This design comes from an exercise in tuning for small area, a short achievable clock period and few clock cycles per item on the open sky130 flow, not from production work.
The series may have gaps, and a smaller design here may also do less where the tests do not look.
No run shown here included a check of the RTL's function; only the layout flow was run.
Power figures rest on the tool's default switching activity, not on a simulated workload.

$ cat design/flow/flow/run.sh
#!/bin/bash
# The standard layout (standard.sh: the standard flow's synthesis, floorplan, placement,
# CTS, routing) at the design's clock period and constraints, with two
# changes to how hard the resizer works:
#  - repair_timing aims for a setup slack of SETUP_MARGIN ns instead of 0,
#    so the critical paths get sized and buffered although the 12 ns clock
#    would already be met;
#  - the port buffers are buf_2 cells rather than the resizer's pick.
set -euo pipefail
cd "$(dirname "$0")/.."
SETUP_MARGIN=$(cat flow/setup_margin.txt)
bash standard.sh "SETUP_SLACK_MARGIN=$SETUP_MARGIN" \
  "BUFFER_PORTS_ARGS=-buffer_cell sky130_fd_sc_hd__buf_2" finish > standard_make.log 2>&1
$ cat design/flow/flow/setup_margin.txt
7.5
$ cat design/flow/standard.sh
#!/bin/bash
# synth_recipe.tcl (not shown) runs the flow's synth.tcl, then flattens the netlist and writes it again
# the make line also repeats each setting of config.mk as NAME=value (left out here)
make -C /OpenROAD-flow-scripts/flow DESIGN_CONFIG=/design/flow/config.mk WORK_HOME=/design/flow/orfs CLKGATE_MAP_FILE= SYNTH_SCRIPT=/design/flow/synth_recipe.tcl "${@:-finish}"
$ cat design/flow/config.mk
export PLATFORM = sky130hd
export DESIGN_NAME = COMP_Control
export DESIGN_NICKNAME = COMP_Control
export VERILOG_FILES = /design/flow/design.v
export SDC_FILE = /design/flow/constraint.sdc
export NUM_CORES = 4
export LEC_CHECK = 0
export CAP_MARGIN = 20
export CORE_MARGIN = 2
export CORE_UTILIZATION = 40
export SLEW_MARGIN = 20
export SYNTH_HIERARCHICAL = 1
export SYNTH_MINIMUM_KEEP_SIZE = 0
$ cat design/flow/constraint.sdc
create_clock -name core_clock -period 12.0 [get_ports {clock}]
set_input_delay 2.4000 -clock core_clock [delete_from_list [all_inputs] [get_ports {clock}]]
set_output_delay 2.4000 -clock core_clock [all_outputs]
set_load 0.01 [all_outputs]
$ cat design/flow/design.v
module COMP_Control(
    input clock,
    input rst,
    input start_trigger,
    input reset_act,
    input reset_data,
    input signed [15:0] K0,
    input signed [15:0] K1,
    input signed [15:0] K2,
    input signed [17:0] setPoint,
    input signed [17:0] data,
    output reg busy,
    output wire signed [15:0] COMP_output
    );
    reg [18:0] e0, e1, e2;
    reg [47:0] S, C;
    reg [15:0] Kr;
    reg sB, sC;    
    wire load = start_trigger & ~busy & ~reset_act & ~rst;
    wire clr_all = rst | (reset_act & reset_data);
    wire [18:0] diff = {setPoint[17], setPoint} - {data[17], data};
    wire [15:0] Km = busy ? Kr : K2;
    wire acc_en = load | busy;
    wire [47:0] acc = S + C;
    assign COMP_output = {acc[47], acc[29:15]};
    wire d0_one = e1[0] ^ 1'b0;
    wire d0_two = (e1[1] & ~e1[0] & ~1'b0) | (~e1[1] & e1[0] & 1'b0);
    wire d0_neg = (e1[1] & ~(e1[0] & 1'b0)) ^ sB;
    wire d0_pp0 = ((d0_one & Km[0])) ^ d0_neg;
    wire d0_pp1 = ((d0_one & Km[1]) | (d0_two & Km[0])) ^ d0_neg;
    wire d0_pp2 = ((d0_one & Km[2]) | (d0_two & Km[1])) ^ d0_neg;
    wire d0_pp3 = ((d0_one & Km[3]) | (d0_two & Km[2])) ^ d0_neg;
    wire d0_pp4 = ((d0_one & Km[4]) | (d0_two & Km[3])) ^ d0_neg;
    wire d0_pp5 = ((d0_one & Km[5]) | (d0_two & Km[4])) ^ d0_neg;
    wire d0_pp6 = ((d0_one & Km[6]) | (d0_two & Km[5])) ^ d0_neg;
    wire d0_pp7 = ((d0_one & Km[7]) | (d0_two & Km[6])) ^ d0_neg;
    wire d0_pp8 = ((d0_one & Km[8]) | (d0_two & Km[7])) ^ d0_neg;
    wire d0_pp9 = ((d0_one & Km[9]) | (d0_two & Km[8])) ^ d0_neg;
    wire d0_pp10 = ((d0_one & Km[10]) | (d0_two & Km[9])) ^ d0_neg;
    wire d0_pp11 = ((d0_one & Km[11]) | (d0_two & Km[10])) ^ d0_neg;
    wire d0_pp12 = ((d0_one & Km[12]) | (d0_two & Km[11])) ^ d0_neg;
    wire d0_pp13 = ((d0_one & Km[13]) | (d0_two & Km[12])) ^ d0_neg;
    wire d0_pp14 = ((d0_one & Km[14]) | (d0_two & Km[13])) ^ d0_neg;
    wire d0_pp15 = ((d0_one & Km[15]) | (d0_two & Km[14])) ^ d0_neg;
    wire d0_pp16 = ((d0_two & Km[15])) ^ d0_neg;
    wire d1_one = e1[2] ^ e1[1];
    wire d1_two = (e1[3] & ~e1[2] & ~e1[1]) | (~e1[3] & e1[2] & e1[1]);
    wire d1_neg = (e1[3] & ~(e1[2] & e1[1])) ^ sB;
    wire d1_pp0 = ((d1_one & Km[0])) ^ d1_neg;
    wire d1_pp1 = ((d1_one & Km[1]) | (d1_two & Km[0])) ^ d1_neg;
    wire d1_pp2 = ((d1_one & Km[2]) | (d1_two & Km[1])) ^ d1_neg;
    wire d1_pp3 = ((d1_one & Km[3]) | (d1_two & Km[2])) ^ d1_neg;
    wire d1_pp4 = ((d1_one & Km[4]) | (d1_two & Km[3])) ^ d1_neg;
    wire d1_pp5 = ((d1_one & Km[5]) | (d1_two & Km[4])) ^ d1_neg;
    wire d1_pp6 = ((d1_one & Km[6]) | (d1_two & Km[5])) ^ d1_neg;
    wire d1_pp7 = ((d1_one & Km[7]) | (d1_two & Km[6])) ^ d1_neg;
    wire d1_pp8 = ((d1_one & Km[8]) | (d1_two & Km[7])) ^ d1_neg;
    wire d1_pp9 = ((d1_one & Km[9]) | (d1_two & Km[8])) ^ d1_neg;
    wire d1_pp10 = ((d1_one & Km[10]) | (d1_two & Km[9])) ^ d1_neg;
    wire d1_pp11 = ((d1_one & Km[11]) | (d1_two & Km[10])) ^ d1_neg;
    wire d1_pp12 = ((d1_one & Km[12]) | (d1_two & Km[11])) ^ d1_neg;
    wire d1_pp13 = ((d1_one & Km[13]) | (d1_two & Km[12])) ^ d1_neg;
    wire d1_pp14 = ((d1_one & Km[14]) | (d1_two & Km[13])) ^ d1_neg;
    wire d1_pp15 = ((d1_one & Km[15]) | (d1_two & Km[14])) ^ d1_neg;
    wire d1_pp16 = ((d1_two & Km[15])) ^ d1_neg;
    wire d2_one = e1[4] ^ e1[3];
    wire d2_two = (e1[5] & ~e1[4] & ~e1[3]) | (~e1[5] & e1[4] & e1[3]);
    wire d2_neg = (e1[5] & ~(e1[4] & e1[3])) ^ sB;
    wire d2_pp0 = ((d2_one & Km[0])) ^ d2_neg;
    wire d2_pp1 = ((d2_one & Km[1]) | (d2_two & Km[0])) ^ d2_neg;
    wire d2_pp2 = ((d2_one & Km[2]) | (d2_two & Km[1])) ^ d2_neg;
    wire d2_pp3 = ((d2_one & Km[3]) | (d2_two & Km[2])) ^ d2_neg;
    wire d2_pp4 = ((d2_one & Km[4]) | (d2_two & Km[3])) ^ d2_neg;
    wire d2_pp5 = ((d2_one & Km[5]) | (d2_two & Km[4])) ^ d2_neg;
    wire d2_pp6 = ((d2_one & Km[6]) | (d2_two & Km[5])) ^ d2_neg;
    wire d2_pp7 = ((d2_one & Km[7]) | (d2_two & Km[6])) ^ d2_neg;
    wire d2_pp8 = ((d2_one & Km[8]) | (d2_two & Km[7])) ^ d2_neg;
    wire d2_pp9 = ((d2_one & Km[9]) | (d2_two & Km[8])) ^ d2_neg;
    wire d2_pp10 = ((d2_one & Km[10]) | (d2_two & Km[9])) ^ d2_neg;
    wire d2_pp11 = ((d2_one & Km[11]) | (d2_two & Km[10])) ^ d2_neg;
    wire d2_pp12 = ((d2_one & Km[12]) | (d2_two & Km[11])) ^ d2_neg;
    wire d2_pp13 = ((d2_one & Km[13]) | (d2_two & Km[12])) ^ d2_neg;
    wire d2_pp14 = ((d2_one & Km[14]) | (d2_two & Km[13])) ^ d2_neg;
    wire d2_pp15 = ((d2_one & Km[15]) | (d2_two & Km[14])) ^ d2_neg;
    wire d2_pp16 = ((d2_two & Km[15])) ^ d2_neg;
    wire d3_one = e1[6] ^ e1[5];
    wire d3_two = (e1[7] & ~e1[6] & ~e1[5]) | (~e1[7] & e1[6] & e1[5]);
    wire d3_neg = (e1[7] & ~(e1[6] & e1[5])) ^ sB;
    wire d3_pp0 = ((d3_one & Km[0])) ^ d3_neg;
    wire d3_pp1 = ((d3_one & Km[1]) | (d3_two & Km[0])) ^ d3_neg;
    wire d3_pp2 = ((d3_one & Km[2]) | (d3_two & Km[1])) ^ d3_neg;
    wire d3_pp3 = ((d3_one & Km[3]) | (d3_two & Km[2])) ^ d3_neg;
    wire d3_pp4 = ((d3_one & Km[4]) | (d3_two & Km[3])) ^ d3_neg;
    wire d3_pp5 = ((d3_one & Km[5]) | (d3_two & Km[4])) ^ d3_neg;
    wire d3_pp6 = ((d3_one & Km[6]) | (d3_two & Km[5])) ^ d3_neg;
    wire d3_pp7 = ((d3_one & Km[7]) | (d3_two & Km[6])) ^ d3_neg;
    wire d3_pp8 = ((d3_one & Km[8]) | (d3_two & Km[7])) ^ d3_neg;
    wire d3_pp9 = ((d3_one & Km[9]) | (d3_two & Km[8])) ^ d3_neg;
    wire d3_pp10 = ((d3_one & Km[10]) | (d3_two & Km[9])) ^ d3_neg;
    wire d3_pp11 = ((d3_one & Km[11]) | (d3_two & Km[10])) ^ d3_neg;
    wire d3_pp12 = ((d3_one & Km[12]) | (d3_two & Km[11])) ^ d3_neg;
    wire d3_pp13 = ((d3_one & Km[13]) | (d3_two & Km[12])) ^ d3_neg;
    wire d3_pp14 = ((d3_one & Km[14]) | (d3_two & Km[13])) ^ d3_neg;
    wire d3_pp15 = ((d3_one & Km[15]) | (d3_two & Km[14])) ^ d3_neg;
    wire d3_pp16 = ((d3_two & Km[15])) ^ d3_neg;
    wire d4_one = e1[8] ^ e1[7];
    wire d4_two = (e1[9] & ~e1[8] & ~e1[7]) | (~e1[9] & e1[8] & e1[7]);
    wire d4_neg = (e1[9] & ~(e1[8] & e1[7])) ^ sB;
    wire d4_pp0 = ((d4_one & Km[0])) ^ d4_neg;
    wire d4_pp1 = ((d4_one & Km[1]) | (d4_two & Km[0])) ^ d4_neg;
    wire d4_pp2 = ((d4_one & Km[2]) | (d4_two & Km[1])) ^ d4_neg;
    wire d4_pp3 = ((d4_one & Km[3]) | (d4_two & Km[2])) ^ d4_neg;
    wire d4_pp4 = ((d4_one & Km[4]) | (d4_two & Km[3])) ^ d4_neg;
    wire d4_pp5 = ((d4_one & Km[5]) | (d4_two & Km[4])) ^ d4_neg;
    wire d4_pp6 = ((d4_one & Km[6]) | (d4_two & Km[5])) ^ d4_neg;
    wire d4_pp7 = ((d4_one & Km[7]) | (d4_two & Km[6])) ^ d4_neg;
    wire d4_pp8 = ((d4_one & Km[8]) | (d4_two & Km[7])) ^ d4_neg;
    wire d4_pp9 = ((d4_one & Km[9]) | (d4_two & Km[8])) ^ d4_neg;
    wire d4_pp10 = ((d4_one & Km[10]) | (d4_two & Km[9])) ^ d4_neg;
    wire d4_pp11 = ((d4_one & Km[11]) | (d4_two & Km[10])) ^ d4_neg;
    wire d4_pp12 = ((d4_one & Km[12]) | (d4_two & Km[11])) ^ d4_neg;
    wire d4_pp13 = ((d4_one & Km[13]) | (d4_two & Km[12])) ^ d4_neg;
    wire d4_pp14 = ((d4_one & Km[14]) | (d4_two & Km[13])) ^ d4_neg;
    wire d4_pp15 = ((d4_one & Km[15]) | (d4_two & Km[14])) ^ d4_neg;
    wire d4_pp16 = ((d4_two & Km[15])) ^ d4_neg;
    wire d5_one = e1[10] ^ e1[9];
    wire d5_two = (e1[11] & ~e1[10] & ~e1[9]) | (~e1[11] & e1[10] & e1[9]);
    wire d5_neg = (e1[11] & ~(e1[10] & e1[9])) ^ sB;
    wire d5_pp0 = ((d5_one & Km[0])) ^ d5_neg;
    wire d5_pp1 = ((d5_one & Km[1]) | (d5_two & Km[0])) ^ d5_neg;
    wire d5_pp2 = ((d5_one & Km[2]) | (d5_two & Km[1])) ^ d5_neg;
    wire d5_pp3 = ((d5_one & Km[3]) | (d5_two & Km[2])) ^ d5_neg;
    wire d5_pp4 = ((d5_one & Km[4]) | (d5_two & Km[3])) ^ d5_neg;
    wire d5_pp5 = ((d5_one & Km[5]) | (d5_two & Km[4])) ^ d5_neg;
    wire d5_pp6 = ((d5_one & Km[6]) | (d5_two & Km[5])) ^ d5_neg;
    wire d5_pp7 = ((d5_one & Km[7]) | (d5_two & Km[6])) ^ d5_neg;
    wire d5_pp8 = ((d5_one & Km[8]) | (d5_two & Km[7])) ^ d5_neg;
    wire d5_pp9 = ((d5_one & Km[9]) | (d5_two & Km[8])) ^ d5_neg;
    wire d5_pp10 = ((d5_one & Km[10]) | (d5_two & Km[9])) ^ d5_neg;
    wire d5_pp11 = ((d5_one & Km[11]) | (d5_two & Km[10])) ^ d5_neg;
    wire d5_pp12 = ((d5_one & Km[12]) | (d5_two & Km[11])) ^ d5_neg;
    wire d5_pp13 = ((d5_one & Km[13]) | (d5_two & Km[12])) ^ d5_neg;
    wire d5_pp14 = ((d5_one & Km[14]) | (d5_two & Km[13])) ^ d5_neg;
    wire d5_pp15 = ((d5_one & Km[15]) | (d5_two & Km[14])) ^ d5_neg;
    wire d5_pp16 = ((d5_two & Km[15])) ^ d5_neg;
    wire d6_one = e1[12] ^ e1[11];
    wire d6_two = (e1[13] & ~e1[12] & ~e1[11]) | (~e1[13] & e1[12] & e1[11]);
    wire d6_neg = (e1[13] & ~(e1[12] & e1[11])) ^ sB;
    wire d6_pp0 = ((d6_one & Km[0])) ^ d6_neg;
    wire d6_pp1 = ((d6_one & Km[1]) | (d6_two & Km[0])) ^ d6_neg;
    wire d6_pp2 = ((d6_one & Km[2]) | (d6_two & Km[1])) ^ d6_neg;
    wire d6_pp3 = ((d6_one & Km[3]) | (d6_two & Km[2])) ^ d6_neg;
    wire d6_pp4 = ((d6_one & Km[4]) | (d6_two & Km[3])) ^ d6_neg;
    wire d6_pp5 = ((d6_one & Km[5]) | (d6_two & Km[4])) ^ d6_neg;
    wire d6_pp6 = ((d6_one & Km[6]) | (d6_two & Km[5])) ^ d6_neg;
    wire d6_pp7 = ((d6_one & Km[7]) | (d6_two & Km[6])) ^ d6_neg;
    wire d6_pp8 = ((d6_one & Km[8]) | (d6_two & Km[7])) ^ d6_neg;
    wire d6_pp9 = ((d6_one & Km[9]) | (d6_two & Km[8])) ^ d6_neg;
    wire d6_pp10 = ((d6_one & Km[10]) | (d6_two & Km[9])) ^ d6_neg;
    wire d6_pp11 = ((d6_one & Km[11]) | (d6_two & Km[10])) ^ d6_neg;
    wire d6_pp12 = ((d6_one & Km[12]) | (d6_two & Km[11])) ^ d6_neg;
    wire d6_pp13 = ((d6_one & Km[13]) | (d6_two & Km[12])) ^ d6_neg;
    wire d6_pp14 = ((d6_one & Km[14]) | (d6_two & Km[13])) ^ d6_neg;
    wire d6_pp15 = ((d6_one & Km[15]) | (d6_two & Km[14])) ^ d6_neg;
    wire d6_pp16 = ((d6_two & Km[15])) ^ d6_neg;
    wire d7_one = e1[14] ^ e1[13];
    wire d7_two = (e1[15] & ~e1[14] & ~e1[13]) | (~e1[15] & e1[14] & e1[13]);
    wire d7_neg = (e1[15] & ~(e1[14] & e1[13])) ^ sB;
    wire d7_pp0 = ((d7_one & Km[0])) ^ d7_neg;
    wire d7_pp1 = ((d7_one & Km[1]) | (d7_two & Km[0])) ^ d7_neg;
    wire d7_pp2 = ((d7_one & Km[2]) | (d7_two & Km[1])) ^ d7_neg;
    wire d7_pp3 = ((d7_one & Km[3]) | (d7_two & Km[2])) ^ d7_neg;
    wire d7_pp4 = ((d7_one & Km[4]) | (d7_two & Km[3])) ^ d7_neg;
    wire d7_pp5 = ((d7_one & Km[5]) | (d7_two & Km[4])) ^ d7_neg;
    wire d7_pp6 = ((d7_one & Km[6]) | (d7_two & Km[5])) ^ d7_neg;
    wire d7_pp7 = ((d7_one & Km[7]) | (d7_two & Km[6])) ^ d7_neg;
    wire d7_pp8 = ((d7_one & Km[8]) | (d7_two & Km[7])) ^ d7_neg;
    wire d7_pp9 = ((d7_one & Km[9]) | (d7_two & Km[8])) ^ d7_neg;
    wire d7_pp10 = ((d7_one & Km[10]) | (d7_two & Km[9])) ^ d7_neg;
    wire d7_pp11 = ((d7_one & Km[11]) | (d7_two & Km[10])) ^ d7_neg;
    wire d7_pp12 = ((d7_one & Km[12]) | (d7_two & Km[11])) ^ d7_neg;
    wire d7_pp13 = ((d7_one & Km[13]) | (d7_two & Km[12])) ^ d7_neg;
    wire d7_pp14 = ((d7_one & Km[14]) | (d7_two & Km[13])) ^ d7_neg;
    wire d7_pp15 = ((d7_one & Km[15]) | (d7_two & Km[14])) ^ d7_neg;
    wire d7_pp16 = ((d7_two & Km[15])) ^ d7_neg;
    wire d8_one = e1[16] ^ e1[15];
    wire d8_two = (e1[17] & ~e1[16] & ~e1[15]) | (~e1[17] & e1[16] & e1[15]);
    wire d8_neg = (e1[17] & ~(e1[16] & e1[15])) ^ sB;
    wire d8_pp0 = ((d8_one & Km[0])) ^ d8_neg;
    wire d8_pp1 = ((d8_one & Km[1]) | (d8_two & Km[0])) ^ d8_neg;
    wire d8_pp2 = ((d8_one & Km[2]) | (d8_two & Km[1])) ^ d8_neg;
    wire d8_pp3 = ((d8_one & Km[3]) | (d8_two & Km[2])) ^ d8_neg;
    wire d8_pp4 = ((d8_one & Km[4]) | (d8_two & Km[3])) ^ d8_neg;
    wire d8_pp5 = ((d8_one & Km[5]) | (d8_two & Km[4])) ^ d8_neg;
    wire d8_pp6 = ((d8_one & Km[6]) | (d8_two & Km[5])) ^ d8_neg;
    wire d8_pp7 = ((d8_one & Km[7]) | (d8_two & Km[6])) ^ d8_neg;
    wire d8_pp8 = ((d8_one & Km[8]) | (d8_two & Km[7])) ^ d8_neg;
    wire d8_pp9 = ((d8_one & Km[9]) | (d8_two & Km[8])) ^ d8_neg;
    wire d8_pp10 = ((d8_one & Km[10]) | (d8_two & Km[9])) ^ d8_neg;
    wire d8_pp11 = ((d8_one & Km[11]) | (d8_two & Km[10])) ^ d8_neg;
    wire d8_pp12 = ((d8_one & Km[12]) | (d8_two & Km[11])) ^ d8_neg;
    wire d8_pp13 = ((d8_one & Km[13]) | (d8_two & Km[12])) ^ d8_neg;
    wire d8_pp14 = ((d8_one & Km[14]) | (d8_two & Km[13])) ^ d8_neg;
    wire d8_pp15 = ((d8_one & Km[15]) | (d8_two & Km[14])) ^ d8_neg;
    wire d8_pp16 = ((d8_two & Km[15])) ^ d8_neg;
    wire d9_one = e1[18] ^ e1[17];
    wire d9_two = (e1[18] & ~e1[18] & ~e1[17]) | (~e1[18] & e1[18] & e1[17]);
    wire d9_neg = (e1[18] & ~(e1[18] & e1[17])) ^ sB;
    wire d9_pp0 = ((d9_one & Km[0])) ^ d9_neg;
    wire d9_pp1 = ((d9_one & Km[1]) | (d9_two & Km[0])) ^ d9_neg;
    wire d9_pp2 = ((d9_one & Km[2]) | (d9_two & Km[1])) ^ d9_neg;
    wire d9_pp3 = ((d9_one & Km[3]) | (d9_two & Km[2])) ^ d9_neg;
    wire d9_pp4 = ((d9_one & Km[4]) | (d9_two & Km[3])) ^ d9_neg;
    wire d9_pp5 = ((d9_one & Km[5]) | (d9_two & Km[4])) ^ d9_neg;
    wire d9_pp6 = ((d9_one & Km[6]) | (d9_two & Km[5])) ^ d9_neg;
    wire d9_pp7 = ((d9_one & Km[7]) | (d9_two & Km[6])) ^ d9_neg;
    wire d9_pp8 = ((d9_one & Km[8]) | (d9_two & Km[7])) ^ d9_neg;
    wire d9_pp9 = ((d9_one & Km[9]) | (d9_two & Km[8])) ^ d9_neg;
    wire d9_pp10 = ((d9_one & Km[10]) | (d9_two & Km[9])) ^ d9_neg;
    wire d9_pp11 = ((d9_one & Km[11]) | (d9_two & Km[10])) ^ d9_neg;
    wire d9_pp12 = ((d9_one & Km[12]) | (d9_two & Km[11])) ^ d9_neg;
    wire d9_pp13 = ((d9_one & Km[13]) | (d9_two & Km[12])) ^ d9_neg;
    wire d9_pp14 = ((d9_one & Km[14]) | (d9_two & Km[13])) ^ d9_neg;
    wire d9_pp15 = ((d9_one & Km[15]) | (d9_two & Km[14])) ^ d9_neg;
    wire d9_pp16 = ((d9_two & Km[15])) ^ d9_neg;
    wire h1_s = S[12] ^ C[12];
    wire h1_c = S[12] & C[12];
    wire h2_s = S[13] ^ C[13];
    wire h2_c = S[13] & C[13];
    wire f3_s, f3_c;
    FAX uf3 (.a(S[14]), .b(C[14]), .c(d0_pp14), .s(f3_s), .co(f3_c));
    wire h4_s = d1_pp12 ^ d2_pp10;
    wire h4_c = d1_pp12 & d2_pp10;
    wire f5_s, f5_c;
    FAX uf5 (.a(S[15]), .b(C[15]), .c(d0_pp15), .s(f5_s), .co(f5_c));
    wire h6_s = d1_pp13 ^ d2_pp11;
    wire h6_c = d1_pp13 & d2_pp11;
    wire f7_s, f7_c;
    FAX uf7 (.a(S[16]), .b(C[16]), .c(d0_pp16), .s(f7_s), .co(f7_c));
    wire f8_s, f8_c;
    FAX uf8 (.a(d1_pp14), .b(d2_pp12), .c(d3_pp10), .s(f8_s), .co(f8_c));
    wire h9_s = d4_pp8 ^ d5_pp6;
    wire h9_c = d4_pp8 & d5_pp6;
    wire f10_s, f10_c;
    FA uf10 (.a(1'b1), .b(S[17]), .c(C[17]), .s(f10_s), .co(f10_c));
    wire f11_s, f11_c;
    FAX uf11 (.a(~d0_neg), .b(d1_pp15), .c(d2_pp13), .s(f11_s), .co(f11_c));
    wire f12_s, f12_c;
    FAX uf12 (.a(d3_pp11), .b(d4_pp9), .c(d5_pp7), .s(f12_s), .co(f12_c));
    wire f13_s, f13_c;
    FA uf13 (.a(1'b1), .b(S[18]), .c(C[18]), .s(f13_s), .co(f13_c));
    wire f14_s, f14_c;
    FAX uf14 (.a(d1_pp16), .b(d2_pp14), .c(d3_pp12), .s(f14_s), .co(f14_c));
    wire f15_s, f15_c;
    FAX uf15 (.a(d4_pp10), .b(d5_pp8), .c(d6_pp6), .s(f15_s), .co(f15_c));
    wire h16_s = d7_pp4 ^ d8_pp2;
    wire h16_c = d7_pp4 & d8_pp2;
    wire f17_s, f17_c;
    FAX uf17 (.a(S[19]), .b(C[19]), .c(~d1_neg), .s(f17_s), .co(f17_c));
    wire f18_s, f18_c;
    FAX uf18 (.a(d2_pp15), .b(d3_pp13), .c(d4_pp11), .s(f18_s), .co(f18_c));
    wire f19_s, f19_c;
    FAX uf19 (.a(d5_pp9), .b(d6_pp7), .c(d7_pp5), .s(f19_s), .co(f19_c));
    wire f20_s, f20_c;
    FA uf20 (.a(1'b1), .b(S[20]), .c(C[20]), .s(f20_s), .co(f20_c));
    wire f21_s, f21_c;
    FAX uf21 (.a(d2_pp16), .b(d3_pp14), .c(d4_pp12), .s(f21_s), .co(f21_c));
    wire h22_s = d5_pp10 ^ d6_pp8;
    wire h22_c = d5_pp10 & d6_pp8;
    wire f23_s, f23_c;
    FAX uf23 (.a(S[21]), .b(C[21]), .c(~d2_neg), .s(f23_s), .co(f23_c));
    wire f24_s, f24_c;
    FAX uf24 (.a(d3_pp15), .b(d4_pp13), .c(d5_pp11), .s(f24_s), .co(f24_c));
    wire f25_s, f25_c;
    FA uf25 (.a(1'b1), .b(S[22]), .c(C[22]), .s(f25_s), .co(f25_c));
    wire h26_s = d3_pp16 ^ d4_pp14;
    wire h26_c = d3_pp16 & d4_pp14;
    wire f27_s, f27_c;
    FA uf27 (.a(S[23]), .b(C[23]), .c(~d3_neg), .s(f27_s), .co(f27_c));
    wire h28_s = 1'b1 ^ S[24];
    wire h28_c = 1'b1 & S[24];
    wire h29_s = S[6] ^ C[6];
    wire h29_c = S[6] & C[6];
    wire h30_s = S[7] ^ C[7];
    wire h30_c = S[7] & C[7];
    wire f31_s, f31_c;
    FA uf31 (.a(S[8]), .b(C[8]), .c(d0_pp8), .s(f31_s), .co(f31_c));
    wire h32_s = d1_pp6 ^ d2_pp4;
    wire h32_c = d1_pp6 & d2_pp4;
    wire f33_s, f33_c;
    FA uf33 (.a(S[9]), .b(C[9]), .c(d0_pp9), .s(f33_s), .co(f33_c));
    wire h34_s = d1_pp7 ^ d2_pp5;
    wire h34_c = d1_pp7 & d2_pp5;
    wire f35_s, f35_c;
    FA uf35 (.a(S[10]), .b(C[10]), .c(d0_pp10), .s(f35_s), .co(f35_c));
    wire f36_s, f36_c;
    FA uf36 (.a(d1_pp8), .b(d2_pp6), .c(d3_pp4), .s(f36_s), .co(f36_c));
    wire h37_s = d4_pp2 ^ d5_pp0;
    wire h37_c = d4_pp2 & d5_pp0;
    wire f38_s, f38_c;
    FA uf38 (.a(S[11]), .b(C[11]), .c(d0_pp11), .s(f38_s), .co(f38_c));
    wire f39_s, f39_c;
    FA uf39 (.a(d1_pp9), .b(d2_pp7), .c(d3_pp5), .s(f39_s), .co(f39_c));
    wire h40_s = d4_pp3 ^ d5_pp1;
    wire h40_c = d4_pp3 & d5_pp1;
    wire f41_s, f41_c;
    FA uf41 (.a(h1_s), .b(d0_pp12), .c(d1_pp10), .s(f41_s), .co(f41_c));
    wire f42_s, f42_c;
    FA uf42 (.a(d2_pp8), .b(d3_pp6), .c(d4_pp4), .s(f42_s), .co(f42_c));
    wire f43_s, f43_c;
    FA uf43 (.a(d5_pp2), .b(d6_pp0), .c(d6_neg), .s(f43_s), .co(f43_c));
    wire f44_s, f44_c;
    FA uf44 (.a(h1_c), .b(h2_s), .c(d0_pp13), .s(f44_s), .co(f44_c));
    wire f45_s, f45_c;
    FA uf45 (.a(d1_pp11), .b(d2_pp9), .c(d3_pp7), .s(f45_s), .co(f45_c));
    wire f46_s, f46_c;
    FA uf46 (.a(d4_pp5), .b(d5_pp3), .c(d6_pp1), .s(f46_s), .co(f46_c));
    wire f47_s, f47_c;
    FA uf47 (.a(h2_c), .b(d3_pp8), .c(d4_pp6), .s(f47_s), .co(f47_c));
    wire f48_s, f48_c;
    FA uf48 (.a(d5_pp4), .b(d6_pp2), .c(d7_pp0), .s(f48_s), .co(f48_c));
    wire f49_s, f49_c;
    FAX uf49 (.a(d7_neg), .b(f3_s), .c(h4_s), .s(f49_s), .co(f49_c));
    wire f50_s, f50_c;
    FA uf50 (.a(d3_pp9), .b(d4_pp7), .c(d5_pp5), .s(f50_s), .co(f50_c));
    wire f51_s, f51_c;
    FA uf51 (.a(d6_pp3), .b(d7_pp1), .c(h4_c), .s(f51_s), .co(f51_c));
    wire f52_s, f52_c;
    FAX uf52 (.a(f5_s), .b(h6_s), .c(f3_c), .s(f52_s), .co(f52_c));
    wire f53_s, f53_c;
    FA uf53 (.a(d6_pp4), .b(d7_pp2), .c(d8_pp0), .s(f53_s), .co(f53_c));
    wire f54_s, f54_c;
    FA uf54 (.a(d8_neg), .b(h6_c), .c(h9_s), .s(f54_s), .co(f54_c));
    wire f55_s, f55_c;
    FAX uf55 (.a(f7_s), .b(f5_c), .c(f8_s), .s(f55_s), .co(f55_c));
    wire f56_s, f56_c;
    FA uf56 (.a(f10_s), .b(d6_pp5), .c(d7_pp3), .s(f56_s), .co(f56_c));
    wire f57_s, f57_c;
    FAX uf57 (.a(d8_pp1), .b(h9_c), .c(f7_c), .s(f57_s), .co(f57_c));
    wire f58_s, f58_c;
    FAX uf58 (.a(f8_c), .b(f11_s), .c(f12_s), .s(f58_s), .co(f58_c));
    wire f59_s, f59_c;
    FA uf59 (.a(f10_c), .b(f13_s), .c(d9_pp0), .s(f59_s), .co(f59_c));
    wire f60_s, f60_c;
    FAX uf60 (.a(d9_neg), .b(h16_s), .c(f11_c), .s(f60_s), .co(f60_c));
    wire f61_s, f61_c;
    FAX uf61 (.a(f12_c), .b(f14_s), .c(f15_s), .s(f61_s), .co(f61_c));
    wire f62_s, f62_c;
    FA uf62 (.a(f13_c), .b(d8_pp3), .c(d9_pp1), .s(f62_s), .co(f62_c));
    wire f63_s, f63_c;
    FAX uf63 (.a(h16_c), .b(f14_c), .c(f15_c), .s(f63_s), .co(f63_c));
    wire f64_s, f64_c;
    FAX uf64 (.a(f17_s), .b(f18_s), .c(f19_s), .s(f64_s), .co(f64_c));
    wire f65_s, f65_c;
    FA uf65 (.a(f20_s), .b(d7_pp6), .c(d8_pp4), .s(f65_s), .co(f65_c));
    wire f66_s, f66_c;
    FAX uf66 (.a(d9_pp2), .b(h22_s), .c(f17_c), .s(f66_s), .co(f66_c));
    wire f67_s, f67_c;
    FAX uf67 (.a(f18_c), .b(f19_c), .c(f21_s), .s(f67_s), .co(f67_c));
    wire f68_s, f68_c;
    FA uf68 (.a(f20_c), .b(d6_pp9), .c(d7_pp7), .s(f68_s), .co(f68_c));
    wire f69_s, f69_c;
    FA uf69 (.a(d8_pp5), .b(d9_pp3), .c(h22_c), .s(f69_s), .co(f69_c));
    wire f70_s, f70_c;
    FAX uf70 (.a(f23_s), .b(f21_c), .c(f24_s), .s(f70_s), .co(f70_c));
    wire f71_s, f71_c;
    FA uf71 (.a(f25_s), .b(d5_pp12), .c(d6_pp10), .s(f71_s), .co(f71_c));
    wire f72_s, f72_c;
    FA uf72 (.a(d7_pp8), .b(d8_pp6), .c(d9_pp4), .s(f72_s), .co(f72_c));
    wire f73_s, f73_c;
    FAX uf73 (.a(h26_s), .b(f24_c), .c(f23_c), .s(f73_s), .co(f73_c));
    wire f74_s, f74_c;
    FA uf74 (.a(f25_c), .b(d4_pp15), .c(d5_pp13), .s(f74_s), .co(f74_c));
    wire f75_s, f75_c;
    FA uf75 (.a(d6_pp11), .b(d7_pp9), .c(d8_pp7), .s(f75_s), .co(f75_c));
    wire f76_s, f76_c;
    FAX uf76 (.a(d9_pp5), .b(h26_c), .c(f27_s), .s(f76_s), .co(f76_c));
    wire f77_s, f77_c;
    FA uf77 (.a(C[24]), .b(h28_s), .c(d4_pp16), .s(f77_s), .co(f77_c));
    wire f78_s, f78_c;
    FA uf78 (.a(d5_pp14), .b(d6_pp12), .c(d7_pp10), .s(f78_s), .co(f78_c));
    wire f79_s, f79_c;
    FA uf79 (.a(d8_pp8), .b(d9_pp6), .c(f27_c), .s(f79_s), .co(f79_c));
    wire f80_s, f80_c;
    FA uf80 (.a(S[25]), .b(C[25]), .c(h28_c), .s(f80_s), .co(f80_c));
    wire f81_s, f81_c;
    FA uf81 (.a(~d4_neg), .b(d5_pp15), .c(d6_pp13), .s(f81_s), .co(f81_c));
    wire f82_s, f82_c;
    FA uf82 (.a(d7_pp11), .b(d8_pp9), .c(d9_pp7), .s(f82_s), .co(f82_c));
    wire f83_s, f83_c;
    FA uf83 (.a(1'b1), .b(S[26]), .c(C[26]), .s(f83_s), .co(f83_c));
    wire f84_s, f84_c;
    FA uf84 (.a(d5_pp16), .b(d6_pp14), .c(d7_pp12), .s(f84_s), .co(f84_c));
    wire h85_s = d8_pp10 ^ d9_pp8;
    wire h85_c = d8_pp10 & d9_pp8;
    wire f86_s, f86_c;
    FA uf86 (.a(S[27]), .b(C[27]), .c(~d5_neg), .s(f86_s), .co(f86_c));
    wire f87_s, f87_c;
    FA uf87 (.a(d6_pp15), .b(d7_pp13), .c(d8_pp11), .s(f87_s), .co(f87_c));
    wire f88_s, f88_c;
    FA uf88 (.a(1'b1), .b(S[28]), .c(C[28]), .s(f88_s), .co(f88_c));
    wire h89_s = d6_pp16 ^ d7_pp14;
    wire h89_c = d6_pp16 & d7_pp14;
    wire f90_s, f90_c;
    FA uf90 (.a(S[29]), .b(C[29]), .c(~d6_neg), .s(f90_s), .co(f90_c));
    wire h91_s = 1'b1 ^ S[30];
    wire h91_c = 1'b1 & S[30];
    wire h92_s = S[2] ^ C[2];
    wire h92_c = S[2] & C[2];
    wire h93_s = S[3] ^ C[3];
    wire h93_c = S[3] & C[3];
    wire f94_s, f94_c;
    FA uf94 (.a(S[4]), .b(C[4]), .c(d0_pp4), .s(f94_s), .co(f94_c));
    wire h95_s = d1_pp2 ^ d2_pp0;
    wire h95_c = d1_pp2 & d2_pp0;
    wire f96_s, f96_c;
    FA uf96 (.a(S[5]), .b(C[5]), .c(d0_pp5), .s(f96_s), .co(f96_c));
    wire h97_s = d1_pp3 ^ d2_pp1;
    wire h97_c = d1_pp3 & d2_pp1;
    wire f98_s, f98_c;
    FA uf98 (.a(h29_s), .b(d0_pp6), .c(d1_pp4), .s(f98_s), .co(f98_c));
    wire f99_s, f99_c;
    FA uf99 (.a(d2_pp2), .b(d3_pp0), .c(d3_neg), .s(f99_s), .co(f99_c));
    wire f100_s, f100_c;
    FA uf100 (.a(h29_c), .b(h30_s), .c(d0_pp7), .s(f100_s), .co(f100_c));
    wire f101_s, f101_c;
    FA uf101 (.a(d1_pp5), .b(d2_pp3), .c(d3_pp1), .s(f101_s), .co(f101_c));
    wire f102_s, f102_c;
    FA uf102 (.a(h30_c), .b(d3_pp2), .c(d4_pp0), .s(f102_s), .co(f102_c));
    wire f103_s, f103_c;
    FA uf103 (.a(d4_neg), .b(h32_s), .c(f31_s), .s(f103_s), .co(f103_c));
    wire f104_s, f104_c;
    FA uf104 (.a(d3_pp3), .b(d4_pp1), .c(h32_c), .s(f104_s), .co(f104_c));
    wire f105_s, f105_c;
    FA uf105 (.a(h34_s), .b(f31_c), .c(f33_s), .s(f105_s), .co(f105_c));
    wire f106_s, f106_c;
    FA uf106 (.a(d5_neg), .b(h34_c), .c(h37_s), .s(f106_s), .co(f106_c));
    wire f107_s, f107_c;
    FA uf107 (.a(f33_c), .b(f35_s), .c(f36_s), .s(f107_s), .co(f107_c));
    wire f108_s, f108_c;
    FA uf108 (.a(h37_c), .b(h40_s), .c(f35_c), .s(f108_s), .co(f108_c));
    wire f109_s, f109_c;
    FA uf109 (.a(f36_c), .b(f38_s), .c(f39_s), .s(f109_s), .co(f109_c));
    wire f110_s, f110_c;
    FA uf110 (.a(h40_c), .b(f38_c), .c(f39_c), .s(f110_s), .co(f110_c));
    wire f111_s, f111_c;
    FA uf111 (.a(f41_s), .b(f42_s), .c(f43_s), .s(f111_s), .co(f111_c));
    wire f112_s, f112_c;
    FA uf112 (.a(f41_c), .b(f42_c), .c(f43_c), .s(f112_s), .co(f112_c));
    wire f113_s, f113_c;
    FA uf113 (.a(f44_s), .b(f45_s), .c(f46_s), .s(f113_s), .co(f113_c));
    wire f114_s, f114_c;
    FA uf114 (.a(f44_c), .b(f45_c), .c(f46_c), .s(f114_s), .co(f114_c));
    wire f115_s, f115_c;
    FAX uf115 (.a(f47_s), .b(f48_s), .c(f49_s), .s(f115_s), .co(f115_c));
    wire f116_s, f116_c;
    FA uf116 (.a(f47_c), .b(f48_c), .c(f50_s), .s(f116_s), .co(f116_c));
    wire f117_s, f117_c;
    FAX uf117 (.a(f49_c), .b(f51_s), .c(f52_s), .s(f117_s), .co(f117_c));
    wire f118_s, f118_c;
    FA uf118 (.a(f50_c), .b(f53_s), .c(f51_c), .s(f118_s), .co(f118_c));
    wire f119_s, f119_c;
    FAX uf119 (.a(f52_c), .b(f55_s), .c(f54_s), .s(f119_s), .co(f119_c));
    wire f120_s, f120_c;
    FA uf120 (.a(f53_c), .b(f56_s), .c(f54_c), .s(f120_s), .co(f120_c));
    wire f121_s, f121_c;
    FAX uf121 (.a(f57_s), .b(f55_c), .c(f58_s), .s(f121_s), .co(f121_c));
    wire f122_s, f122_c;
    FAX uf122 (.a(f56_c), .b(f59_s), .c(f57_c), .s(f122_s), .co(f122_c));
    wire f123_s, f123_c;
    FAX uf123 (.a(f60_s), .b(f58_c), .c(f61_s), .s(f123_s), .co(f123_c));
    wire f124_s, f124_c;
    FAX uf124 (.a(f59_c), .b(f62_s), .c(f60_c), .s(f124_s), .co(f124_c));
    wire f125_s, f125_c;
    FAX uf125 (.a(f63_s), .b(f61_c), .c(f64_s), .s(f125_s), .co(f125_c));
    wire f126_s, f126_c;
    FAX uf126 (.a(f62_c), .b(f65_s), .c(f66_s), .s(f126_s), .co(f126_c));
    wire f127_s, f127_c;
    FAX uf127 (.a(f63_c), .b(f67_s), .c(f64_c), .s(f127_s), .co(f127_c));
    wire f128_s, f128_c;
    FA uf128 (.a(f65_c), .b(f68_s), .c(f69_s), .s(f128_s), .co(f128_c));
    wire f129_s, f129_c;
    FAX uf129 (.a(f66_c), .b(f70_s), .c(f67_c), .s(f129_s), .co(f129_c));
    wire f130_s, f130_c;
    FA uf130 (.a(f68_c), .b(f71_s), .c(f72_s), .s(f130_s), .co(f130_c));
    wire f131_s, f131_c;
    FAX uf131 (.a(f69_c), .b(f73_s), .c(f70_c), .s(f131_s), .co(f131_c));
    wire f132_s, f132_c;
    FA uf132 (.a(f71_c), .b(f72_c), .c(f74_s), .s(f132_s), .co(f132_c));
    wire f133_s, f133_c;
    FAX uf133 (.a(f75_s), .b(f76_s), .c(f73_c), .s(f133_s), .co(f133_c));
    wire f134_s, f134_c;
    FA uf134 (.a(f74_c), .b(f75_c), .c(f77_s), .s(f134_s), .co(f134_c));
    wire f135_s, f135_c;
    FA uf135 (.a(f78_s), .b(f76_c), .c(f79_s), .s(f135_s), .co(f135_c));
    wire f136_s, f136_c;
    FA uf136 (.a(f80_s), .b(f77_c), .c(f78_c), .s(f136_s), .co(f136_c));
    wire f137_s, f137_c;
    FAX uf137 (.a(f81_s), .b(f82_s), .c(f79_c), .s(f137_s), .co(f137_c));
    wire f138_s, f138_c;
    FA uf138 (.a(f83_s), .b(f80_c), .c(h85_s), .s(f138_s), .co(f138_c));
    wire f139_s, f139_c;
    FA uf139 (.a(f81_c), .b(f82_c), .c(f84_s), .s(f139_s), .co(f139_c));
    wire f140_s, f140_c;
    FA uf140 (.a(f83_c), .b(d9_pp9), .c(h85_c), .s(f140_s), .co(f140_c));
    wire f141_s, f141_c;
    FA uf141 (.a(f84_c), .b(f86_s), .c(f87_s), .s(f141_s), .co(f141_c));
    wire f142_s, f142_c;
    FA uf142 (.a(f88_s), .b(d8_pp12), .c(d9_pp10), .s(f142_s), .co(f142_c));
    wire f143_s, f143_c;
    FA uf143 (.a(h89_s), .b(f86_c), .c(f87_c), .s(f143_s), .co(f143_c));
    wire f144_s, f144_c;
    FA uf144 (.a(f88_c), .b(d7_pp15), .c(d8_pp13), .s(f144_s), .co(f144_c));
    wire f145_s, f145_c;
    FA uf145 (.a(d9_pp11), .b(h89_c), .c(f90_s), .s(f145_s), .co(f145_c));
    wire f146_s, f146_c;
    FA uf146 (.a(C[30]), .b(h91_s), .c(d7_pp16), .s(f146_s), .co(f146_c));
    wire f147_s, f147_c;
    FA uf147 (.a(d8_pp14), .b(d9_pp12), .c(f90_c), .s(f147_s), .co(f147_c));
    wire f148_s, f148_c;
    FA uf148 (.a(S[31]), .b(C[31]), .c(h91_c), .s(f148_s), .co(f148_c));
    wire f149_s, f149_c;
    FA uf149 (.a(~d7_neg), .b(d8_pp15), .c(d9_pp13), .s(f149_s), .co(f149_c));
    wire f150_s, f150_c;
    FA uf150 (.a(1'b1), .b(S[32]), .c(C[32]), .s(f150_s), .co(f150_c));
    wire h151_s = d8_pp16 ^ d9_pp14;
    wire h151_c = d8_pp16 & d9_pp14;
    wire f152_s, f152_c;
    FA uf152 (.a(S[33]), .b(C[33]), .c(~d8_neg), .s(f152_s), .co(f152_c));
    wire h153_s = 1'b1 ^ S[34];
    wire h153_c = 1'b1 & S[34];
    wire h154_s = S[0] ^ C[0];
    wire h154_c = S[0] & C[0];
    wire h155_s = S[1] ^ C[1];
    wire h155_c = S[1] & C[1];
    wire f156_s, f156_c;
    FA uf156 (.a(h92_s), .b(d0_pp2), .c(d1_pp0), .s(f156_s), .co(f156_c));
    wire f157_s, f157_c;
    FA uf157 (.a(h92_c), .b(h93_s), .c(d0_pp3), .s(f157_s), .co(f157_c));
    wire f158_s, f158_c;
    FA uf158 (.a(h93_c), .b(d2_neg), .c(h95_s), .s(f158_s), .co(f158_c));
    wire f159_s, f159_c;
    FA uf159 (.a(h95_c), .b(h97_s), .c(f94_c), .s(f159_s), .co(f159_c));
    wire f160_s, f160_c;
    FA uf160 (.a(h97_c), .b(f96_c), .c(f98_s), .s(f160_s), .co(f160_c));
    wire f161_s, f161_c;
    FA uf161 (.a(f98_c), .b(f99_c), .c(f100_s), .s(f161_s), .co(f161_c));
    wire f162_s, f162_c;
    FA uf162 (.a(f100_c), .b(f101_c), .c(f102_s), .s(f162_s), .co(f162_c));
    wire f163_s, f163_c;
    FA uf163 (.a(f102_c), .b(f104_s), .c(f103_c), .s(f163_s), .co(f163_c));
    wire f164_s, f164_c;
    FA uf164 (.a(f104_c), .b(f106_s), .c(f105_c), .s(f164_s), .co(f164_c));
    wire f165_s, f165_c;
    FA uf165 (.a(f106_c), .b(f108_s), .c(f107_c), .s(f165_s), .co(f165_c));
    wire f166_s, f166_c;
    FA uf166 (.a(f108_c), .b(f109_c), .c(f110_s), .s(f166_s), .co(f166_c));
    wire f167_s, f167_c;
    FA uf167 (.a(f110_c), .b(f111_c), .c(f112_s), .s(f167_s), .co(f167_c));
    wire f168_s, f168_c;
    FA uf168 (.a(f112_c), .b(f113_c), .c(f114_s), .s(f168_s), .co(f168_c));
    wire f169_s, f169_c;
    FAX uf169 (.a(f114_c), .b(f116_s), .c(f115_c), .s(f169_s), .co(f169_c));
    wire f170_s, f170_c;
    FAX uf170 (.a(f116_c), .b(f117_c), .c(f118_s), .s(f170_s), .co(f170_c));
    wire f171_s, f171_c;
    FAX uf171 (.a(f118_c), .b(f119_c), .c(f120_s), .s(f171_s), .co(f171_c));
    wire f172_s, f172_c;
    FAX uf172 (.a(f122_s), .b(f120_c), .c(f121_c), .s(f172_s), .co(f172_c));
    wire f173_s, f173_c;
    FAX uf173 (.a(f124_s), .b(f122_c), .c(f123_c), .s(f173_s), .co(f173_c));
    wire f174_s, f174_c;
    FAX uf174 (.a(f126_s), .b(f124_c), .c(f125_c), .s(f174_s), .co(f174_c));
    wire f175_s, f175_c;
    FAX uf175 (.a(f126_c), .b(f127_c), .c(f128_s), .s(f175_s), .co(f175_c));
    wire f176_s, f176_c;
    FAX uf176 (.a(f130_s), .b(f128_c), .c(f129_c), .s(f176_s), .co(f176_c));
    wire f177_s, f177_c;
    FAX uf177 (.a(f130_c), .b(f132_s), .c(f131_c), .s(f177_s), .co(f177_c));
    wire f178_s, f178_c;
    FAX uf178 (.a(f132_c), .b(f134_s), .c(f133_c), .s(f178_s), .co(f178_c));
    wire f179_s, f179_c;
    FAX uf179 (.a(f134_c), .b(f136_s), .c(f137_s), .s(f179_s), .co(f179_c));
    wire f180_s, f180_c;
    FA uf180 (.a(f138_s), .b(f136_c), .c(f139_s), .s(f180_s), .co(f180_c));
    wire f181_s, f181_c;
    FA uf181 (.a(f140_s), .b(f138_c), .c(f139_c), .s(f181_s), .co(f181_c));
    wire f182_s, f182_c;
    FA uf182 (.a(f142_s), .b(f140_c), .c(f141_c), .s(f182_s), .co(f182_c));
    wire f183_s, f183_c;
    FA uf183 (.a(f142_c), .b(f144_s), .c(f143_c), .s(f183_s), .co(f183_c));
    wire f184_s, f184_c;
    FA uf184 (.a(f144_c), .b(f146_s), .c(f145_c), .s(f184_s), .co(f184_c));
    wire f185_s, f185_c;
    FA uf185 (.a(f148_s), .b(f146_c), .c(f149_s), .s(f185_s), .co(f185_c));
    wire f186_s, f186_c;
    FA uf186 (.a(f150_s), .b(f148_c), .c(h151_s), .s(f186_s), .co(f186_c));
    wire f187_s, f187_c;
    FA uf187 (.a(f150_c), .b(d9_pp15), .c(h151_c), .s(f187_s), .co(f187_c));
    wire f188_s, f188_c;
    FA uf188 (.a(C[34]), .b(h153_s), .c(d9_pp16), .s(f188_s), .co(f188_c));
    wire f189_s, f189_c;
    FA uf189 (.a(S[35]), .b(C[35]), .c(h153_c), .s(f189_s), .co(f189_c));
    wire h190_s = 1'b1 ^ S[36];
    wire h190_c = 1'b1 & S[36];
    wire h191_s = 1'b1 ^ S[37];
    wire h191_c = 1'b1 & S[37];
    wire h192_s = 1'b1 ^ S[38];
    wire h192_c = 1'b1 & S[38];
    wire h193_s = 1'b1 ^ S[39];
    wire h193_c = 1'b1 & S[39];
    wire h194_s = 1'b1 ^ S[40];
    wire h194_c = 1'b1 & S[40];
    wire h195_s = 1'b1 ^ S[41];
    wire h195_c = 1'b1 & S[41];
    wire h196_s = 1'b1 ^ S[42];
    wire h196_c = 1'b1 & S[42];
    wire h197_s = 1'b1 ^ S[43];
    wire h197_c = 1'b1 & S[43];
    wire h198_s = 1'b1 ^ S[44];
    wire h198_c = 1'b1 & S[44];
    wire h199_s = 1'b1 ^ S[45];
    wire h199_c = 1'b1 & S[45];
    wire h200_s = 1'b1 ^ S[46];
    wire h200_c = 1'b1 & S[46];
    wire h201_s = 1'b1 ^ S[47];
    wire h201_c = 1'b1 & S[47];
    wire h202_s = h154_s ^ d0_pp0;
    wire h202_c = h154_s & d0_pp0;
    wire f203_s, f203_c;
    FA uf203 (.a(h154_c), .b(h155_s), .c(d0_pp1), .s(f203_s), .co(f203_c));
    wire f204_s, f204_c;
    FA uf204 (.a(h155_c), .b(d1_neg), .c(f156_s), .s(f204_s), .co(f204_c));
    wire f205_s, f205_c;
    FA uf205 (.a(d1_pp1), .b(f156_c), .c(f157_s), .s(f205_s), .co(f205_c));
    wire f206_s, f206_c;
    FA uf206 (.a(f157_c), .b(f94_s), .c(f158_s), .s(f206_s), .co(f206_c));
    wire f207_s, f207_c;
    FA uf207 (.a(f96_s), .b(f158_c), .c(f159_s), .s(f207_s), .co(f207_c));
    wire f208_s, f208_c;
    FA uf208 (.a(f99_s), .b(f159_c), .c(f160_s), .s(f208_s), .co(f208_c));
    wire f209_s, f209_c;
    FA uf209 (.a(f101_s), .b(f160_c), .c(f161_s), .s(f209_s), .co(f209_c));
    wire f210_s, f210_c;
    FA uf210 (.a(f161_c), .b(f103_s), .c(f162_s), .s(f210_s), .co(f210_c));
    wire f211_s, f211_c;
    FA uf211 (.a(f162_c), .b(f105_s), .c(f163_s), .s(f211_s), .co(f211_c));
    wire f212_s, f212_c;
    FA uf212 (.a(f107_s), .b(f163_c), .c(f164_s), .s(f212_s), .co(f212_c));
    wire f213_s, f213_c;
    FA uf213 (.a(f109_s), .b(f164_c), .c(f165_s), .s(f213_s), .co(f213_c));
    wire f214_s, f214_c;
    FA uf214 (.a(f111_s), .b(f165_c), .c(f166_s), .s(f214_s), .co(f214_c));
    wire f215_s, f215_c;
    FA uf215 (.a(f113_s), .b(f166_c), .c(f167_s), .s(f215_s), .co(f215_c));
    wire f216_s, f216_c;
    FA uf216 (.a(f115_s), .b(f167_c), .c(f168_s), .s(f216_s), .co(f216_c));
    wire f217_s, f217_c;
    FAX uf217 (.a(f117_s), .b(f168_c), .c(f169_s), .s(f217_s), .co(f217_c));
    wire f218_s, f218_c;
    FAX uf218 (.a(f119_s), .b(f169_c), .c(f170_s), .s(f218_s), .co(f218_c));
    wire f219_s, f219_c;
    FAX uf219 (.a(f121_s), .b(f170_c), .c(f171_s), .s(f219_s), .co(f219_c));
    wire f220_s, f220_c;
    FAX uf220 (.a(f123_s), .b(f172_s), .c(f171_c), .s(f220_s), .co(f220_c));
    wire f221_s, f221_c;
    FAX uf221 (.a(f125_s), .b(f173_s), .c(f172_c), .s(f221_s), .co(f221_c));
    wire f222_s, f222_c;
    FAX uf222 (.a(f127_s), .b(f174_s), .c(f173_c), .s(f222_s), .co(f222_c));
    wire f223_s, f223_c;
    FAX uf223 (.a(f129_s), .b(f175_s), .c(f174_c), .s(f223_s), .co(f223_c));
    wire f224_s, f224_c;
    FAX uf224 (.a(f131_s), .b(f176_s), .c(f175_c), .s(f224_s), .co(f224_c));
    wire f225_s, f225_c;
    FAX uf225 (.a(f133_s), .b(f177_s), .c(f176_c), .s(f225_s), .co(f225_c));
    wire f226_s, f226_c;
    FAX uf226 (.a(f135_s), .b(f178_s), .c(f177_c), .s(f226_s), .co(f226_c));
    wire f227_s, f227_c;
    FAX uf227 (.a(f135_c), .b(f179_s), .c(f178_c), .s(f227_s), .co(f227_c));
    wire f228_s, f228_c;
    FAX uf228 (.a(f137_c), .b(f179_c), .c(f180_s), .s(f228_s), .co(f228_c));
    wire f229_s, f229_c;
    FA uf229 (.a(f141_s), .b(f180_c), .c(f181_s), .s(f229_s), .co(f229_c));
    wire f230_s, f230_c;
    FA uf230 (.a(f143_s), .b(f181_c), .c(f182_s), .s(f230_s), .co(f230_c));
    wire f231_s, f231_c;
    FA uf231 (.a(f145_s), .b(f182_c), .c(f183_s), .s(f231_s), .co(f231_c));
    wire f232_s, f232_c;
    FA uf232 (.a(f147_s), .b(f183_c), .c(f184_s), .s(f232_s), .co(f232_c));
    wire f233_s, f233_c;
    FA uf233 (.a(f147_c), .b(f185_s), .c(f184_c), .s(f233_s), .co(f233_c));
    wire f234_s, f234_c;
    FA uf234 (.a(f149_c), .b(f186_s), .c(f185_c), .s(f234_s), .co(f234_c));
    wire f235_s, f235_c;
    FA uf235 (.a(f152_s), .b(f187_s), .c(f186_c), .s(f235_s), .co(f235_c));
    wire f236_s, f236_c;
    FA uf236 (.a(f152_c), .b(f188_s), .c(f187_c), .s(f236_s), .co(f236_c));
    wire f237_s, f237_c;
    FA uf237 (.a(f189_s), .b(~d9_neg), .c(f188_c), .s(f237_s), .co(f237_c));
    wire f238_s, f238_c;
    FA uf238 (.a(C[36]), .b(h190_s), .c(f189_c), .s(f238_s), .co(f238_c));
    wire f239_s, f239_c;
    FA uf239 (.a(C[37]), .b(h190_c), .c(h191_s), .s(f239_s), .co(f239_c));
    wire f240_s, f240_c;
    FA uf240 (.a(C[38]), .b(h191_c), .c(h192_s), .s(f240_s), .co(f240_c));
    wire f241_s, f241_c;
    FA uf241 (.a(C[39]), .b(h192_c), .c(h193_s), .s(f241_s), .co(f241_c));
    wire f242_s, f242_c;
    FA uf242 (.a(C[40]), .b(h193_c), .c(h194_s), .s(f242_s), .co(f242_c));
    wire f243_s, f243_c;
    FA uf243 (.a(C[41]), .b(h194_c), .c(h195_s), .s(f243_s), .co(f243_c));
    wire f244_s, f244_c;
    FA uf244 (.a(C[42]), .b(h195_c), .c(h196_s), .s(f244_s), .co(f244_c));
    wire f245_s, f245_c;
    FA uf245 (.a(C[43]), .b(h196_c), .c(h197_s), .s(f245_s), .co(f245_c));
    wire f246_s, f246_c;
    FA uf246 (.a(C[44]), .b(h197_c), .c(h198_s), .s(f246_s), .co(f246_c));
    wire f247_s, f247_c;
    FA uf247 (.a(C[45]), .b(h198_c), .c(h199_s), .s(f247_s), .co(f247_c));
    wire f248_s, f248_c;
    FA uf248 (.a(C[46]), .b(h199_c), .c(h200_s), .s(f248_s), .co(f248_c));
    wire f249_s, f249_c;
    FA uf249 (.a(C[47]), .b(h200_c), .c(h201_s), .s(f249_s), .co(f249_c));
    wire [47:0] S_n, C_n;
    assign S_n[0] = d0_neg;
    assign C_n[0] = h202_s;
    assign S_n[1] = h202_c;
    assign C_n[1] = f203_s;
    assign S_n[2] = f203_c;
    assign C_n[2] = f204_s;
    assign S_n[3] = f204_c;
    assign C_n[3] = f205_s;
    assign S_n[4] = f205_c;
    assign C_n[4] = f206_s;
    assign S_n[5] = f206_c;
    assign C_n[5] = f207_s;
    assign S_n[6] = f207_c;
    assign C_n[6] = f208_s;
    assign S_n[7] = f208_c;
    assign C_n[7] = f209_s;
    assign S_n[8] = f209_c;
    assign C_n[8] = f210_s;
    assign S_n[9] = f210_c;
    assign C_n[9] = f211_s;
    assign S_n[10] = f211_c;
    assign C_n[10] = f212_s;
    assign S_n[11] = f212_c;
    assign C_n[11] = f213_s;
    assign S_n[12] = f213_c;
    assign C_n[12] = f214_s;
    assign S_n[13] = f214_c;
    assign C_n[13] = f215_s;
    assign S_n[14] = f215_c;
    assign C_n[14] = f216_s;
    assign S_n[15] = f217_s;
    assign C_n[15] = f216_c;
    assign S_n[16] = f217_c;
    assign C_n[16] = f218_s;
    assign S_n[17] = f218_c;
    assign C_n[17] = f219_s;
    assign S_n[18] = f220_s;
    assign C_n[18] = f219_c;
    assign S_n[19] = f221_s;
    assign C_n[19] = f220_c;
    assign S_n[20] = f222_s;
    assign C_n[20] = f221_c;
    assign S_n[21] = f222_c;
    assign C_n[21] = f223_s;
    assign S_n[22] = f224_s;
    assign C_n[22] = f223_c;
    assign S_n[23] = f225_s;
    assign C_n[23] = f224_c;
    assign S_n[24] = f226_s;
    assign C_n[24] = f225_c;
    assign S_n[25] = f227_s;
    assign C_n[25] = f226_c;
    assign S_n[26] = f228_s;
    assign C_n[26] = f227_c;
    assign S_n[27] = f228_c;
    assign C_n[27] = f229_s;
    assign S_n[28] = f229_c;
    assign C_n[28] = f230_s;
    assign S_n[29] = f230_c;
    assign C_n[29] = f231_s;
    assign S_n[30] = f231_c;
    assign C_n[30] = f232_s;
    assign S_n[31] = f232_c;
    assign C_n[31] = f233_s;
    assign S_n[32] = f234_s;
    assign C_n[32] = f233_c;
    assign S_n[33] = f235_s;
    assign C_n[33] = f234_c;
    assign S_n[34] = f236_s;
    assign C_n[34] = f235_c;
    assign S_n[35] = f237_s;
    assign C_n[35] = f236_c;
    assign S_n[36] = f238_s;
    assign C_n[36] = f237_c;
    assign S_n[37] = f239_s;
    assign C_n[37] = f238_c;
    assign S_n[38] = f239_c;
    assign C_n[38] = f240_s;
    assign S_n[39] = f240_c;
    assign C_n[39] = f241_s;
    assign S_n[40] = f241_c;
    assign C_n[40] = f242_s;
    assign S_n[41] = f242_c;
    assign C_n[41] = f243_s;
    assign S_n[42] = f243_c;
    assign C_n[42] = f244_s;
    assign S_n[43] = f244_c;
    assign C_n[43] = f245_s;
    assign S_n[44] = f245_c;
    assign C_n[44] = f246_s;
    assign S_n[45] = f246_c;
    assign C_n[45] = f247_s;
    assign S_n[46] = f247_c;
    assign C_n[46] = f248_s;
    assign S_n[47] = f248_c;
    assign C_n[47] = f249_s;
    always @(posedge clock) begin
        Kr <= sB ? K0 : K1;
        if (rst) begin
            busy <= 1'b0;
            sB <= 1'b0;
            sC <= 1'b0;
        end else begin
            busy <= load | sB;
            sB <= load;
            sC <= sB;
        end
        if (clr_all) begin
            S <= 48'd0;
            C <= 48'd0;
            e0 <= 19'd0;
            e1 <= 19'd0;
            e2 <= 19'd0;
        end else begin
            if (acc_en) begin
                S <= S_n;
                C <= C_n;
            end
            if (reset_act) begin
                e0 <= 19'd0;
            end else if (load) begin
                e0 <= diff;
                e1 <= e0;
                e2 <= e1;
            end else if (busy) begin
                e0 <= e1;
                e1 <= e0;
            end
        end
    end
endmodule
module FA(input a, input b, input c, output s, output co);
    assign s = a ^ b ^ c;
    assign co = (a & b) | (a & c) | (b & c);
endmodule
module FAX(input a, input b, input c, output s, output co);
    XOR3 ux (.a(a), .b(b), .c(c), .y(s));
    MAJ3 um (.a(a), .b(b), .c(c), .y(co));
endmodule
module XOR3(input a, input b, input c, output y);
    assign y = a ^ b ^ c;
endmodule
module MAJ3(input a, input b, input c, output y);
    assign y = (a & b) | (a & c) | (b & c);
endmodule
Run 1, signal wires on met1:
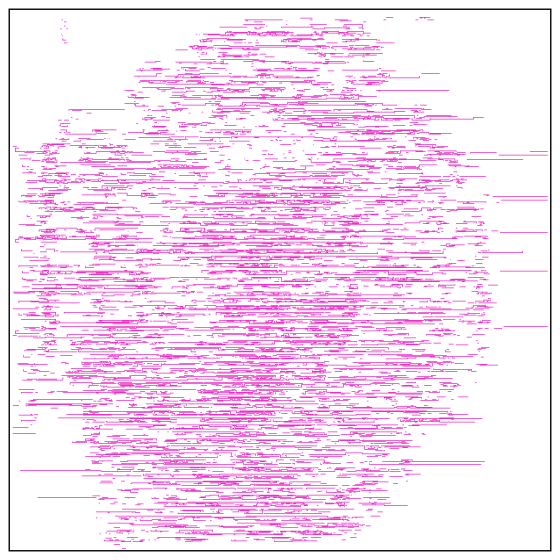
The longest straight run is 80.5 um. 2107 nets have wire on it. The wires run mostly horizontal.
global routing usage on met1: 31.78%
via count: 14149

Run 1, M2 wires:
Scale bar: 50 um. Cells faint in the background.
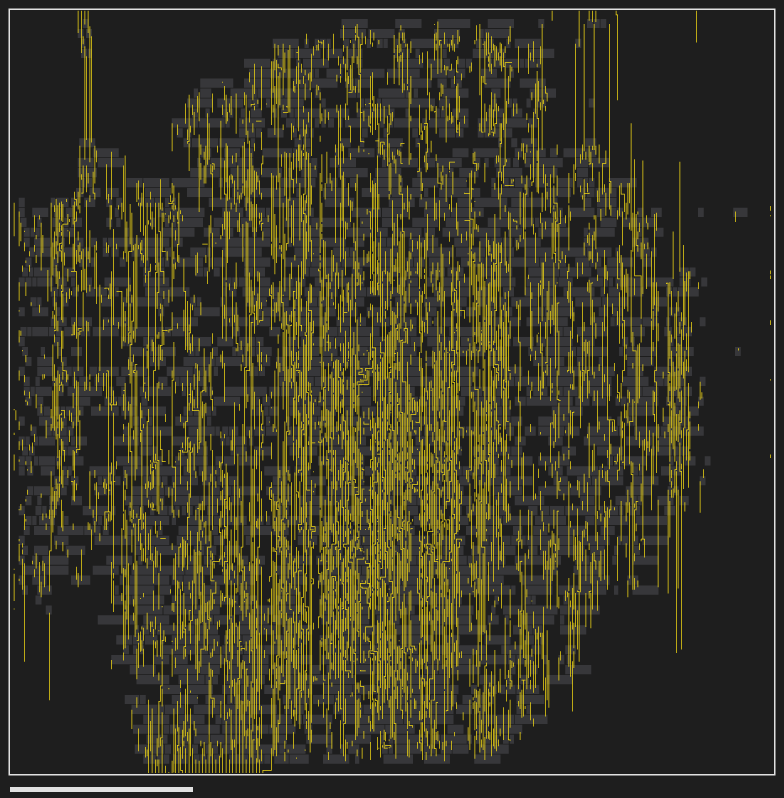
1906 nets have wire on it. The layer holds 45% of the routed length. The layer carries 23.0 mm of wire. The longest straight run is 86.0 um. The wires run mostly vertical.
GRT met2 Usage: 36.95%
Total Routed Length: 50.92 mm

==> summary.txt, run 1 <==
htree depth 4; synthesized cell area 0.01682 mm^2; Seq area share 14.45%; Cells after DPL 2335; status timing/DRC/antenna clean; Final Power 2.663 mW; Max Used Layer met4; CP Buf/Inv Count 2; GR peak layer met2; max frequency 183.2 MHz; clock transition at the registers of the reported paths 0.07 ns; Flop pwr share 22.8%; CTS resizes 177; Initial DRC Count 1090; chip width 209.1 um; max cap viols 0; Worst EP arrival 3.06 ns; setup ws final 6.541 ns; Pwr Density 125.9 mW/mm^2; flip-flop and latch count 152; Max FO, Critical Path 5; area grow syn2layout 25.78%; vias per cell 5.673; Final Cycle Share 45.49%; post-synthesis compound-gate area fraction 15.53%; Clock-cell share 2.673%; met1 WL 22.41 mm; initial antenna violation count 0; RSZ-0062 raised after global routing true; area share of the largest cell type after synthesis 18.09%; register area share after synthesis 18.09%; number of diodes 0; main combinational cell family by area after synthesis adder cells; proportion of synthesized area in mux cells 2.976%; Storage cell area 0.003057 mm^2; vias in the first global route 13988; cell taking the most area after synthesis dfxtp_1; final setup TNS 0 ns; CP Capture Type output port; critical path type reg -> out; Hold Slack 0.4523 ns; commonest non-fill, non-tap cell in the layout nand2_1; routability cong. 0.8513; DR WL met2 22.99 mm; CP cell instances ha_4 -> a211oi_4 -> o21ai_2 -> a221oi_4 -> buf_4 -> o21ai_4 -> a21oi_4 -> o31ai_4 -> or4_1 -> nand4_1 -> buf_2; ranking of synthesized cells by area dfxtp_1 (18%), fa_1 (17%), xnor2_1 (9.7%); number of synthesized flops with an enable pin 0; routed length per instance 20.42 um; WHS Path Cells 2; clock buffer depth 2; FILL cells 3680; hold_buf cts 0; NonClk Buf Share 9.291%; post-route minimum period 5.459 ns; Multi-input comb cells 1472; measured slew at the worst slew-check pin 1.120 ns; most frequent cells in the layout nand2_1 (275), xnor2_1 (145), a21oi_1 (145), dfxtp_1 (143), buf_2 (93); Layout Cell Area excl Fill 0.02116 mm^2; die height 209.1 um; Total Nets Final 2270; xor/xnor share of the synthesized area 20.64%; Post-DP HPWL 32.88 mm; drt pass-1 iters 5; Critical Path Sink COMP_output[15]; Comb group 1.51 mW; global route overflow 0; Max power group combinational cells; Synth Flop Type dfxtp_1; fraction of area in multi-input gates 69.41%; Yosys cell types 62; Critical Path Source S[1]; Synth Area per Inst 9.465 um^2; Clk network pwr share 20.4%; Final Setup Violations 0; total clock buffers created by CTS 17; inverter count 56; Max VDD drop 0.1242 mV; Die Area 0.04371 mm^2; FF-to-FF End C[21]; most instantiated cells after synthesis nand2_1 (290), xnor2_1 (187), a21oi_1 (165), dfxtp_1 (152), fa_1 (146); hold crit path type reg -> reg; port bufs 105; Hold EP e1[5]; sw power 0.9685 mW; setup bufs post-CTS 84; starting density of the core 40.28%; clock skew 0.01104 ns; Crit-path slowest cell or4_1
Run 1, the metal 4 layer:
Cells faint in the background.
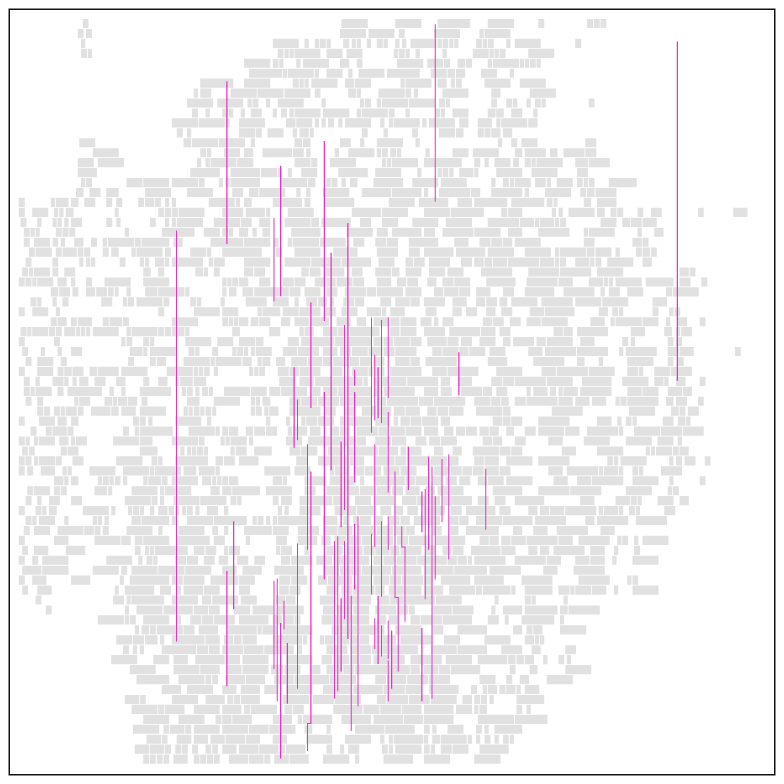
The wires run mostly vertical. The layer holds 3.8% of the routed length. The layer carries 1960 um of wire.

Run 1, cell outlines without signal wires:
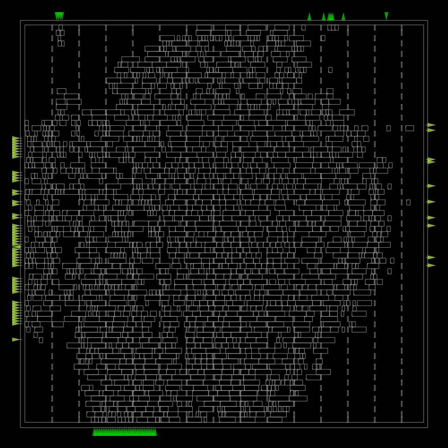
Tapcells: 539
Core ar.: 0.04176 mm^2
num rows: 75
final non-filler cell total: 2494

Run 1, I/O pins on the die edge:
Scale bar: 50 um. Pins as bars across the die edge, other pins in grey.
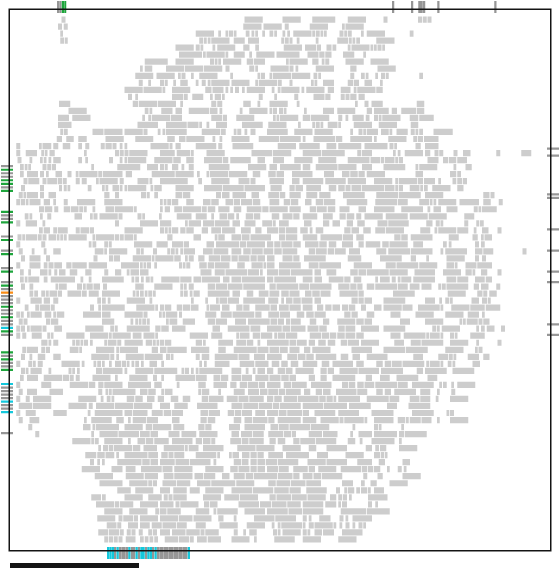

## Run 2: what changed since run 1
--- a/design/flow/design.v
+++ b/design/flow/design.v
@@ -14,15 +14,12 @@
     );
     reg [18:0] e0, e1, e2;
     reg [47:0] S, C;
-    reg [15:0] Kr;
     reg sB, sC;    
     wire load = start_trigger & ~busy & ~reset_act & ~rst;
     wire clr_all = rst | (reset_act & reset_data);
     wire [18:0] diff = {setPoint[17], setPoint} - {data[17], data};
-    wire [15:0] Km = busy ? Kr : K2;
+    wire [15:0] Km = (K2 & {16{~busy}}) | (K1 & {16{sB}}) | (K0 & {16{sC}});
     wire acc_en = load | busy;
-    wire [47:0] acc = S + C;
-    assign COMP_output = {acc[47], acc[29:15]};
     wire d0_one = e1[0] ^ 1'b0;
     wire d0_two = (e1[1] & ~e1[0] & ~1'b0) | (~e1[1] & e1[0] & 1'b0);
     wire d0_neg = (e1[1] & ~(e1[0] & 1'b0)) ^ sB;
@@ -228,49 +225,49 @@
     wire h2_s = S[13] ^ C[13];
     wire h2_c = S[13] & C[13];
     wire f3_s, f3_c;
-    FAX uf3 (.a(S[14]), .b(C[14]), .c(d0_pp14), .s(f3_s), .co(f3_c));
+    FA uf3 (.a(S[14]), .b(C[14]), .c(d0_pp14), .s(f3_s), .co(f3_c));
     wire h4_s = d1_pp12 ^ d2_pp10;
     wire h4_c = d1_pp12 & d2_pp10;
     wire f5_s, f5_c;
-    FAX uf5 (.a(S[15]), .b(C[15]), .c(d0_pp15), .s(f5_s), .co(f5_c));
+    FA uf5 (.a(S[15]), .b(C[15]), .c(d0_pp15), .s(f5_s), .co(f5_c));
     wire h6_s = d1_pp13 ^ d2_pp11;
     wire h6_c = d1_pp13 & d2_pp11;
     wire f7_s, f7_c;
-    FAX uf7 (.a(S[16]), .b(C[16]), .c(d0_pp16), .s(f7_s), .co(f7_c));
+    FA uf7 (.a(S[16]), .b(C[16]), .c(d0_pp16), .s(f7_s), .co(f7_c));
     wire f8_s, f8_c;
-    FAX uf8 (.a(d1_pp14), .b(d2_pp12), .c(d3_pp10), .s(f8_s), .co(f8_c));
+    FA uf8 (.a(d1_pp14), .b(d2_pp12), .c(d3_pp10), .s(f8_s), .co(f8_c));
     wire h9_s = d4_pp8 ^ d5_pp6;
     wire h9_c = d4_pp8 & d5_pp6;
     wire f10_s, f10_c;
     FA uf10 (.a(1'b1), .b(S[17]), .c(C[17]), .s(f10_s), .co(f10_c));
     wire f11_s, f11_c;
-    FAX uf11 (.a(~d0_neg), .b(d1_pp15), .c(d2_pp13), .s(f11_s), .co(f11_c));
+    FA uf11 (.a(~d0_neg), .b(d1_pp15), .c(d2_pp13), .s(f11_s), .co(f11_c));
     wire f12_s, f12_c;
-    FAX uf12 (.a(d3_pp11), .b(d4_pp9), .c(d5_pp7), .s(f12_s), .co(f12_c));
+    FA uf12 (.a(d3_pp11), .b(d4_pp9), .c(d5_pp7), .s(f12_s), .co(f12_c));
     wire f13_s, f13_c;
     FA uf13 (.a(1'b1), .b(S[18]), .c(C[18]), .s(f13_s), .co(f13_c));
     wire f14_s, f14_c;
-    FAX uf14 (.a(d1_pp16), .b(d2_pp14), .c(d3_pp12), .s(f14_s), .co(f14_c));
+    FA uf14 (.a(d1_pp16), .b(d2_pp14), .c(d3_pp12), .s(f14_s), .co(f14_c));
     wire f15_s, f15_c;
-    FAX uf15 (.a(d4_pp10), .b(d5_pp8), .c(d6_pp6), .s(f15_s), .co(f15_c));
+    FA uf15 (.a(d4_pp10), .b(d5_pp8), .c(d6_pp6), .s(f15_s), .co(f15_c));
     wire h16_s = d7_pp4 ^ d8_pp2;
     wire h16_c = d7_pp4 & d8_pp2;
     wire f17_s, f17_c;
-    FAX uf17 (.a(S[19]), .b(C[19]), .c(~d1_neg), .s(f17_s), .co(f17_c));
+    FA uf17 (.a(S[19]), .b(C[19]), .c(~d1_neg), .s(f17_s), .co(f17_c));
     wire f18_s, f18_c;
-    FAX uf18 (.a(d2_pp15), .b(d3_pp13), .c(d4_pp11), .s(f18_s), .co(f18_c));
+    FA uf18 (.a(d2_pp15), .b(d3_pp13), .c(d4_pp11), .s(f18_s), .co(f18_c));
     wire f19_s, f19_c;
-    FAX uf19 (.a(d5_pp9), .b(d6_pp7), .c(d7_pp5), .s(f19_s), .co(f19_c));
+    FA uf19 (.a(d5_pp9), .b(d6_pp7), .c(d7_pp5), .s(f19_s), .co(f19_c));
     wire f20_s, f20_c;
     FA uf20 (.a(1'b1), .b(S[20]), .c(C[20]), .s(f20_s), .co(f20_c));
     wire f21_s, f21_c;
-    FAX uf21 (.a(d2_pp16), .b(d3_pp14), .c(d4_pp12), .s(f21_s), .co(f21_c));
+    FA uf21 (.a(d2_pp16), .b(d3_pp14), .c(d4_pp12), .s(f21_s), .co(f21_c));
     wire h22_s = d5_pp10 ^ d6_pp8;
     wire h22_c = d5_pp10 & d6_pp8;
     wire f23_s, f23_c;
-    FAX uf23 (.a(S[21]), .b(C[21]), .c(~d2_neg), .s(f23_s), .co(f23_c));
+    FA uf23 (.a(S[21]), .b(C[21]), .c(~d2_neg), .s(f23_s), .co(f23_c));
     wire f24_s, f24_c;
-    FAX uf24 (.a(d3_pp15), .b(d4_pp13), .c(d5_pp11), .s(f24_s), .co(f24_c));
+    FA uf24 (.a(d3_pp15), .b(d4_pp13), .c(d5_pp11), .s(f24_s), .co(f24_c));
     wire f25_s, f25_c;
     FA uf25 (.a(1'b1), .b(S[22]), .c(C[22]), .s(f25_s), .co(f25_c));
     wire h26_s = d3_pp16 ^ d4_pp14;
@@ -320,29 +317,29 @@
     wire f48_s, f48_c;
     FA uf48 (.a(d5_pp4), .b(d6_pp2), .c(d7_pp0), .s(f48_s), .co(f48_c));
     wire f49_s, f49_c;
-    FAX uf49 (.a(d7_neg), .b(f3_s), .c(h4_s), .s(f49_s), .co(f49_c));
+    FAX uf49 (.a(d7_neg), .b(h4_s), .c(f3_s), .s(f49_s), .co(f49_c));
     wire f50_s, f50_c;
     FA uf50 (.a(d3_pp9), .b(d4_pp7), .c(d5_pp5), .s(f50_s), .co(f50_c));
     wire f51_s, f51_c;
     FA uf51 (.a(d6_pp3), .b(d7_pp1), .c(h4_c), .s(f51_s), .co(f51_c));
     wire f52_s, f52_c;
-    FAX uf52 (.a(f5_s), .b(h6_s), .c(f3_c), .s(f52_s), .co(f52_c));
+    FAX uf52 (.a(h6_s), .b(f3_c), .c(f5_s), .s(f52_s), .co(f52_c));
     wire f53_s, f53_c;
     FA uf53 (.a(d6_pp4), .b(d7_pp2), .c(d8_pp0), .s(f53_s), .co(f53_c));
     wire f54_s, f54_c;
     FA uf54 (.a(d8_neg), .b(h6_c), .c(h9_s), .s(f54_s), .co(f54_c));
     wire f55_s, f55_c;
-    FAX uf55 (.a(f7_s), .b(f5_c), .c(f8_s), .s(f55_s), .co(f55_c));
+    FAX uf55 (.a(f5_c), .b(f7_s), .c(f8_s), .s(f55_s), .co(f55_c));
     wire f56_s, f56_c;
     FA uf56 (.a(f10_s), .b(d6_pp5), .c(d7_pp3), .s(f56_s), .co(f56_c));
     wire f57_s, f57_c;
-    FAX uf57 (.a(d8_pp1), .b(h9_c), .c(f7_c), .s(f57_s), .co(f57_c));
+    FA uf57 (.a(d8_pp1), .b(h9_c), .c(f7_c), .s(f57_s), .co(f57_c));
     wire f58_s, f58_c;
     FAX uf58 (.a(f8_c), .b(f11_s), .c(f12_s), .s(f58_s), .co(f58_c));
     wire f59_s, f59_c;
     FA uf59 (.a(f10_c), .b(f13_s), .c(d9_pp0), .s(f59_s), .co(f59_c));
     wire f60_s, f60_c;
-    FAX uf60 (.a(d9_neg), .b(h16_s), .c(f11_c), .s(f60_s), .co(f60_c));
+    FA uf60 (.a(d9_neg), .b(h16_s), .c(f11_c), .s(f60_s), .co(f60_c));
     wire f61_s, f61_c;
     FAX uf61 (.a(f12_c), .b(f14_s), .c(f15_s), .s(f61_s), .co(f61_c));
     wire f62_s, f62_c;
@@ -354,7 +351,7 @@
     wire f65_s, f65_c;
     FA uf65 (.a(f20_s), .b(d7_pp6), .c(d8_pp4), .s(f65_s), .co(f65_c));
     wire f66_s, f66_c;
-    FAX uf66 (.a(d9_pp2), .b(h22_s), .c(f17_c), .s(f66_s), .co(f66_c));
+    FA uf66 (.a(d9_pp2), .b(h22_s), .c(f17_c), .s(f66_s), .co(f66_c));
     wire f67_s, f67_c;
     FAX uf67 (.a(f18_c), .b(f19_c), .c(f21_s), .s(f67_s), .co(f67_c));
     wire f68_s, f68_c;
@@ -362,13 +359,13 @@
     wire f69_s, f69_c;
     FA uf69 (.a(d8_pp5), .b(d9_pp3), .c(h22_c), .s(f69_s), .co(f69_c));
     wire f70_s, f70_c;
-    FAX uf70 (.a(f23_s), .b(f21_c), .c(f24_s), .s(f70_s), .co(f70_c));
+    FAX uf70 (.a(f21_c), .b(f23_s), .c(f24_s), .s(f70_s), .co(f70_c));
     wire f71_s, f71_c;
     FA uf71 (.a(f25_s), .b(d5_pp12), .c(d6_pp10), .s(f71_s), .co(f71_c));
     wire f72_s, f72_c;
     FA uf72 (.a(d7_pp8), .b(d8_pp6), .c(d9_pp4), .s(f72_s), .co(f72_c));
     wire f73_s, f73_c;
-    FAX uf73 (.a(h26_s), .b(f24_c), .c(f23_c), .s(f73_s), .co(f73_c));
+    FA uf73 (.a(h26_s), .b(f23_c), .c(f24_c), .s(f73_s), .co(f73_c));
     wire f74_s, f74_c;
     FA uf74 (.a(f25_c), .b(d4_pp15), .c(d5_pp13), .s(f74_s), .co(f74_c));
     wire f75_s, f75_c;
@@ -456,19 +453,19 @@
     wire f116_s, f116_c;
     FA uf116 (.a(f47_c), .b(f48_c), .c(f50_s), .s(f116_s), .co(f116_c));
     wire f117_s, f117_c;
-    FAX uf117 (.a(f49_c), .b(f51_s), .c(f52_s), .s(f117_s), .co(f117_c));
+    FAX uf117 (.a(f51_s), .b(f52_s), .c(f49_c), .s(f117_s), .co(f117_c));
     wire f118_s, f118_c;
     FA uf118 (.a(f50_c), .b(f53_s), .c(f51_c), .s(f118_s), .co(f118_c));
     wire f119_s, f119_c;
-    FAX uf119 (.a(f52_c), .b(f55_s), .c(f54_s), .s(f119_s), .co(f119_c));
+    FAX uf119 (.a(f54_s), .b(f52_c), .c(f55_s), .s(f119_s), .co(f119_c));
     wire f120_s, f120_c;
     FA uf120 (.a(f53_c), .b(f56_s), .c(f54_c), .s(f120_s), .co(f120_c));
     wire f121_s, f121_c;
     FAX uf121 (.a(f57_s), .b(f55_c), .c(f58_s), .s(f121_s), .co(f121_c));
     wire f122_s, f122_c;
-    FAX uf122 (.a(f56_c), .b(f59_s), .c(f57_c), .s(f122_s), .co(f122_c));
+    FA uf122 (.a(f56_c), .b(f59_s), .c(f57_c), .s(f122_s), .co(f122_c));
     wire f123_s, f123_c;
-    FAX uf123 (.a(f60_s), .b(f58_c), .c(f61_s), .s(f123_s), .co(f123_c));
+    FAX uf123 (.a(f58_c), .b(f61_s), .c(f60_s), .s(f123_s), .co(f123_c));
     wire f124_s, f124_c;
     FAX uf124 (.a(f59_c), .b(f62_s), .c(f60_c), .s(f124_s), .co(f124_c));
     wire f125_s, f125_c;
@@ -484,7 +481,7 @@
     wire f130_s, f130_c;
     FA uf130 (.a(f68_c), .b(f71_s), .c(f72_s), .s(f130_s), .co(f130_c));
     wire f131_s, f131_c;
-    FAX uf131 (.a(f69_c), .b(f73_s), .c(f70_c), .s(f131_s), .co(f131_c));
+    FAX uf131 (.a(f69_c), .b(f70_c), .c(f73_s), .s(f131_s), .co(f131_c));
     wire f132_s, f132_c;
     FA uf132 (.a(f71_c), .b(f72_c), .c(f74_s), .s(f132_s), .co(f132_c));
     wire f133_s, f133_c;
@@ -496,7 +493,7 @@
     wire f136_s, f136_c;
     FA uf136 (.a(f80_s), .b(f77_c), .c(f78_c), .s(f136_s), .co(f136_c));
     wire f137_s, f137_c;
-    FAX uf137 (.a(f81_s), .b(f82_s), .c(f79_c), .s(f137_s), .co(f137_c));
+    FA uf137 (.a(f81_s), .b(f82_s), .c(f79_c), .s(f137_s), .co(f137_c));
     wire f138_s, f138_c;
     FA uf138 (.a(f83_s), .b(f80_c), .c(h85_s), .s(f138_s), .co(f138_c));
     wire f139_s, f139_c;
@@ -562,17 +559,17 @@
     wire f169_s, f169_c;
     FAX uf169 (.a(f114_c), .b(f116_s), .c(f115_c), .s(f169_s), .co(f169_c));
     wire f170_s, f170_c;
-    FAX uf170 (.a(f116_c), .b(f117_c), .c(f118_s), .s(f170_s), .co(f170_c));
+    FAX uf170 (.a(f116_c), .b(f118_s), .c(f117_c), .s(f170_s), .co(f170_c));
     wire f171_s, f171_c;
-    FAX uf171 (.a(f118_c), .b(f119_c), .c(f120_s), .s(f171_s), .co(f171_c));
+    FAX uf171 (.a(f118_c), .b(f120_s), .c(f119_c), .s(f171_s), .co(f171_c));
     wire f172_s, f172_c;
-    FAX uf172 (.a(f122_s), .b(f120_c), .c(f121_c), .s(f172_s), .co(f172_c));
+    FAX uf172 (.a(f120_c), .b(f122_s), .c(f121_c), .s(f172_s), .co(f172_c));
     wire f173_s, f173_c;
     FAX uf173 (.a(f124_s), .b(f122_c), .c(f123_c), .s(f173_s), .co(f173_c));
     wire f174_s, f174_c;
     FAX uf174 (.a(f126_s), .b(f124_c), .c(f125_c), .s(f174_s), .co(f174_c));
     wire f175_s, f175_c;
-    FAX uf175 (.a(f126_c), .b(f127_c), .c(f128_s), .s(f175_s), .co(f175_c));
+    FAX uf175 (.a(f128_s), .b(f126_c), .c(f127_c), .s(f175_s), .co(f175_c));
     wire f176_s, f176_c;
     FAX uf176 (.a(f130_s), .b(f128_c), .c(f129_c), .s(f176_s), .co(f176_c));
     wire f177_s, f177_c;
@@ -660,9 +657,9 @@
     wire f218_s, f218_c;
     FAX uf218 (.a(f119_s), .b(f169_c), .c(f170_s), .s(f218_s), .co(f218_c));
     wire f219_s, f219_c;
-    FAX uf219 (.a(f121_s), .b(f170_c), .c(f171_s), .s(f219_s), .co(f219_c));
+    FAX uf219 (.a(f121_s), .b(f171_s), .c(f170_c), .s(f219_s), .co(f219_c));
     wire f220_s, f220_c;
-    FAX uf220 (.a(f123_s), .b(f172_s), .c(f171_c), .s(f220_s), .co(f220_c));
+    FAX uf220 (.a(f123_s), .b(f171_c), .c(f172_s), .s(f220_s), .co(f220_c));
     wire f221_s, f221_c;
     FAX uf221 (.a(f125_s), .b(f173_s), .c(f172_c), .s(f221_s), .co(f221_c));
     wire f222_s, f222_c;
@@ -678,7 +675,7 @@
     wire f227_s, f227_c;
     FAX uf227 (.a(f135_c), .b(f179_s), .c(f178_c), .s(f227_s), .co(f227_c));
     wire f228_s, f228_c;
-    FAX uf228 (.a(f137_c), .b(f179_c), .c(f180_s), .s(f228_s), .co(f228_c));
+    FAX uf228 (.a(f137_c), .b(f180_s), .c(f179_c), .s(f228_s), .co(f228_c));
     wire f229_s, f229_c;
     FA uf229 (.a(f141_s), .b(f180_c), .c(f181_s), .s(f229_s), .co(f229_c));
     wire f230_s, f230_c;
@@ -721,6 +718,340 @@
     FA uf248 (.a(C[46]), .b(h199_c), .c(h200_s), .s(f248_s), .co(f248_c));
     wire f249_s, f249_c;
     FA uf249 (.a(C[47]), .b(h200_c), .c(h201_s), .s(f249_s), .co(f249_c));
+    wire oa_1; NAND2 uoa_1 (.a(S[0]), .b(C[0]), .y(oa_1));
+    wire oa_2; NAND2 uoa_2 (.a(S[1]), .b(C[1]), .y(oa_2));
+    wire oa_3; NOR2 uoa_3 (.a(S[1]), .b(C[1]), .y(oa_3));
+    wire oa_4; NAND2 uoa_4 (.a(S[2]), .b(C[2]), .y(oa_4));
+    wire oa_5; NOR2 uoa_5 (.a(S[2]), .b(C[2]), .y(oa_5));
+    wire oa_6; NAND2 uoa_6 (.a(S[3]), .b(C[3]), .y(oa_6));
+    wire oa_7; NOR2 uoa_7 (.a(S[3]), .b(C[3]), .y(oa_7));
+    wire oa_8; NAND2 uoa_8 (.a(S[4]), .b(C[4]), .y(oa_8));
+    wire oa_9; NOR2 uoa_9 (.a(S[4]), .b(C[4]), .y(oa_9));
+    wire oa_10; NAND2 uoa_10 (.a(S[5]), .b(C[5]), .y(oa_10));
+    wire oa_11; NOR2 uoa_11 (.a(S[5]), .b(C[5]), .y(oa_11));
+    wire oa_12; NAND2 uoa_12 (.a(S[6]), .b(C[6]), .y(oa_12));
+    wire oa_13; NOR2 uoa_13 (.a(S[6]), .b(C[6]), .y(oa_13));
+    wire oa_14; NAND2 uoa_14 (.a(S[7]), .b(C[7]), .y(oa_14));
+    wire oa_15; NOR2 uoa_15 (.a(S[7]), .b(C[7]), .y(oa_15));
+    wire oa_16; NAND2 uoa_16 (.a(S[8]), .b(C[8]), .y(oa_16));
+    wire oa_17; NOR2 uoa_17 (.a(S[8]), .b(C[8]), .y(oa_17));
+    wire oa_18; NAND2 uoa_18 (.a(S[9]), .b(C[9]), .y(oa_18));
+    wire oa_19; NOR2 uoa_19 (.a(S[9]), .b(C[9]), .y(oa_19));
+    wire oa_20; NAND2 uoa_20 (.a(S[10]), .b(C[10]), .y(oa_20));
+    wire oa_21; NOR2 uoa_21 (.a(S[10]), .b(C[10]), .y(oa_21));
+    wire oa_22; NAND2 uoa_22 (.a(S[11]), .b(C[11]), .y(oa_22));
+    wire oa_23; NOR2 uoa_23 (.a(S[11]), .b(C[11]), .y(oa_23));
+    wire oa_24; NAND2 uoa_24 (.a(S[12]), .b(C[12]), .y(oa_24));
+    wire oa_25; NOR2 uoa_25 (.a(S[12]), .b(C[12]), .y(oa_25));
+    wire oa_26; NAND2 uoa_26 (.a(S[13]), .b(C[13]), .y(oa_26));
+    wire oa_27; NOR2 uoa_27 (.a(S[13]), .b(C[13]), .y(oa_27));
+    wire oa_28; NAND2 uoa_28 (.a(S[14]), .b(C[14]), .y(oa_28));
+    wire oa_29; NOR2 uoa_29 (.a(S[14]), .b(C[14]), .y(oa_29));
+    wire oa_30; NAND2 uoa_30 (.a(S[15]), .b(C[15]), .y(oa_30));
+    wire oa_31; NOR2 uoa_31 (.a(S[15]), .b(C[15]), .y(oa_31));
+    wire oa_32; NAND2 uoa_32 (.a(S[16]), .b(C[16]), .y(oa_32));
+    wire oa_33; NOR2 uoa_33 (.a(S[16]), .b(C[16]), .y(oa_33));
+    wire oa_34; NAND2 uoa_34 (.a(S[17]), .b(C[17]), .y(oa_34));
+    wire oa_35; NOR2 uoa_35 (.a(S[17]), .b(C[17]), .y(oa_35));
+    wire oa_36; NAND2 uoa_36 (.a(S[18]), .b(C[18]), .y(oa_36));
+    wire oa_37; NOR2 uoa_37 (.a(S[18]), .b(C[18]), .y(oa_37));
+    wire oa_38; NAND2 uoa_38 (.a(S[19]), .b(C[19]), .y(oa_38));
+    wire oa_39; NOR2 uoa_39 (.a(S[19]), .b(C[19]), .y(oa_39));
+    wire oa_40; NAND2 uoa_40 (.a(S[20]), .b(C[20]), .y(oa_40));
+    wire oa_41; NOR2 uoa_41 (.a(S[20]), .b(C[20]), .y(oa_41));
+    wire oa_42; NAND2 uoa_42 (.a(S[21]), .b(C[21]), .y(oa_42));
+    wire oa_43; NOR2 uoa_43 (.a(S[21]), .b(C[21]), .y(oa_43));
+    wire oa_44; NAND2 uoa_44 (.a(S[22]), .b(C[22]), .y(oa_44));
+    wire oa_45; NOR2 uoa_45 (.a(S[22]), .b(C[22]), .y(oa_45));
+    wire oa_46; NAND2 uoa_46 (.a(S[23]), .b(C[23]), .y(oa_46));
+    wire oa_47; NOR2 uoa_47 (.a(S[23]), .b(C[23]), .y(oa_47));
+    wire oa_48; NAND2 uoa_48 (.a(S[24]), .b(C[24]), .y(oa_48));
+    wire oa_49; NOR2 uoa_49 (.a(S[24]), .b(C[24]), .y(oa_49));
+    wire oa_50; NAND2 uoa_50 (.a(S[25]), .b(C[25]), .y(oa_50));
+    wire oa_51; NOR2 uoa_51 (.a(S[25]), .b(C[25]), .y(oa_51));
+    wire oa_52; NAND2 uoa_52 (.a(S[26]), .b(C[26]), .y(oa_52));
+    wire oa_53; NOR2 uoa_53 (.a(S[26]), .b(C[26]), .y(oa_53));
+    wire oa_54; NAND2 uoa_54 (.a(S[27]), .b(C[27]), .y(oa_54));
+    wire oa_55; NOR2 uoa_55 (.a(S[27]), .b(C[27]), .y(oa_55));
+    wire oa_56; NAND2 uoa_56 (.a(S[28]), .b(C[28]), .y(oa_56));
+    wire oa_57; NOR2 uoa_57 (.a(S[28]), .b(C[28]), .y(oa_57));
+    wire oa_58; NAND2 uoa_58 (.a(S[29]), .b(C[29]), .y(oa_58));
+    wire oa_59; NOR2 uoa_59 (.a(S[29]), .b(C[29]), .y(oa_59));
+    wire oa_60; NAND2 uoa_60 (.a(S[30]), .b(C[30]), .y(oa_60));
+    wire oa_61; NOR2 uoa_61 (.a(S[30]), .b(C[30]), .y(oa_61));
+    wire oa_62; NAND2 uoa_62 (.a(S[31]), .b(C[31]), .y(oa_62));
+    wire oa_63; NOR2 uoa_63 (.a(S[31]), .b(C[31]), .y(oa_63));
+    wire oa_64; NAND2 uoa_64 (.a(S[32]), .b(C[32]), .y(oa_64));
+    wire oa_65; NOR2 uoa_65 (.a(S[32]), .b(C[32]), .y(oa_65));
+    wire oa_66; NAND2 uoa_66 (.a(S[33]), .b(C[33]), .y(oa_66));
+    wire oa_67; NOR2 uoa_67 (.a(S[33]), .b(C[33]), .y(oa_67));
+    wire oa_68; NAND2 uoa_68 (.a(S[34]), .b(C[34]), .y(oa_68));
+    wire oa_69; NOR2 uoa_69 (.a(S[34]), .b(C[34]), .y(oa_69));
+    wire oa_70; NAND2 uoa_70 (.a(S[35]), .b(C[35]), .y(oa_70));
+    wire oa_71; NOR2 uoa_71 (.a(S[35]), .b(C[35]), .y(oa_71));
+    wire oa_72; NAND2 uoa_72 (.a(S[36]), .b(C[36]), .y(oa_72));
+    wire oa_73; NOR2 uoa_73 (.a(S[36]), .b(C[36]), .y(oa_73));
+    wire oa_74; NAND2 uoa_74 (.a(S[37]), .b(C[37]), .y(oa_74));
+    wire oa_75; NOR2 uoa_75 (.a(S[37]), .b(C[37]), .y(oa_75));
+    wire oa_76; NAND2 uoa_76 (.a(S[38]), .b(C[38]), .y(oa_76));
+    wire oa_77; NOR2 uoa_77 (.a(S[38]), .b(C[38]), .y(oa_77));
+    wire oa_78; NAND2 uoa_78 (.a(S[39]), .b(C[39]), .y(oa_78));
+    wire oa_79; NOR2 uoa_79 (.a(S[39]), .b(C[39]), .y(oa_79));
+    wire oa_80; NAND2 uoa_80 (.a(S[40]), .b(C[40]), .y(oa_80));
+    wire oa_81; NOR2 uoa_81 (.a(S[40]), .b(C[40]), .y(oa_81));
+    wire oa_82; NAND2 uoa_82 (.a(S[41]), .b(C[41]), .y(oa_82));
+    wire oa_83; NOR2 uoa_83 (.a(S[41]), .b(C[41]), .y(oa_83));
+    wire oa_84; NAND2 uoa_84 (.a(S[42]), .b(C[42]), .y(oa_84));
+    wire oa_85; NOR2 uoa_85 (.a(S[42]), .b(C[42]), .y(oa_85));
+    wire oa_86; NAND2 uoa_86 (.a(S[43]), .b(C[43]), .y(oa_86));
+    wire oa_87; NOR2 uoa_87 (.a(S[43]), .b(C[43]), .y(oa_87));
+    wire oa_88; NAND2 uoa_88 (.a(S[44]), .b(C[44]), .y(oa_88));
+    wire oa_89; NOR2 uoa_89 (.a(S[44]), .b(C[44]), .y(oa_89));
+    wire oa_90; NAND2 uoa_90 (.a(S[45]), .b(C[45]), .y(oa_90));
+    wire oa_91; NOR2 uoa_91 (.a(S[45]), .b(C[45]), .y(oa_91));
+    wire oa_92; NAND2 uoa_92 (.a(S[46]), .b(C[46]), .y(oa_92));
+    wire oa_93; NOR2 uoa_93 (.a(S[46]), .b(C[46]), .y(oa_93));
+    wire oa_94; OAI21 uoa_94 (.a(oa_2), .b(oa_3), .c(oa_1), .y(oa_94));
+    wire oa_95; OAI21 uoa_95 (.a(oa_4), .b(oa_5), .c(oa_2), .y(oa_95));
+    wire oa_96; OAI21 uoa_96 (.a(oa_6), .b(oa_7), .c(oa_4), .y(oa_96));
+    wire oa_97; OAI21 uoa_97 (.a(oa_8), .b(oa_9), .c(oa_6), .y(oa_97));
+    wire oa_98; OAI21 uoa_98 (.a(oa_10), .b(oa_11), .c(oa_8), .y(oa_98));
+    wire oa_99; OAI21 uoa_99 (.a(oa_12), .b(oa_13), .c(oa_10), .y(oa_99));
+    wire oa_100; OAI21 uoa_100 (.a(oa_14), .b(oa_15), .c(oa_12), .y(oa_100));
+    wire oa_101; OAI21 uoa_101 (.a(oa_16), .b(oa_17), .c(oa_14), .y(oa_101));
+    wire oa_102; OAI21 uoa_102 (.a(oa_18), .b(oa_19), .c(oa_16), .y(oa_102));
+    wire oa_103; OAI21 uoa_103 (.a(oa_20), .b(oa_21), .c(oa_18), .y(oa_103));
+    wire oa_104; OAI21 uoa_104 (.a(oa_22), .b(oa_23), .c(oa_20), .y(oa_104));
+    wire oa_105; OAI21 uoa_105 (.a(oa_24), .b(oa_25), .c(oa_22), .y(oa_105));
+    wire oa_106; OAI21 uoa_106 (.a(oa_26), .b(oa_27), .c(oa_24), .y(oa_106));
+    wire oa_107; OAI21 uoa_107 (.a(oa_28), .b(oa_29), .c(oa_26), .y(oa_107));
+    wire oa_108; OAI21 uoa_108 (.a(oa_30), .b(oa_31), .c(oa_28), .y(oa_108));
+    wire oa_109; OAI21 uoa_109 (.a(oa_32), .b(oa_33), .c(oa_30), .y(oa_109));
+    wire oa_110; OAI21 uoa_110 (.a(oa_34), .b(oa_35), .c(oa_32), .y(oa_110));
+    wire oa_111; OAI21 uoa_111 (.a(oa_36), .b(oa_37), .c(oa_34), .y(oa_111));
+    wire oa_112; OAI21 uoa_112 (.a(oa_38), .b(oa_39), .c(oa_36), .y(oa_112));
+    wire oa_113; OAI21 uoa_113 (.a(oa_40), .b(oa_41), .c(oa_38), .y(oa_113));
+    wire oa_114; OAI21 uoa_114 (.a(oa_42), .b(oa_43), .c(oa_40), .y(oa_114));
+    wire oa_115; OAI21 uoa_115 (.a(oa_44), .b(oa_45), .c(oa_42), .y(oa_115));
+    wire oa_116; OAI21 uoa_116 (.a(oa_46), .b(oa_47), .c(oa_44), .y(oa_116));
+    wire oa_117; OAI21 uoa_117 (.a(oa_48), .b(oa_49), .c(oa_46), .y(oa_117));
+    wire oa_118; OAI21 uoa_118 (.a(oa_50), .b(oa_51), .c(oa_48), .y(oa_118));
+    wire oa_119; OAI21 uoa_119 (.a(oa_52), .b(oa_53), .c(oa_50), .y(oa_119));
+    wire oa_120; OAI21 uoa_120 (.a(oa_54), .b(oa_55), .c(oa_52), .y(oa_120));
+    wire oa_121; OAI21 uoa_121 (.a(oa_56), .b(oa_57), .c(oa_54), .y(oa_121));
+    wire oa_122; OAI21 uoa_122 (.a(oa_60), .b(oa_61), .c(oa_58), .y(oa_122));
+    wire oa_123; OAI21 uoa_123 (.a(oa_64), .b(oa_65), .c(oa_62), .y(oa_123));
+    wire oa_124; OAI21 uoa_124 (.a(oa_68), .b(oa_69), .c(oa_66), .y(oa_124));
+    wire oa_125; OAI21 uoa_125 (.a(oa_72), .b(oa_73), .c(oa_70), .y(oa_125));
+    wire oa_126; OAI21 uoa_126 (.a(oa_76), .b(oa_77), .c(oa_74), .y(oa_126));
+    wire oa_127; OAI21 uoa_127 (.a(oa_80), .b(oa_81), .c(oa_78), .y(oa_127));
+    wire oa_128; OAI21 uoa_128 (.a(oa_84), .b(oa_85), .c(oa_82), .y(oa_128));
+    wire oa_129; OAI21 uoa_129 (.a(oa_88), .b(oa_89), .c(oa_86), .y(oa_129));
+    wire oa_130; OAI21 uoa_130 (.a(oa_92), .b(oa_93), .c(oa_90), .y(oa_130));
+    wire oa_131; NOR2 uoa_131 (.a(oa_5), .b(oa_3), .y(oa_131));
+    wire oa_132; NOR2 uoa_132 (.a(oa_7), .b(oa_5), .y(oa_132));
+    wire oa_133; NOR2 uoa_133 (.a(oa_9), .b(oa_7), .y(oa_133));
+    wire oa_134; NOR2 uoa_134 (.a(oa_11), .b(oa_9), .y(oa_134));
+    wire oa_135; NOR2 uoa_135 (.a(oa_13), .b(oa_11), .y(oa_135));
+    wire oa_136; NOR2 uoa_136 (.a(oa_15), .b(oa_13), .y(oa_136));
+    wire oa_137; NOR2 uoa_137 (.a(oa_17), .b(oa_15), .y(oa_137));
+    wire oa_138; NOR2 uoa_138 (.a(oa_19), .b(oa_17), .y(oa_138));
+    wire oa_139; NOR2 uoa_139 (.a(oa_21), .b(oa_19), .y(oa_139));
+    wire oa_140; NOR2 uoa_140 (.a(oa_23), .b(oa_21), .y(oa_140));
+    wire oa_141; NOR2 uoa_141 (.a(oa_25), .b(oa_23), .y(oa_141));
+    wire oa_142; NOR2 uoa_142 (.a(oa_27), .b(oa_25), .y(oa_142));
+    wire oa_143; NOR2 uoa_143 (.a(oa_29), .b(oa_27), .y(oa_143));
+    wire oa_144; NOR2 uoa_144 (.a(oa_31), .b(oa_29), .y(oa_144));
+    wire oa_145; NOR2 uoa_145 (.a(oa_33), .b(oa_31), .y(oa_145));
+    wire oa_146; NOR2 uoa_146 (.a(oa_35), .b(oa_33), .y(oa_146));
+    wire oa_147; NOR2 uoa_147 (.a(oa_37), .b(oa_35), .y(oa_147));
+    wire oa_148; NOR2 uoa_148 (.a(oa_39), .b(oa_37), .y(oa_148));
+    wire oa_149; NOR2 uoa_149 (.a(oa_41), .b(oa_39), .y(oa_149));
+    wire oa_150; NOR2 uoa_150 (.a(oa_43), .b(oa_41), .y(oa_150));
+    wire oa_151; NOR2 uoa_151 (.a(oa_45), .b(oa_43), .y(oa_151));
+    wire oa_152; NOR2 uoa_152 (.a(oa_47), .b(oa_45), .y(oa_152));
+    wire oa_153; NOR2 uoa_153 (.a(oa_49), .b(oa_47), .y(oa_153));
+    wire oa_154; NOR2 uoa_154 (.a(oa_51), .b(oa_49), .y(oa_154));
+    wire oa_155; NOR2 uoa_155 (.a(oa_53), .b(oa_51), .y(oa_155));
+    wire oa_156; NOR2 uoa_156 (.a(oa_55), .b(oa_53), .y(oa_156));
+    wire oa_157; NOR2 uoa_157 (.a(oa_57), .b(oa_55), .y(oa_157));
+    wire oa_158; NOR2 uoa_158 (.a(oa_61), .b(oa_59), .y(oa_158));
+    wire oa_159; NOR2 uoa_159 (.a(oa_65), .b(oa_63), .y(oa_159));
+    wire oa_160; NOR2 uoa_160 (.a(oa_69), .b(oa_67), .y(oa_160));
+    wire oa_161; NOR2 uoa_161 (.a(oa_73), .b(oa_71), .y(oa_161));
+    wire oa_162; NOR2 uoa_162 (.a(oa_77), .b(oa_75), .y(oa_162));
+    wire oa_163; NOR2 uoa_163 (.a(oa_81), .b(oa_79), .y(oa_163));
+    wire oa_164; NOR2 uoa_164 (.a(oa_85), .b(oa_83), .y(oa_164));
+    wire oa_165; NOR2 uoa_165 (.a(oa_89), .b(oa_87), .y(oa_165));
+    wire oa_166; NOR2 uoa_166 (.a(oa_93), .b(oa_91), .y(oa_166));
+    wire oa_167; AOI21 uoa_167 (.a(oa_95), .b(oa_131), .c(~oa_1), .y(oa_167));
+    wire oa_168; AOI21 uoa_168 (.a(oa_96), .b(oa_132), .c(oa_94), .y(oa_168));
+    wire oa_169; AOI21 uoa_169 (.a(oa_97), .b(oa_133), .c(oa_95), .y(oa_169));
+    wire oa_170; AOI21 uoa_170 (.a(oa_98), .b(oa_134), .c(oa_96), .y(oa_170));
+    wire oa_171; AOI21 uoa_171 (.a(oa_99), .b(oa_135), .c(oa_97), .y(oa_171));
+    wire oa_172; AOI21 uoa_172 (.a(oa_100), .b(oa_136), .c(oa_98), .y(oa_172));
+    wire oa_173; AOI21 uoa_173 (.a(oa_101), .b(oa_137), .c(oa_99), .y(oa_173));
+    wire oa_174; AOI21 uoa_174 (.a(oa_102), .b(oa_138), .c(oa_100), .y(oa_174));
+    wire oa_175; AOI21 uoa_175 (.a(oa_103), .b(oa_139), .c(oa_101), .y(oa_175));
+    wire oa_176; AOI21 uoa_176 (.a(oa_104), .b(oa_140), .c(oa_102), .y(oa_176));
+    wire oa_177; AOI21 uoa_177 (.a(oa_105), .b(oa_141), .c(oa_103), .y(oa_177));
+    wire oa_178; AOI21 uoa_178 (.a(oa_106), .b(oa_142), .c(oa_104), .y(oa_178));
+    wire oa_179; AOI21 uoa_179 (.a(oa_107), .b(oa_143), .c(oa_105), .y(oa_179));
+    wire oa_180; AOI21 uoa_180 (.a(oa_108), .b(oa_144), .c(oa_106), .y(oa_180));
+    wire oa_181; AOI21 uoa_181 (.a(oa_109), .b(oa_145), .c(oa_107), .y(oa_181));
+    wire oa_182; AOI21 uoa_182 (.a(oa_110), .b(oa_146), .c(oa_108), .y(oa_182));
+    wire oa_183; AOI21 uoa_183 (.a(oa_111), .b(oa_147), .c(oa_109), .y(oa_183));
+    wire oa_184; AOI21 uoa_184 (.a(oa_112), .b(oa_148), .c(oa_110), .y(oa_184));
+    wire oa_185; AOI21 uoa_185 (.a(oa_113), .b(oa_149), .c(oa_111), .y(oa_185));
+    wire oa_186; AOI21 uoa_186 (.a(oa_114), .b(oa_150), .c(oa_112), .y(oa_186));
+    wire oa_187; AOI21 uoa_187 (.a(oa_115), .b(oa_151), .c(oa_113), .y(oa_187));
+    wire oa_188; AOI21 uoa_188 (.a(oa_116), .b(oa_152), .c(oa_114), .y(oa_188));
+    wire oa_189; AOI21 uoa_189 (.a(oa_117), .b(oa_153), .c(oa_115), .y(oa_189));
+    wire oa_190; AOI21 uoa_190 (.a(oa_118), .b(oa_154), .c(oa_116), .y(oa_190));
+    wire oa_191; AOI21 uoa_191 (.a(oa_119), .b(oa_155), .c(oa_117), .y(oa_191));
+    wire oa_192; AOI21 uoa_192 (.a(oa_120), .b(oa_156), .c(oa_118), .y(oa_192));
+    wire oa_193; AOI21 uoa_193 (.a(oa_121), .b(oa_157), .c(oa_119), .y(oa_193));
+    wire oa_194; AOI21 uoa_194 (.a(oa_122), .b(oa_158), .c(oa_121), .y(oa_194));
+    wire oa_195; AOI21 uoa_195 (.a(oa_124), .b(oa_160), .c(oa_123), .y(oa_195));
+    wire oa_196; AOI21 uoa_196 (.a(oa_126), .b(oa_162), .c(oa_125), .y(oa_196));
+    wire oa_197; AOI21 uoa_197 (.a(oa_128), .b(oa_164), .c(oa_127), .y(oa_197));
+    wire oa_198; AOI21 uoa_198 (.a(oa_130), .b(oa_166), .c(oa_129), .y(oa_198));
+    wire oa_199; NAND2 uoa_199 (.a(oa_133), .b(oa_131), .y(oa_199));
+    wire oa_200; NAND2 uoa_200 (.a(oa_134), .b(oa_132), .y(oa_200));
+    wire oa_201; NAND2 uoa_201 (.a(oa_135), .b(oa_133), .y(oa_201));
+    wire oa_202; NAND2 uoa_202 (.a(oa_136), .b(oa_134), .y(oa_202));
+    wire oa_203; NAND2 uoa_203 (.a(oa_137), .b(oa_135), .y(oa_203));
+    wire oa_204; NAND2 uoa_204 (.a(oa_138), .b(oa_136), .y(oa_204));
+    wire oa_205; NAND2 uoa_205 (.a(oa_139), .b(oa_137), .y(oa_205));
+    wire oa_206; NAND2 uoa_206 (.a(oa_140), .b(oa_138), .y(oa_206));
+    wire oa_207; NAND2 uoa_207 (.a(oa_141), .b(oa_139), .y(oa_207));
+    wire oa_208; NAND2 uoa_208 (.a(oa_142), .b(oa_140), .y(oa_208));
+    wire oa_209; NAND2 uoa_209 (.a(oa_143), .b(oa_141), .y(oa_209));
+    wire oa_210; NAND2 uoa_210 (.a(oa_144), .b(oa_142), .y(oa_210));
+    wire oa_211; NAND2 uoa_211 (.a(oa_145), .b(oa_143), .y(oa_211));
+    wire oa_212; NAND2 uoa_212 (.a(oa_146), .b(oa_144), .y(oa_212));
+    wire oa_213; NAND2 uoa_213 (.a(oa_147), .b(oa_145), .y(oa_213));
+    wire oa_214; NAND2 uoa_214 (.a(oa_148), .b(oa_146), .y(oa_214));
+    wire oa_215; NAND2 uoa_215 (.a(oa_149), .b(oa_147), .y(oa_215));
+    wire oa_216; NAND2 uoa_216 (.a(oa_150), .b(oa_148), .y(oa_216));
+    wire oa_217; NAND2 uoa_217 (.a(oa_151), .b(oa_149), .y(oa_217));
+    wire oa_218; NAND2 uoa_218 (.a(oa_152), .b(oa_150), .y(oa_218));
+    wire oa_219; NAND2 uoa_219 (.a(oa_153), .b(oa_151), .y(oa_219));
+    wire oa_220; NAND2 uoa_220 (.a(oa_154), .b(oa_152), .y(oa_220));
+    wire oa_221; NAND2 uoa_221 (.a(oa_155), .b(oa_153), .y(oa_221));
+    wire oa_222; NAND2 uoa_222 (.a(oa_156), .b(oa_154), .y(oa_222));
+    wire oa_223; NAND2 uoa_223 (.a(oa_157), .b(oa_155), .y(oa_223));
+    wire oa_224; NAND2 uoa_224 (.a(oa_158), .b(oa_157), .y(oa_224));
+    wire oa_225; NAND2 uoa_225 (.a(oa_160), .b(oa_159), .y(oa_225));
+    wire oa_226; NAND2 uoa_226 (.a(oa_162), .b(oa_161), .y(oa_226));
+    wire oa_227; NAND2 uoa_227 (.a(oa_164), .b(oa_163), .y(oa_227));
+    wire oa_228; NAND2 uoa_228 (.a(oa_166), .b(oa_165), .y(oa_228));
+    wire oa_229; OAI21 uoa_229 (.a(oa_169), .b(oa_199), .c(oa_1), .y(oa_229));
+    wire oa_230; OAI21 uoa_230 (.a(oa_170), .b(oa_200), .c(~oa_94), .y(oa_230));
+    wire oa_231; OAI21 uoa_231 (.a(oa_171), .b(oa_201), .c(oa_167), .y(oa_231));
+    wire oa_232; OAI21 uoa_232 (.a(oa_172), .b(oa_202), .c(oa_168), .y(oa_232));
+    wire oa_233; OAI21 uoa_233 (.a(oa_173), .b(oa_203), .c(oa_169), .y(oa_233));
+    wire oa_234; OAI21 uoa_234 (.a(oa_174), .b(oa_204), .c(oa_170), .y(oa_234));
+    wire oa_235; OAI21 uoa_235 (.a(oa_175), .b(oa_205), .c(oa_171), .y(oa_235));
+    wire oa_236; OAI21 uoa_236 (.a(oa_176), .b(oa_206), .c(oa_172), .y(oa_236));
+    wire oa_237; OAI21 uoa_237 (.a(oa_177), .b(oa_207), .c(oa_173), .y(oa_237));
+    wire oa_238; OAI21 uoa_238 (.a(oa_178), .b(oa_208), .c(oa_174), .y(oa_238));
+    wire oa_239; OAI21 uoa_239 (.a(oa_179), .b(oa_209), .c(oa_175), .y(oa_239));
+    wire oa_240; OAI21 uoa_240 (.a(oa_180), .b(oa_210), .c(oa_176), .y(oa_240));
+    wire oa_241; OAI21 uoa_241 (.a(oa_181), .b(oa_211), .c(oa_177), .y(oa_241));
+    wire oa_242; OAI21 uoa_242 (.a(oa_182), .b(oa_212), .c(oa_178), .y(oa_242));
+    wire oa_243; OAI21 uoa_243 (.a(oa_183), .b(oa_213), .c(oa_179), .y(oa_243));
+    wire oa_244; OAI21 uoa_244 (.a(oa_184), .b(oa_214), .c(oa_180), .y(oa_244));
+    wire oa_245; OAI21 uoa_245 (.a(oa_185), .b(oa_215), .c(oa_181), .y(oa_245));
+    wire oa_246; OAI21 uoa_246 (.a(oa_186), .b(oa_216), .c(oa_182), .y(oa_246));
+    wire oa_247; OAI21 uoa_247 (.a(oa_187), .b(oa_217), .c(oa_183), .y(oa_247));
+    wire oa_248; OAI21 uoa_248 (.a(oa_188), .b(oa_218), .c(oa_184), .y(oa_248));
+    wire oa_249; OAI21 uoa_249 (.a(oa_189), .b(oa_219), .c(oa_185), .y(oa_249));
+    wire oa_250; OAI21 uoa_250 (.a(oa_190), .b(oa_220), .c(oa_186), .y(oa_250));
+    wire oa_251; OAI21 uoa_251 (.a(oa_191), .b(oa_221), .c(oa_187), .y(oa_251));
+    wire oa_252; OAI21 uoa_252 (.a(oa_192), .b(oa_222), .c(oa_188), .y(oa_252));
+    wire oa_253; OAI21 uoa_253 (.a(oa_193), .b(oa_223), .c(oa_189), .y(oa_253));
+    wire oa_254; OAI21 uoa_254 (.a(oa_194), .b(oa_224), .c(oa_191), .y(oa_254));
+    wire oa_255; OAI21 uoa_255 (.a(oa_196), .b(oa_226), .c(oa_195), .y(oa_255));
+    wire oa_256; OAI21 uoa_256 (.a(oa_198), .b(oa_228), .c(oa_197), .y(oa_256));
+    wire oa_257; NOR2 uoa_257 (.a(oa_203), .b(oa_199), .y(oa_257));
+    wire oa_258; NOR2 uoa_258 (.a(oa_204), .b(oa_200), .y(oa_258));
+    wire oa_259; NOR2 uoa_259 (.a(oa_205), .b(oa_201), .y(oa_259));
+    wire oa_260; NOR2 uoa_260 (.a(oa_206), .b(oa_202), .y(oa_260));
+    wire oa_261; NOR2 uoa_261 (.a(oa_207), .b(oa_203), .y(oa_261));
+    wire oa_262; NOR2 uoa_262 (.a(oa_208), .b(oa_204), .y(oa_262));
+    wire oa_263; NOR2 uoa_263 (.a(oa_209), .b(oa_205), .y(oa_263));
+    wire oa_264; NOR2 uoa_264 (.a(oa_210), .b(oa_206), .y(oa_264));
+    wire oa_265; NOR2 uoa_265 (.a(oa_211), .b(oa_207), .y(oa_265));
+    wire oa_266; NOR2 uoa_266 (.a(oa_212), .b(oa_208), .y(oa_266));
+    wire oa_267; NOR2 uoa_267 (.a(oa_213), .b(oa_209), .y(oa_267));
+    wire oa_268; NOR2 uoa_268 (.a(oa_214), .b(oa_210), .y(oa_268));
+    wire oa_269; NOR2 uoa_269 (.a(oa_215), .b(oa_211), .y(oa_269));
+    wire oa_270; NOR2 uoa_270 (.a(oa_216), .b(oa_212), .y(oa_270));
+    wire oa_271; NOR2 uoa_271 (.a(oa_217), .b(oa_213), .y(oa_271));
+    wire oa_272; NOR2 uoa_272 (.a(oa_218), .b(oa_214), .y(oa_272));
+    wire oa_273; NOR2 uoa_273 (.a(oa_219), .b(oa_215), .y(oa_273));
+    wire oa_274; NOR2 uoa_274 (.a(oa_220), .b(oa_216), .y(oa_274));
+    wire oa_275; NOR2 uoa_275 (.a(oa_221), .b(oa_217), .y(oa_275));
+    wire oa_276; NOR2 uoa_276 (.a(oa_222), .b(oa_218), .y(oa_276));
+    wire oa_277; NOR2 uoa_277 (.a(oa_223), .b(oa_219), .y(oa_277));
+    wire oa_278; NOR2 uoa_278 (.a(oa_224), .b(oa_221), .y(oa_278));
+    wire oa_279; NOR2 uoa_279 (.a(oa_226), .b(oa_225), .y(oa_279));
+    wire oa_280; NOR2 uoa_280 (.a(oa_228), .b(oa_227), .y(oa_280));
+    wire oa_281; AOI21 uoa_281 (.a(oa_233), .b(oa_257), .c(~oa_1), .y(oa_281));
+    wire oa_282; AOI21 uoa_282 (.a(oa_234), .b(oa_258), .c(oa_94), .y(oa_282));
+    wire oa_283; AOI21 uoa_283 (.a(oa_235), .b(oa_259), .c(~oa_167), .y(oa_283));
+    wire oa_284; AOI21 uoa_284 (.a(oa_236), .b(oa_260), .c(~oa_168), .y(oa_284));
+    wire oa_285; AOI21 uoa_285 (.a(oa_237), .b(oa_261), .c(oa_229), .y(oa_285));
+    wire oa_286; AOI21 uoa_286 (.a(oa_239), .b(oa_263), .c(oa_231), .y(oa_286));
+    wire oa_287; AOI21 uoa_287 (.a(oa_240), .b(oa_264), .c(oa_232), .y(oa_287));
+    wire oa_288; AOI21 uoa_288 (.a(oa_241), .b(oa_265), .c(oa_233), .y(oa_288));
+    wire oa_289; AOI21 uoa_289 (.a(oa_242), .b(oa_266), .c(oa_234), .y(oa_289));
+    wire oa_290; AOI21 uoa_290 (.a(oa_243), .b(oa_267), .c(oa_235), .y(oa_290));
+    wire oa_291; AOI21 uoa_291 (.a(oa_244), .b(oa_268), .c(oa_236), .y(oa_291));
+    wire oa_292; AOI21 uoa_292 (.a(oa_245), .b(oa_269), .c(oa_237), .y(oa_292));
+    wire oa_293; AOI21 uoa_293 (.a(oa_246), .b(oa_270), .c(oa_238), .y(oa_293));
+    wire oa_294; AOI21 uoa_294 (.a(oa_247), .b(oa_271), .c(oa_239), .y(oa_294));
+    wire oa_295; AOI21 uoa_295 (.a(oa_248), .b(oa_272), .c(oa_240), .y(oa_295));
+    wire oa_296; AOI21 uoa_296 (.a(oa_249), .b(oa_273), .c(oa_241), .y(oa_296));
+    wire oa_297; AOI21 uoa_297 (.a(oa_250), .b(oa_274), .c(oa_242), .y(oa_297));
+    wire oa_298; AOI21 uoa_298 (.a(oa_251), .b(oa_275), .c(oa_243), .y(oa_298));
+    wire oa_299; AOI21 uoa_299 (.a(oa_252), .b(oa_276), .c(oa_244), .y(oa_299));
+    wire oa_300; AOI21 uoa_300 (.a(oa_253), .b(oa_277), .c(oa_245), .y(oa_300));
+    wire oa_301; AOI21 uoa_301 (.a(oa_254), .b(oa_278), .c(oa_247), .y(oa_301));
+    wire oa_302; AOI21 uoa_302 (.a(oa_256), .b(oa_280), .c(oa_255), .y(oa_302));
+    wire oa_303; NAND2 uoa_303 (.a(oa_265), .b(oa_257), .y(oa_303));
+    wire oa_304; NAND2 uoa_304 (.a(oa_266), .b(oa_258), .y(oa_304));
+    wire oa_305; NAND2 uoa_305 (.a(oa_267), .b(oa_259), .y(oa_305));
+    wire oa_306; NAND2 uoa_306 (.a(oa_268), .b(oa_260), .y(oa_306));
+    wire oa_307; NAND2 uoa_307 (.a(oa_269), .b(oa_261), .y(oa_307));
+    wire oa_308; NAND2 uoa_308 (.a(oa_270), .b(oa_262), .y(oa_308));
+    wire oa_309; NAND2 uoa_309 (.a(oa_271), .b(oa_263), .y(oa_309));
+    wire oa_310; NAND2 uoa_310 (.a(oa_272), .b(oa_264), .y(oa_310));
+    wire oa_311; NAND2 uoa_311 (.a(oa_273), .b(oa_265), .y(oa_311));
+    wire oa_312; NAND2 uoa_312 (.a(oa_274), .b(oa_266), .y(oa_312));
+    wire oa_313; NAND2 uoa_313 (.a(oa_275), .b(oa_267), .y(oa_313));
+    wire oa_314; NAND2 uoa_314 (.a(oa_276), .b(oa_268), .y(oa_314));
+    wire oa_315; NAND2 uoa_315 (.a(oa_277), .b(oa_269), .y(oa_315));
+    wire oa_316; NAND2 uoa_316 (.a(oa_278), .b(oa_271), .y(oa_316));
+    wire oa_317; NAND2 uoa_317 (.a(oa_280), .b(oa_279), .y(oa_317));
+    wire oa_318; OAI21 uoa_318 (.a(oa_288), .b(oa_303), .c(oa_1), .y(oa_318));
+    wire oa_319; OAI21 uoa_319 (.a(oa_289), .b(oa_304), .c(~oa_94), .y(oa_319));
+    wire oa_320; OAI21 uoa_320 (.a(oa_290), .b(oa_305), .c(oa_167), .y(oa_320));
+    wire oa_321; OAI21 uoa_321 (.a(oa_291), .b(oa_306), .c(oa_168), .y(oa_321));
+    wire oa_322; OAI21 uoa_322 (.a(oa_292), .b(oa_307), .c(~oa_229), .y(oa_322));
+    wire oa_323; OAI21 uoa_323 (.a(oa_293), .b(oa_308), .c(~oa_230), .y(oa_323));
+    wire oa_324; OAI21 uoa_324 (.a(oa_294), .b(oa_309), .c(~oa_231), .y(oa_324));
+    wire oa_325; OAI21 uoa_325 (.a(oa_295), .b(oa_310), .c(~oa_232), .y(oa_325));
+    wire oa_326; OAI21 uoa_326 (.a(oa_296), .b(oa_311), .c(oa_281), .y(oa_326));
+    wire oa_327; OAI21 uoa_327 (.a(oa_297), .b(oa_312), .c(oa_282), .y(oa_327));
+    wire oa_328; OAI21 uoa_328 (.a(oa_298), .b(oa_313), .c(oa_283), .y(oa_328));
+    wire oa_329; OAI21 uoa_329 (.a(oa_299), .b(oa_314), .c(oa_284), .y(oa_329));
+    wire oa_330; OAI21 uoa_330 (.a(oa_300), .b(oa_315), .c(oa_285), .y(oa_330));
+    wire oa_331; OAI21 uoa_331 (.a(oa_302), .b(oa_317), .c(oa_301), .y(oa_331));
+    wire oa_332; NOR2 uoa_332 (.a(oa_317), .b(oa_316), .y(oa_332));
+    wire oa_333; AOI21 uoa_333 (.a(oa_331), .b(oa_332), .c(~oa_286), .y(oa_333));
+    assign COMP_output = {(S[47] ^ C[47] ^ ~oa_333), (S[29] ^ C[29] ^ oa_330), (S[28] ^ C[28] ^ oa_329), (S[27] ^ C[27] ^ oa_328), (S[26] ^ C[26] ^ oa_327), (S[25] ^ C[25] ^ oa_326), (S[24] ^ C[24] ^ oa_325), (S[23] ^ C[23] ^ oa_324), (S[22] ^ C[22] ^ oa_323), (S[21] ^ C[21] ^ oa_322), (S[20] ^ C[20] ^ oa_321), (S[19] ^ C[19] ^ oa_320), (S[18] ^ C[18] ^ oa_319), (S[17] ^ C[17] ^ oa_318), (S[16] ^ C[16] ^ ~oa_287), (S[15] ^ C[15] ^ ~oa_286)};
     wire [47:0] S_n, C_n;
     assign S_n[0] = d0_neg;
     assign C_n[0] = h202_s;
@@ -758,14 +1089,14 @@
     assign C_n[16] = f218_s;
     assign S_n[17] = f218_c;
     assign C_n[17] = f219_s;
-    assign S_n[18] = f220_s;
-    assign C_n[18] = f219_c;
+    assign S_n[18] = f219_c;
+    assign C_n[18] = f220_s;
     assign S_n[19] = f221_s;
     assign C_n[19] = f220_c;
     assign S_n[20] = f222_s;
     assign C_n[20] = f221_c;
-    assign S_n[21] = f222_c;
-    assign C_n[21] = f223_s;
+    assign S_n[21] = f223_s;
+    assign C_n[21] = f222_c;
     assign S_n[22] = f224_s;
     assign C_n[22] = f223_c;
     assign S_n[23] = f225_s;
@@ -776,8 +1107,8 @@
     assign C_n[25] = f226_c;
     assign S_n[26] = f228_s;
     assign C_n[26] = f227_c;
-    assign S_n[27] = f228_c;
-    assign C_n[27] = f229_s;
+    assign S_n[27] = f229_s;
+    assign C_n[27] = f228_c;
     assign S_n[28] = f229_c;
     assign C_n[28] = f230_s;
     assign S_n[29] = f230_c;
@@ -819,7 +1150,6 @@
     assign S_n[47] = f248_c;
     assign C_n[47] = f249_s;
     always @(posedge clock) begin
-        Kr <= sB ? K0 : K1;
         if (rst) begin
             busy <= 1'b0;
             sB <= 1'b0;
@@ -867,3 +1197,21 @@
 module MAJ3(input a, input b, input c, output y);
     assign y = (a & b) | (a & c) | (b & c);
 endmodule
+module AOI21(input a, input b, input c, output y);    
+    assign y = ~(a | (b & c));
+endmodule
+module OAI21(input a, input b, input c, output y);    
+    assign y = ~(a & (b | c));
+endmodule
+module NAND2(input a, input b, output y);
+    assign y = ~(a & b);
+endmodule
+module NOR2(input a, input b, output y);
+    assign y = ~(a | b);
+endmodule
+module XOR2(input a, input b, output y);
+    assign y = a ^ b;
+endmodule
+module XNOR2(input a, input b, output y);
+    assign y = ~(a ^ b);
+endmodule
==> design/flow/flow/setup_margin.txt (replaced) <==
7.0
Run 2, I/O pins on the die edge:
Scale bar: 50 um. Pins as bars across the die edge, other pins in grey.
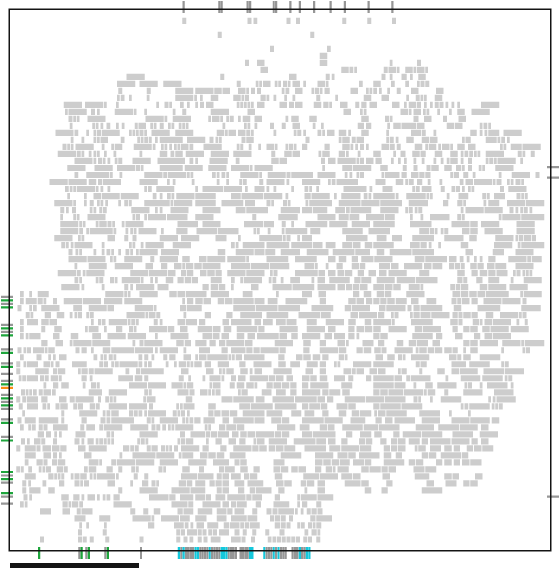
`K0`: marked cyan, pins 16, direction input, edge south. `setPoint`: marked green, pins 18, direction input, edge 14 west, 4 south. `reset_data`: marked orange, pins 1, direction input, edge west.
All pins by edge: 57 south, 32 west, 14 north, 3 east.

Run 2, signal wires on met1:
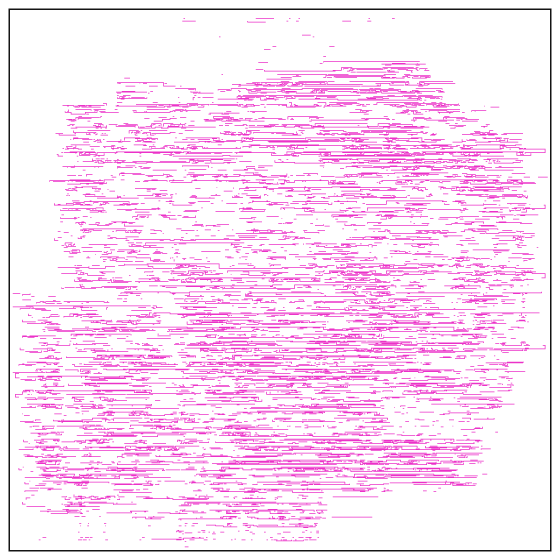
The layer carries 21.7 mm of wire. The wires run mostly horizontal. 2202 nets have wire on it.

==> summary.txt, run 2 <==
setup ws final 6.792 ns (+0.2509 ns); met1 WL 21.67 mm (-3.3%); CP cell instances buf_2 -> inv_6 -> o21ai_4 -> buf_4 -> a22oi_1 -> xnor2_1 -> fa_2 -> fa_1 -> xor3_1 -> xor3_1 -> nand2_1 -> a21oi_1; Seq area share 13.85% (-0.60 points); ANT nets after route 0; CP Capture Type flop; vias in the first global route 15066 (+7.7%); post-synthesis cell count 1986; area share of the largest cell type after synthesis 19.66% (+1.6 points); Comb group 1.40 mW (-7%); Clk network pwr share 21.4% (+1.0 points); Placed Area 0.01822 mm^2; clock skew 0.02315 ns (+0.01211 ns); Hold Slack 0.4542 ns (+0.001880 ns); area grow syn2layout 18.51%; fin. max-slew vios 0; Crit-path slowest cell fa_1; Final Cycle Share 43.40% (-2.1 points); P_clk 0.540 mW; die height 209.5 um (+0.23%); most frequent cells in the layout nand2_1 (379), xnor2_1 (204), a21oi_1 (149), fa_1 (117), dfxtp_1 (112); htree depth 4 (unchanged); CTS tree built; clk root buf clkbuf_16; Layout Cell Area excl Fill 0.02003 mm^2 (-5.3%); proportion of synthesized area in mux cells 0.3702% (-2.6 points); measured slew at the worst slew-check pin 1.168 ns (+0.04816 ns); top-count cell post-synth nand2_1; Initial DRC Count 1208 (+11%); WHS Path Cells 2 (unchanged); met3 Use GR 3.202%; Critical Path Source K2[15]; crit-path max cell delay 0.55 ns; DR WL met2 25.76 mm (+12%); Yosys cell types 61 (-1.6%); Storage cell area 0.002774 mm^2 (-9.3%); max cap viols 0 (unchanged); Synth Area per Inst 8.510 um^2 (-10%); I/O Pins 106; met3 wire length 2.821 mm; Hold EP e1[13]; chip width 209.5 um (+0.23%); crit-path most repeated cell xor3_1; routed length per instance 20.02 um (-1.9%); Clock-cell share 2.974% (+0.30 points); vias per cell 5.588 (-1.5%); port bufs 105 (unchanged); post-route minimum period 5.208 ns (-0.2509 ns); inverter count 61 (+8.9%); Post-DP HPWL 37.66 mm (+15%); number of non-clock buffers 185; initial antenna violation count 0 (unchanged); GR peak layer met2; Lkg Pwr 7.523 nW; global route overflow 0 (unchanged); logic gate share of total power 55.7%; total clock buffers created by CTS 17 (unchanged); ranking of synthesized cells by area fa_1 (20%), dfxtp_1 (16%), xnor2_1 (11%); area occupied by multi-input gates 0.01440 mm^2; Die Area 0.04391 mm^2 (+0.46%); cell-internal power 1.555 mW; flip-flop and latch count 137 (-9.9%); global routing usage on met1 30.24% (-1.5 points); Final Setup Violations 0 (unchanged); fraction of registers with async set/reset 0%; RSZ-0062 raised after global routing true; Largest cell class multi-input gates; cell taking the most area after synthesis fa_1; Worst EP arrival 5.51 ns (+2.45 ns); xor/xnor share of the synthesized area 18.66% (-2.0 points); num rows 75 (unchanged); Critical Path Sink S[23]; starting density of the core 40.38% (+0.10 points); critical path type in -> reg; number of remaining DRC errors 0; clock buffer depth 2 (unchanged); main combinational cell family by area after synthesis adder cells; routability cong. 0.9125 (+7.2%); HP Start e0[13]; clock transition at the registers of the reported paths 0.07 ns (about the same); Cells after DPL 2538 (+8.7%); final setup TNS 0 ns (unchanged); register area share after synthesis 16.23% (-1.9 points); largest net degree at the start of global routing 98; commonest non-fill, non-tap cell in the layout nand2_1; Synth Flop Type dfxtp_1; fraction of area in multi-input gates 71.88% (+2.5 points); max frequency 192.0 MHz (+4.8%); share of post-route cells with drive strength above 1 26.70%; Startpoint Class input port; Tapcells 539 (unchanged); Multi-input comb cells 1686 (+15%); cell count along the critical path 12; Synth Register Bits 137; Max FO, Critical Path 11 (+6); simple-gate portion of the synthesized area 15.08%; Flop pwr share 22.9% (about the same); Final Hold Viols 0; synthesized cell area 0.01690 mm^2 (+0.48%); CTS resizes 50 (-72%); reg2reg start sB; sw power 0.9656 mW (-0.30%); Core Util, Final 47.85%; Slew headroom 22.12%; pre-CTS setup slack 6.053 ns; status timing/DRC/antenna clean; hold_buf cts 0 (unchanged); later-pin clock latency in the skew report 0.46 ns; drt pass-1 iters 6 (+1); FF-to-FF End C[18]; Final Power 2.520 mW (-5.4%); reg2reg path depth 11; Synth Warn # 7; most instantiated cells after synthesis nand2_1 (415), xnor2_1 (213), fa_1 (166), a21oi_1 (157), dfxtp_1 (137); number of synthesized flops with an enable pin 0 (unchanged); sequential logic power 0.577 mW; Total GRT Usage 24.39%; first-pass GRT wire length 83.61 mm; post-synthesis compound-gate area fraction 18.92% (+3.4 points); final non-filler cell total 2640 (+5.9%); Sink Count 137; Post-Synth Adder-Cell Area 26.44%; R2R setup slack 7.50 ns; # clk buffers 17; Pwr Density 125.8 mW/mm^2 (about the same); Regs by FF count C (48), S (48); hold crit path type reg -> reg; Max VDD drop 0.09530 mV (-23%); Total Nets Final 2394 (+5.5%); FILL cells 4026 (+9.4%); Core ar. 0.04185 mm^2 (+0.22%); Switching Fraction 38.31%; delay-heaviest family, CP XOR/XNOR gates; Max Used Layer met4; NonClk Buf Share 6.760% (-2.5 points); CP required 12.30 ns; setup bufs post-CTS 55 (-35%); Max power group combinational cells; number of diodes 0 (unchanged); CP Buf/Inv Count 3 (+1)
Run 2, M2 wires:
Scale bar: 50 um. Cells faint in the background.
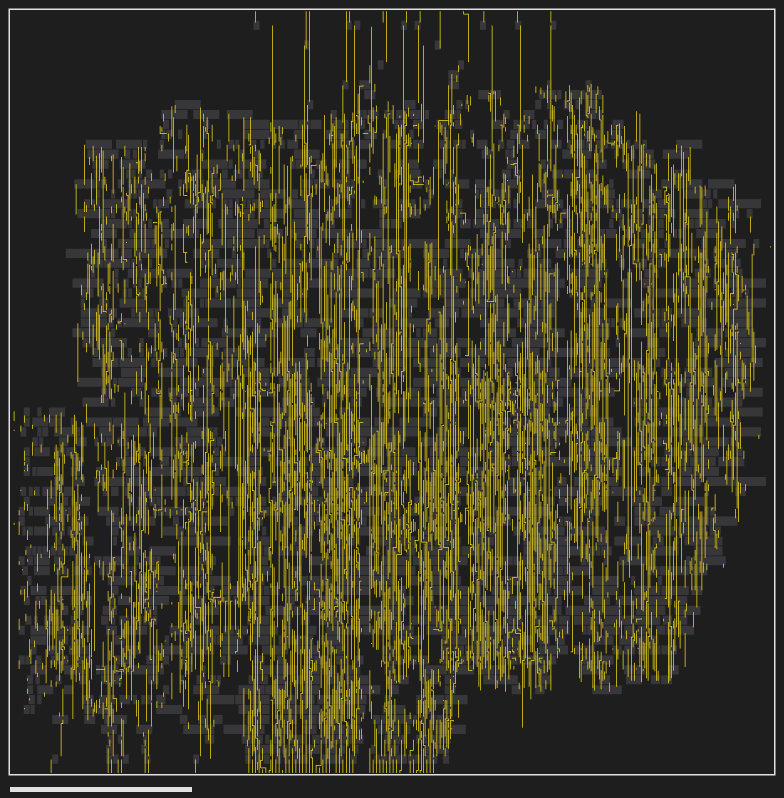
2016 nets have wire on it. The longest straight run is 79.2 um. The layer holds 49% of the routed length. The wires run mostly vertical. The layer carries 25.8 mm of wire.
Total Routed Length: 52.85 mm
GRT met2 Usage: 42.37%
via count: 14753

Run 2, the metal 4 layer:
Cells faint in the background.
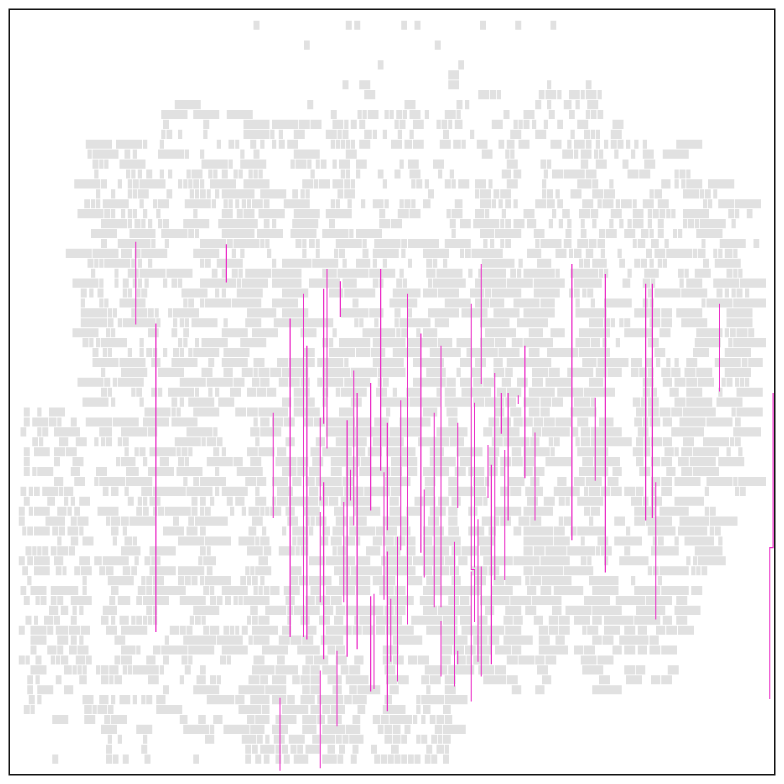
51 nets have wire on it. The wires run mostly vertical. The layer holds 4.9% of the routed length. The longest straight run is 93.8 um.

Run 2, cell outlines without signal wires:
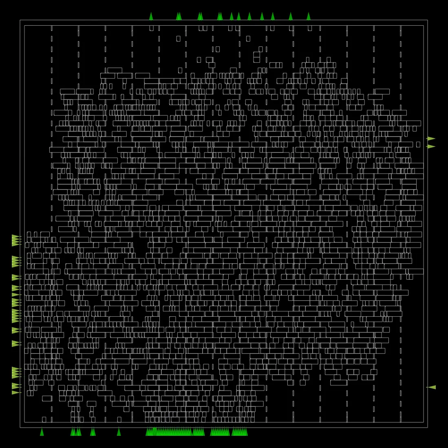

## Run 3: what changed since run 2
--- a/design/flow/design.v
+++ b/design/flow/design.v
@@ -14,11 +14,12 @@
     );
     reg [18:0] e0, e1, e2;
     reg [47:0] S, C;
+    reg [15:0] Kr;
     reg sB, sC;    
     wire load = start_trigger & ~busy & ~reset_act & ~rst;
     wire clr_all = rst | (reset_act & reset_data);
     wire [18:0] diff = {setPoint[17], setPoint} - {data[17], data};
-    wire [15:0] Km = (K2 & {16{~busy}}) | (K1 & {16{sB}}) | (K0 & {16{sC}});
+    wire [15:0] Km = busy ? Kr : K2;
     wire acc_en = load | busy;
     wire d0_one = e1[0] ^ 1'b0;
     wire d0_two = (e1[1] & ~e1[0] & ~1'b0) | (~e1[1] & e1[0] & 1'b0);
@@ -317,49 +318,49 @@
     wire f48_s, f48_c;
     FA uf48 (.a(d5_pp4), .b(d6_pp2), .c(d7_pp0), .s(f48_s), .co(f48_c));
     wire f49_s, f49_c;
-    FAX uf49 (.a(d7_neg), .b(h4_s), .c(f3_s), .s(f49_s), .co(f49_c));
+    FA uf49 (.a(d7_neg), .b(h4_s), .c(f3_s), .s(f49_s), .co(f49_c));
     wire f50_s, f50_c;
     FA uf50 (.a(d3_pp9), .b(d4_pp7), .c(d5_pp5), .s(f50_s), .co(f50_c));
     wire f51_s, f51_c;
     FA uf51 (.a(d6_pp3), .b(d7_pp1), .c(h4_c), .s(f51_s), .co(f51_c));
     wire f52_s, f52_c;
-    FAX uf52 (.a(h6_s), .b(f3_c), .c(f5_s), .s(f52_s), .co(f52_c));
+    FA uf52 (.a(h6_s), .b(f3_c), .c(f5_s), .s(f52_s), .co(f52_c));
     wire f53_s, f53_c;
     FA uf53 (.a(d6_pp4), .b(d7_pp2), .c(d8_pp0), .s(f53_s), .co(f53_c));
     wire f54_s, f54_c;
     FA uf54 (.a(d8_neg), .b(h6_c), .c(h9_s), .s(f54_s), .co(f54_c));
     wire f55_s, f55_c;
-    FAX uf55 (.a(f5_c), .b(f7_s), .c(f8_s), .s(f55_s), .co(f55_c));
+    FA uf55 (.a(f5_c), .b(f7_s), .c(f8_s), .s(f55_s), .co(f55_c));
     wire f56_s, f56_c;
     FA uf56 (.a(f10_s), .b(d6_pp5), .c(d7_pp3), .s(f56_s), .co(f56_c));
     wire f57_s, f57_c;
     FA uf57 (.a(d8_pp1), .b(h9_c), .c(f7_c), .s(f57_s), .co(f57_c));
     wire f58_s, f58_c;
-    FAX uf58 (.a(f8_c), .b(f11_s), .c(f12_s), .s(f58_s), .co(f58_c));
+    FA uf58 (.a(f8_c), .b(f11_s), .c(f12_s), .s(f58_s), .co(f58_c));
     wire f59_s, f59_c;
     FA uf59 (.a(f10_c), .b(f13_s), .c(d9_pp0), .s(f59_s), .co(f59_c));
     wire f60_s, f60_c;
     FA uf60 (.a(d9_neg), .b(h16_s), .c(f11_c), .s(f60_s), .co(f60_c));
     wire f61_s, f61_c;
-    FAX uf61 (.a(f12_c), .b(f14_s), .c(f15_s), .s(f61_s), .co(f61_c));
+    FA uf61 (.a(f12_c), .b(f14_s), .c(f15_s), .s(f61_s), .co(f61_c));
     wire f62_s, f62_c;
     FA uf62 (.a(f13_c), .b(d8_pp3), .c(d9_pp1), .s(f62_s), .co(f62_c));
     wire f63_s, f63_c;
-    FAX uf63 (.a(h16_c), .b(f14_c), .c(f15_c), .s(f63_s), .co(f63_c));
+    FA uf63 (.a(h16_c), .b(f14_c), .c(f15_c), .s(f63_s), .co(f63_c));
     wire f64_s, f64_c;
-    FAX uf64 (.a(f17_s), .b(f18_s), .c(f19_s), .s(f64_s), .co(f64_c));
+    FA uf64 (.a(f17_s), .b(f18_s), .c(f19_s), .s(f64_s), .co(f64_c));
     wire f65_s, f65_c;
     FA uf65 (.a(f20_s), .b(d7_pp6), .c(d8_pp4), .s(f65_s), .co(f65_c));
     wire f66_s, f66_c;
     FA uf66 (.a(d9_pp2), .b(h22_s), .c(f17_c), .s(f66_s), .co(f66_c));
     wire f67_s, f67_c;
-    FAX uf67 (.a(f18_c), .b(f19_c), .c(f21_s), .s(f67_s), .co(f67_c));
+    FA uf67 (.a(f18_c), .b(f19_c), .c(f21_s), .s(f67_s), .co(f67_c));
     wire f68_s, f68_c;
     FA uf68 (.a(f20_c), .b(d6_pp9), .c(d7_pp7), .s(f68_s), .co(f68_c));
     wire f69_s, f69_c;
     FA uf69 (.a(d8_pp5), .b(d9_pp3), .c(h22_c), .s(f69_s), .co(f69_c));
     wire f70_s, f70_c;
-    FAX uf70 (.a(f21_c), .b(f23_s), .c(f24_s), .s(f70_s), .co(f70_c));
+    FA uf70 (.a(f21_c), .b(f23_s), .c(f24_s), .s(f70_s), .co(f70_c));
     wire f71_s, f71_c;
     FA uf71 (.a(f25_s), .b(d5_pp12), .c(d6_pp10), .s(f71_s), .co(f71_c));
     wire f72_s, f72_c;
@@ -371,7 +372,7 @@
     wire f75_s, f75_c;
     FA uf75 (.a(d6_pp11), .b(d7_pp9), .c(d8_pp7), .s(f75_s), .co(f75_c));
     wire f76_s, f76_c;
-    FAX uf76 (.a(d9_pp5), .b(h26_c), .c(f27_s), .s(f76_s), .co(f76_c));
+    FA uf76 (.a(d9_pp5), .b(h26_c), .c(f27_s), .s(f76_s), .co(f76_c));
     wire f77_s, f77_c;
     FA uf77 (.a(C[24]), .b(h28_s), .c(d4_pp16), .s(f77_s), .co(f77_c));
     wire f78_s, f78_c;
@@ -449,43 +450,43 @@
     wire f114_s, f114_c;
     FA uf114 (.a(f44_c), .b(f45_c), .c(f46_c), .s(f114_s), .co(f114_c));
     wire f115_s, f115_c;
-    FAX uf115 (.a(f47_s), .b(f48_s), .c(f49_s), .s(f115_s), .co(f115_c));
+    FA uf115 (.a(f47_s), .b(f48_s), .c(f49_s), .s(f115_s), .co(f115_c));
     wire f116_s, f116_c;
     FA uf116 (.a(f47_c), .b(f48_c), .c(f50_s), .s(f116_s), .co(f116_c));
     wire f117_s, f117_c;
-    FAX uf117 (.a(f51_s), .b(f52_s), .c(f49_c), .s(f117_s), .co(f117_c));
+    FA uf117 (.a(f51_s), .b(f49_c), .c(f52_s), .s(f117_s), .co(f117_c));
     wire f118_s, f118_c;
     FA uf118 (.a(f50_c), .b(f53_s), .c(f51_c), .s(f118_s), .co(f118_c));
     wire f119_s, f119_c;
-    FAX uf119 (.a(f54_s), .b(f52_c), .c(f55_s), .s(f119_s), .co(f119_c));
+    FA uf119 (.a(f54_s), .b(f52_c), .c(f55_s), .s(f119_s), .co(f119_c));
     wire f120_s, f120_c;
     FA uf120 (.a(f53_c), .b(f56_s), .c(f54_c), .s(f120_s), .co(f120_c));
     wire f121_s, f121_c;
-    FAX uf121 (.a(f57_s), .b(f55_c), .c(f58_s), .s(f121_s), .co(f121_c));
+    FA uf121 (.a(f57_s), .b(f55_c), .c(f58_s), .s(f121_s), .co(f121_c));
     wire f122_s, f122_c;
     FA uf122 (.a(f56_c), .b(f59_s), .c(f57_c), .s(f122_s), .co(f122_c));
     wire f123_s, f123_c;
-    FAX uf123 (.a(f58_c), .b(f61_s), .c(f60_s), .s(f123_s), .co(f123_c));
+    FA uf123 (.a(f60_s), .b(f58_c), .c(f61_s), .s(f123_s), .co(f123_c));
     wire f124_s, f124_c;
-    FAX uf124 (.a(f59_c), .b(f62_s), .c(f60_c), .s(f124_s), .co(f124_c));
+    FA uf124 (.a(f59_c), .b(f62_s), .c(f60_c), .s(f124_s), .co(f124_c));
     wire f125_s, f125_c;
-    FAX uf125 (.a(f63_s), .b(f61_c), .c(f64_s), .s(f125_s), .co(f125_c));
+    FA uf125 (.a(f61_c), .b(f63_s), .c(f64_s), .s(f125_s), .co(f125_c));
     wire f126_s, f126_c;
-    FAX uf126 (.a(f62_c), .b(f65_s), .c(f66_s), .s(f126_s), .co(f126_c));
+    FA uf126 (.a(f62_c), .b(f65_s), .c(f66_s), .s(f126_s), .co(f126_c));
     wire f127_s, f127_c;
-    FAX uf127 (.a(f63_c), .b(f67_s), .c(f64_c), .s(f127_s), .co(f127_c));
+    FA uf127 (.a(f63_c), .b(f64_c), .c(f67_s), .s(f127_s), .co(f127_c));
     wire f128_s, f128_c;
     FA uf128 (.a(f65_c), .b(f68_s), .c(f69_s), .s(f128_s), .co(f128_c));
     wire f129_s, f129_c;
-    FAX uf129 (.a(f66_c), .b(f70_s), .c(f67_c), .s(f129_s), .co(f129_c));
+    FA uf129 (.a(f66_c), .b(f67_c), .c(f70_s), .s(f129_s), .co(f129_c));
     wire f130_s, f130_c;
     FA uf130 (.a(f68_c), .b(f71_s), .c(f72_s), .s(f130_s), .co(f130_c));
     wire f131_s, f131_c;
-    FAX uf131 (.a(f69_c), .b(f70_c), .c(f73_s), .s(f131_s), .co(f131_c));
+    FA uf131 (.a(f69_c), .b(f70_c), .c(f73_s), .s(f131_s), .co(f131_c));
     wire f132_s, f132_c;
     FA uf132 (.a(f71_c), .b(f72_c), .c(f74_s), .s(f132_s), .co(f132_c));
     wire f133_s, f133_c;
-    FAX uf133 (.a(f75_s), .b(f76_s), .c(f73_c), .s(f133_s), .co(f133_c));
+    FA uf133 (.a(f75_s), .b(f73_c), .c(f76_s), .s(f133_s), .co(f133_c));
     wire f134_s, f134_c;
     FA uf134 (.a(f74_c), .b(f75_c), .c(f77_s), .s(f134_s), .co(f134_c));
     wire f135_s, f135_c;
@@ -557,27 +558,27 @@
     wire f168_s, f168_c;
     FA uf168 (.a(f112_c), .b(f113_c), .c(f114_s), .s(f168_s), .co(f168_c));
     wire f169_s, f169_c;
-    FAX uf169 (.a(f114_c), .b(f116_s), .c(f115_c), .s(f169_s), .co(f169_c));
+    FA uf169 (.a(f114_c), .b(f116_s), .c(f115_c), .s(f169_s), .co(f169_c));
     wire f170_s, f170_c;
-    FAX uf170 (.a(f116_c), .b(f118_s), .c(f117_c), .s(f170_s), .co(f170_c));
+    FA uf170 (.a(f116_c), .b(f118_s), .c(f117_c), .s(f170_s), .co(f170_c));
     wire f171_s, f171_c;
-    FAX uf171 (.a(f118_c), .b(f120_s), .c(f119_c), .s(f171_s), .co(f171_c));
+    FA uf171 (.a(f118_c), .b(f120_s), .c(f119_c), .s(f171_s), .co(f171_c));
     wire f172_s, f172_c;
-    FAX uf172 (.a(f120_c), .b(f122_s), .c(f121_c), .s(f172_s), .co(f172_c));
+    FA uf172 (.a(f120_c), .b(f122_s), .c(f121_c), .s(f172_s), .co(f172_c));
     wire f173_s, f173_c;
-    FAX uf173 (.a(f124_s), .b(f122_c), .c(f123_c), .s(f173_s), .co(f173_c));
+    FA uf173 (.a(f122_c), .b(f124_s), .c(f123_c), .s(f173_s), .co(f173_c));
     wire f174_s, f174_c;
-    FAX uf174 (.a(f126_s), .b(f124_c), .c(f125_c), .s(f174_s), .co(f174_c));
+    FA uf174 (.a(f124_c), .b(f126_s), .c(f125_c), .s(f174_s), .co(f174_c));
     wire f175_s, f175_c;
-    FAX uf175 (.a(f128_s), .b(f126_c), .c(f127_c), .s(f175_s), .co(f175_c));
+    FA uf175 (.a(f128_s), .b(f126_c), .c(f127_c), .s(f175_s), .co(f175_c));
     wire f176_s, f176_c;
-    FAX uf176 (.a(f130_s), .b(f128_c), .c(f129_c), .s(f176_s), .co(f176_c));
+    FA uf176 (.a(f130_s), .b(f128_c), .c(f129_c), .s(f176_s), .co(f176_c));
     wire f177_s, f177_c;
-    FAX uf177 (.a(f130_c), .b(f132_s), .c(f131_c), .s(f177_s), .co(f177_c));
+    FA uf177 (.a(f130_c), .b(f132_s), .c(f131_c), .s(f177_s), .co(f177_c));
     wire f178_s, f178_c;
-    FAX uf178 (.a(f132_c), .b(f134_s), .c(f133_c), .s(f178_s), .co(f178_c));
+    FA uf178 (.a(f132_c), .b(f134_s), .c(f133_c), .s(f178_s), .co(f178_c));
     wire f179_s, f179_c;
-    FAX uf179 (.a(f134_c), .b(f136_s), .c(f137_s), .s(f179_s), .co(f179_c));
+    FA uf179 (.a(f134_c), .b(f136_s), .c(f137_s), .s(f179_s), .co(f179_c));
     wire f180_s, f180_c;
     FA uf180 (.a(f138_s), .b(f136_c), .c(f139_s), .s(f180_s), .co(f180_c));
     wire f181_s, f181_c;
@@ -651,31 +652,31 @@
     wire f215_s, f215_c;
     FA uf215 (.a(f113_s), .b(f166_c), .c(f167_s), .s(f215_s), .co(f215_c));
     wire f216_s, f216_c;
-    FA uf216 (.a(f115_s), .b(f167_c), .c(f168_s), .s(f216_s), .co(f216_c));
+    FA uf216 (.a(f167_c), .b(f115_s), .c(f168_s), .s(f216_s), .co(f216_c));
     wire f217_s, f217_c;
-    FAX uf217 (.a(f117_s), .b(f168_c), .c(f169_s), .s(f217_s), .co(f217_c));
+    FA uf217 (.a(f168_c), .b(f117_s), .c(f169_s), .s(f217_s), .co(f217_c));
     wire f218_s, f218_c;
-    FAX uf218 (.a(f119_s), .b(f169_c), .c(f170_s), .s(f218_s), .co(f218_c));
+    FA uf218 (.a(f119_s), .b(f169_c), .c(f170_s), .s(f218_s), .co(f218_c));
     wire f219_s, f219_c;
-    FAX uf219 (.a(f121_s), .b(f171_s), .c(f170_c), .s(f219_s), .co(f219_c));
+    FA uf219 (.a(f121_s), .b(f170_c), .c(f171_s), .s(f219_s), .co(f219_c));
     wire f220_s, f220_c;
-    FAX uf220 (.a(f123_s), .b(f171_c), .c(f172_s), .s(f220_s), .co(f220_c));
+    FA uf220 (.a(f123_s), .b(f171_c), .c(f172_s), .s(f220_s), .co(f220_c));
     wire f221_s, f221_c;
-    FAX uf221 (.a(f125_s), .b(f173_s), .c(f172_c), .s(f221_s), .co(f221_c));
+    FA uf221 (.a(f125_s), .b(f172_c), .c(f173_s), .s(f221_s), .co(f221_c));
     wire f222_s, f222_c;
-    FAX uf222 (.a(f127_s), .b(f174_s), .c(f173_c), .s(f222_s), .co(f222_c));
+    FA uf222 (.a(f127_s), .b(f173_c), .c(f174_s), .s(f222_s), .co(f222_c));
     wire f223_s, f223_c;
-    FAX uf223 (.a(f129_s), .b(f175_s), .c(f174_c), .s(f223_s), .co(f223_c));
+    FA uf223 (.a(f129_s), .b(f174_c), .c(f175_s), .s(f223_s), .co(f223_c));
     wire f224_s, f224_c;
-    FAX uf224 (.a(f131_s), .b(f176_s), .c(f175_c), .s(f224_s), .co(f224_c));
+    FA uf224 (.a(f131_s), .b(f175_c), .c(f176_s), .s(f224_s), .co(f224_c));
     wire f225_s, f225_c;
-    FAX uf225 (.a(f133_s), .b(f177_s), .c(f176_c), .s(f225_s), .co(f225_c));
+    FA uf225 (.a(f133_s), .b(f176_c), .c(f177_s), .s(f225_s), .co(f225_c));
     wire f226_s, f226_c;
-    FAX uf226 (.a(f135_s), .b(f178_s), .c(f177_c), .s(f226_s), .co(f226_c));
+    FA uf226 (.a(f135_s), .b(f177_c), .c(f178_s), .s(f226_s), .co(f226_c));
     wire f227_s, f227_c;
-    FAX uf227 (.a(f135_c), .b(f179_s), .c(f178_c), .s(f227_s), .co(f227_c));
+    FA uf227 (.a(f135_c), .b(f178_c), .c(f179_s), .s(f227_s), .co(f227_c));
     wire f228_s, f228_c;
-    FAX uf228 (.a(f137_c), .b(f180_s), .c(f179_c), .s(f228_s), .co(f228_c));
+    FA uf228 (.a(f137_c), .b(f180_s), .c(f179_c), .s(f228_s), .co(f228_c));
     wire f229_s, f229_c;
     FA uf229 (.a(f141_s), .b(f180_c), .c(f181_s), .s(f229_s), .co(f229_c));
     wire f230_s, f230_c;
@@ -1083,28 +1084,28 @@
     assign C_n[13] = f215_s;
     assign S_n[14] = f215_c;
     assign C_n[14] = f216_s;
-    assign S_n[15] = f217_s;
-    assign C_n[15] = f216_c;
+    assign S_n[15] = f216_c;
+    assign C_n[15] = f217_s;
     assign S_n[16] = f217_c;
     assign C_n[16] = f218_s;
     assign S_n[17] = f218_c;
     assign C_n[17] = f219_s;
     assign S_n[18] = f219_c;
     assign C_n[18] = f220_s;
-    assign S_n[19] = f221_s;
-    assign C_n[19] = f220_c;
-    assign S_n[20] = f222_s;
-    assign C_n[20] = f221_c;
-    assign S_n[21] = f223_s;
-    assign C_n[21] = f222_c;
-    assign S_n[22] = f224_s;
-    assign C_n[22] = f223_c;
-    assign S_n[23] = f225_s;
-    assign C_n[23] = f224_c;
-    assign S_n[24] = f226_s;
-    assign C_n[24] = f225_c;
-    assign S_n[25] = f227_s;
-    assign C_n[25] = f226_c;
+    assign S_n[19] = f220_c;
+    assign C_n[19] = f221_s;
+    assign S_n[20] = f221_c;
+    assign C_n[20] = f222_s;
+    assign S_n[21] = f222_c;
+    assign C_n[21] = f223_s;
+    assign S_n[22] = f223_c;
+    assign C_n[22] = f224_s;
+    assign S_n[23] = f224_c;
+    assign C_n[23] = f225_s;
+    assign S_n[24] = f225_c;
+    assign C_n[24] = f226_s;
+    assign S_n[25] = f226_c;
+    assign C_n[25] = f227_s;
     assign S_n[26] = f228_s;
     assign C_n[26] = f227_c;
     assign S_n[27] = f229_s;
@@ -1150,6 +1151,7 @@
     assign S_n[47] = f248_c;
     assign C_n[47] = f249_s;
     always @(posedge clock) begin
+        Kr <= sB ? K0 : K1;
         if (rst) begin
             busy <= 1'b0;
             sB <= 1'b0;
Run 3, cell outlines without signal wires:
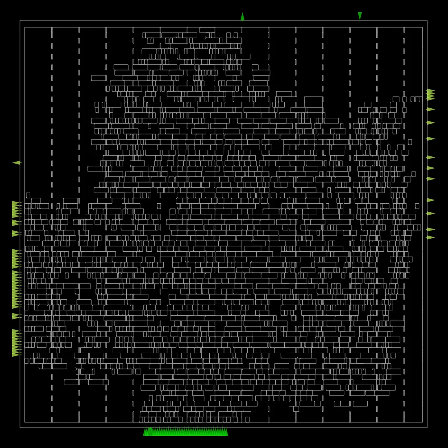
Seq area share: 15.98%
FILL cells: 3895
num rows: 74

Run 3, the metal 4 layer:
Cells faint in the background.
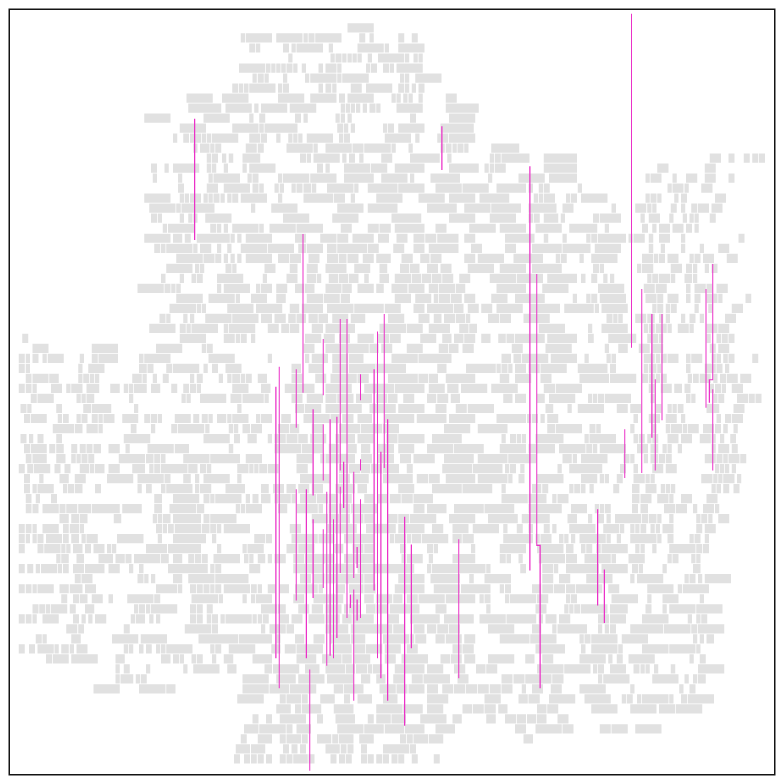
The layer holds 4.0% of the routed length. The longest straight run is 110 um.

==> summary.txt, run 3 <==
fraction of registers with async set/reset 0% (unchanged); number of diodes 0 (unchanged); most frequent cells in the layout nand2_1 (375), xnor2_1 (189), a21oi_1 (141), dfxtp_1 (139), fa_1 (130); most instantiated cells after synthesis nand2_1 (375), fa_1 (211), xnor2_1 (203), dfxtp_1 (152), a21oi_1 (143); Critical Path Sink C[20]; xor/xnor share of the synthesized area 12.52% (-6.1 points); area share of the largest cell type after synthesis 25.49% (+5.8 points); Synth Area per Inst 8.670 um^2 (+1.9%); Final Setup Violations 0 (unchanged); ranking of synthesized cells by area fa_1 (25%), dfxtp_1 (18%), xnor2_1 (11%); I/O Pins 106 (unchanged); Cells after DPL 2456 (-3.2%); sw power 0.8946 mW (-7.3%); Final Hold Viols 0 (unchanged); later-pin clock latency in the skew report 0.45 ns (about the same); max cap viols 0 (unchanged); Layout Cell Area excl Fill 0.01914 mm^2 (-4.4%); WHS Path Cells 2 (unchanged); Post-Synth Adder-Cell Area 29.35% (+2.9 points); CP Buf/Inv Count 1 (-2); cell count along the critical path 11 (-1); starting density of the core 40.58% (+0.20 points); post-route minimum period 5.438 ns (+0.2299 ns); crit-path most repeated cell fa_2; CP Capture Type flop; DR WL met2 22.67 mm (-12%); top-count cell post-synth nand2_1; hold_buf cts 0 (unchanged); global route overflow 0 (unchanged); met3 Use GR 4.236% (+1.0 points); critical path type in -> reg; first-pass GRT wire length 79.38 mm (-5.1%); Critical Path Source K2[15]; Crit-path slowest cell fa_1; Hold EP e1[13]; cell-internal power 1.362 mW (-12%); fraction of area in multi-input gates 70.96% (-0.92 points); Switching Fraction 39.65% (+1.3 points); CP cell instances buf_6 -> mux2_4 -> a22oi_2 -> xnor2_2 -> fa_1 -> fa_1 -> fa_2 -> fa_2 -> fa_2 -> nand2_1 -> a21oi_1; status timing/DRC/antenna clean; Initial DRC Count 1255 (+3.9%); port bufs 105 (unchanged); Final Power 2.256 mW (-10%); CTS resizes 91 (+82%); setup bufs post-CTS 35 (-36%); P_clk 0.569 mW (+5.4%); simple-gate portion of the synthesized area 13.96% (-1.1 points); Synth Register Bits 152 (+11%); register area share after synthesis 18.37% (+2.1 points); drt pass-1 iters 5 (-1); vias per cell 5.517 (-1.3%); Flop pwr share 28.2% (+5.3 points); GR peak layer met2; measured slew at the worst slew-check pin 1.147 ns (-0.02060 ns); clock skew 0.01124 ns (-0.01191 ns); Max Used Layer met4; final non-filler cell total 2529 (-4.2%); Die Area 0.04306 mm^2 (-1.9%); Synth Flop Type dfxtp_1; ANT nets after route 0 (unchanged); number of synthesized flops with an enable pin 0 (unchanged); GRT met2 Usage 36.80% (-5.6 points); final setup TNS 0 ns (unchanged); Core Util, Final 46.88% (-0.98 points); flip-flop and latch count 152 (+11%); reg2reg path depth 11 (unchanged); Startpoint Class input port; # clk buffers 20 (+3); Max VDD drop 0.09263 mV (-2.8%); reg2reg start sB; Post-DP HPWL 35.15 mm (-6.6%); post-synthesis cell count 1911 (-3.8%); synthesized cell area 0.01657 mm^2 (-2.0%); Storage cell area 0.003059 mm^2 (+10%); HP Start e0[13]; Clk network pwr share 25.2% (+3.8 points); Total GRT Usage 23.39% (-0.99 points); met1 WL 21.60 mm (-0.33%); Synth Warn # 7 (unchanged); die height 207.5 um (-0.97%); Slew headroom 22.96% (+0.83 points); sequential logic power 0.636 mW (+10%); delay-heaviest family, CP adder cells; Hold Slack 0.4500 ns (-0.004202 ns); met3 wire length 3.162 mm (+12%); inverter count 60 (-1.6%); number of non-clock buffers 155 (-16%); main combinational cell family by area after synthesis adder cells; number of remaining DRC errors 0 (unchanged); Total Routed Length 49.41 mm (-6.5%); total clock buffers created by CTS 17 (unchanged); RSZ-0062 raised after global routing true; routability cong. 0.9939 (+8.9%); Sink Count 152 (+11%); FF-to-FF End C[20]; clock buffer depth 2 (unchanged); Comb group 1.05 mW (-25%); Regs by FF count C (48), S (48); Tapcells 532 (-1.3%); logic gate share of total power 46.6% (-9.1 points); hold crit path type reg -> reg; commonest non-fill, non-tap cell in the layout nand2_1; clock transition at the registers of the reported paths 0.07 ns (about the same)
Run 3, signal wires on met1:
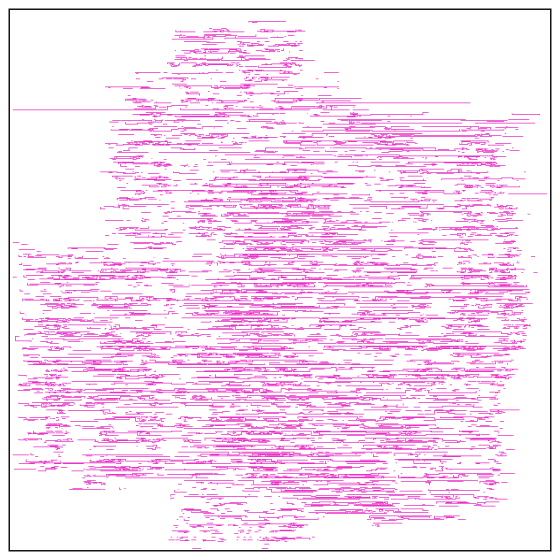
The layer holds 44% of the routed length. The layer carries 21.6 mm of wire.

Run 3, I/O pins on the die edge:
Scale bar: 50 um. Pins as bars across the die edge, other pins in grey.
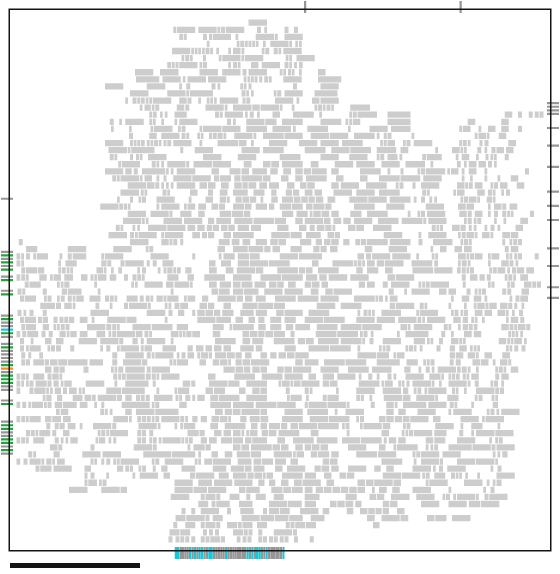
`K0`: marked cyan, pins 16, direction input, edge 15 south, 1 west. `reset_data`: marked orange, pins 1, direction input, edge west. `setPoint`: marked green, pins 18, direction input, edge west.

Run 3, M2 wires:
Scale bar: 50 um. Cells faint in the background.
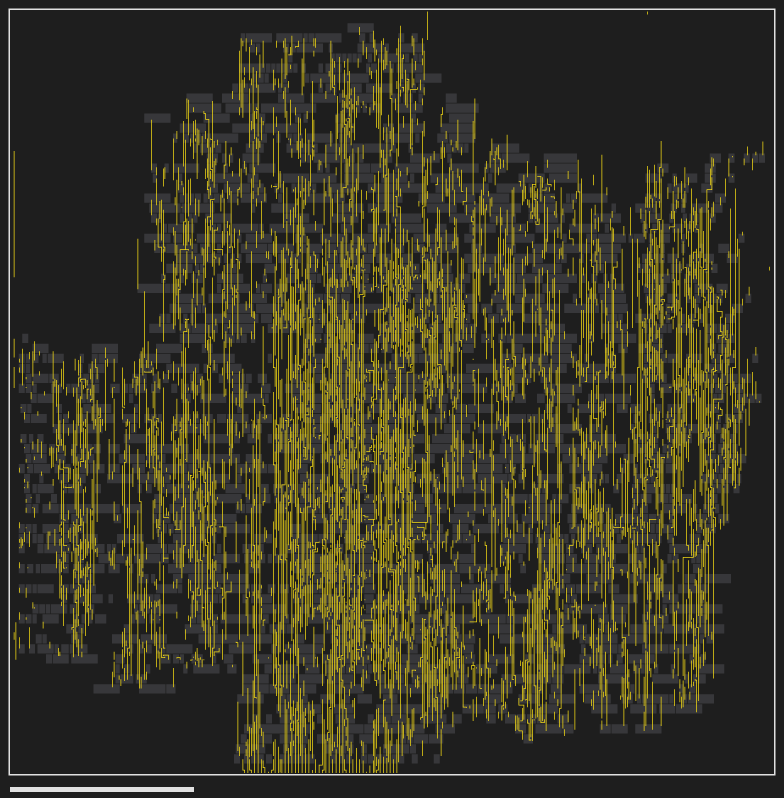

## Run 4: what changed since run 3
==> design/flow/flow/setup_margin.txt (replaced) <==
6.6
Run 4, M2 wires:
Scale bar: 50 um. Cells faint in the background.
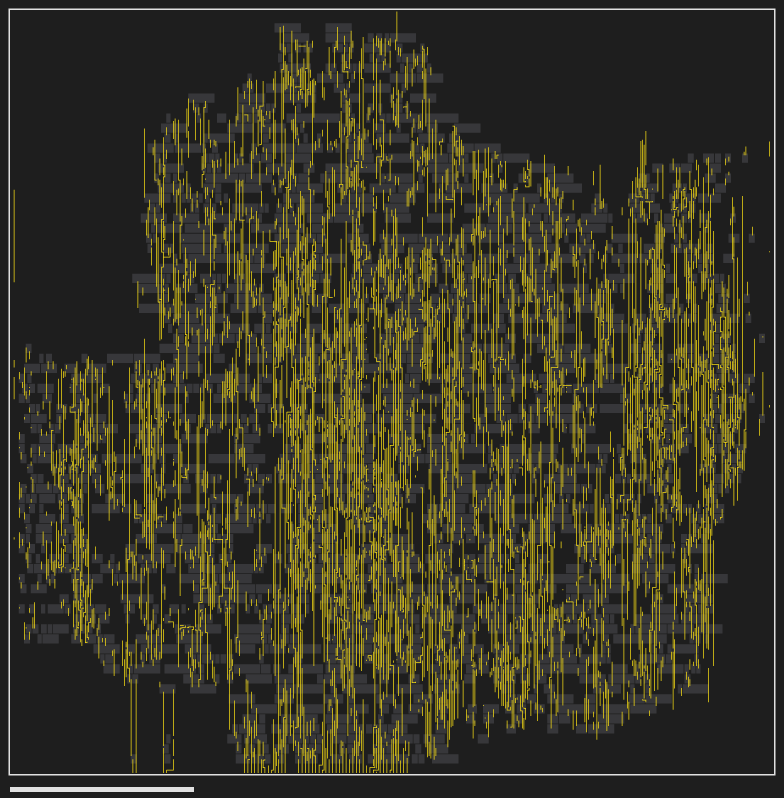
1902 nets have wire on it. The layer carries 21.8 mm of wire. The longest straight run is 77.9 um.

Run 4, I/O pins on the die edge:
Scale bar: 50 um. Pins as bars across the die edge, other pins in grey.
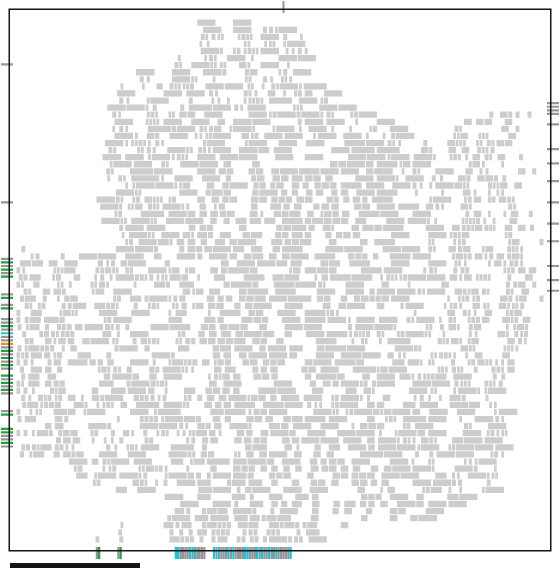
`reset_data`: marked orange, pins 1, direction input, edge west. `K0`: marked cyan, pins 16, direction input, edge 15 south, 1 west. `setPoint`: marked green, pins 18, direction input, edge 16 west, 2 south.
port bufs: 105
chip width: 207.5 um
die height: 207.5 um

==> summary.txt, run 4 <==
I/O Pins 106 (unchanged); flip-flop and latch count 152 (unchanged); FF-to-FF End C[22]; area share of the largest cell type after synthesis 25.49% (unchanged); P_clk 0.540 mW (-5.1%); main combinational cell family by area after synthesis adder cells; ANT nets after route 0 (unchanged); CP cell instances buf_6 -> mux2_4 -> buf_12 -> a22oi_2 -> xnor2_2 -> fa_2 -> fa_2 -> fa_2 -> fa_2 -> fa_1 -> nand2_1 -> a21oi_1; most instantiated cells after synthesis nand2_1 (375), fa_1 (211), xnor2_1 (203), dfxtp_1 (152), a21oi_1 (143); htree depth 4; Startpoint Class input port; Clk network pwr share 24.7% (-0.5 points); delay-heaviest family, CP adder cells; met1 WL 21.49 mm (-0.51%); Comb group 1.02 mW (about the same); sw power 0.8694 mW (-2.8%); ranking of synthesized cells by area fa_1 (25%), dfxtp_1 (18%), xnor2_1 (11%); Synth Flop Type dfxtp_1; clock skew 0.01912 ns (+0.007874 ns); post-synthesis cell count 1911 (unchanged); inverter count 60 (unchanged); Switching Fraction 39.76% (+0.11 points); crit-path most repeated cell fa_2; # clk buffers 20 (unchanged); met3 Use GR 4.070% (-0.17 points); Critical Path Source K2[14]; reg2reg path depth 11 (unchanged); drt pass-1 iters 7 (+2); hold crit path type reg -> reg; CP Capture Type flop; first-pass GRT wire length 76.94 mm (-3.1%); CTS resizes 8 (-91%); cell count along the critical path 12 (+1); reg2reg start sB; Final Power 2.187 mW (-3.1%); Total Routed Length 47.59 mm (-3.7%); sequential logic power 0.630 mW (-0.9%); Total GRT Usage 22.45% (-0.94 points); WHS Path Cells 2 (unchanged); logic gate share of total power 46.5% (about the same); HP Start e0[9]; Lkg Pwr 6.848 nW; simple-gate portion of the synthesized area 13.96% (unchanged); Storage cell area 0.003045 mm^2 (-0.45%); routability cong. 0.9694 (-2.5%); clock transition at the registers of the reported paths 0.07 ns (about the same); Final Hold Viols 0 (unchanged); most frequent cells in the layout nand2_1 (375), xnor2_1 (200), fa_1 (173), dfxtp_1 (150), a21oi_1 (141); starting density of the core 40.58% (unchanged); Max VDD drop 0.06699 mV (-28%); Final Setup Violations 0 (unchanged); Max Used Layer met4; GR peak layer met2; clk root buf clkbuf_16; CP required 12.30 ns; clock buffer depth 2 (unchanged); fraction of registers with async set/reset 0% (unchanged); final non-filler cell total 2526 (-0.12%); Flop pwr share 28.8% (+0.6 points); post-route minimum period 5.502 ns (+0.06423 ns); measured slew at the worst slew-check pin 1.089 ns (-0.05815 ns); commonest non-fill, non-tap cell in the layout nand2_1; Critical Path Sink C[22]; Crit-path slowest cell fa_2; Core Util, Final 45.62% (-1.3 points); Initial DRC Count 1255 (unchanged); Placed Area 0.01759 mm^2; hold_buf cts 0 (unchanged); max cap viols 0 (unchanged); DR WL met2 21.77 mm (-3.9%); number of diodes 1 (+1); RSZ-0062 raised after global routing true; Cells after DPL 2460 (+0.16%); CP Buf/Inv Count 2 (+1); Die Area 0.04306 mm^2 (unchanged); status timing/DRC/antenna clean; cell-internal power 1.317 mW (-3.3%); Post-Synth Adder-Cell Area 29.35% (unchanged); critical path type in -> reg; number of remaining DRC errors 0 (unchanged); final setup TNS 0 ns (unchanged); Hold Slack 0.4414 ns (-0.008606 ns); Synth Warn # 7 (unchanged); Tapcells 532 (unchanged); total clock buffers created by CTS 17 (unchanged); GRT met2 Usage 35.62% (-1.2 points); synthesized cell area 0.01657 mm^2 (unchanged); number of synthesized flops with an enable pin 0 (unchanged); Regs by FF count C (48), S (48); Hold EP e1[9]; later-pin clock latency in the skew report 0.46 ns (about the same); Layout Cell Area excl Fill 0.01863 mm^2 (-2.7%); fraction of area in multi-input gates 70.72% (-0.24 points); vias per cell 5.466 (-0.92%); Sink Count 152 (unchanged); Slew headroom 27.38% (+4.4 points); top-count cell post-synth nand2_1; register area share after synthesis 18.37% (unchanged); Synth Register Bits 152 (unchanged); global route overflow 0 (unchanged); setup bufs post-CTS 23 (-34%); met3 wire length 2.988 mm (-5.5%); xor/xnor share of the synthesized area 12.52% (unchanged); Synth Area per Inst 8.670 um^2 (unchanged); Post-DP HPWL 34.73 mm (-1.2%); num rows 74 (unchanged); number of non-clock buffers 154 (-0.65%); post-synthesis compound-gate area fraction 18.66%
Run 4, the metal 4 layer:
Cells faint in the background.
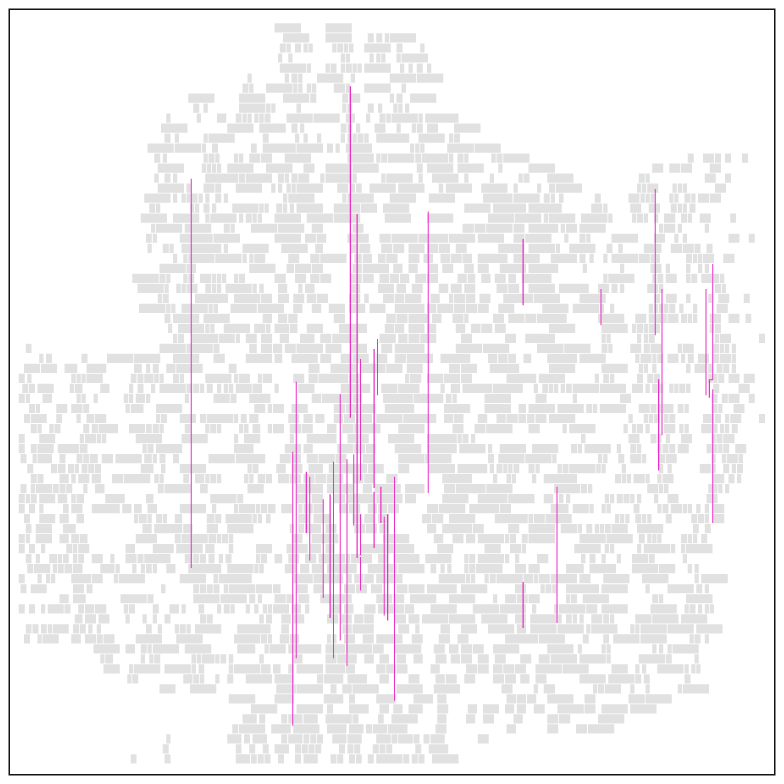
The layer holds 2.8% of the routed length. The longest straight run is 105 um. 31 nets have wire on it.

Run 4, cell outlines without signal wires:
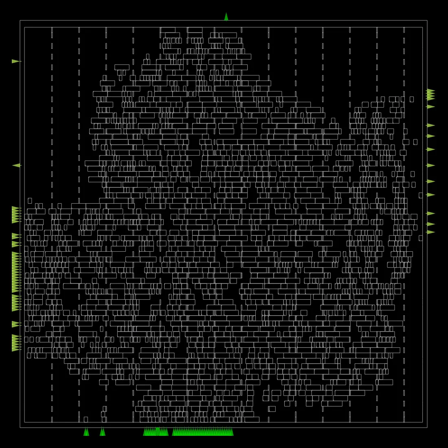
FILL cells: 3916
Seq area share: 16.35%

Run 4, signal wires on met1:
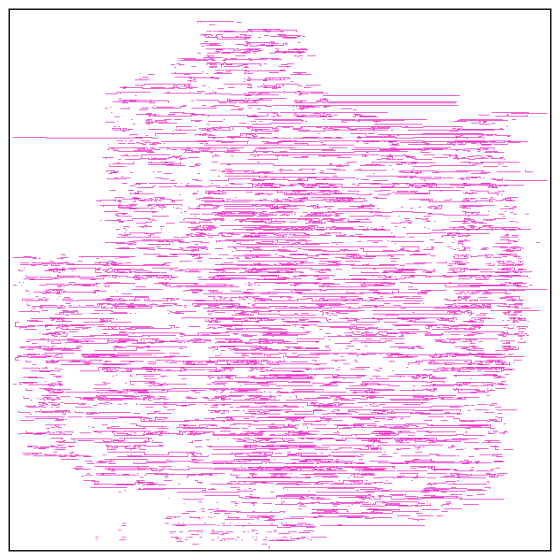

## Run 5: what changed since run 4
==> design/flow/flow/setup_margin.txt (replaced) <==
6.2
Run 5, signal wires on met1:
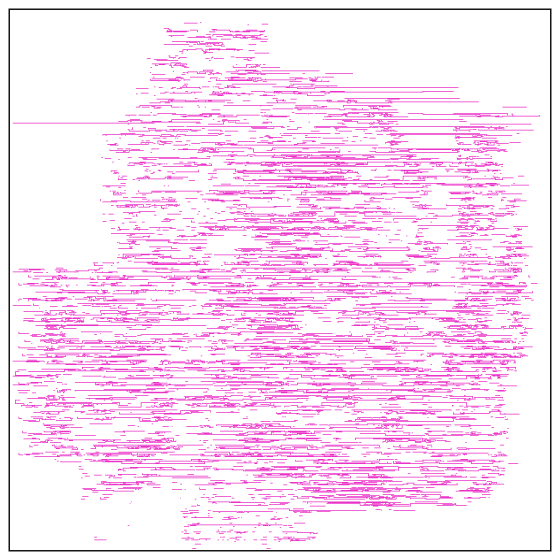
2083 nets have wire on it. The wires run mostly horizontal. The longest straight run is 55.2 um.

Run 5, M2 wires:
Scale bar: 50 um. Cells faint in the background.
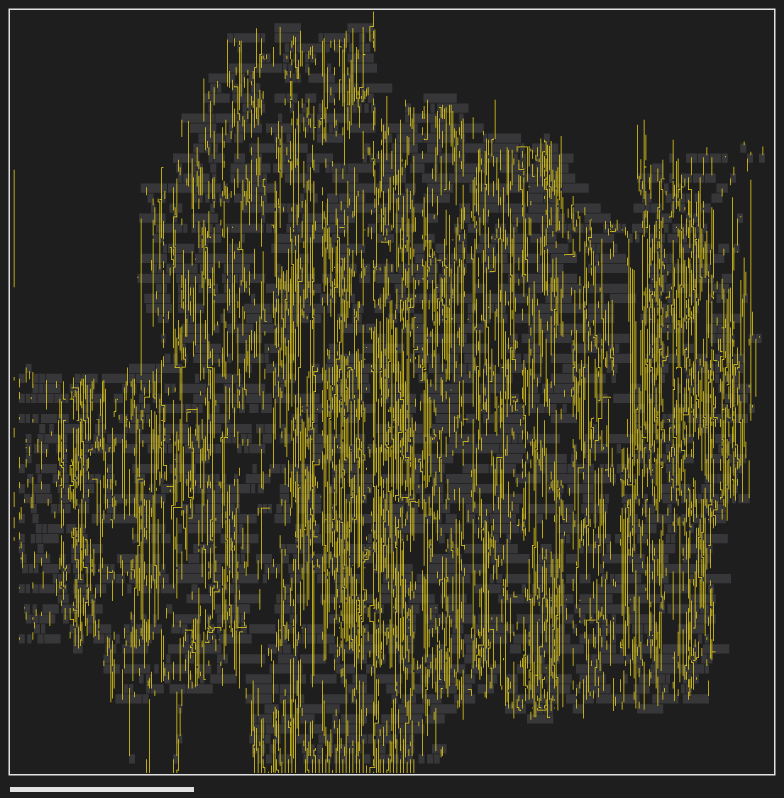
The longest straight run is 65.3 um. 1842 nets have wire on it. The layer carries 21.4 mm of wire. The wires run mostly vertical.
via count: 13542
Total Routed Length: 46.36 mm
GRT met2 Usage: 35.36%

Run 5, I/O pins on the die edge:
Scale bar: 50 um. Pins as bars across the die edge, other pins in grey.
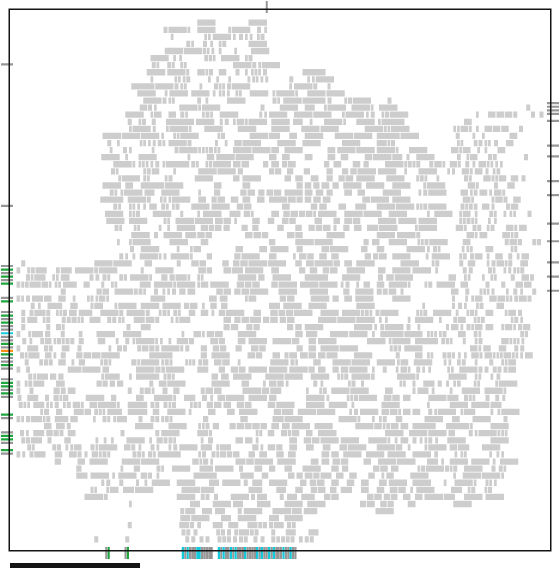
`setPoint`: marked green, pins 18, direction input, edge 16 west, 2 south. `reset_data`: marked orange, pins 1, direction input, edge west. `K0`: marked cyan, pins 16, direction input, edge 15 south, 1 west.
All pins by edge: 50 south, 41 west, 14 east, 1 north.

Run 5, the metal 4 layer:
Cells faint in the background.
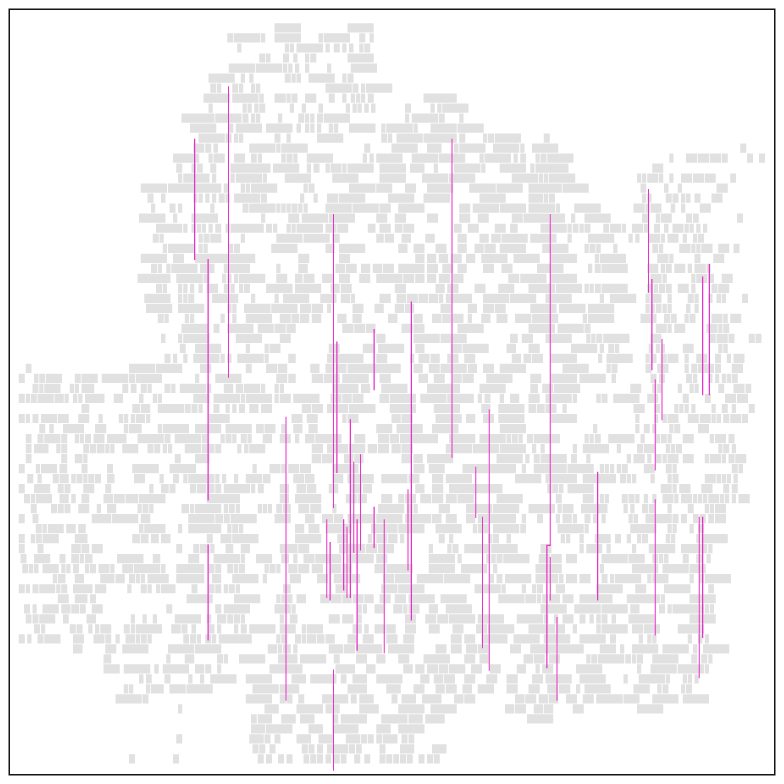
29 nets have wire on it. The layer holds 3.2% of the routed length. The longest straight run is 89.9 um.

==> summary.txt, run 5 <==
Storage cell area 0.003045 mm^2 (unchanged); Synth Flop Type dfxtp_1; CP required 12.38 ns (+0.08 ns); hold_buf cts 0 (unchanged); Cells after DPL 2460 (unchanged); starting density of the core 40.58% (unchanged); Lkg Pwr 6.674 nW (-2.5%); Final Hold Viols 0 (unchanged); initial antenna violation count 1; WHS Path Cells 2 (unchanged); Switching Fraction 40.49% (+0.73 points); vias per cell 5.432 (-0.63%); Post-DP HPWL 34.64 mm (-0.25%); port bufs 105 (unchanged); CP Buf/Inv Count 1 (-1); htree depth 4 (unchanged); ranking of synthesized cells by area fa_1 (25%), dfxtp_1 (18%), xnor2_1 (11%); drt pass-1 iters 6 (-1); FF-to-FF End C[20]; global route overflow 0 (unchanged); total clock buffers created by CTS 17 (unchanged); reg2reg path depth 12 (+1); number of synthesized flops with an enable pin 0 (unchanged); met3 wire length 2.826 mm (-5.4%); num rows 74 (unchanged); CP cell instances buf_2 -> mux2_2 -> a22oi_1 -> xnor2_1 -> fa_1 -> fa_1 -> fa_1 -> fa_1 -> fa_1 -> nand2_1 -> a21oi_1; Synth Register Bits 152 (unchanged); GR peak layer met2; Yosys cell types 61; Sink Count 152 (unchanged); Final Setup Violations 0 (unchanged); DR WL met2 21.35 mm (-1.9%); # clk buffers 17 (-15%); Tapcells 532 (unchanged); cell-internal power 1.272 mW (-3.4%); delay-heaviest family, CP adder cells; Startpoint Class input port; reg2reg start e1[5]; logic gate share of total power 45.1% (-1.4 points); met1 WL 20.70 mm (-3.7%); Crit-path slowest cell fa_1; Seq area share 16.91% (+0.56 points); RSZ-0062 raised after global routing false; I/O Pins 106 (unchanged); HP Start e0[12]; Final Power 2.138 mW (-2.2%); clock skew 0.01421 ns (-0.004912 ns); top-count cell post-synth nand2_1; final setup TNS 0 ns (unchanged); status timing/DRC/antenna clean; FILL cells 4009 (+2.4%); Clk network pwr share 25.5% (+0.8 points); CP Capture Type flop; Slew headroom 27.45% (+0.070 points); Core Util, Final 44.11% (-1.5 points); Die Area 0.04306 mm^2 (unchanged); clk root buf clkbuf_16; number of diodes 1 (unchanged); Initial DRC Count 1000 (-20%); post-synthesis cell count 1911 (unchanged); flip-flop and latch count 152 (unchanged); later-pin clock latency in the skew report 0.45 ns (about the same); xor/xnor share of the synthesized area 12.52% (unchanged); Synth Area per Inst 8.670 um^2 (unchanged); final non-filler cell total 2493 (-1.3%); crit-path most repeated cell fa_1; Post-Synth Adder-Cell Area 29.35% (unchanged); commonest non-fill, non-tap cell in the layout nand2_1; post-synthesis compound-gate area fraction 18.66% (unchanged); register area share after synthesis 18.37% (unchanged); critical path type in -> reg; synthesized cell area 0.01657 mm^2 (unchanged); Critical Path Source K2[10]; P_clk 0.545 mW (+0.9%); Placed Area 0.01743 mm^2 (-0.92%); Comb group 0.964 mW (-5%); Max VDD drop 0.1212 mV (+81%); Max Used Layer met4; Regs by FF count C (48), S (48); most frequent cells in the layout nand2_1 (375), fa_1 (211), xnor2_1 (203), dfxtp_1 (150), a21oi_1 (143); clock buffer depth 2 (unchanged); Total GRT Usage 22.11% (-0.35 points); cell count along the critical path 11 (-1); first-pass GRT wire length 76.00 mm (-1.2%); Hold Slack 0.4488 ns (+0.007393 ns); ANT nets after route 0 (unchanged); measured slew at the worst slew-check pin 1.088 ns (-0.001053 ns); met3 Use GR 4.085% (+0.015 points); Flop pwr share 29.4% (+0.6 points); sequential logic power 0.629 mW (about the same); number of remaining DRC errors 0 (unchanged); clock transition at the registers of the reported paths 0.07 ns (about the same); CTS resizes 0 (-8); Critical Path Sink C[20]; main combinational cell family by area after synthesis adder cells; chip width 207.5 um (unchanged); inverter count 60 (unchanged); die height 207.5 um (unchanged); fraction of area in multi-input gates 71.26% (+0.54 points); Synth Warn # 7 (unchanged)
## Run 6: what changed since run 5
==> design/flow/flow/setup_margin.txt (replaced) <==
5.4
Run 6, cell outlines without signal wires:
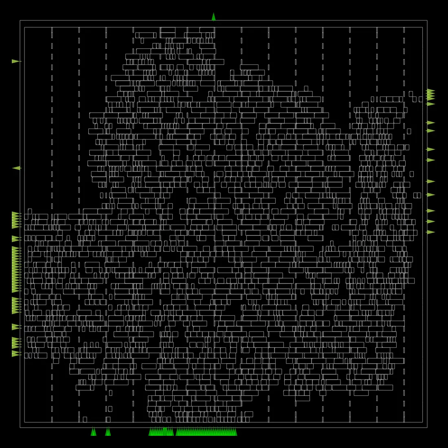
final non-filler cell total: 2493
flip-flop and latch count: 152
Core ar.: 0.04083 mm^2

==> summary.txt, run 6 <==
CTS resizes 0 (unchanged); number of synthesized flops with an enable pin 0 (unchanged); RSZ-0062 raised after global routing false; share of post-route cells with drive strength above 1 13.78%; Clk network pwr share 25.5% (about the same); max cap viols 0; Hold Slack 0.4488 ns (unchanged); Synth Flop Type dfxtp_1; pre-CTS setup slack 5.910 ns; Final Setup Violations 0 (unchanged); Final Hold Viols 0 (unchanged); clock buffer depth 2 (unchanged); routed length per instance 18.59 um; Placed Area 0.01743 mm^2 (unchanged); total clock buffers created by CTS 17 (unchanged); fraction of area in multi-input gates 71.26% (unchanged); P_clk 0.545 mW (about the same); area grow syn2layout 8.715%; die height 207.5 um (unchanged); later-pin clock latency in the skew report 0.45 ns (about the same); CP required 12.38 ns (about the same); global routing usage on met1 29.53%; Startpoint Class input port; cell-internal power 1.272 mW (unchanged); Pwr Density 118.7 mW/mm^2; synthesized cell area 0.01657 mm^2 (unchanged); sequential logic power 0.629 mW (about the same); GR peak layer met2; fraction of registers with async set/reset 0%; delay-heaviest family, CP adder cells; starting density of the core 40.58% (unchanged); port bufs 105 (unchanged); drt pass-1 iters 6 (unchanged); area share of the largest cell type after synthesis 25.49%; Tapcells 532 (unchanged); Regs by FF count C (48), S (48); post-synthesis compound-gate area fraction 18.66% (unchanged); Final Cycle Share 46.97%; met3 Use GR 4.085% (unchanged); Post-DP HPWL 34.64 mm (unchanged); Seq area share 16.91% (unchanged); top-count cell post-synth nand2_1; Synth Warn # 7 (unchanged); fin. max-slew vios 0; Comb group 0.964 mW (about the same); Lkg Pwr 6.674 nW (unchanged); final setup TNS 0 ns (unchanged); hold crit path type reg -> reg; CP Capture Type flop; FILL cells 4009 (unchanged); initial antenna violation count 1 (unchanged); Layout Cell Area excl Fill 0.01801 mm^2; met3 wire length 2.826 mm (unchanged); sw power 0.8657 mW; clock transition at the registers of the reported paths 0.07 ns (about the same); Final Power 2.138 mW (unchanged); Critical Path Sink C[20]; max frequency 177.4 MHz; R2R setup slack 6.88 ns; setup bufs post-CTS 0; ANT nets after route 0 (unchanged); reg2reg path depth 12 (unchanged); crit-path most repeated cell fa_1; Worst EP arrival 6.01 ns; Post-Synth Adder-Cell Area 29.35% (unchanged); clk root buf clkbuf_16; Flop pwr share 29.4% (about the same); inverter count 60 (unchanged); cell count along the critical path 11 (unchanged); Slew headroom 27.45% (unchanged); WHS Path Cells 2 (unchanged); Clock-cell share 3.223%; num rows 74 (unchanged); Crit-path slowest cell fa_1; measured slew at the worst slew-check pin 1.088 ns (unchanged); DR WL met2 21.35 mm (unchanged); Total Routed Length 46.36 mm (unchanged); Max FO, Critical Path 19; vias in the first global route 14008; xor/xnor share of the synthesized area 12.52% (unchanged); simple-gate portion of the synthesized area 13.96%; reg2reg start e1[5]; first-pass GRT wire length 76.00 mm (unchanged); Max Used Layer met4; critical path type in -> reg; routability cong. 0.9904; Synth Register Bits 152 (unchanged); CP cell instances buf_2 -> mux2_2 -> a22oi_1 -> xnor2_1 -> fa_1 -> fa_1 -> fa_1 -> fa_1 -> fa_1 -> nand2_1 -> a21oi_1; Max VDD drop 0.1212 mV (unchanged); most frequent cells in the layout nand2_1 (375), fa_1 (211), xnor2_1 (203), dfxtp_1 (150), a21oi_1 (143); met1 WL 20.70 mm (unchanged); Largest cell class multi-input gates; Max power group combinational cells; Hold EP e1[12]; FF-to-FF End C[20]; Cells after DPL 2460 (unchanged); most instantiated cells after synthesis nand2_1 (375), fa_1 (211), xnor2_1 (203), dfxtp_1 (152), a21oi_1 (143); NonClk Buf Share 3.647%; # clk buffers 17 (unchanged); htree depth 4 (unchanged); clock skew 0.01421 ns (unchanged); commonest non-fill, non-tap cell in the layout nand2_1; global route overflow 0 (unchanged); register area share after synthesis 18.37% (unchanged); Sink Count 152 (unchanged); cell taking the most area after synthesis fa_1; ranking of synthesized cells by area fa_1 (25%), dfxtp_1 (18%), xnor2_1 (11%); Multi-input comb cells 1594; Total Nets Final 2298; area occupied by multi-input gates 0.01284 mm^2; Initial DRC Count 1000 (unchanged); proportion of synthesized area in mux cells 2.734%; number of remaining DRC errors 0 (unchanged); status timing/DRC/antenna clean; number of non-clock buffers 122; vias per cell 5.432 (unchanged); Switching Fraction 40.49% (unchanged); main combinational cell family by area after synthesis adder cells; Core Util, Final 44.11% (unchanged); logic gate share of total power 45.1% (about the same); Synth Area per Inst 8.670 um^2 (unchanged); HP Start e0[12]; Yosys cell types 61 (unchanged); GRT met2 Usage 35.36% (unchanged); crit-path max cell delay 0.51 ns; CP Buf/Inv Count 1 (unchanged); post-route minimum period 5.636 ns; number of diodes 1 (unchanged); chip width 207.5 um (unchanged); Total GRT Usage 22.11% (unchanged); CTS tree built; Die Area 0.04306 mm^2 (unchanged); Storage cell area 0.003045 mm^2 (unchanged); largest net degree at the start of global routing 99; I/O Pins 106 (unchanged); post-synthesis cell count 1911 (unchanged); hold_buf cts 0 (unchanged); setup ws final 6.364 ns; via count 13542 (unchanged); Critical Path Source K2[10]
## Run 7: what changed since run 6
==> design/flow/flow/setup_margin.txt (replaced) <==
5.8
==> summary.txt, run 7 <==
status timing/DRC/antenna clean; Sink Count 152 (unchanged); ANT nets after route 0 (unchanged); met1 WL 20.70 mm (unchanged); post-synthesis cell count 1911 (unchanged); top-count cell post-synth nand2_1; crit-path most repeated cell fa_1; Hold Slack 0.4488 ns (unchanged); Post-Synth Adder-Cell Area 29.35% (unchanged); most instantiated cells after synthesis nand2_1 (375), fa_1 (211), xnor2_1 (203), dfxtp_1 (152), a21oi_1 (143); post-route minimum period 5.636 ns (unchanged); CP Buf/Inv Count 1 (unchanged); delay-heaviest family, CP adder cells; Core Util, Final 44.11% (unchanged); Synth Area per Inst 8.670 um^2 (unchanged); routed length per instance 18.59 um (unchanged); crit-path max cell delay 0.51 ns (about the same); final setup TNS 0 ns (unchanged); Core ar. 0.04083 mm^2 (unchanged); Final Hold Viols 0 (unchanged); CP Capture Type flop; Flop pwr share 29.4% (about the same); Post-DP HPWL 34.64 mm (unchanged); largest net degree at the start of global routing 99 (unchanged); GRT met2 Usage 35.36% (unchanged); number of remaining DRC errors 0 (unchanged); sequential logic power 0.629 mW (about the same); Max VDD drop 0.1212 mV (unchanged); GR peak layer met2; NonClk Buf Share 3.647% (unchanged); CP required 12.38 ns (about the same); flip-flop and latch count 152 (unchanged); Final Setup Violations 0 (unchanged); met3 Use GR 4.085% (unchanged); reg2reg start e1[5]; commonest non-fill, non-tap cell in the layout nand2_1; number of synthesized flops with an enable pin 0 (unchanged); logic gate share of total power 45.1% (about the same); first-pass GRT wire length 76.00 mm (unchanged); fin. max-slew vios 0 (unchanged); Total GRT Usage 22.11% (unchanged); drt pass-1 iters 6 (unchanged); cell taking the most area after synthesis fa_1; Placed Area 0.01743 mm^2 (unchanged); global route overflow 0 (unchanged); P_clk 0.545 mW (about the same); port bufs 105 (unchanged); area grow syn2layout 8.715% (unchanged); Max FO, Critical Path 19 (unchanged); max cap viols 0 (unchanged); fraction of registers with async set/reset 0% (unchanged); number of non-clock buffers 122 (unchanged); vias in the first global route 14008 (unchanged); Final Cycle Share 46.97% (unchanged); vias per cell 5.432 (unchanged); Total Routed Length 46.36 mm (unchanged); simple-gate portion of the synthesized area 13.96% (unchanged); cell count along the critical path 11 (unchanged); routability cong. 0.9904 (unchanged); Synth Register Bits 152 (unchanged); clock buffer depth 2 (unchanged); chip width 207.5 um (unchanged); Slew headroom 27.45% (unchanged); RSZ-0062 raised after global routing false; Switching Fraction 40.49% (unchanged); R2R setup slack 6.88 ns (about the same); I/O Pins 106 (unchanged); Multi-input comb cells 1594 (unchanged); share of post-route cells with drive strength above 1 13.78% (unchanged); met3 wire length 2.826 mm (unchanged); setup bufs post-CTS 0 (unchanged); clock transition at the registers of the reported paths 0.07 ns (about the same); FILL cells 4009 (unchanged); Crit-path slowest cell fa_1; Synth Flop Type dfxtp_1; die height 207.5 um (unchanged); starting density of the core 40.58% (unchanged); Final Power 2.138 mW (unchanged); max frequency 177.4 MHz (unchanged); Regs by FF count C (48), S (48); register area share after synthesis 18.37% (unchanged); cell-internal power 1.272 mW (unchanged); main combinational cell family by area after synthesis adder cells; inverter count 60 (unchanged); CTS resizes 0 (unchanged); Pwr Density 118.7 mW/mm^2 (unchanged); total clock buffers created by CTS 17 (unchanged); synthesized cell area 0.01657 mm^2 (unchanged); Yosys cell types 61 (unchanged); CTS tree built; Lkg Pwr 6.674 nW (unchanged); Die Area 0.04306 mm^2 (unchanged); global routing usage on met1 29.53% (unchanged); Critical Path Source K2[10]; Startpoint Class input port; Synth Warn # 7 (unchanged); Cells after DPL 2460 (unchanged); hold crit path type reg -> reg; FF-to-FF End C[20]; reg2reg path depth 12 (unchanged); ranking of synthesized cells by area fa_1 (25%), dfxtp_1 (18%), xnor2_1 (11%); sw power 0.8657 mW (unchanged); Clk network pwr share 25.5% (about the same); hold_buf cts 0 (unchanged); xor/xnor share of the synthesized area 12.52% (unchanged); num rows 74 (unchanged); area occupied by multi-input gates 0.01284 mm^2 (unchanged); most frequent cells in the layout nand2_1 (375), fa_1 (211), xnor2_1 (203), dfxtp_1 (150), a21oi_1 (143); Storage cell area 0.003045 mm^2 (unchanged); htree depth 4 (unchanged); HP Start e0[12]; pre-CTS setup slack 5.910 ns (unchanged); Seq area share 16.91% (unchanged); Largest cell class multi-input gates; Layout Cell Area excl Fill 0.01801 mm^2 (unchanged); WHS Path Cells 2 (unchanged); Max Used Layer met4; Worst EP arrival 6.01 ns (about the same); post-synthesis compound-gate area fraction 18.66% (unchanged); later-pin clock latency in the skew report 0.45 ns (about the same); Critical Path Sink C[20]; area share of the largest cell type after synthesis 25.49% (unchanged); CP cell instances buf_2 -> mux2_2 -> a22oi_1 -> xnor2_1 -> fa_1 -> fa_1 -> fa_1 -> fa_1 -> fa_1 -> nand2_1 -> a21oi_1; DR WL met2 21.35 mm (unchanged); via count 13542 (unchanged); final non-filler cell total 2493 (unchanged); proportion of synthesized area in mux cells 2.734% (unchanged); # clk buffers 17 (unchanged); Clock-cell share 3.223% (unchanged); initial antenna violation count 1 (unchanged); Tapcells 532 (unchanged); critical path type in -> reg; fraction of area in multi-input gates 71.26% (unchanged); number of diodes 1 (unchanged); measured slew at the worst slew-check pin 1.088 ns (unchanged); clk root buf clkbuf_16; Comb group 0.964 mW (about the same); clock skew 0.01421 ns (unchanged); Max power group combinational cells; setup ws final 6.364 ns (unchanged); Hold EP e1[12]; Total Nets Final 2298 (unchanged); Initial DRC Count 1000 (unchanged)
## Run 8: what changed since run 7
--- a/design/flow/design.v
+++ b/design/flow/design.v
@@ -14,12 +14,11 @@
     );
     reg [18:0] e0, e1, e2;
     reg [47:0] S, C;
-    reg [15:0] Kr;
     reg sB, sC;    
     wire load = start_trigger & ~busy & ~reset_act & ~rst;
     wire clr_all = rst | (reset_act & reset_data);
     wire [18:0] diff = {setPoint[17], setPoint} - {data[17], data};
-    wire [15:0] Km = busy ? Kr : K2;
+    wire [15:0] Km = (K2 & {16{~busy}}) | (K1 & {16{sB}}) | (K0 & {16{sC}});
     wire acc_en = load | busy;
     wire d0_one = e1[0] ^ 1'b0;
     wire d0_two = (e1[1] & ~e1[0] & ~1'b0) | (~e1[1] & e1[0] & 1'b0);
@@ -1151,7 +1150,6 @@
     assign S_n[47] = f248_c;
     assign C_n[47] = f249_s;
     always @(posedge clock) begin
-        Kr <= sB ? K0 : K1;
         if (rst) begin
             busy <= 1'b0;
             sB <= 1'b0;
==> design/flow/flow/setup_margin.txt (replaced) <==
7.0
Run 8, the metal 4 layer:
Cells faint in the background.
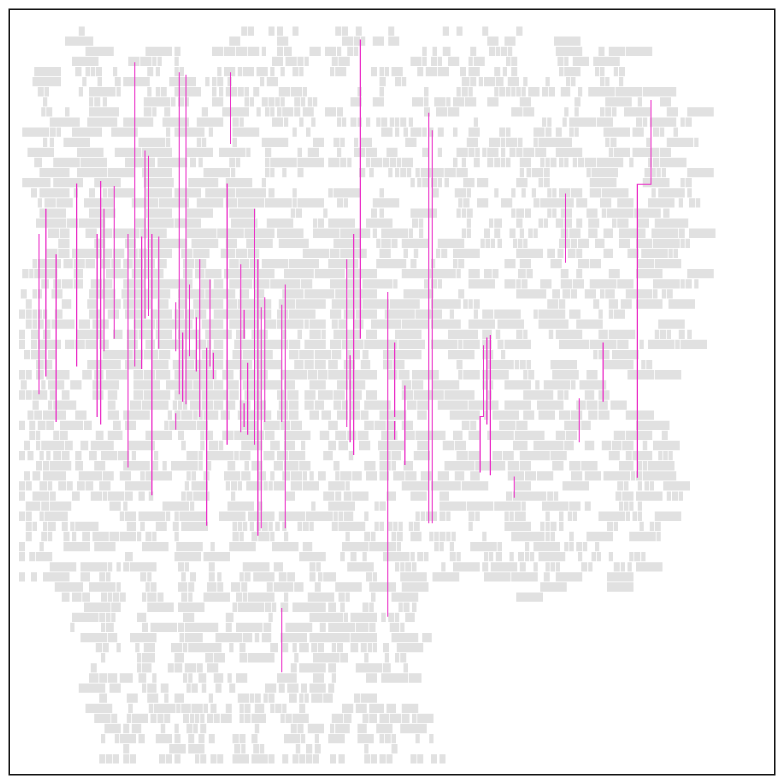
The longest straight run is 110 um. The wires run mostly vertical. The layer holds 4.8% of the routed length. 52 nets have wire on it. The layer carries 2420 um of wire.

Run 8, cell outlines without signal wires:
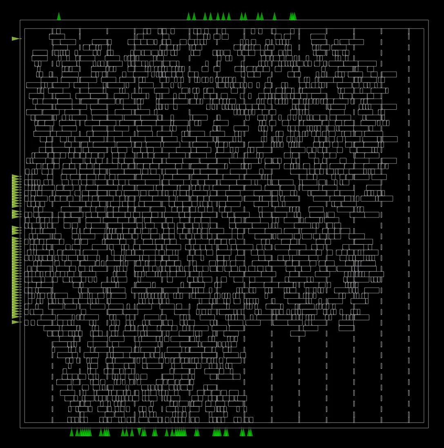
num rows: 73
FILL cells: 3803

==> summary.txt, run 8 <==
initial antenna violation count 0 (-1); hold crit path type reg -> reg; cell-internal power 1.288 mW (+1.3%); clock transition at the registers of the reported paths 0.08 ns (about the same); drt pass-1 iters 8 (+2); crit-path most repeated cell fa_2; clk root buf clkbuf_16; main combinational cell family by area after synthesis adder cells; number of synthesized flops with an enable pin 0 (unchanged); Crit-path slowest cell fa_1; crit-path max cell delay 0.57 ns (+0.06 ns); max cap viols 0 (unchanged); met3 wire length 3.421 mm (+21%); register area share after synthesis 16.87% (-1.5 points); Yosys cell types 58 (-4.9%); Placed Area 0.01742 mm^2 (about the same); fraction of area in multi-input gates 71.85% (+0.58 points); Post-DP HPWL 36.52 mm (+5.4%); Storage cell area 0.002750 mm^2 (-9.7%); clock buffer depth 2 (unchanged); HP Start e0[6]; GRT met2 Usage 40.20% (+4.8 points); max frequency 180.1 MHz (+1.5%); # clk buffers 18 (+1); Tapcells 525 (-1.3%); share of post-route cells with drive strength above 1 22.15% (+8.4 points); Critical Path Source K1[12]; routed length per instance 19.83 um (+6.6%); post-route minimum period 5.553 ns (-0.08357 ns); Final Setup Violations 0 (unchanged); global routing usage on met1 31.58% (+2.0 points); proportion of synthesized area in mux cells 0.2463% (-2.5 points); Initial DRC Count 1197 (+20%); Max power group combinational cells; hold_buf cts 0 (unchanged); Synth Warn # 7 (unchanged); Final Cycle Share 46.27% (-0.70 points); Regs by FF count C (48), S (48); vias in the first global route 14790 (+5.6%); final setup TNS 0 ns (unchanged); final non-filler cell total 2557 (+2.6%); ANT nets after route 0 (unchanged); Switching Fraction 41.40% (+0.91 points); setup ws final 6.447 ns (+0.08357 ns); Largest cell class multi-input gates; number of remaining DRC errors 0 (unchanged); commonest non-fill, non-tap cell in the layout nand2_1; pre-CTS setup slack 5.818 ns (-0.09263 ns); inverter count 60 (unchanged); Max VDD drop 0.1177 mV (-2.8%); Hold Slack 0.4518 ns (+0.003038 ns); post-synthesis compound-gate area fraction 19.51% (+0.85 points); global route overflow 0 (unchanged); WHS Path Cells 2 (unchanged); port bufs 105 (unchanged); I/O Pins 106 (unchanged); sw power 0.9102 mW (+5.1%); xor/xnor share of the synthesized area 12.81% (+0.29 points); ranking of synthesized cells by area fa_1 (26%), dfxtp_1 (17%), xnor2_1 (12%); CTS resizes 66 (+66); CP required 12.29 ns (-0.09 ns); critical path type in -> reg; Max FO, Critical Path 10 (-9); Max Used Layer met4; GR peak layer met2; Multi-input comb cells 1639 (+2.8%); met3 Use GR 5.306% (+1.2 points); first-pass GRT wire length 80.82 mm (+6.3%); setup bufs post-CTS 36 (+36); reg2reg path depth 14 (+2); area grow syn2layout 15.92%; cell count along the critical path 13 (+2); most frequent cells in the layout nand2_1 (388), xnor2_1 (204), a21oi_1 (153), fa_1 (140), dfxtp_1 (131); measured slew at the worst slew-check pin 1.182 ns (+0.09412 ns); logic gate share of total power 47.6% (+2.5 points); Layout Cell Area excl Fill 0.01884 mm^2 (+4.6%); most instantiated cells after synthesis nand2_1 (414), xnor2_1 (215), fa_1 (211), a21oi_1 (154), dfxtp_1 (137); delay-heaviest family, CP adder cells; Clk network pwr share 26.4% (+0.9 points); Worst EP arrival 5.85 ns (-0.16 ns); flip-flop and latch count 137 (-9.9%); area occupied by multi-input gates 0.01354 mm^2 (+5.5%); Core ar. 0.03991 mm^2 (-2.2%); Critical Path Sink C[22]; synthesized cell area 0.01626 mm^2 (-1.9%); clock skew 0.01565 ns (+0.001445 ns); later-pin clock latency in the skew report 0.47 ns (+0.02 ns); Startpoint Class input port; Seq area share 14.59% (-2.3 points); total clock buffers created by CTS 17 (unchanged); number of non-clock buffers 164 (+34%); Hold EP e1[6]; starting density of the core 40.73% (+0.15 points); met1 WL 21.41 mm (+3.5%); Final Hold Viols 0 (unchanged); area share of the largest cell type after synthesis 25.98% (+0.49 points); R2R setup slack 7.09 ns (+0.21 ns); number of diodes 0 (-1); fraction of registers with async set/reset 0% (unchanged); post-synthesis cell count 1941 (+1.6%); Flop pwr share 25.9% (-3.5 points); Slew headroom 21.17% (-6.3 points); Lkg Pwr 6.859 nW (+2.8%); top-count cell post-synth nand2_1; Final Power 2.199 mW (+2.8%); CTS tree built; RSZ-0062 raised after global routing true; htree depth 4 (unchanged); Synth Area per Inst 8.375 um^2 (-3.4%); Post-Synth Adder-Cell Area 29.91% (+0.56 points); NonClk Buf Share 5.617% (+2.0 points); vias per cell 5.575 (+2.6%); Cells after DPL 2478 (+0.73%); reg2reg start busy; CP cell instances buf_2 -> a22oi_2 -> o21ai_4 -> buf_12 -> a22oi_2 -> xnor2_2 -> fa_1 -> fa_2 -> fa_2 -> fa_2 -> fa_2 -> nand2_1 -> a21oi_1; DR WL met2 23.44 mm (+9.7%); Clock-cell share 3.260% (+0.037 points); Total Routed Length 50.69 mm (+9.4%); largest net degree at the start of global routing 96 (-3.0%); status timing/DRC/antenna clean; CP Capture Type flop; CP Buf/Inv Count 2 (+1); Synth Register Bits 137 (-9.9%); Total GRT Usage 24.91% (+2.8 points); Sink Count 137 (-9.9%); fin. max-slew vios 0 (unchanged); Core Util, Final 47.21% (+3.1 points); Synth Flop Type dfxtp_1; sequential logic power 0.570 mW (-9.4%); simple-gate portion of the synthesized area 15.99% (+2.0 points); Die Area 0.04227 mm^2 (-1.8%); Pwr Density 116.7 mW/mm^2 (-1.7%); routability cong. 0.8757 (-12%); cell taking the most area after synthesis fa_1; via count 14254 (+5.3%); Comb group 1.05 mW (+9%); P_clk 0.581 mW (+6.6%); Total Nets Final 2370 (+3.1%); FF-to-FF End C[22]
Run 8, I/O pins on the die edge:
Scale bar: 50 um. Pins as bars across the die edge, other pins in grey.
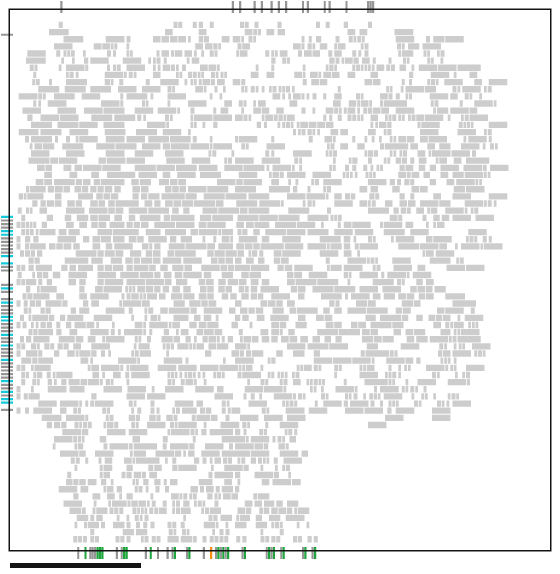
`K0`: marked cyan, pins 16, direction input, edge west. `reset_data`: marked orange, pins 1, direction input, edge south. `setPoint`: marked green, pins 18, direction input, edge south.
All pins by edge: 50 west, 40 south, 16 north.
die height: 205.6 um
chip width: 205.6 um

Run 8, M2 wires:
Scale bar: 50 um. Cells faint in the background.
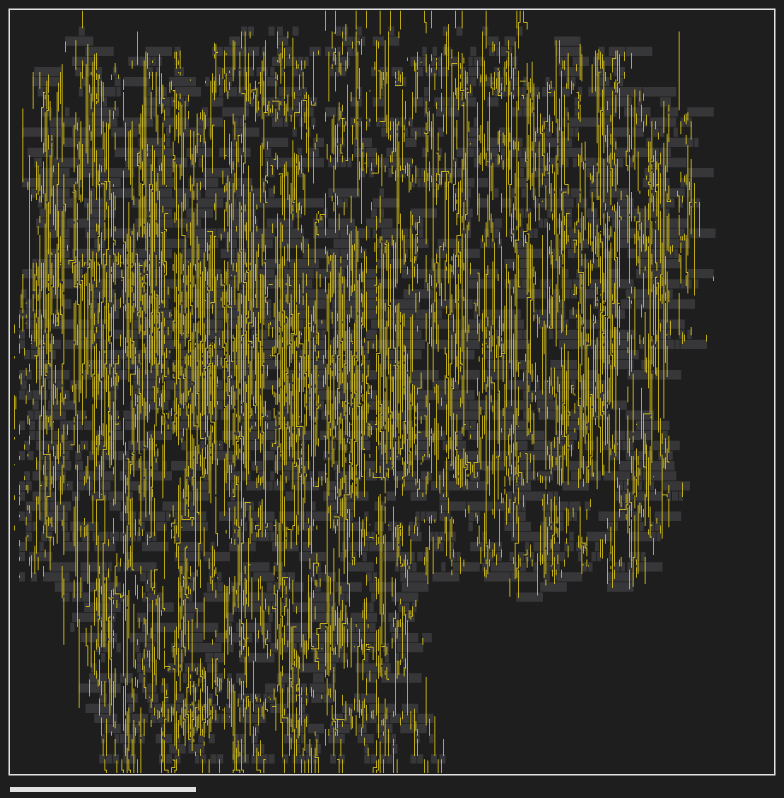
The longest straight run is 74.1 um. The wires run mostly vertical. 1999 nets have wire on it. The layer carries 23.4 mm of wire. The layer holds 46% of the routed length.

Run 8, signal wires on met1:
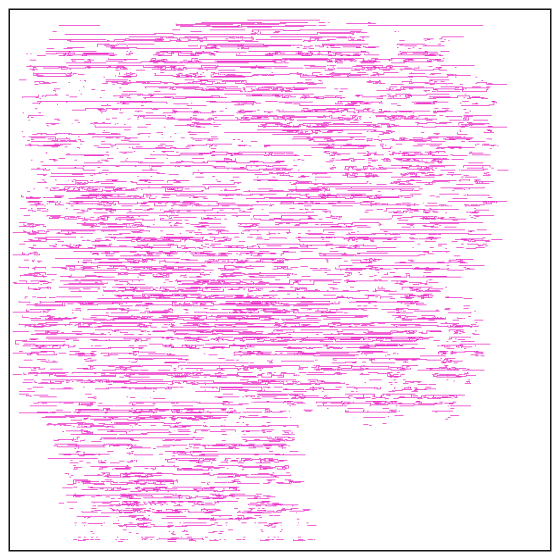

==> run 9: too many edits to list; what changed since run 8 <==
design/flow/design.v: 1217 -> 1223 lines; modules unchanged: 10
  COMP_Control: edited, 1185 -> 1188 lines
  KMUX: new, 3 lines
==> module KMUX as of run 9 <==
module KMUX(input busy, input [15:0] kr, input [15:0] k2, output [15:0] y);
    assign y = busy ? kr : k2;
endmodule
==> design/flow/flow/setup_margin.txt (replaced) <==
6.6
--- a/design/flow/config.mk
+++ b/design/flow/config.mk
@@ -9,4 +9,5 @@
 export CORE_MARGIN = 2
 export CORE_UTILIZATION = 40
+export CTS_BUF_LIST = sky130_fd_sc_hd__clkbuf_8
 export SLEW_MARGIN = 20
 export SYNTH_HIERARCHICAL = 1
Run 9, signal wires on met1:
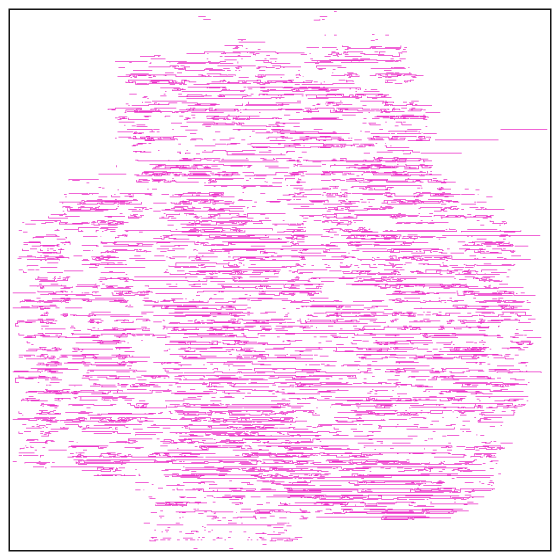
The layer carries 20.5 mm of wire. The longest straight run is 48.3 um. The wires run mostly horizontal. 2110 nets have wire on it. The layer holds 43% of the routed length.
Total Routed Length: 47.28 mm
global routing usage on met1: 28.76%
via count: 13618

Run 9, I/O pins on the die edge:
Scale bar: 50 um. Pins as bars across the die edge, other pins in grey.
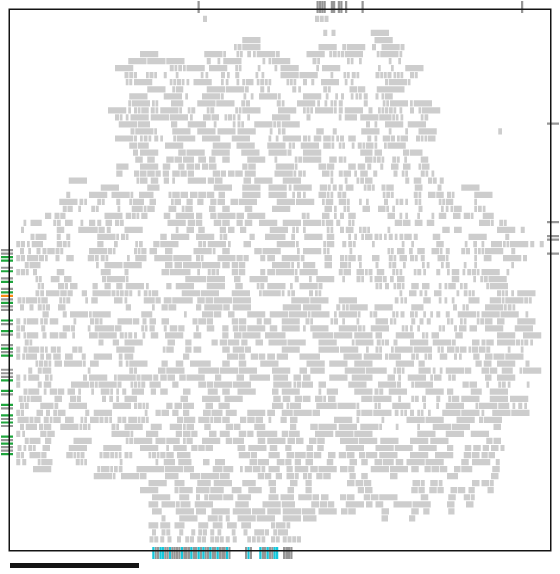
`K0`: marked cyan, pins 16, direction input, edge south. `reset_data`: marked orange, pins 1, direction input, edge west. `setPoint`: marked green, pins 18, direction input, edge west.
All pins by edge: 48 south, 41 west, 12 north, 5 east.

Run 9, cell outlines without signal wires:
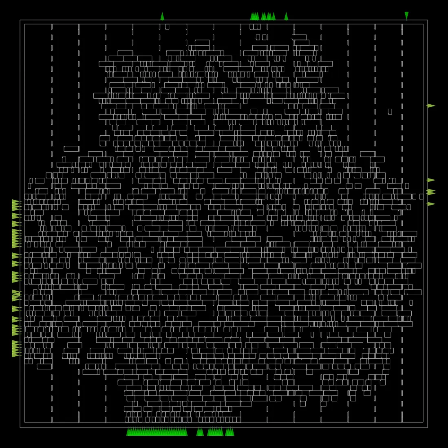
Core ar.: 0.04167 mm^2
FILL cells: 4155
final non-filler cell total: 2519

Run 9, the metal 4 layer:
Cells faint in the background.
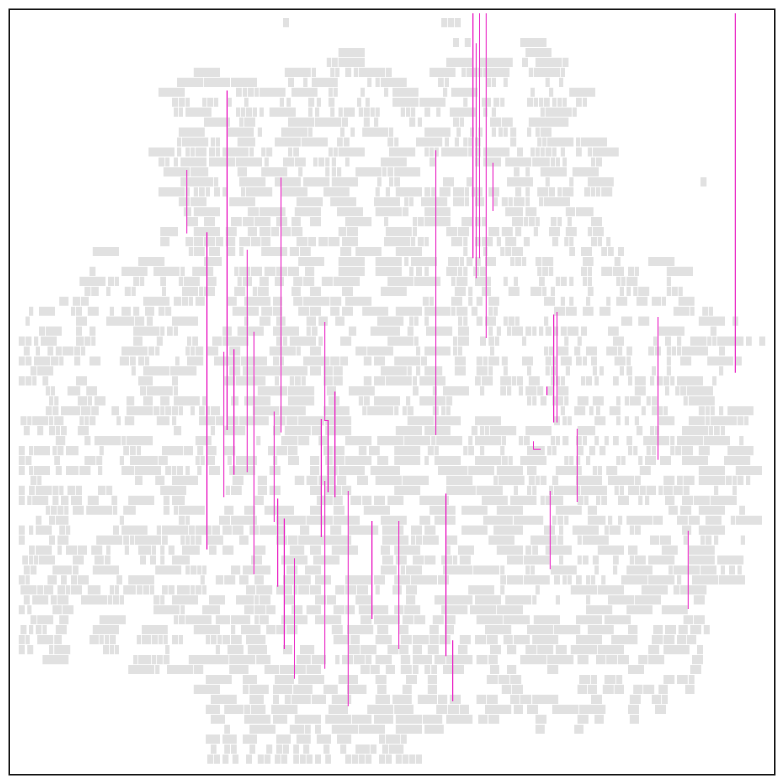
The longest straight run is 97.9 um. The layer holds 3.3% of the routed length. The layer carries 1570 um of wire. 29 nets have wire on it. The wires run mostly vertical.

==> summary.txt, run 9 <==
Hold Slack 0.4527 ns (+0.0008650 ns); clk root buf clkbuf_8; post-synthesis cell count 1941 (unchanged); Storage cell area 0.003045 mm^2 (+11%); initial antenna violation count 0 (unchanged); xor/xnor share of the synthesized area 12.62% (-0.19 points); Worst EP arrival 5.78 ns (-0.07 ns); cell taking the most area after synthesis fa_1; area occupied by multi-input gates 0.01320 mm^2 (-2.5%); R2R setup slack 6.91 ns (-0.18 ns); Synth Register Bits 152 (+11%); Core Util, Final 43.82% (-3.4 points); Max power group combinational cells; fraction of registers with async set/reset 0% (unchanged); number of remaining DRC errors 0 (unchanged); fin. max-slew vios 0 (unchanged); flip-flop and latch count 152 (+11%); num rows 75 (+2.7%); starting density of the core 40.27% (-0.46 points); proportion of synthesized area in mux cells 4.146% (+3.9 points); Largest cell class multi-input gates; max frequency 183.6 MHz (+1.9%); max cap viols 0 (unchanged); final setup TNS 0 ns (unchanged); Total GRT Usage 22.31% (-2.6 points); Slew headroom 27.24% (+6.1 points); synthesized cell area 0.01678 mm^2 (+3.2%); top-count cell post-synth nand2_1; met3 Use GR 3.502% (-1.8 points); Sink Count 152 (+11%); P_clk 0.400 mW (-31%); Multi-input comb cells 1606 (-2.0%); ranking of synthesized cells by area fa_1 (25%), dfxtp_1 (18%), xnor2_1 (11%); GR peak layer met2; crit-path max cell delay 0.56 ns (about the same); hold_buf cts 0 (unchanged); number of synthesized flops with an enable pin 0 (unchanged); routed length per instance 18.77 um (-5.3%); main combinational cell family by area after synthesis adder cells; area share of the largest cell type after synthesis 25.18% (-0.81 points); clock skew 0.01653 ns (+0.0008808 ns); met3 wire length 2.451 mm (-28%); Seq area share 16.68% (+2.1 points); FF-to-FF End C[19]; Max FO, Critical Path 9 (-1); clock transition at the registers of the reported paths 0.09 ns (about the same); port bufs 105 (unchanged); Lkg Pwr 6.707 nW (-2.2%); Synth Warn # 7 (unchanged); register area share after synthesis 18.14% (+1.3 points); Die Area 0.04360 mm^2 (+3.1%); clock buffer depth 2 (unchanged); CP required 12.33 ns (+0.04 ns); cell-internal power 1.185 mW (-8.0%); CP cell instances buf_2 -> mux2_4 -> a22oi_1 -> xnor2_1 -> fa_1 -> fa_2 -> fa_1 -> fa_2 -> fa_1 -> nand2_1 -> a21oi_1; Post-Synth Adder-Cell Area 28.98% (-0.93 points); Final Setup Violations 0 (unchanged); delay-heaviest family, CP adder cells; DR WL met2 22.75 mm (-2.9%); Post-DP HPWL 36.05 mm (-1.3%); setup bufs post-CTS 0 (-100%); CTS resizes 2 (-97%); Tapcells 539 (+2.7%); Final Power 2.045 mW (-7.0%); met1 WL 20.51 mm (-4.2%); later-pin clock latency in the skew report 0.49 ns (+0.02 ns); HP Start e0[15]; Synth Flop Type dfxtp_1; routability cong. 0.8955 (+2.3%); Regs by FF count C (48), S (48); CTS tree built; Placed Area 0.01768 mm^2 (+1.5%); commonest non-fill, non-tap cell in the layout nand2_1; CP Buf/Inv Count 1 (-1); Cells after DPL 2481 (+0.12%); Pwr Density 112.0 mW/mm^2 (-4.0%); vias per cell 5.406 (-3.0%); most frequent cells in the layout nand2_1 (364), xnor2_1 (203), fa_1 (195), a21oi_1 (157), dfxtp_1 (150); Final Hold Viols 0 (unchanged); Flop pwr share 30.7% (+4.8 points); drt pass-1 iters 7 (-1); number of non-clock buffers 129 (-21%); hold crit path type reg -> reg; largest net degree at the start of global routing 101 (+5.2%); total clock buffers created by CTS 17 (unchanged); inverter count 61 (+1.7%); simple-gate portion of the synthesized area 13.64% (-2.4 points); global route overflow 0 (unchanged); Max VDD drop 0.06967 mV (-41%); critical path type in -> reg; Comb group 1.02 mW (about the same); Layout Cell Area excl Fill 0.01826 mm^2 (-3.1%); WHS Path Cells 2 (unchanged); reg2reg start sB; number of diodes 0 (unchanged); RSZ-0062 raised after global routing true; share of post-route cells with drive strength above 1 16.26% (-5.9 points); Critical Path Source K2[8]; Clock-cell share 2.111% (-1.1 points); Critical Path Sink C[19]; first-pass GRT wire length 76.80 mm (-5.0%); Total Nets Final 2318 (-2.2%); crit-path most repeated cell fa_1; Hold EP e1[15]; logic gate share of total power 49.7% (+2.1 points); NonClk Buf Share 3.975% (-1.6 points); Synth Area per Inst 8.644 um^2 (+3.2%); post-synthesis compound-gate area fraction 17.81% (-1.7 points); Crit-path slowest cell fa_1; # clk buffers 17 (-1); sw power 0.8603 mW (-5.5%); sequential logic power 0.629 mW (+10%); chip width 208.8 um (+1.6%); vias in the first global route 14007 (-5.3%); status timing/DRC/antenna clean; area grow syn2layout 8.807%; CP Capture Type flop; post-route minimum period 5.447 ns (-0.1055 ns); Final Cycle Share 45.39% (-0.88 points); Max Used Layer met4; Startpoint Class input port; GRT met2 Usage 37.62% (-2.6 points); die height 208.8 um (+1.6%); Initial DRC Count 859 (-28%); fraction of area in multi-input gates 72.28% (+0.44 points); Yosys cell types 54 (-6.9%); most instantiated cells after synthesis nand2_1 (365), fa_1 (211), xnor2_1 (205), a21oi_1 (160), dfxtp_1 (152); I/O Pins 106 (unchanged); reg2reg path depth 11 (-3); Switching Fraction 42.06% (+0.66 points)
Run 9, M2 wires:
Scale bar: 50 um. Cells faint in the background.
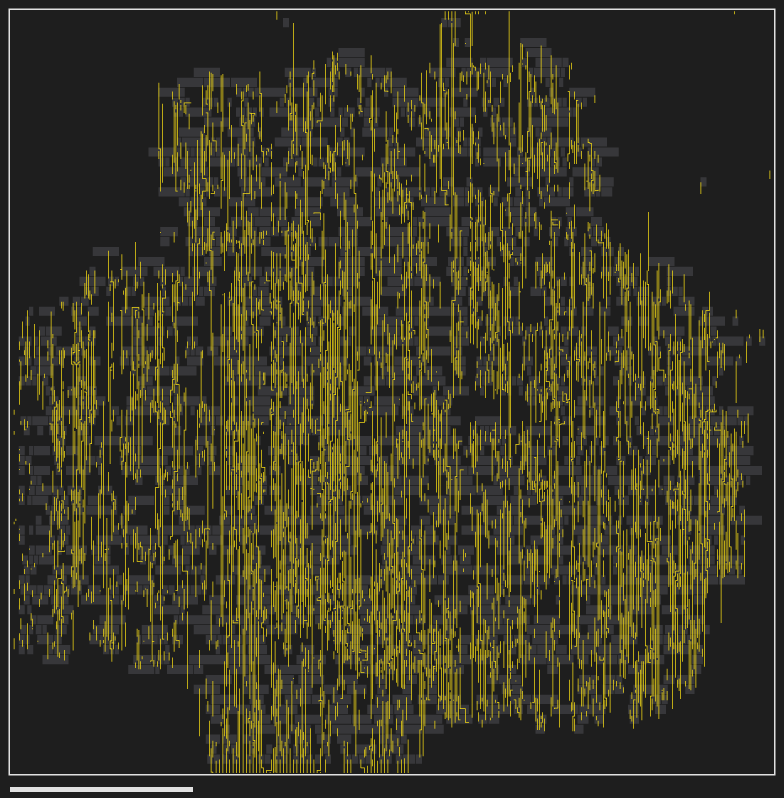

==> run 10: too many edits to list; what changed since run 9 <==
design/flow/design.v: 1223 -> 1227 lines; modules unchanged: 11
  COMP_Control: edited, 1188 -> 1189 lines
  BOOTH: new, 3 lines
==> module BOOTH as of run 10 <==
module BOOTH(input one, input two, input neg, input k1, input k0, output y);
    assign y = ((one & k1) | (two & k0)) ^ neg;
endmodule
==> design/flow/flow/setup_margin.txt (replaced) <==
6.8
--- a/design/flow/config.mk
+++ b/design/flow/config.mk
@@ -9,5 +9,4 @@
 export CORE_MARGIN = 2
 export CORE_UTILIZATION = 40
-export CTS_BUF_LIST = sky130_fd_sc_hd__clkbuf_8
 export SLEW_MARGIN = 20
 export SYNTH_HIERARCHICAL = 1
Run 10, M2 wires:
Scale bar: 50 um. Cells faint in the background.
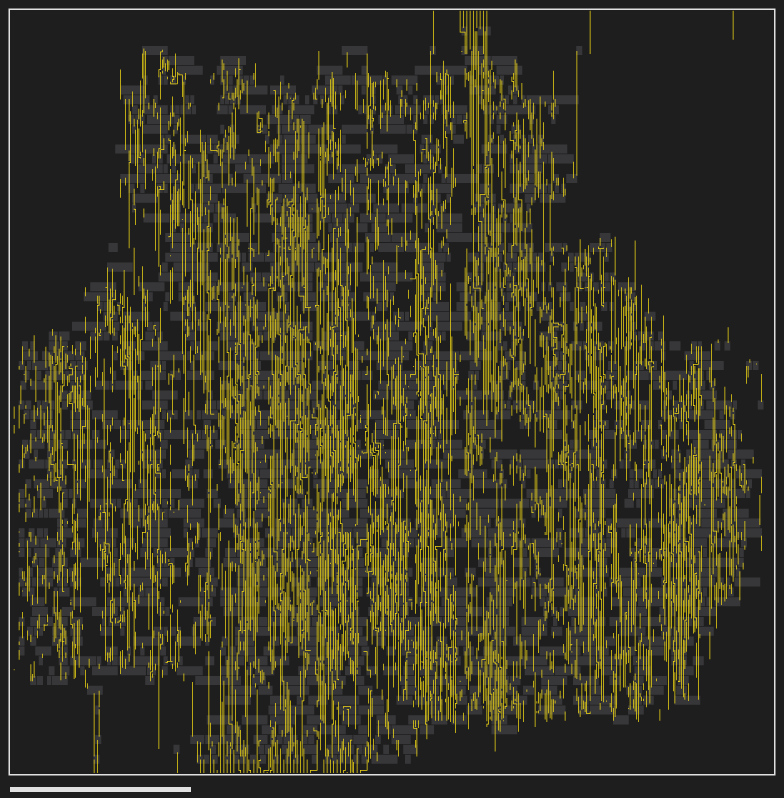
The layer holds 48% of the routed length. The longest straight run is 69.4 um. The layer carries 23.8 mm of wire. 1971 nets have wire on it.

Run 10, the metal 4 layer:
Cells faint in the background.
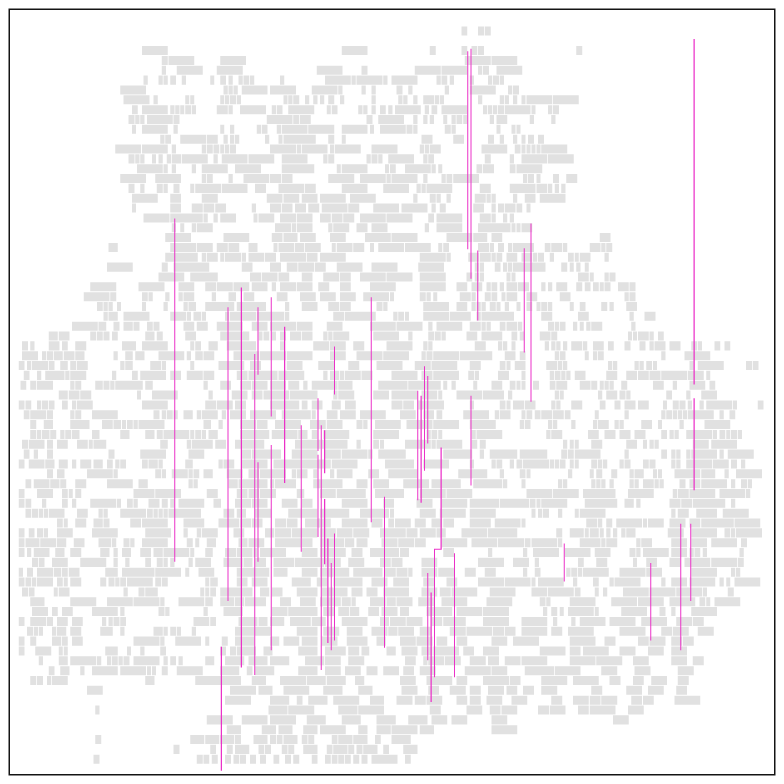
37 nets have wire on it. The wires run mostly vertical. The layer carries 1650 um of wire. The layer holds 3.3% of the routed length.

==> summary.txt, run 10 <==
crit-path most repeated cell fa_2; register area share after synthesis 17.73% (-0.41 points); met3 wire length 2.243 mm (-8.5%); Synth Area per Inst 9.343 um^2 (+8.1%); fraction of area in multi-input gates 71.53% (-0.76 points); clock skew 0.03181 ns (+0.01528 ns); Final Hold Viols 0 (unchanged); Post-Synth Adder-Cell Area 28.33% (-0.65 points); clock buffer depth 2 (unchanged); max cap viols 0 (unchanged); fraction of registers with async set/reset 0% (unchanged); most instantiated cells after synthesis nand2_1 (369), fa_1 (211), xnor2_1 (209), dfxtp_1 (152), a22oi_2 (150); Final Power 2.429 mW (+19%); via count 13966 (+2.6%); post-synthesis cell count 1837 (-5.4%); R2R setup slack 7.01 ns (+0.10 ns); cell taking the most area after synthesis fa_1; Yosys cell types 55 (+1.9%); area grow syn2layout 13.50%; Total Routed Length 49.45 mm (+4.6%); area share of the largest cell type after synthesis 24.61% (-0.56 points); Sink Count 152 (unchanged); HP Start e0[2]; RSZ-0062 raised after global routing true; Largest cell class multi-input gates; max frequency 184.8 MHz (+0.69%); Max VDD drop 0.07981 mV (+15%); Layout Cell Area excl Fill 0.01948 mm^2 (+6.7%); clk root buf clkbuf_16; Placed Area 0.01834 mm^2 (+3.8%); status timing/DRC/antenna clean; commonest non-fill, non-tap cell in the layout nand2_1; vias in the first global route 14630 (+4.4%); ranking of synthesized cells by area fa_1 (25%), dfxtp_1 (18%), a22oi_2 (11%); post-synthesis compound-gate area fraction 22.72% (+4.9 points); largest net degree at the start of global routing 98 (-3.0%); num rows 75 (unchanged); CTS tree built; Cells after DPL 2468 (-0.52%); final non-filler cell total 2531 (+0.48%); total clock buffers created by CTS 17 (unchanged); Switching Fraction 42.64% (+0.58 points); setup bufs post-CTS 22 (+22); GR peak layer met2; clock transition at the registers of the reported paths 0.09 ns (about the same); GRT met2 Usage 38.96% (+1.3 points); vias per cell 5.518 (+2.1%); Initial DRC Count 828 (-3.6%); Core ar. 0.04213 mm^2 (+1.1%); fin. max-slew vios 0 (unchanged); flip-flop and latch count 152 (unchanged); reg2reg path depth 12 (+1); initial antenna violation count 0 (unchanged); Max FO, Critical Path 5 (-4); area occupied by multi-input gates 0.01393 mm^2 (+5.6%); first-pass GRT wire length 79.77 mm (+3.9%); final setup TNS 0 ns (unchanged); Synth Flop Type dfxtp_1; xor/xnor share of the synthesized area 11.53% (-1.1 points); chip width 211.1 um (+1.1%); met1 WL 21.76 mm (+6.1%); critical path type in -> reg; Synth Register Bits 152 (unchanged); simple-gate portion of the synthesized area 12.39% (-1.2 points); routed length per instance 19.54 um (+4.1%); Pwr Density 124.7 mW/mm^2 (+11%); starting density of the core 40.73% (+0.46 points); hold crit path type reg -> reg; routability cong. 0.9067 (+1.3%); global routing usage on met1 30.02% (+1.3 points); Hold EP e1[2]; CP cell instances buf_2 -> mux2_4 -> buf_6 -> a22oi_2 -> xnor2_2 -> fa_2 -> fa_2 -> fa_2 -> fa_2 -> fa_2 -> nand2_1 -> a21oi_1; Critical Path Sink C[20]; CP Capture Type flop; sw power 1.036 mW (+20%); delay-heaviest family, CP adder cells; Hold Slack 0.4494 ns (-0.003303 ns); sequential logic power 0.651 mW (+3.5%); FF-to-FF End C[19]; number of non-clock buffers 154 (+19%); Final Cycle Share 45.08% (-0.31 points); Max power group combinational cells; later-pin clock latency in the skew report 0.47 ns (-0.02 ns); synthesized cell area 0.01716 mm^2 (+2.3%); Seq area share 15.67% (-1.0 points); WHS Path Cells 2 (unchanged); proportion of synthesized area in mux cells 3.937% (-0.21 points); main combinational cell family by area after synthesis adder cells; Flop pwr share 26.8% (-3.9 points); cell-internal power 1.393 mW (+18%); Critical Path Source K2[10]; FILL cells 4018 (-3.3%); Synth Warn # 7 (unchanged); reg2reg start e1[11]; hold_buf cts 0 (unchanged); top-count cell post-synth nand2_1; Crit-path slowest cell fa_2; CTS resizes 23 (+21); I/O Pins 106 (unchanged); number of diodes 0 (unchanged); CP Buf/Inv Count 2 (+1); Worst EP arrival 5.73 ns (-0.05 ns); Startpoint Class input port; drt pass-1 iters 5 (-2); number of synthesized flops with an enable pin 0 (unchanged); NonClk Buf Share 5.010% (+1.0 points); most frequent cells in the layout nand2_1 (365), xnor2_1 (197), fa_1 (177), a22oi_2 (150), dfxtp_1 (144); met3 Use GR 2.632% (-0.87 points); Final Setup Violations 0 (unchanged); Die Area 0.04458 mm^2 (+2.2%); crit-path max cell delay 0.57 ns (about the same); CP required 12.32 ns (about the same); Max Used Layer met4; P_clk 0.555 mW (+39%)
Run 10, I/O pins on the die edge:
Scale bar: 50 um. Pins as bars across the die edge, other pins in grey.
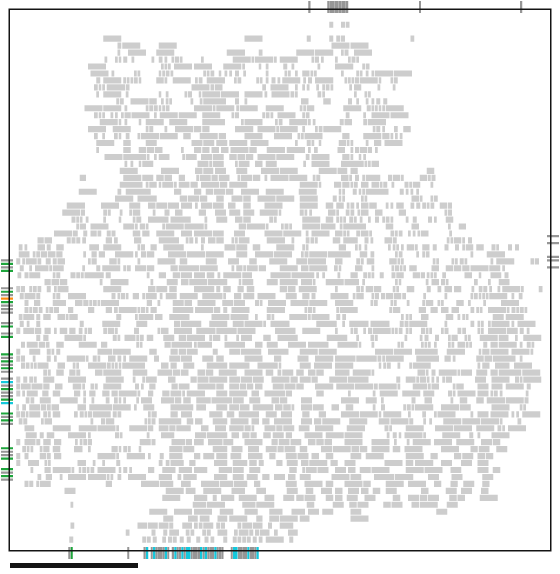
`K0`: marked cyan, pins 16, direction input, edge 14 south, 2 west. `reset_data`: marked orange, pins 1, direction input, edge west. `setPoint`: marked green, pins 18, direction input, edge 17 west, 1 south.
All pins by edge: 47 south, 42 west, 12 north, 5 east.

Run 10, signal wires on met1:
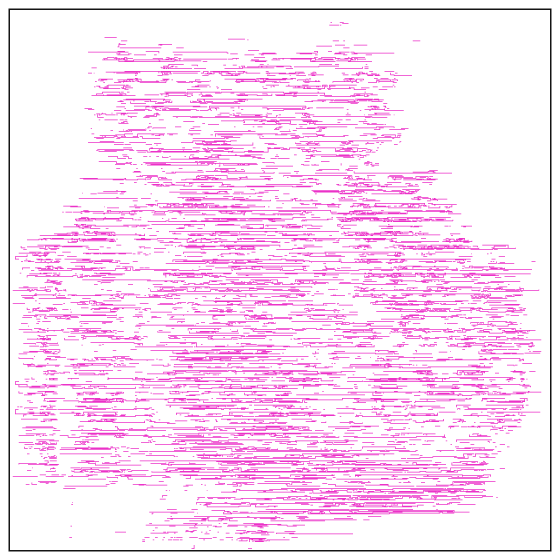
The layer holds 44% of the routed length. 2109 nets have wire on it. The longest straight run is 66.2 um.

Run 10, cell outlines without signal wires:
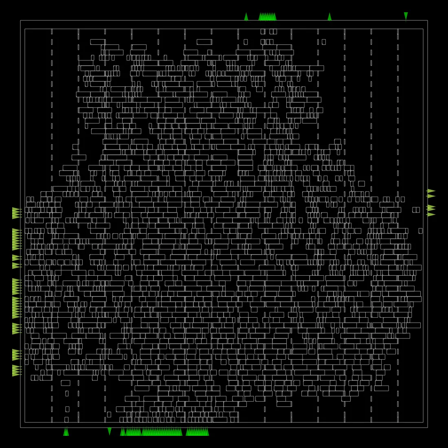

## Run 11: what changed since run 10
==> design/flow/flow/setup_margin.txt (replaced) <==
6.0
Run 11, cell outlines without signal wires:
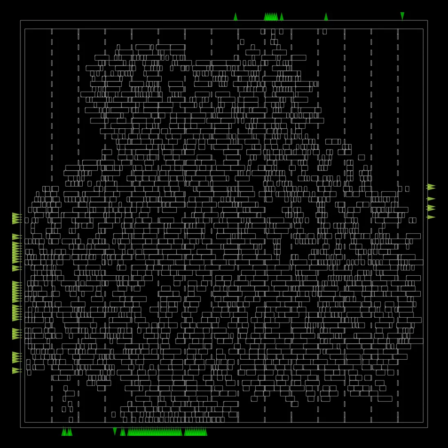
FILL cells: 4070
num rows: 75

Run 11, signal wires on met1:
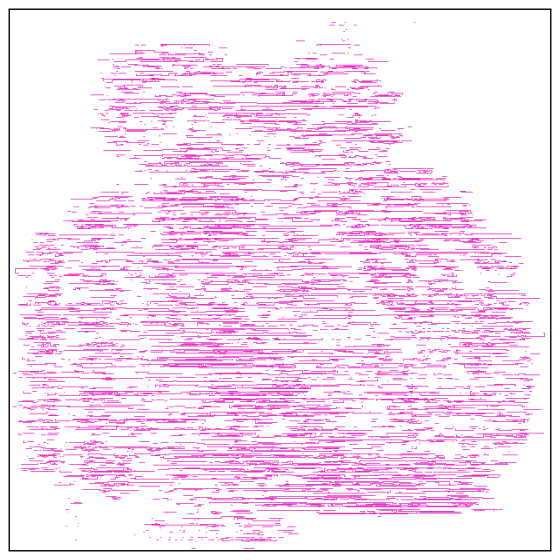
2091 nets have wire on it. The wires run mostly horizontal. The layer holds 44% of the routed length. The layer carries 21.2 mm of wire. The longest straight run is 48.3 um.
via count: 13515
global routing usage on met1: 29.03%
Total Routed Length: 47.87 mm

==> summary.txt, run 11 <==
P_clk 0.548 mW (-1%); commonest non-fill, non-tap cell in the layout nand2_1; Final Hold Viols 0 (unchanged); Hold Slack 0.4497 ns (+0.0002790 ns); Clk network pwr share 23.4%; top-count cell post-synth nand2_1; clock skew 0.01462 ns (-0.01719 ns); CP Buf/Inv Count 2 (unchanged); number of synthesized flops with an enable pin 0 (unchanged); fraction of area in multi-input gates 72.23% (+0.70 points); Switching Fraction 40.71% (-1.9 points); Final Setup Violations 0 (unchanged); cell count along the critical path 11; area occupied by multi-input gates 0.01367 mm^2 (-1.9%); Multi-input comb cells 1590; routability cong. 0.9297 (+2.5%); max cap viols 0 (unchanged); clock transition at the registers of the reported paths 0.06 ns (-0.03 ns); Critical Path Sink C[19]; reg2reg start sB; DR WL met2 23.16 mm; Total GRT Usage 22.33%; number of remaining DRC errors 0; Comb group 1.15 mW; flip-flop and latch count 152 (unchanged); Synth Register Bits 152 (unchanged); Synth Warn # 7 (unchanged); area share of the largest cell type after synthesis 24.61% (unchanged); Synth Flop Type dfxtp_1; post-route minimum period 5.512 ns; first-pass GRT wire length 77.18 mm (-3.2%); NonClk Buf Share 3.842% (-1.2 points); Yosys cell types 55 (unchanged); setup bufs post-CTS 0 (-100%); Layout Cell Area excl Fill 0.01892 mm^2 (-2.9%); main combinational cell family by area after synthesis adder cells; Final Power 2.342 mW (-3.6%); later-pin clock latency in the skew report 0.45 ns (-0.02 ns); crit-path max cell delay 0.83 ns (+0.26 ns); fraction of registers with async set/reset 0% (unchanged); Regs by FF count C (48), S (48); Max FO, Critical Path 21 (+16); vias per cell 5.408 (-2.0%); met1 WL 21.20 mm (-2.6%); Max Used Layer met4; largest net degree at the start of global routing 101 (+3.1%); pre-CTS setup slack 6.059 ns; Critical Path Source sB; vias in the first global route 14046 (-4.0%); Final Cycle Share 45.93% (+0.85 points); Total Nets Final 2300; routed length per instance 19.16 um (-2.0%); max frequency 181.4 MHz (-1.8%); final setup TNS 0 ns (unchanged); R2R setup slack 6.49 ns (-0.52 ns); clock buffer depth 2 (unchanged); port bufs 105; setup ws final 6.488 ns; RSZ-0062 raised after global routing false; Flop pwr share 27.5% (+0.7 points); CP cell instances buf_4 -> xnor2_1 -> inv_1 -> xnor2_1 -> fa_1 -> fa_1 -> fa_1 -> fa_1 -> fa_1 -> nand2_1 -> a21oi_1; number of non-clock buffers 127 (-18%); GR peak layer met2; crit-path most repeated cell fa_1; Post-Synth Adder-Cell Area 28.33% (unchanged); CP required 12.37 ns (+0.05 ns); delay-heaviest family, CP adder cells; ranking of synthesized cells by area fa_1 (25%), dfxtp_1 (18%), a22oi_2 (11%); Core Util, Final 44.91%; Core ar. 0.04213 mm^2 (unchanged); Synth Area per Inst 9.343 um^2 (unchanged); cell taking the most area after synthesis fa_1; Cells after DPL 2467 (-0.041%); final non-filler cell total 2499 (-1.3%); inverter count 61; Hold EP e1[6]; reg2reg path depth 11 (-1); drt pass-1 iters 5 (unchanged); htree depth 4; fin. max-slew vios 0 (unchanged); Max power group combinational cells; number of diodes 0 (unchanged); sequential logic power 0.645 mW (-0.9%); critical path type reg -> reg; initial antenna violation count 0 (unchanged); most instantiated cells after synthesis nand2_1 (369), fa_1 (211), xnor2_1 (209), dfxtp_1 (152), a22oi_2 (150); Max VDD drop 0.1022 mV (+28%); cell-internal power 1.389 mW (-0.34%); Die Area 0.04458 mm^2 (unchanged); area grow syn2layout 10.25%; share of post-route cells with drive strength above 1 21.99%; Largest cell class multi-input gates; HP Start e0[6]; chip width 211.1 um (unchanged); CTS resizes 0 (-100%); # clk buffers 22; post-synthesis compound-gate area fraction 22.72% (unchanged); WHS Path Cells 2 (unchanged); proportion of synthesized area in mux cells 3.937% (unchanged); Lkg Pwr 6.772 nW; synthesized cell area 0.01716 mm^2 (unchanged); Storage cell area 0.003044 mm^2; CTS tree built; Placed Area 0.01828 mm^2 (-0.32%); most frequent cells in the layout nand2_1 (368), fa_1 (211), xnor2_1 (209), dfxtp_1 (151), a22oi_2 (150); Post-DP HPWL 36.75 mm; measured slew at the worst slew-check pin 1.086 ns; Slew headroom 27.50%; logic gate share of total power 49.1%; Seq area share 16.09% (+0.42 points); xor/xnor share of the synthesized area 11.53% (unchanged); FF-to-FF End C[19]; post-synthesis cell count 1837 (unchanged); global route overflow 0; CP Capture Type flop; Worst EP arrival 5.88 ns (+0.15 ns); I/O Pins 106 (unchanged); Sink Count 152 (unchanged); Initial DRC Count 752 (-9.2%); total clock buffers created by CTS 17 (unchanged); simple-gate portion of the synthesized area 12.39% (unchanged); starting density of the core 40.73% (unchanged); status timing/DRC/antenna clean; met3 Use GR 3.167% (+0.54 points); Clock-cell share 3.068%; met3 wire length 2.214 mm (-1.3%); sw power 0.9534 mW (-8.0%); clk root buf clkbuf_16; register area share after synthesis 17.73% (unchanged); die height 211.1 um; Crit-path slowest cell xnor2_1; Tapcells 539; Startpoint Class flop; GRT met2 Usage 38.23% (-0.74 points); ANT nets after route 0; hold_buf cts 0 (unchanged); hold crit path type reg -> reg; Pwr Density 123.8 mW/mm^2 (-0.74%)
Run 11, M2 wires:
Scale bar: 50 um. Cells faint in the background.
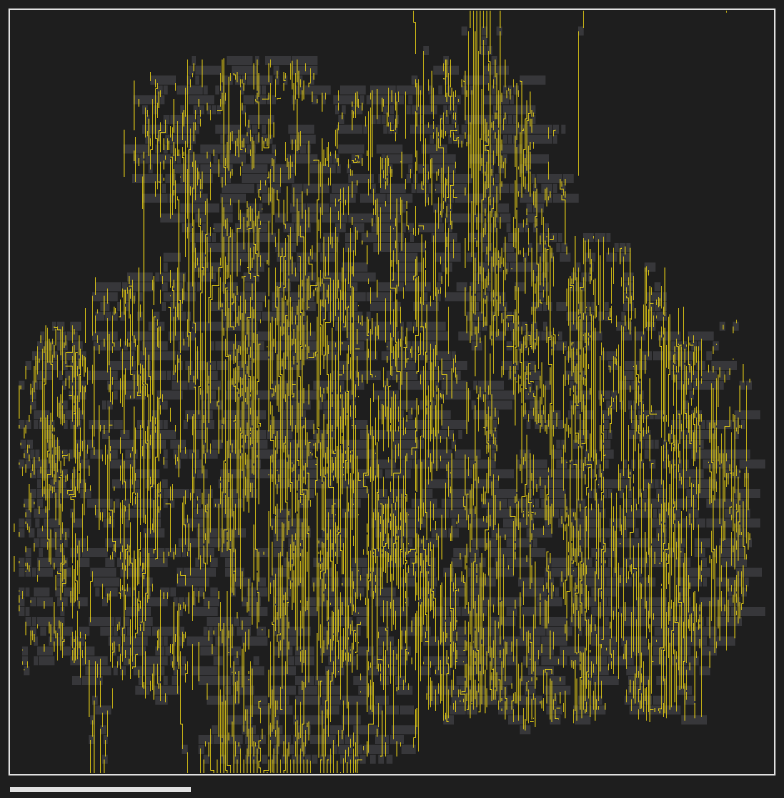
1904 nets have wire on it. The longest straight run is 83.6 um.

Run 11, I/O pins on the die edge:
Scale bar: 50 um. Pins as bars across the die edge, other pins in grey.
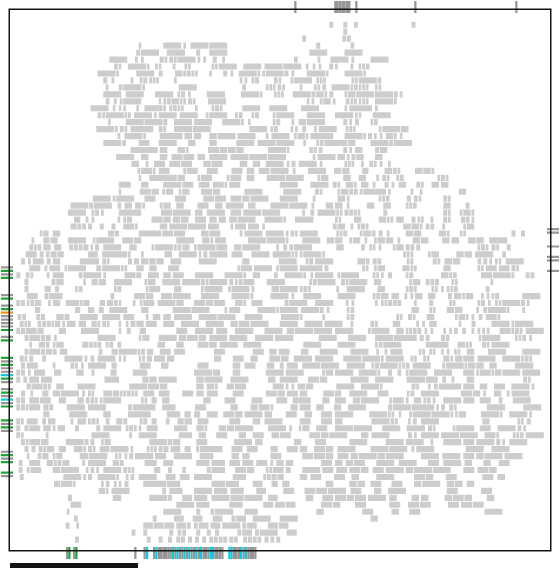
`K0`: marked cyan, pins 16, direction input, edge 14 south, 2 west. `reset_data`: marked orange, pins 1, direction input, edge west. `setPoint`: marked green, pins 18, direction input, edge 16 west, 2 south.

Run 11, the metal 4 layer:
Cells faint in the background.
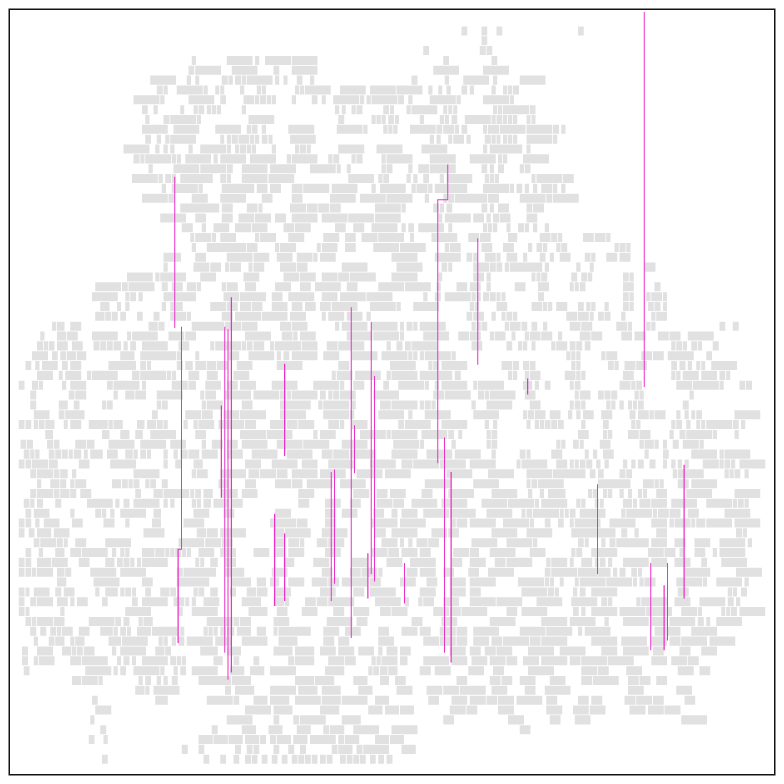

==> run 12: too many edits to list; what changed since run 11 <==
design/flow/design.v: 1227 -> 1226 lines; modules unchanged: 12
  COMP_Control: edited, 1189 -> 1188 lines
--- a/design/flow/config.mk
+++ b/design/flow/config.mk
@@ -9,4 +9,5 @@
 export CORE_MARGIN = 2
 export CORE_UTILIZATION = 40
+export CTS_BUF_LIST = sky130_fd_sc_hd__clkbuf_8
 export SLEW_MARGIN = 20
 export SYNTH_HIERARCHICAL = 1
Run 12, the metal 4 layer:
Cells faint in the background.
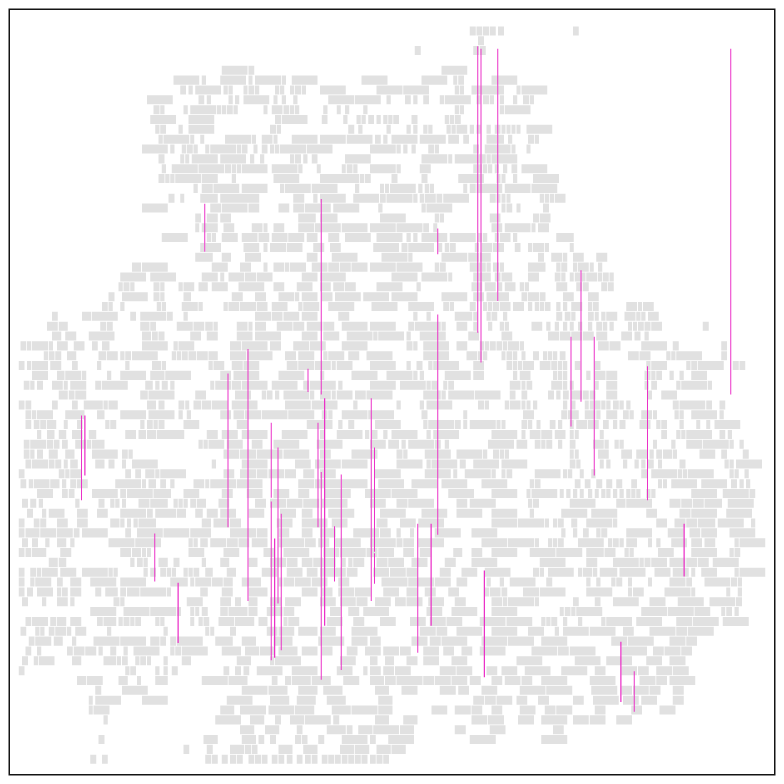
32 nets have wire on it. The layer holds 3.0% of the routed length. The layer carries 1410 um of wire.

Run 12, signal wires on met1:
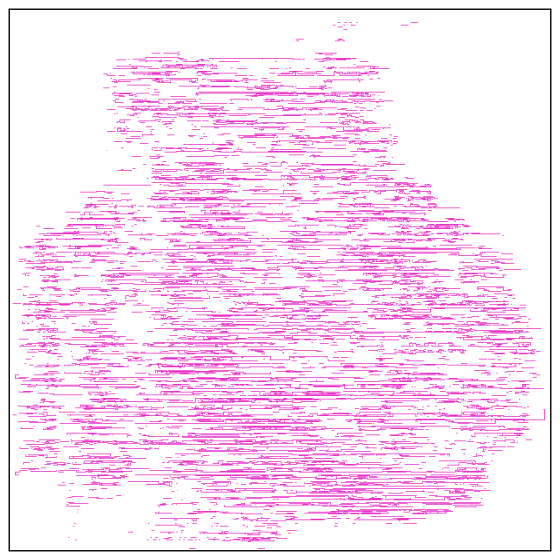
The wires run mostly horizontal. The layer holds 44% of the routed length. 2092 nets have wire on it. The layer carries 20.7 mm of wire. The longest straight run is 52.0 um.

Run 12, M2 wires:
Scale bar: 50 um. Cells faint in the background.
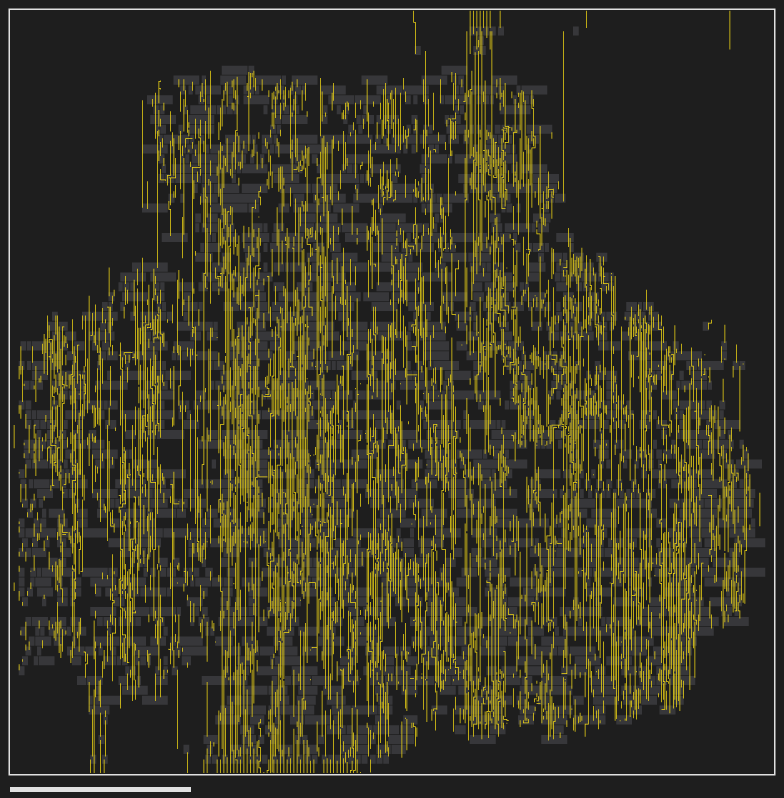
The wires run mostly vertical. The layer holds 48% of the routed length. The longest straight run is 111 um. The layer carries 22.5 mm of wire. 1900 nets have wire on it.

Run 12, cell outlines without signal wires:
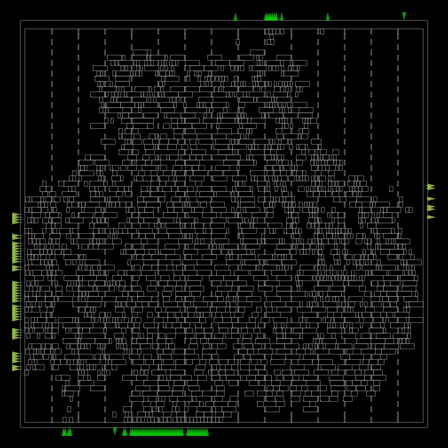
Core ar.: 0.04213 mm^2
FILL cells: 4073
Core Util, Final: 44.40%
final non-filler cell total: 2502

==> summary.txt, run 12 <==
post-route minimum period 5.448 ns (-0.06386 ns); Total Nets Final 2301 (+0.043%); largest net degree at the start of global routing 98 (-3.0%); Total GRT Usage 22.31% (about the same); clock skew 0.02582 ns (+0.01120 ns); Post-Synth Adder-Cell Area 28.33% (unchanged); hold_buf cts 0 (unchanged); later-pin clock latency in the skew report 0.50 ns (+0.05 ns); Worst EP arrival 5.88 ns (about the same); flip-flop and latch count 152 (unchanged); Synth Flop Type dfxtp_1; total clock buffers created by CTS 17 (unchanged); clk root buf clkbuf_8; drt pass-1 iters 5 (unchanged); clock buffer depth 2 (unchanged); pre-CTS setup slack 6.071 ns (+0.01192 ns); Max VDD drop 0.07971 mV (-22%); crit-path most repeated cell fa_1; ranking of synthesized cells by area fa_1 (25%), dfxtp_1 (18%), a22oi_2 (11%); most instantiated cells after synthesis nand2_1 (369), fa_1 (211), xnor2_1 (209), dfxtp_1 (152), a22oi_2 (150); vias per cell 5.436 (+0.52%); top-count cell post-synth nand2_1; Clock-cell share 2.113% (-0.95 points); CTS resizes 0 (unchanged); Max power group combinational cells; R2R setup slack 6.56 ns (+0.07 ns); Total Routed Length 47.31 mm (-1.2%); Tapcells 539 (unchanged); RSZ-0062 raised after global routing false; fraction of area in multi-input gates 73.05% (+0.83 points); Max Used Layer met4; area grow syn2layout 9.003%; cell-internal power 1.257 mW (-9.5%); port bufs 105 (unchanged); Final Setup Violations 0 (unchanged); fraction of registers with async set/reset 0% (unchanged); Final Power 2.215 mW (-5.4%); Crit-path slowest cell fa_1; main combinational cell family by area after synthesis adder cells; NonClk Buf Share 3.732% (-0.11 points); P_clk 0.416 mW (-24%); Initial DRC Count 783 (+4.1%); delay-heaviest family, CP adder cells; Cells after DPL 2470 (+0.12%); Hold Slack 0.4519 ns (+0.002266 ns); most frequent cells in the layout nand2_1 (368), fa_1 (211), xnor2_1 (209), dfxtp_1 (151), a22oi_2 (150); Pwr Density 118.4 mW/mm^2 (-4.3%); routed length per instance 18.91 um (-1.3%); max cap viols 0 (unchanged); Clk network pwr share 18.8% (-4.6 points); setup bufs post-CTS 0 (unchanged); final setup TNS 0 ns (unchanged); global routing usage on met1 28.69% (-0.34 points); hold crit path type reg -> reg; WHS Path Cells 2 (unchanged); Regs by FF count C (48), S (48); CP cell instances buf_2 -> mux2_2 -> a22oi_2 -> xnor2_1 -> fa_1 -> fa_1 -> fa_1 -> fa_1 -> fa_1 -> nand2_1 -> a21oi_1; CP Buf/Inv Count 1 (-1); Critical Path Sink C[22]; number of diodes 0 (unchanged); reg2reg path depth 11 (unchanged); first-pass GRT wire length 77.47 mm (+0.38%); clock transition at the registers of the reported paths 0.11 ns (+0.05 ns); Placed Area 0.01831 mm^2 (+0.12%); global route overflow 0 (unchanged); post-synthesis cell count 1837 (unchanged); starting density of the core 40.73% (unchanged); Sink Count 152 (unchanged); Largest cell class multi-input gates; via count 13602 (+0.64%); logic gate share of total power 52.1% (+3.0 points); area share of the largest cell type after synthesis 24.61% (unchanged); post-synthesis compound-gate area fraction 22.72% (unchanged); Critical Path Source K2[15]; cell taking the most area after synthesis fa_1; commonest non-fill, non-tap cell in the layout nand2_1; xor/xnor share of the synthesized area 11.53% (unchanged); synthesized cell area 0.01716 mm^2 (unchanged); sequential logic power 0.645 mW (about the same); proportion of synthesized area in mux cells 3.937% (unchanged); CP required 12.44 ns (+0.07 ns); Synth Warn # 7 (unchanged); initial antenna violation count 0 (unchanged); Startpoint Class input port; Synth Area per Inst 9.343 um^2 (unchanged); Slew headroom 26.86% (-0.64 points); Final Hold Viols 0 (unchanged); setup ws final 6.552 ns (+0.06386 ns); HP Start e0[14]; Comb group 1.15 mW (about the same); chip width 211.1 um (unchanged); register area share after synthesis 17.73% (unchanged); Die Area 0.04458 mm^2 (unchanged); number of non-clock buffers 128 (+0.79%); Storage cell area 0.003044 mm^2 (unchanged); simple-gate portion of the synthesized area 12.39% (unchanged); CP Capture Type flop; measured slew at the worst slew-check pin 1.096 ns (+0.009580 ns); area occupied by multi-input gates 0.01367 mm^2 (unchanged); met3 Use GR 4.624% (+1.5 points); max frequency 183.6 MHz (+1.2%); num rows 75 (unchanged); Switching Fraction 43.28% (+2.6 points); Post-DP HPWL 37.01 mm (+0.70%); Hold EP e1[14]; inverter count 61 (unchanged); GRT met2 Usage 37.09% (-1.1 points); Yosys cell types 55 (unchanged); critical path type in -> reg; vias in the first global route 14295 (+1.8%); die height 211.1 um (unchanged); crit-path max cell delay 0.59 ns (-0.24 ns); fin. max-slew vios 0 (unchanged); Synth Register Bits 152 (unchanged); GR peak layer met2; Lkg Pwr 6.686 nW (-1.3%); Max FO, Critical Path 10 (-52%); share of post-route cells with drive strength above 1 22.06% (+0.068 points); Final Cycle Share 45.40% (-0.53 points); htree depth 4 (unchanged); met1 WL 20.75 mm (-2.1%); sw power 0.9588 mW (+0.57%); routability cong. 0.9435 (+1.5%); CTS tree built; number of synthesized flops with an enable pin 0 (unchanged); reg2reg start sB; status timing/DRC/antenna clean; I/O Pins 106 (unchanged); Layout Cell Area excl Fill 0.01871 mm^2 (-1.1%); # clk buffers 18 (-18%); ANT nets after route 0 (unchanged); met3 wire length 2.616 mm (+18%); number of remaining DRC errors 0 (unchanged); DR WL met2 22.54 mm (-2.7%); Multi-input comb cells 1590 (unchanged); Flop pwr share 29.1% (+1.6 points); cell count along the critical path 11 (unchanged); FF-to-FF End C[20]; Seq area share 16.27% (+0.18 points)
Run 12, I/O pins on the die edge:
Scale bar: 50 um. Pins as bars across the die edge, other pins in grey.
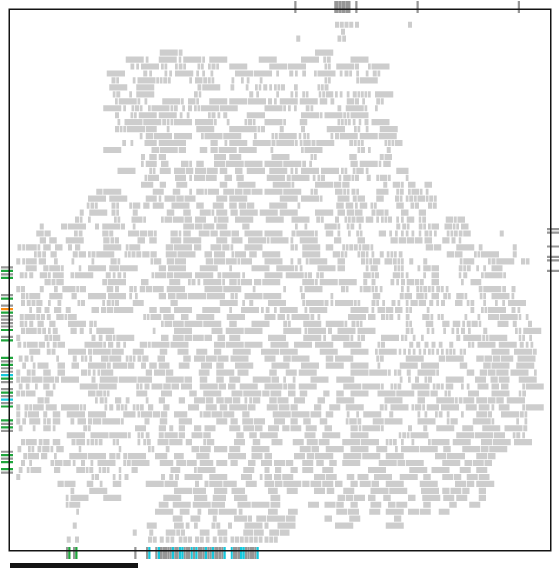

==> run 13: too many edits to list; what changed since run 12 <==
design/flow/design.v: 1226 -> 1276 lines; modules unchanged: 12
  COMP_Control: edited, 1188 -> 1238 lines
--- a/design/flow/config.mk
+++ b/design/flow/config.mk
@@ -9,5 +9,4 @@
 export CORE_MARGIN = 2
 export CORE_UTILIZATION = 40
-export CTS_BUF_LIST = sky130_fd_sc_hd__clkbuf_8
 export SLEW_MARGIN = 20
 export SYNTH_HIERARCHICAL = 1
Run 13, I/O pins on the die edge:
Scale bar: 50 um. Pins as bars across the die edge, other pins in grey.
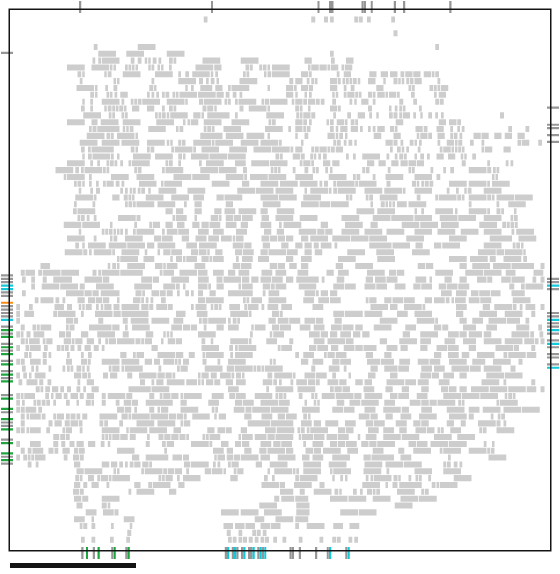
`K0`: marked cyan, pins 16, direction input, edge 8 south, 5 east, 3 west. `setPoint`: marked green, pins 18, direction input, edge 14 west, 4 south. `reset_data`: marked orange, pins 1, direction input, edge west.
All pins by edge: 42 west, 30 south, 23 east, 11 north.

Run 13, cell outlines without signal wires:
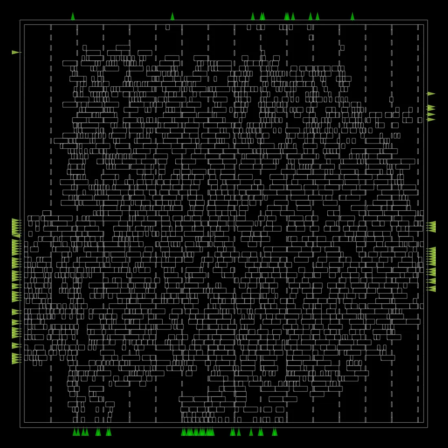
Seq area share: 15.57%
Core Util, Final: 44.71%
flip-flop and latch count: 153

Run 13, signal wires on met1:
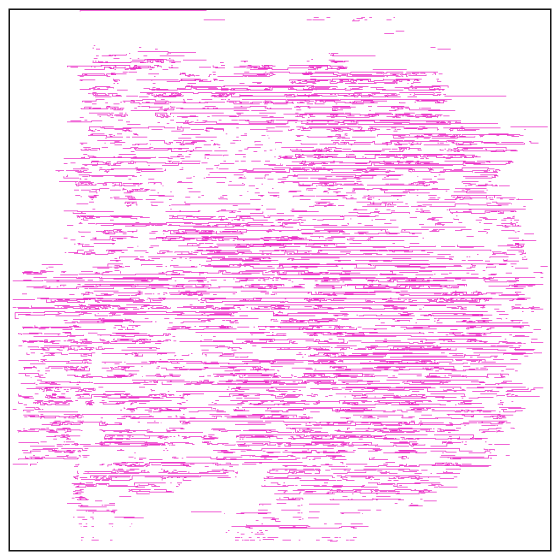
The wires run mostly horizontal. 2165 nets have wire on it. The longest straight run is 110 um. The layer carries 23.5 mm of wire.
via count: 14185
global routing usage on met1: 31.53%
Total Routed Length: 51.85 mm

Run 13, the metal 4 layer:
Cells faint in the background.
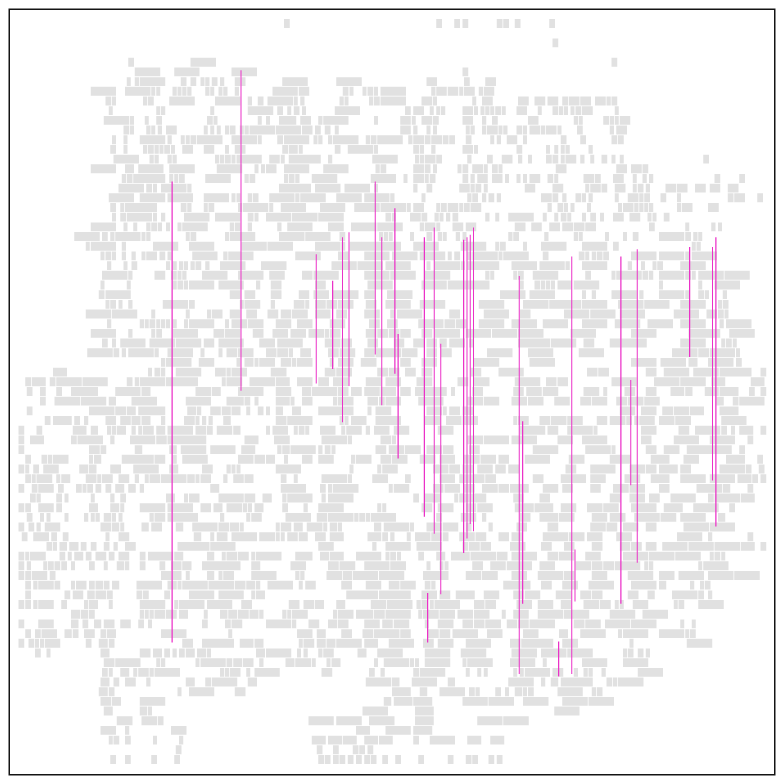
The layer carries 1830 um of wire. The longest straight run is 129 um. 26 nets have wire on it.

==> summary.txt, run 13 <==
port bufs 105 (unchanged); share of post-route cells with drive strength above 1 22.00% (-0.061 points); Cells after DPL 2584 (+4.6%); Hold Slack 0.4811 ns (+0.02914 ns); synthesized cell area 0.01774 mm^2 (+3.4%); Max FO, Critical Path 4 (-6); cell count along the critical path 10 (-1); post-route minimum period 5.552 ns (+0.1039 ns); met3 wire length 2.400 mm (-8.3%); status timing/DRC/antenna clean; Final Setup Violations 0 (unchanged); Final Hold Viols 0 (unchanged); inverter count 60 (-1.6%); later-pin clock latency in the skew report 0.47 ns (-0.03 ns); crit-path max cell delay 0.55 ns (-0.04 ns); Tapcells 592 (+9.8%); simple-gate portion of the synthesized area 12.51% (+0.12 points); Synth Register Bits 153 (+0.66%); proportion of synthesized area in mux cells 3.470% (-0.47 points); HP Start S[0]; clock skew 0.02344 ns (-0.002386 ns); CP Capture Type output port; number of remaining DRC errors 0 (unchanged); ANT nets after route 0 (unchanged); first-pass GRT wire length 83.35 mm (+7.6%); Max power group combinational cells; Comb group 1.64 mW (+43%); fraction of registers with async set/reset 0% (unchanged); drt pass-1 iters 5 (unchanged); cell taking the most area after synthesis fa_1; num rows 77 (+2.7%); Lkg Pwr 7.024 nW (+5.1%); die height 214.6 um (+1.6%); P_clk 0.562 mW (+35%); logic gate share of total power 56.7% (+4.6 points); starting density of the core 40.29% (-0.44 points); largest net degree at the start of global routing 97 (-1.0%); Critical Path Source C[8]; Placed Area 0.01907 mm^2 (+4.2%); GR peak layer met2; ranking of synthesized cells by area fa_1 (26%), dfxtp_1 (17%), xnor2_1 (11%); setup ws final 6.448 ns (-0.1039 ns); cell-internal power 1.631 mW (+30%); RSZ-0062 raised after global routing false; Regs by FF count C (48), S (48); hold crit path type reg -> reg; Pwr Density 146.7 mW/mm^2 (+24%); CP Buf/Inv Count 2 (+1); reg2reg path depth 11 (unchanged); Synth Flop Type dfxtp_1; Post-DP HPWL 40.61 mm (+9.7%); critical path type reg -> out; crit-path most repeated cell a21oi_2; main combinational cell family by area after synthesis adder cells

[separate check: timing with driven ports]
In the flow no input, the clock included, has a driving cell. The finished layouts below were timed again as built, in two steps. Step 1 sets driving cells, clkbuf_16 on the clock port and buf_2 on the other inputs (assumed; they add their load-dependent delay and slew). Step 2 times the ports against the registers' clock, not the clock port: input delays grow and output delays shrink by t, the midpoint of the rising clock arrivals with the driver on. a / b / c = ideal ports / drivers / drivers and shift; a / b = the first two.
run	shift t [ns]	setup slack, ns	worst setup path at the end	latest minus earliest clock arrival (ns)
run 1	0.512	6.541 / 6.483 / 6.323	input to register	0.011 / 0.011
run 2	0.497	6.792 / 6.822 / 6.325	input to register	0.023 / 0.023
run 3	0.496	6.562 / 6.547 / 6.051	input to register	0.012 / 0.011
run 4	0.502	6.498 / 6.521 / 6.019	input to register	0.019 / 0.019
run 5	0.503	6.364 / 6.384 / 5.881	input to register	0.014 / 0.014
run 6	0.503	6.364 / 6.384 / 5.881	input to register	0.014 / 0.014
run 7	0.503	6.364 / 6.384 / 5.881	input to register	0.014 / 0.014
run 8	0.512	6.447 / 6.481 / 5.970	input to register	0.015 / 0.015
run 9	0.532	6.553 / 6.583 / 6.051	input to register	0.017 / 0.016
run 10	0.505	6.590 / 6.610 / 6.105	input to register	0.032 / 0.032
run 11	0.494	6.488 / 6.488 / 6.041	input to register	0.016 / 0.015
run 12	0.536	6.552 / 6.563 / 6.033	input to register	0.027 / 0.028
run 13	0.514	6.448 / 6.390 / 6.053	input to register	0.024 / 0.024
After both steps every run listed still meets setup and hold. The setup slack of run 12, which loses most, moves by +0.011 ns with the drivers and by -0.519 ns with both steps.
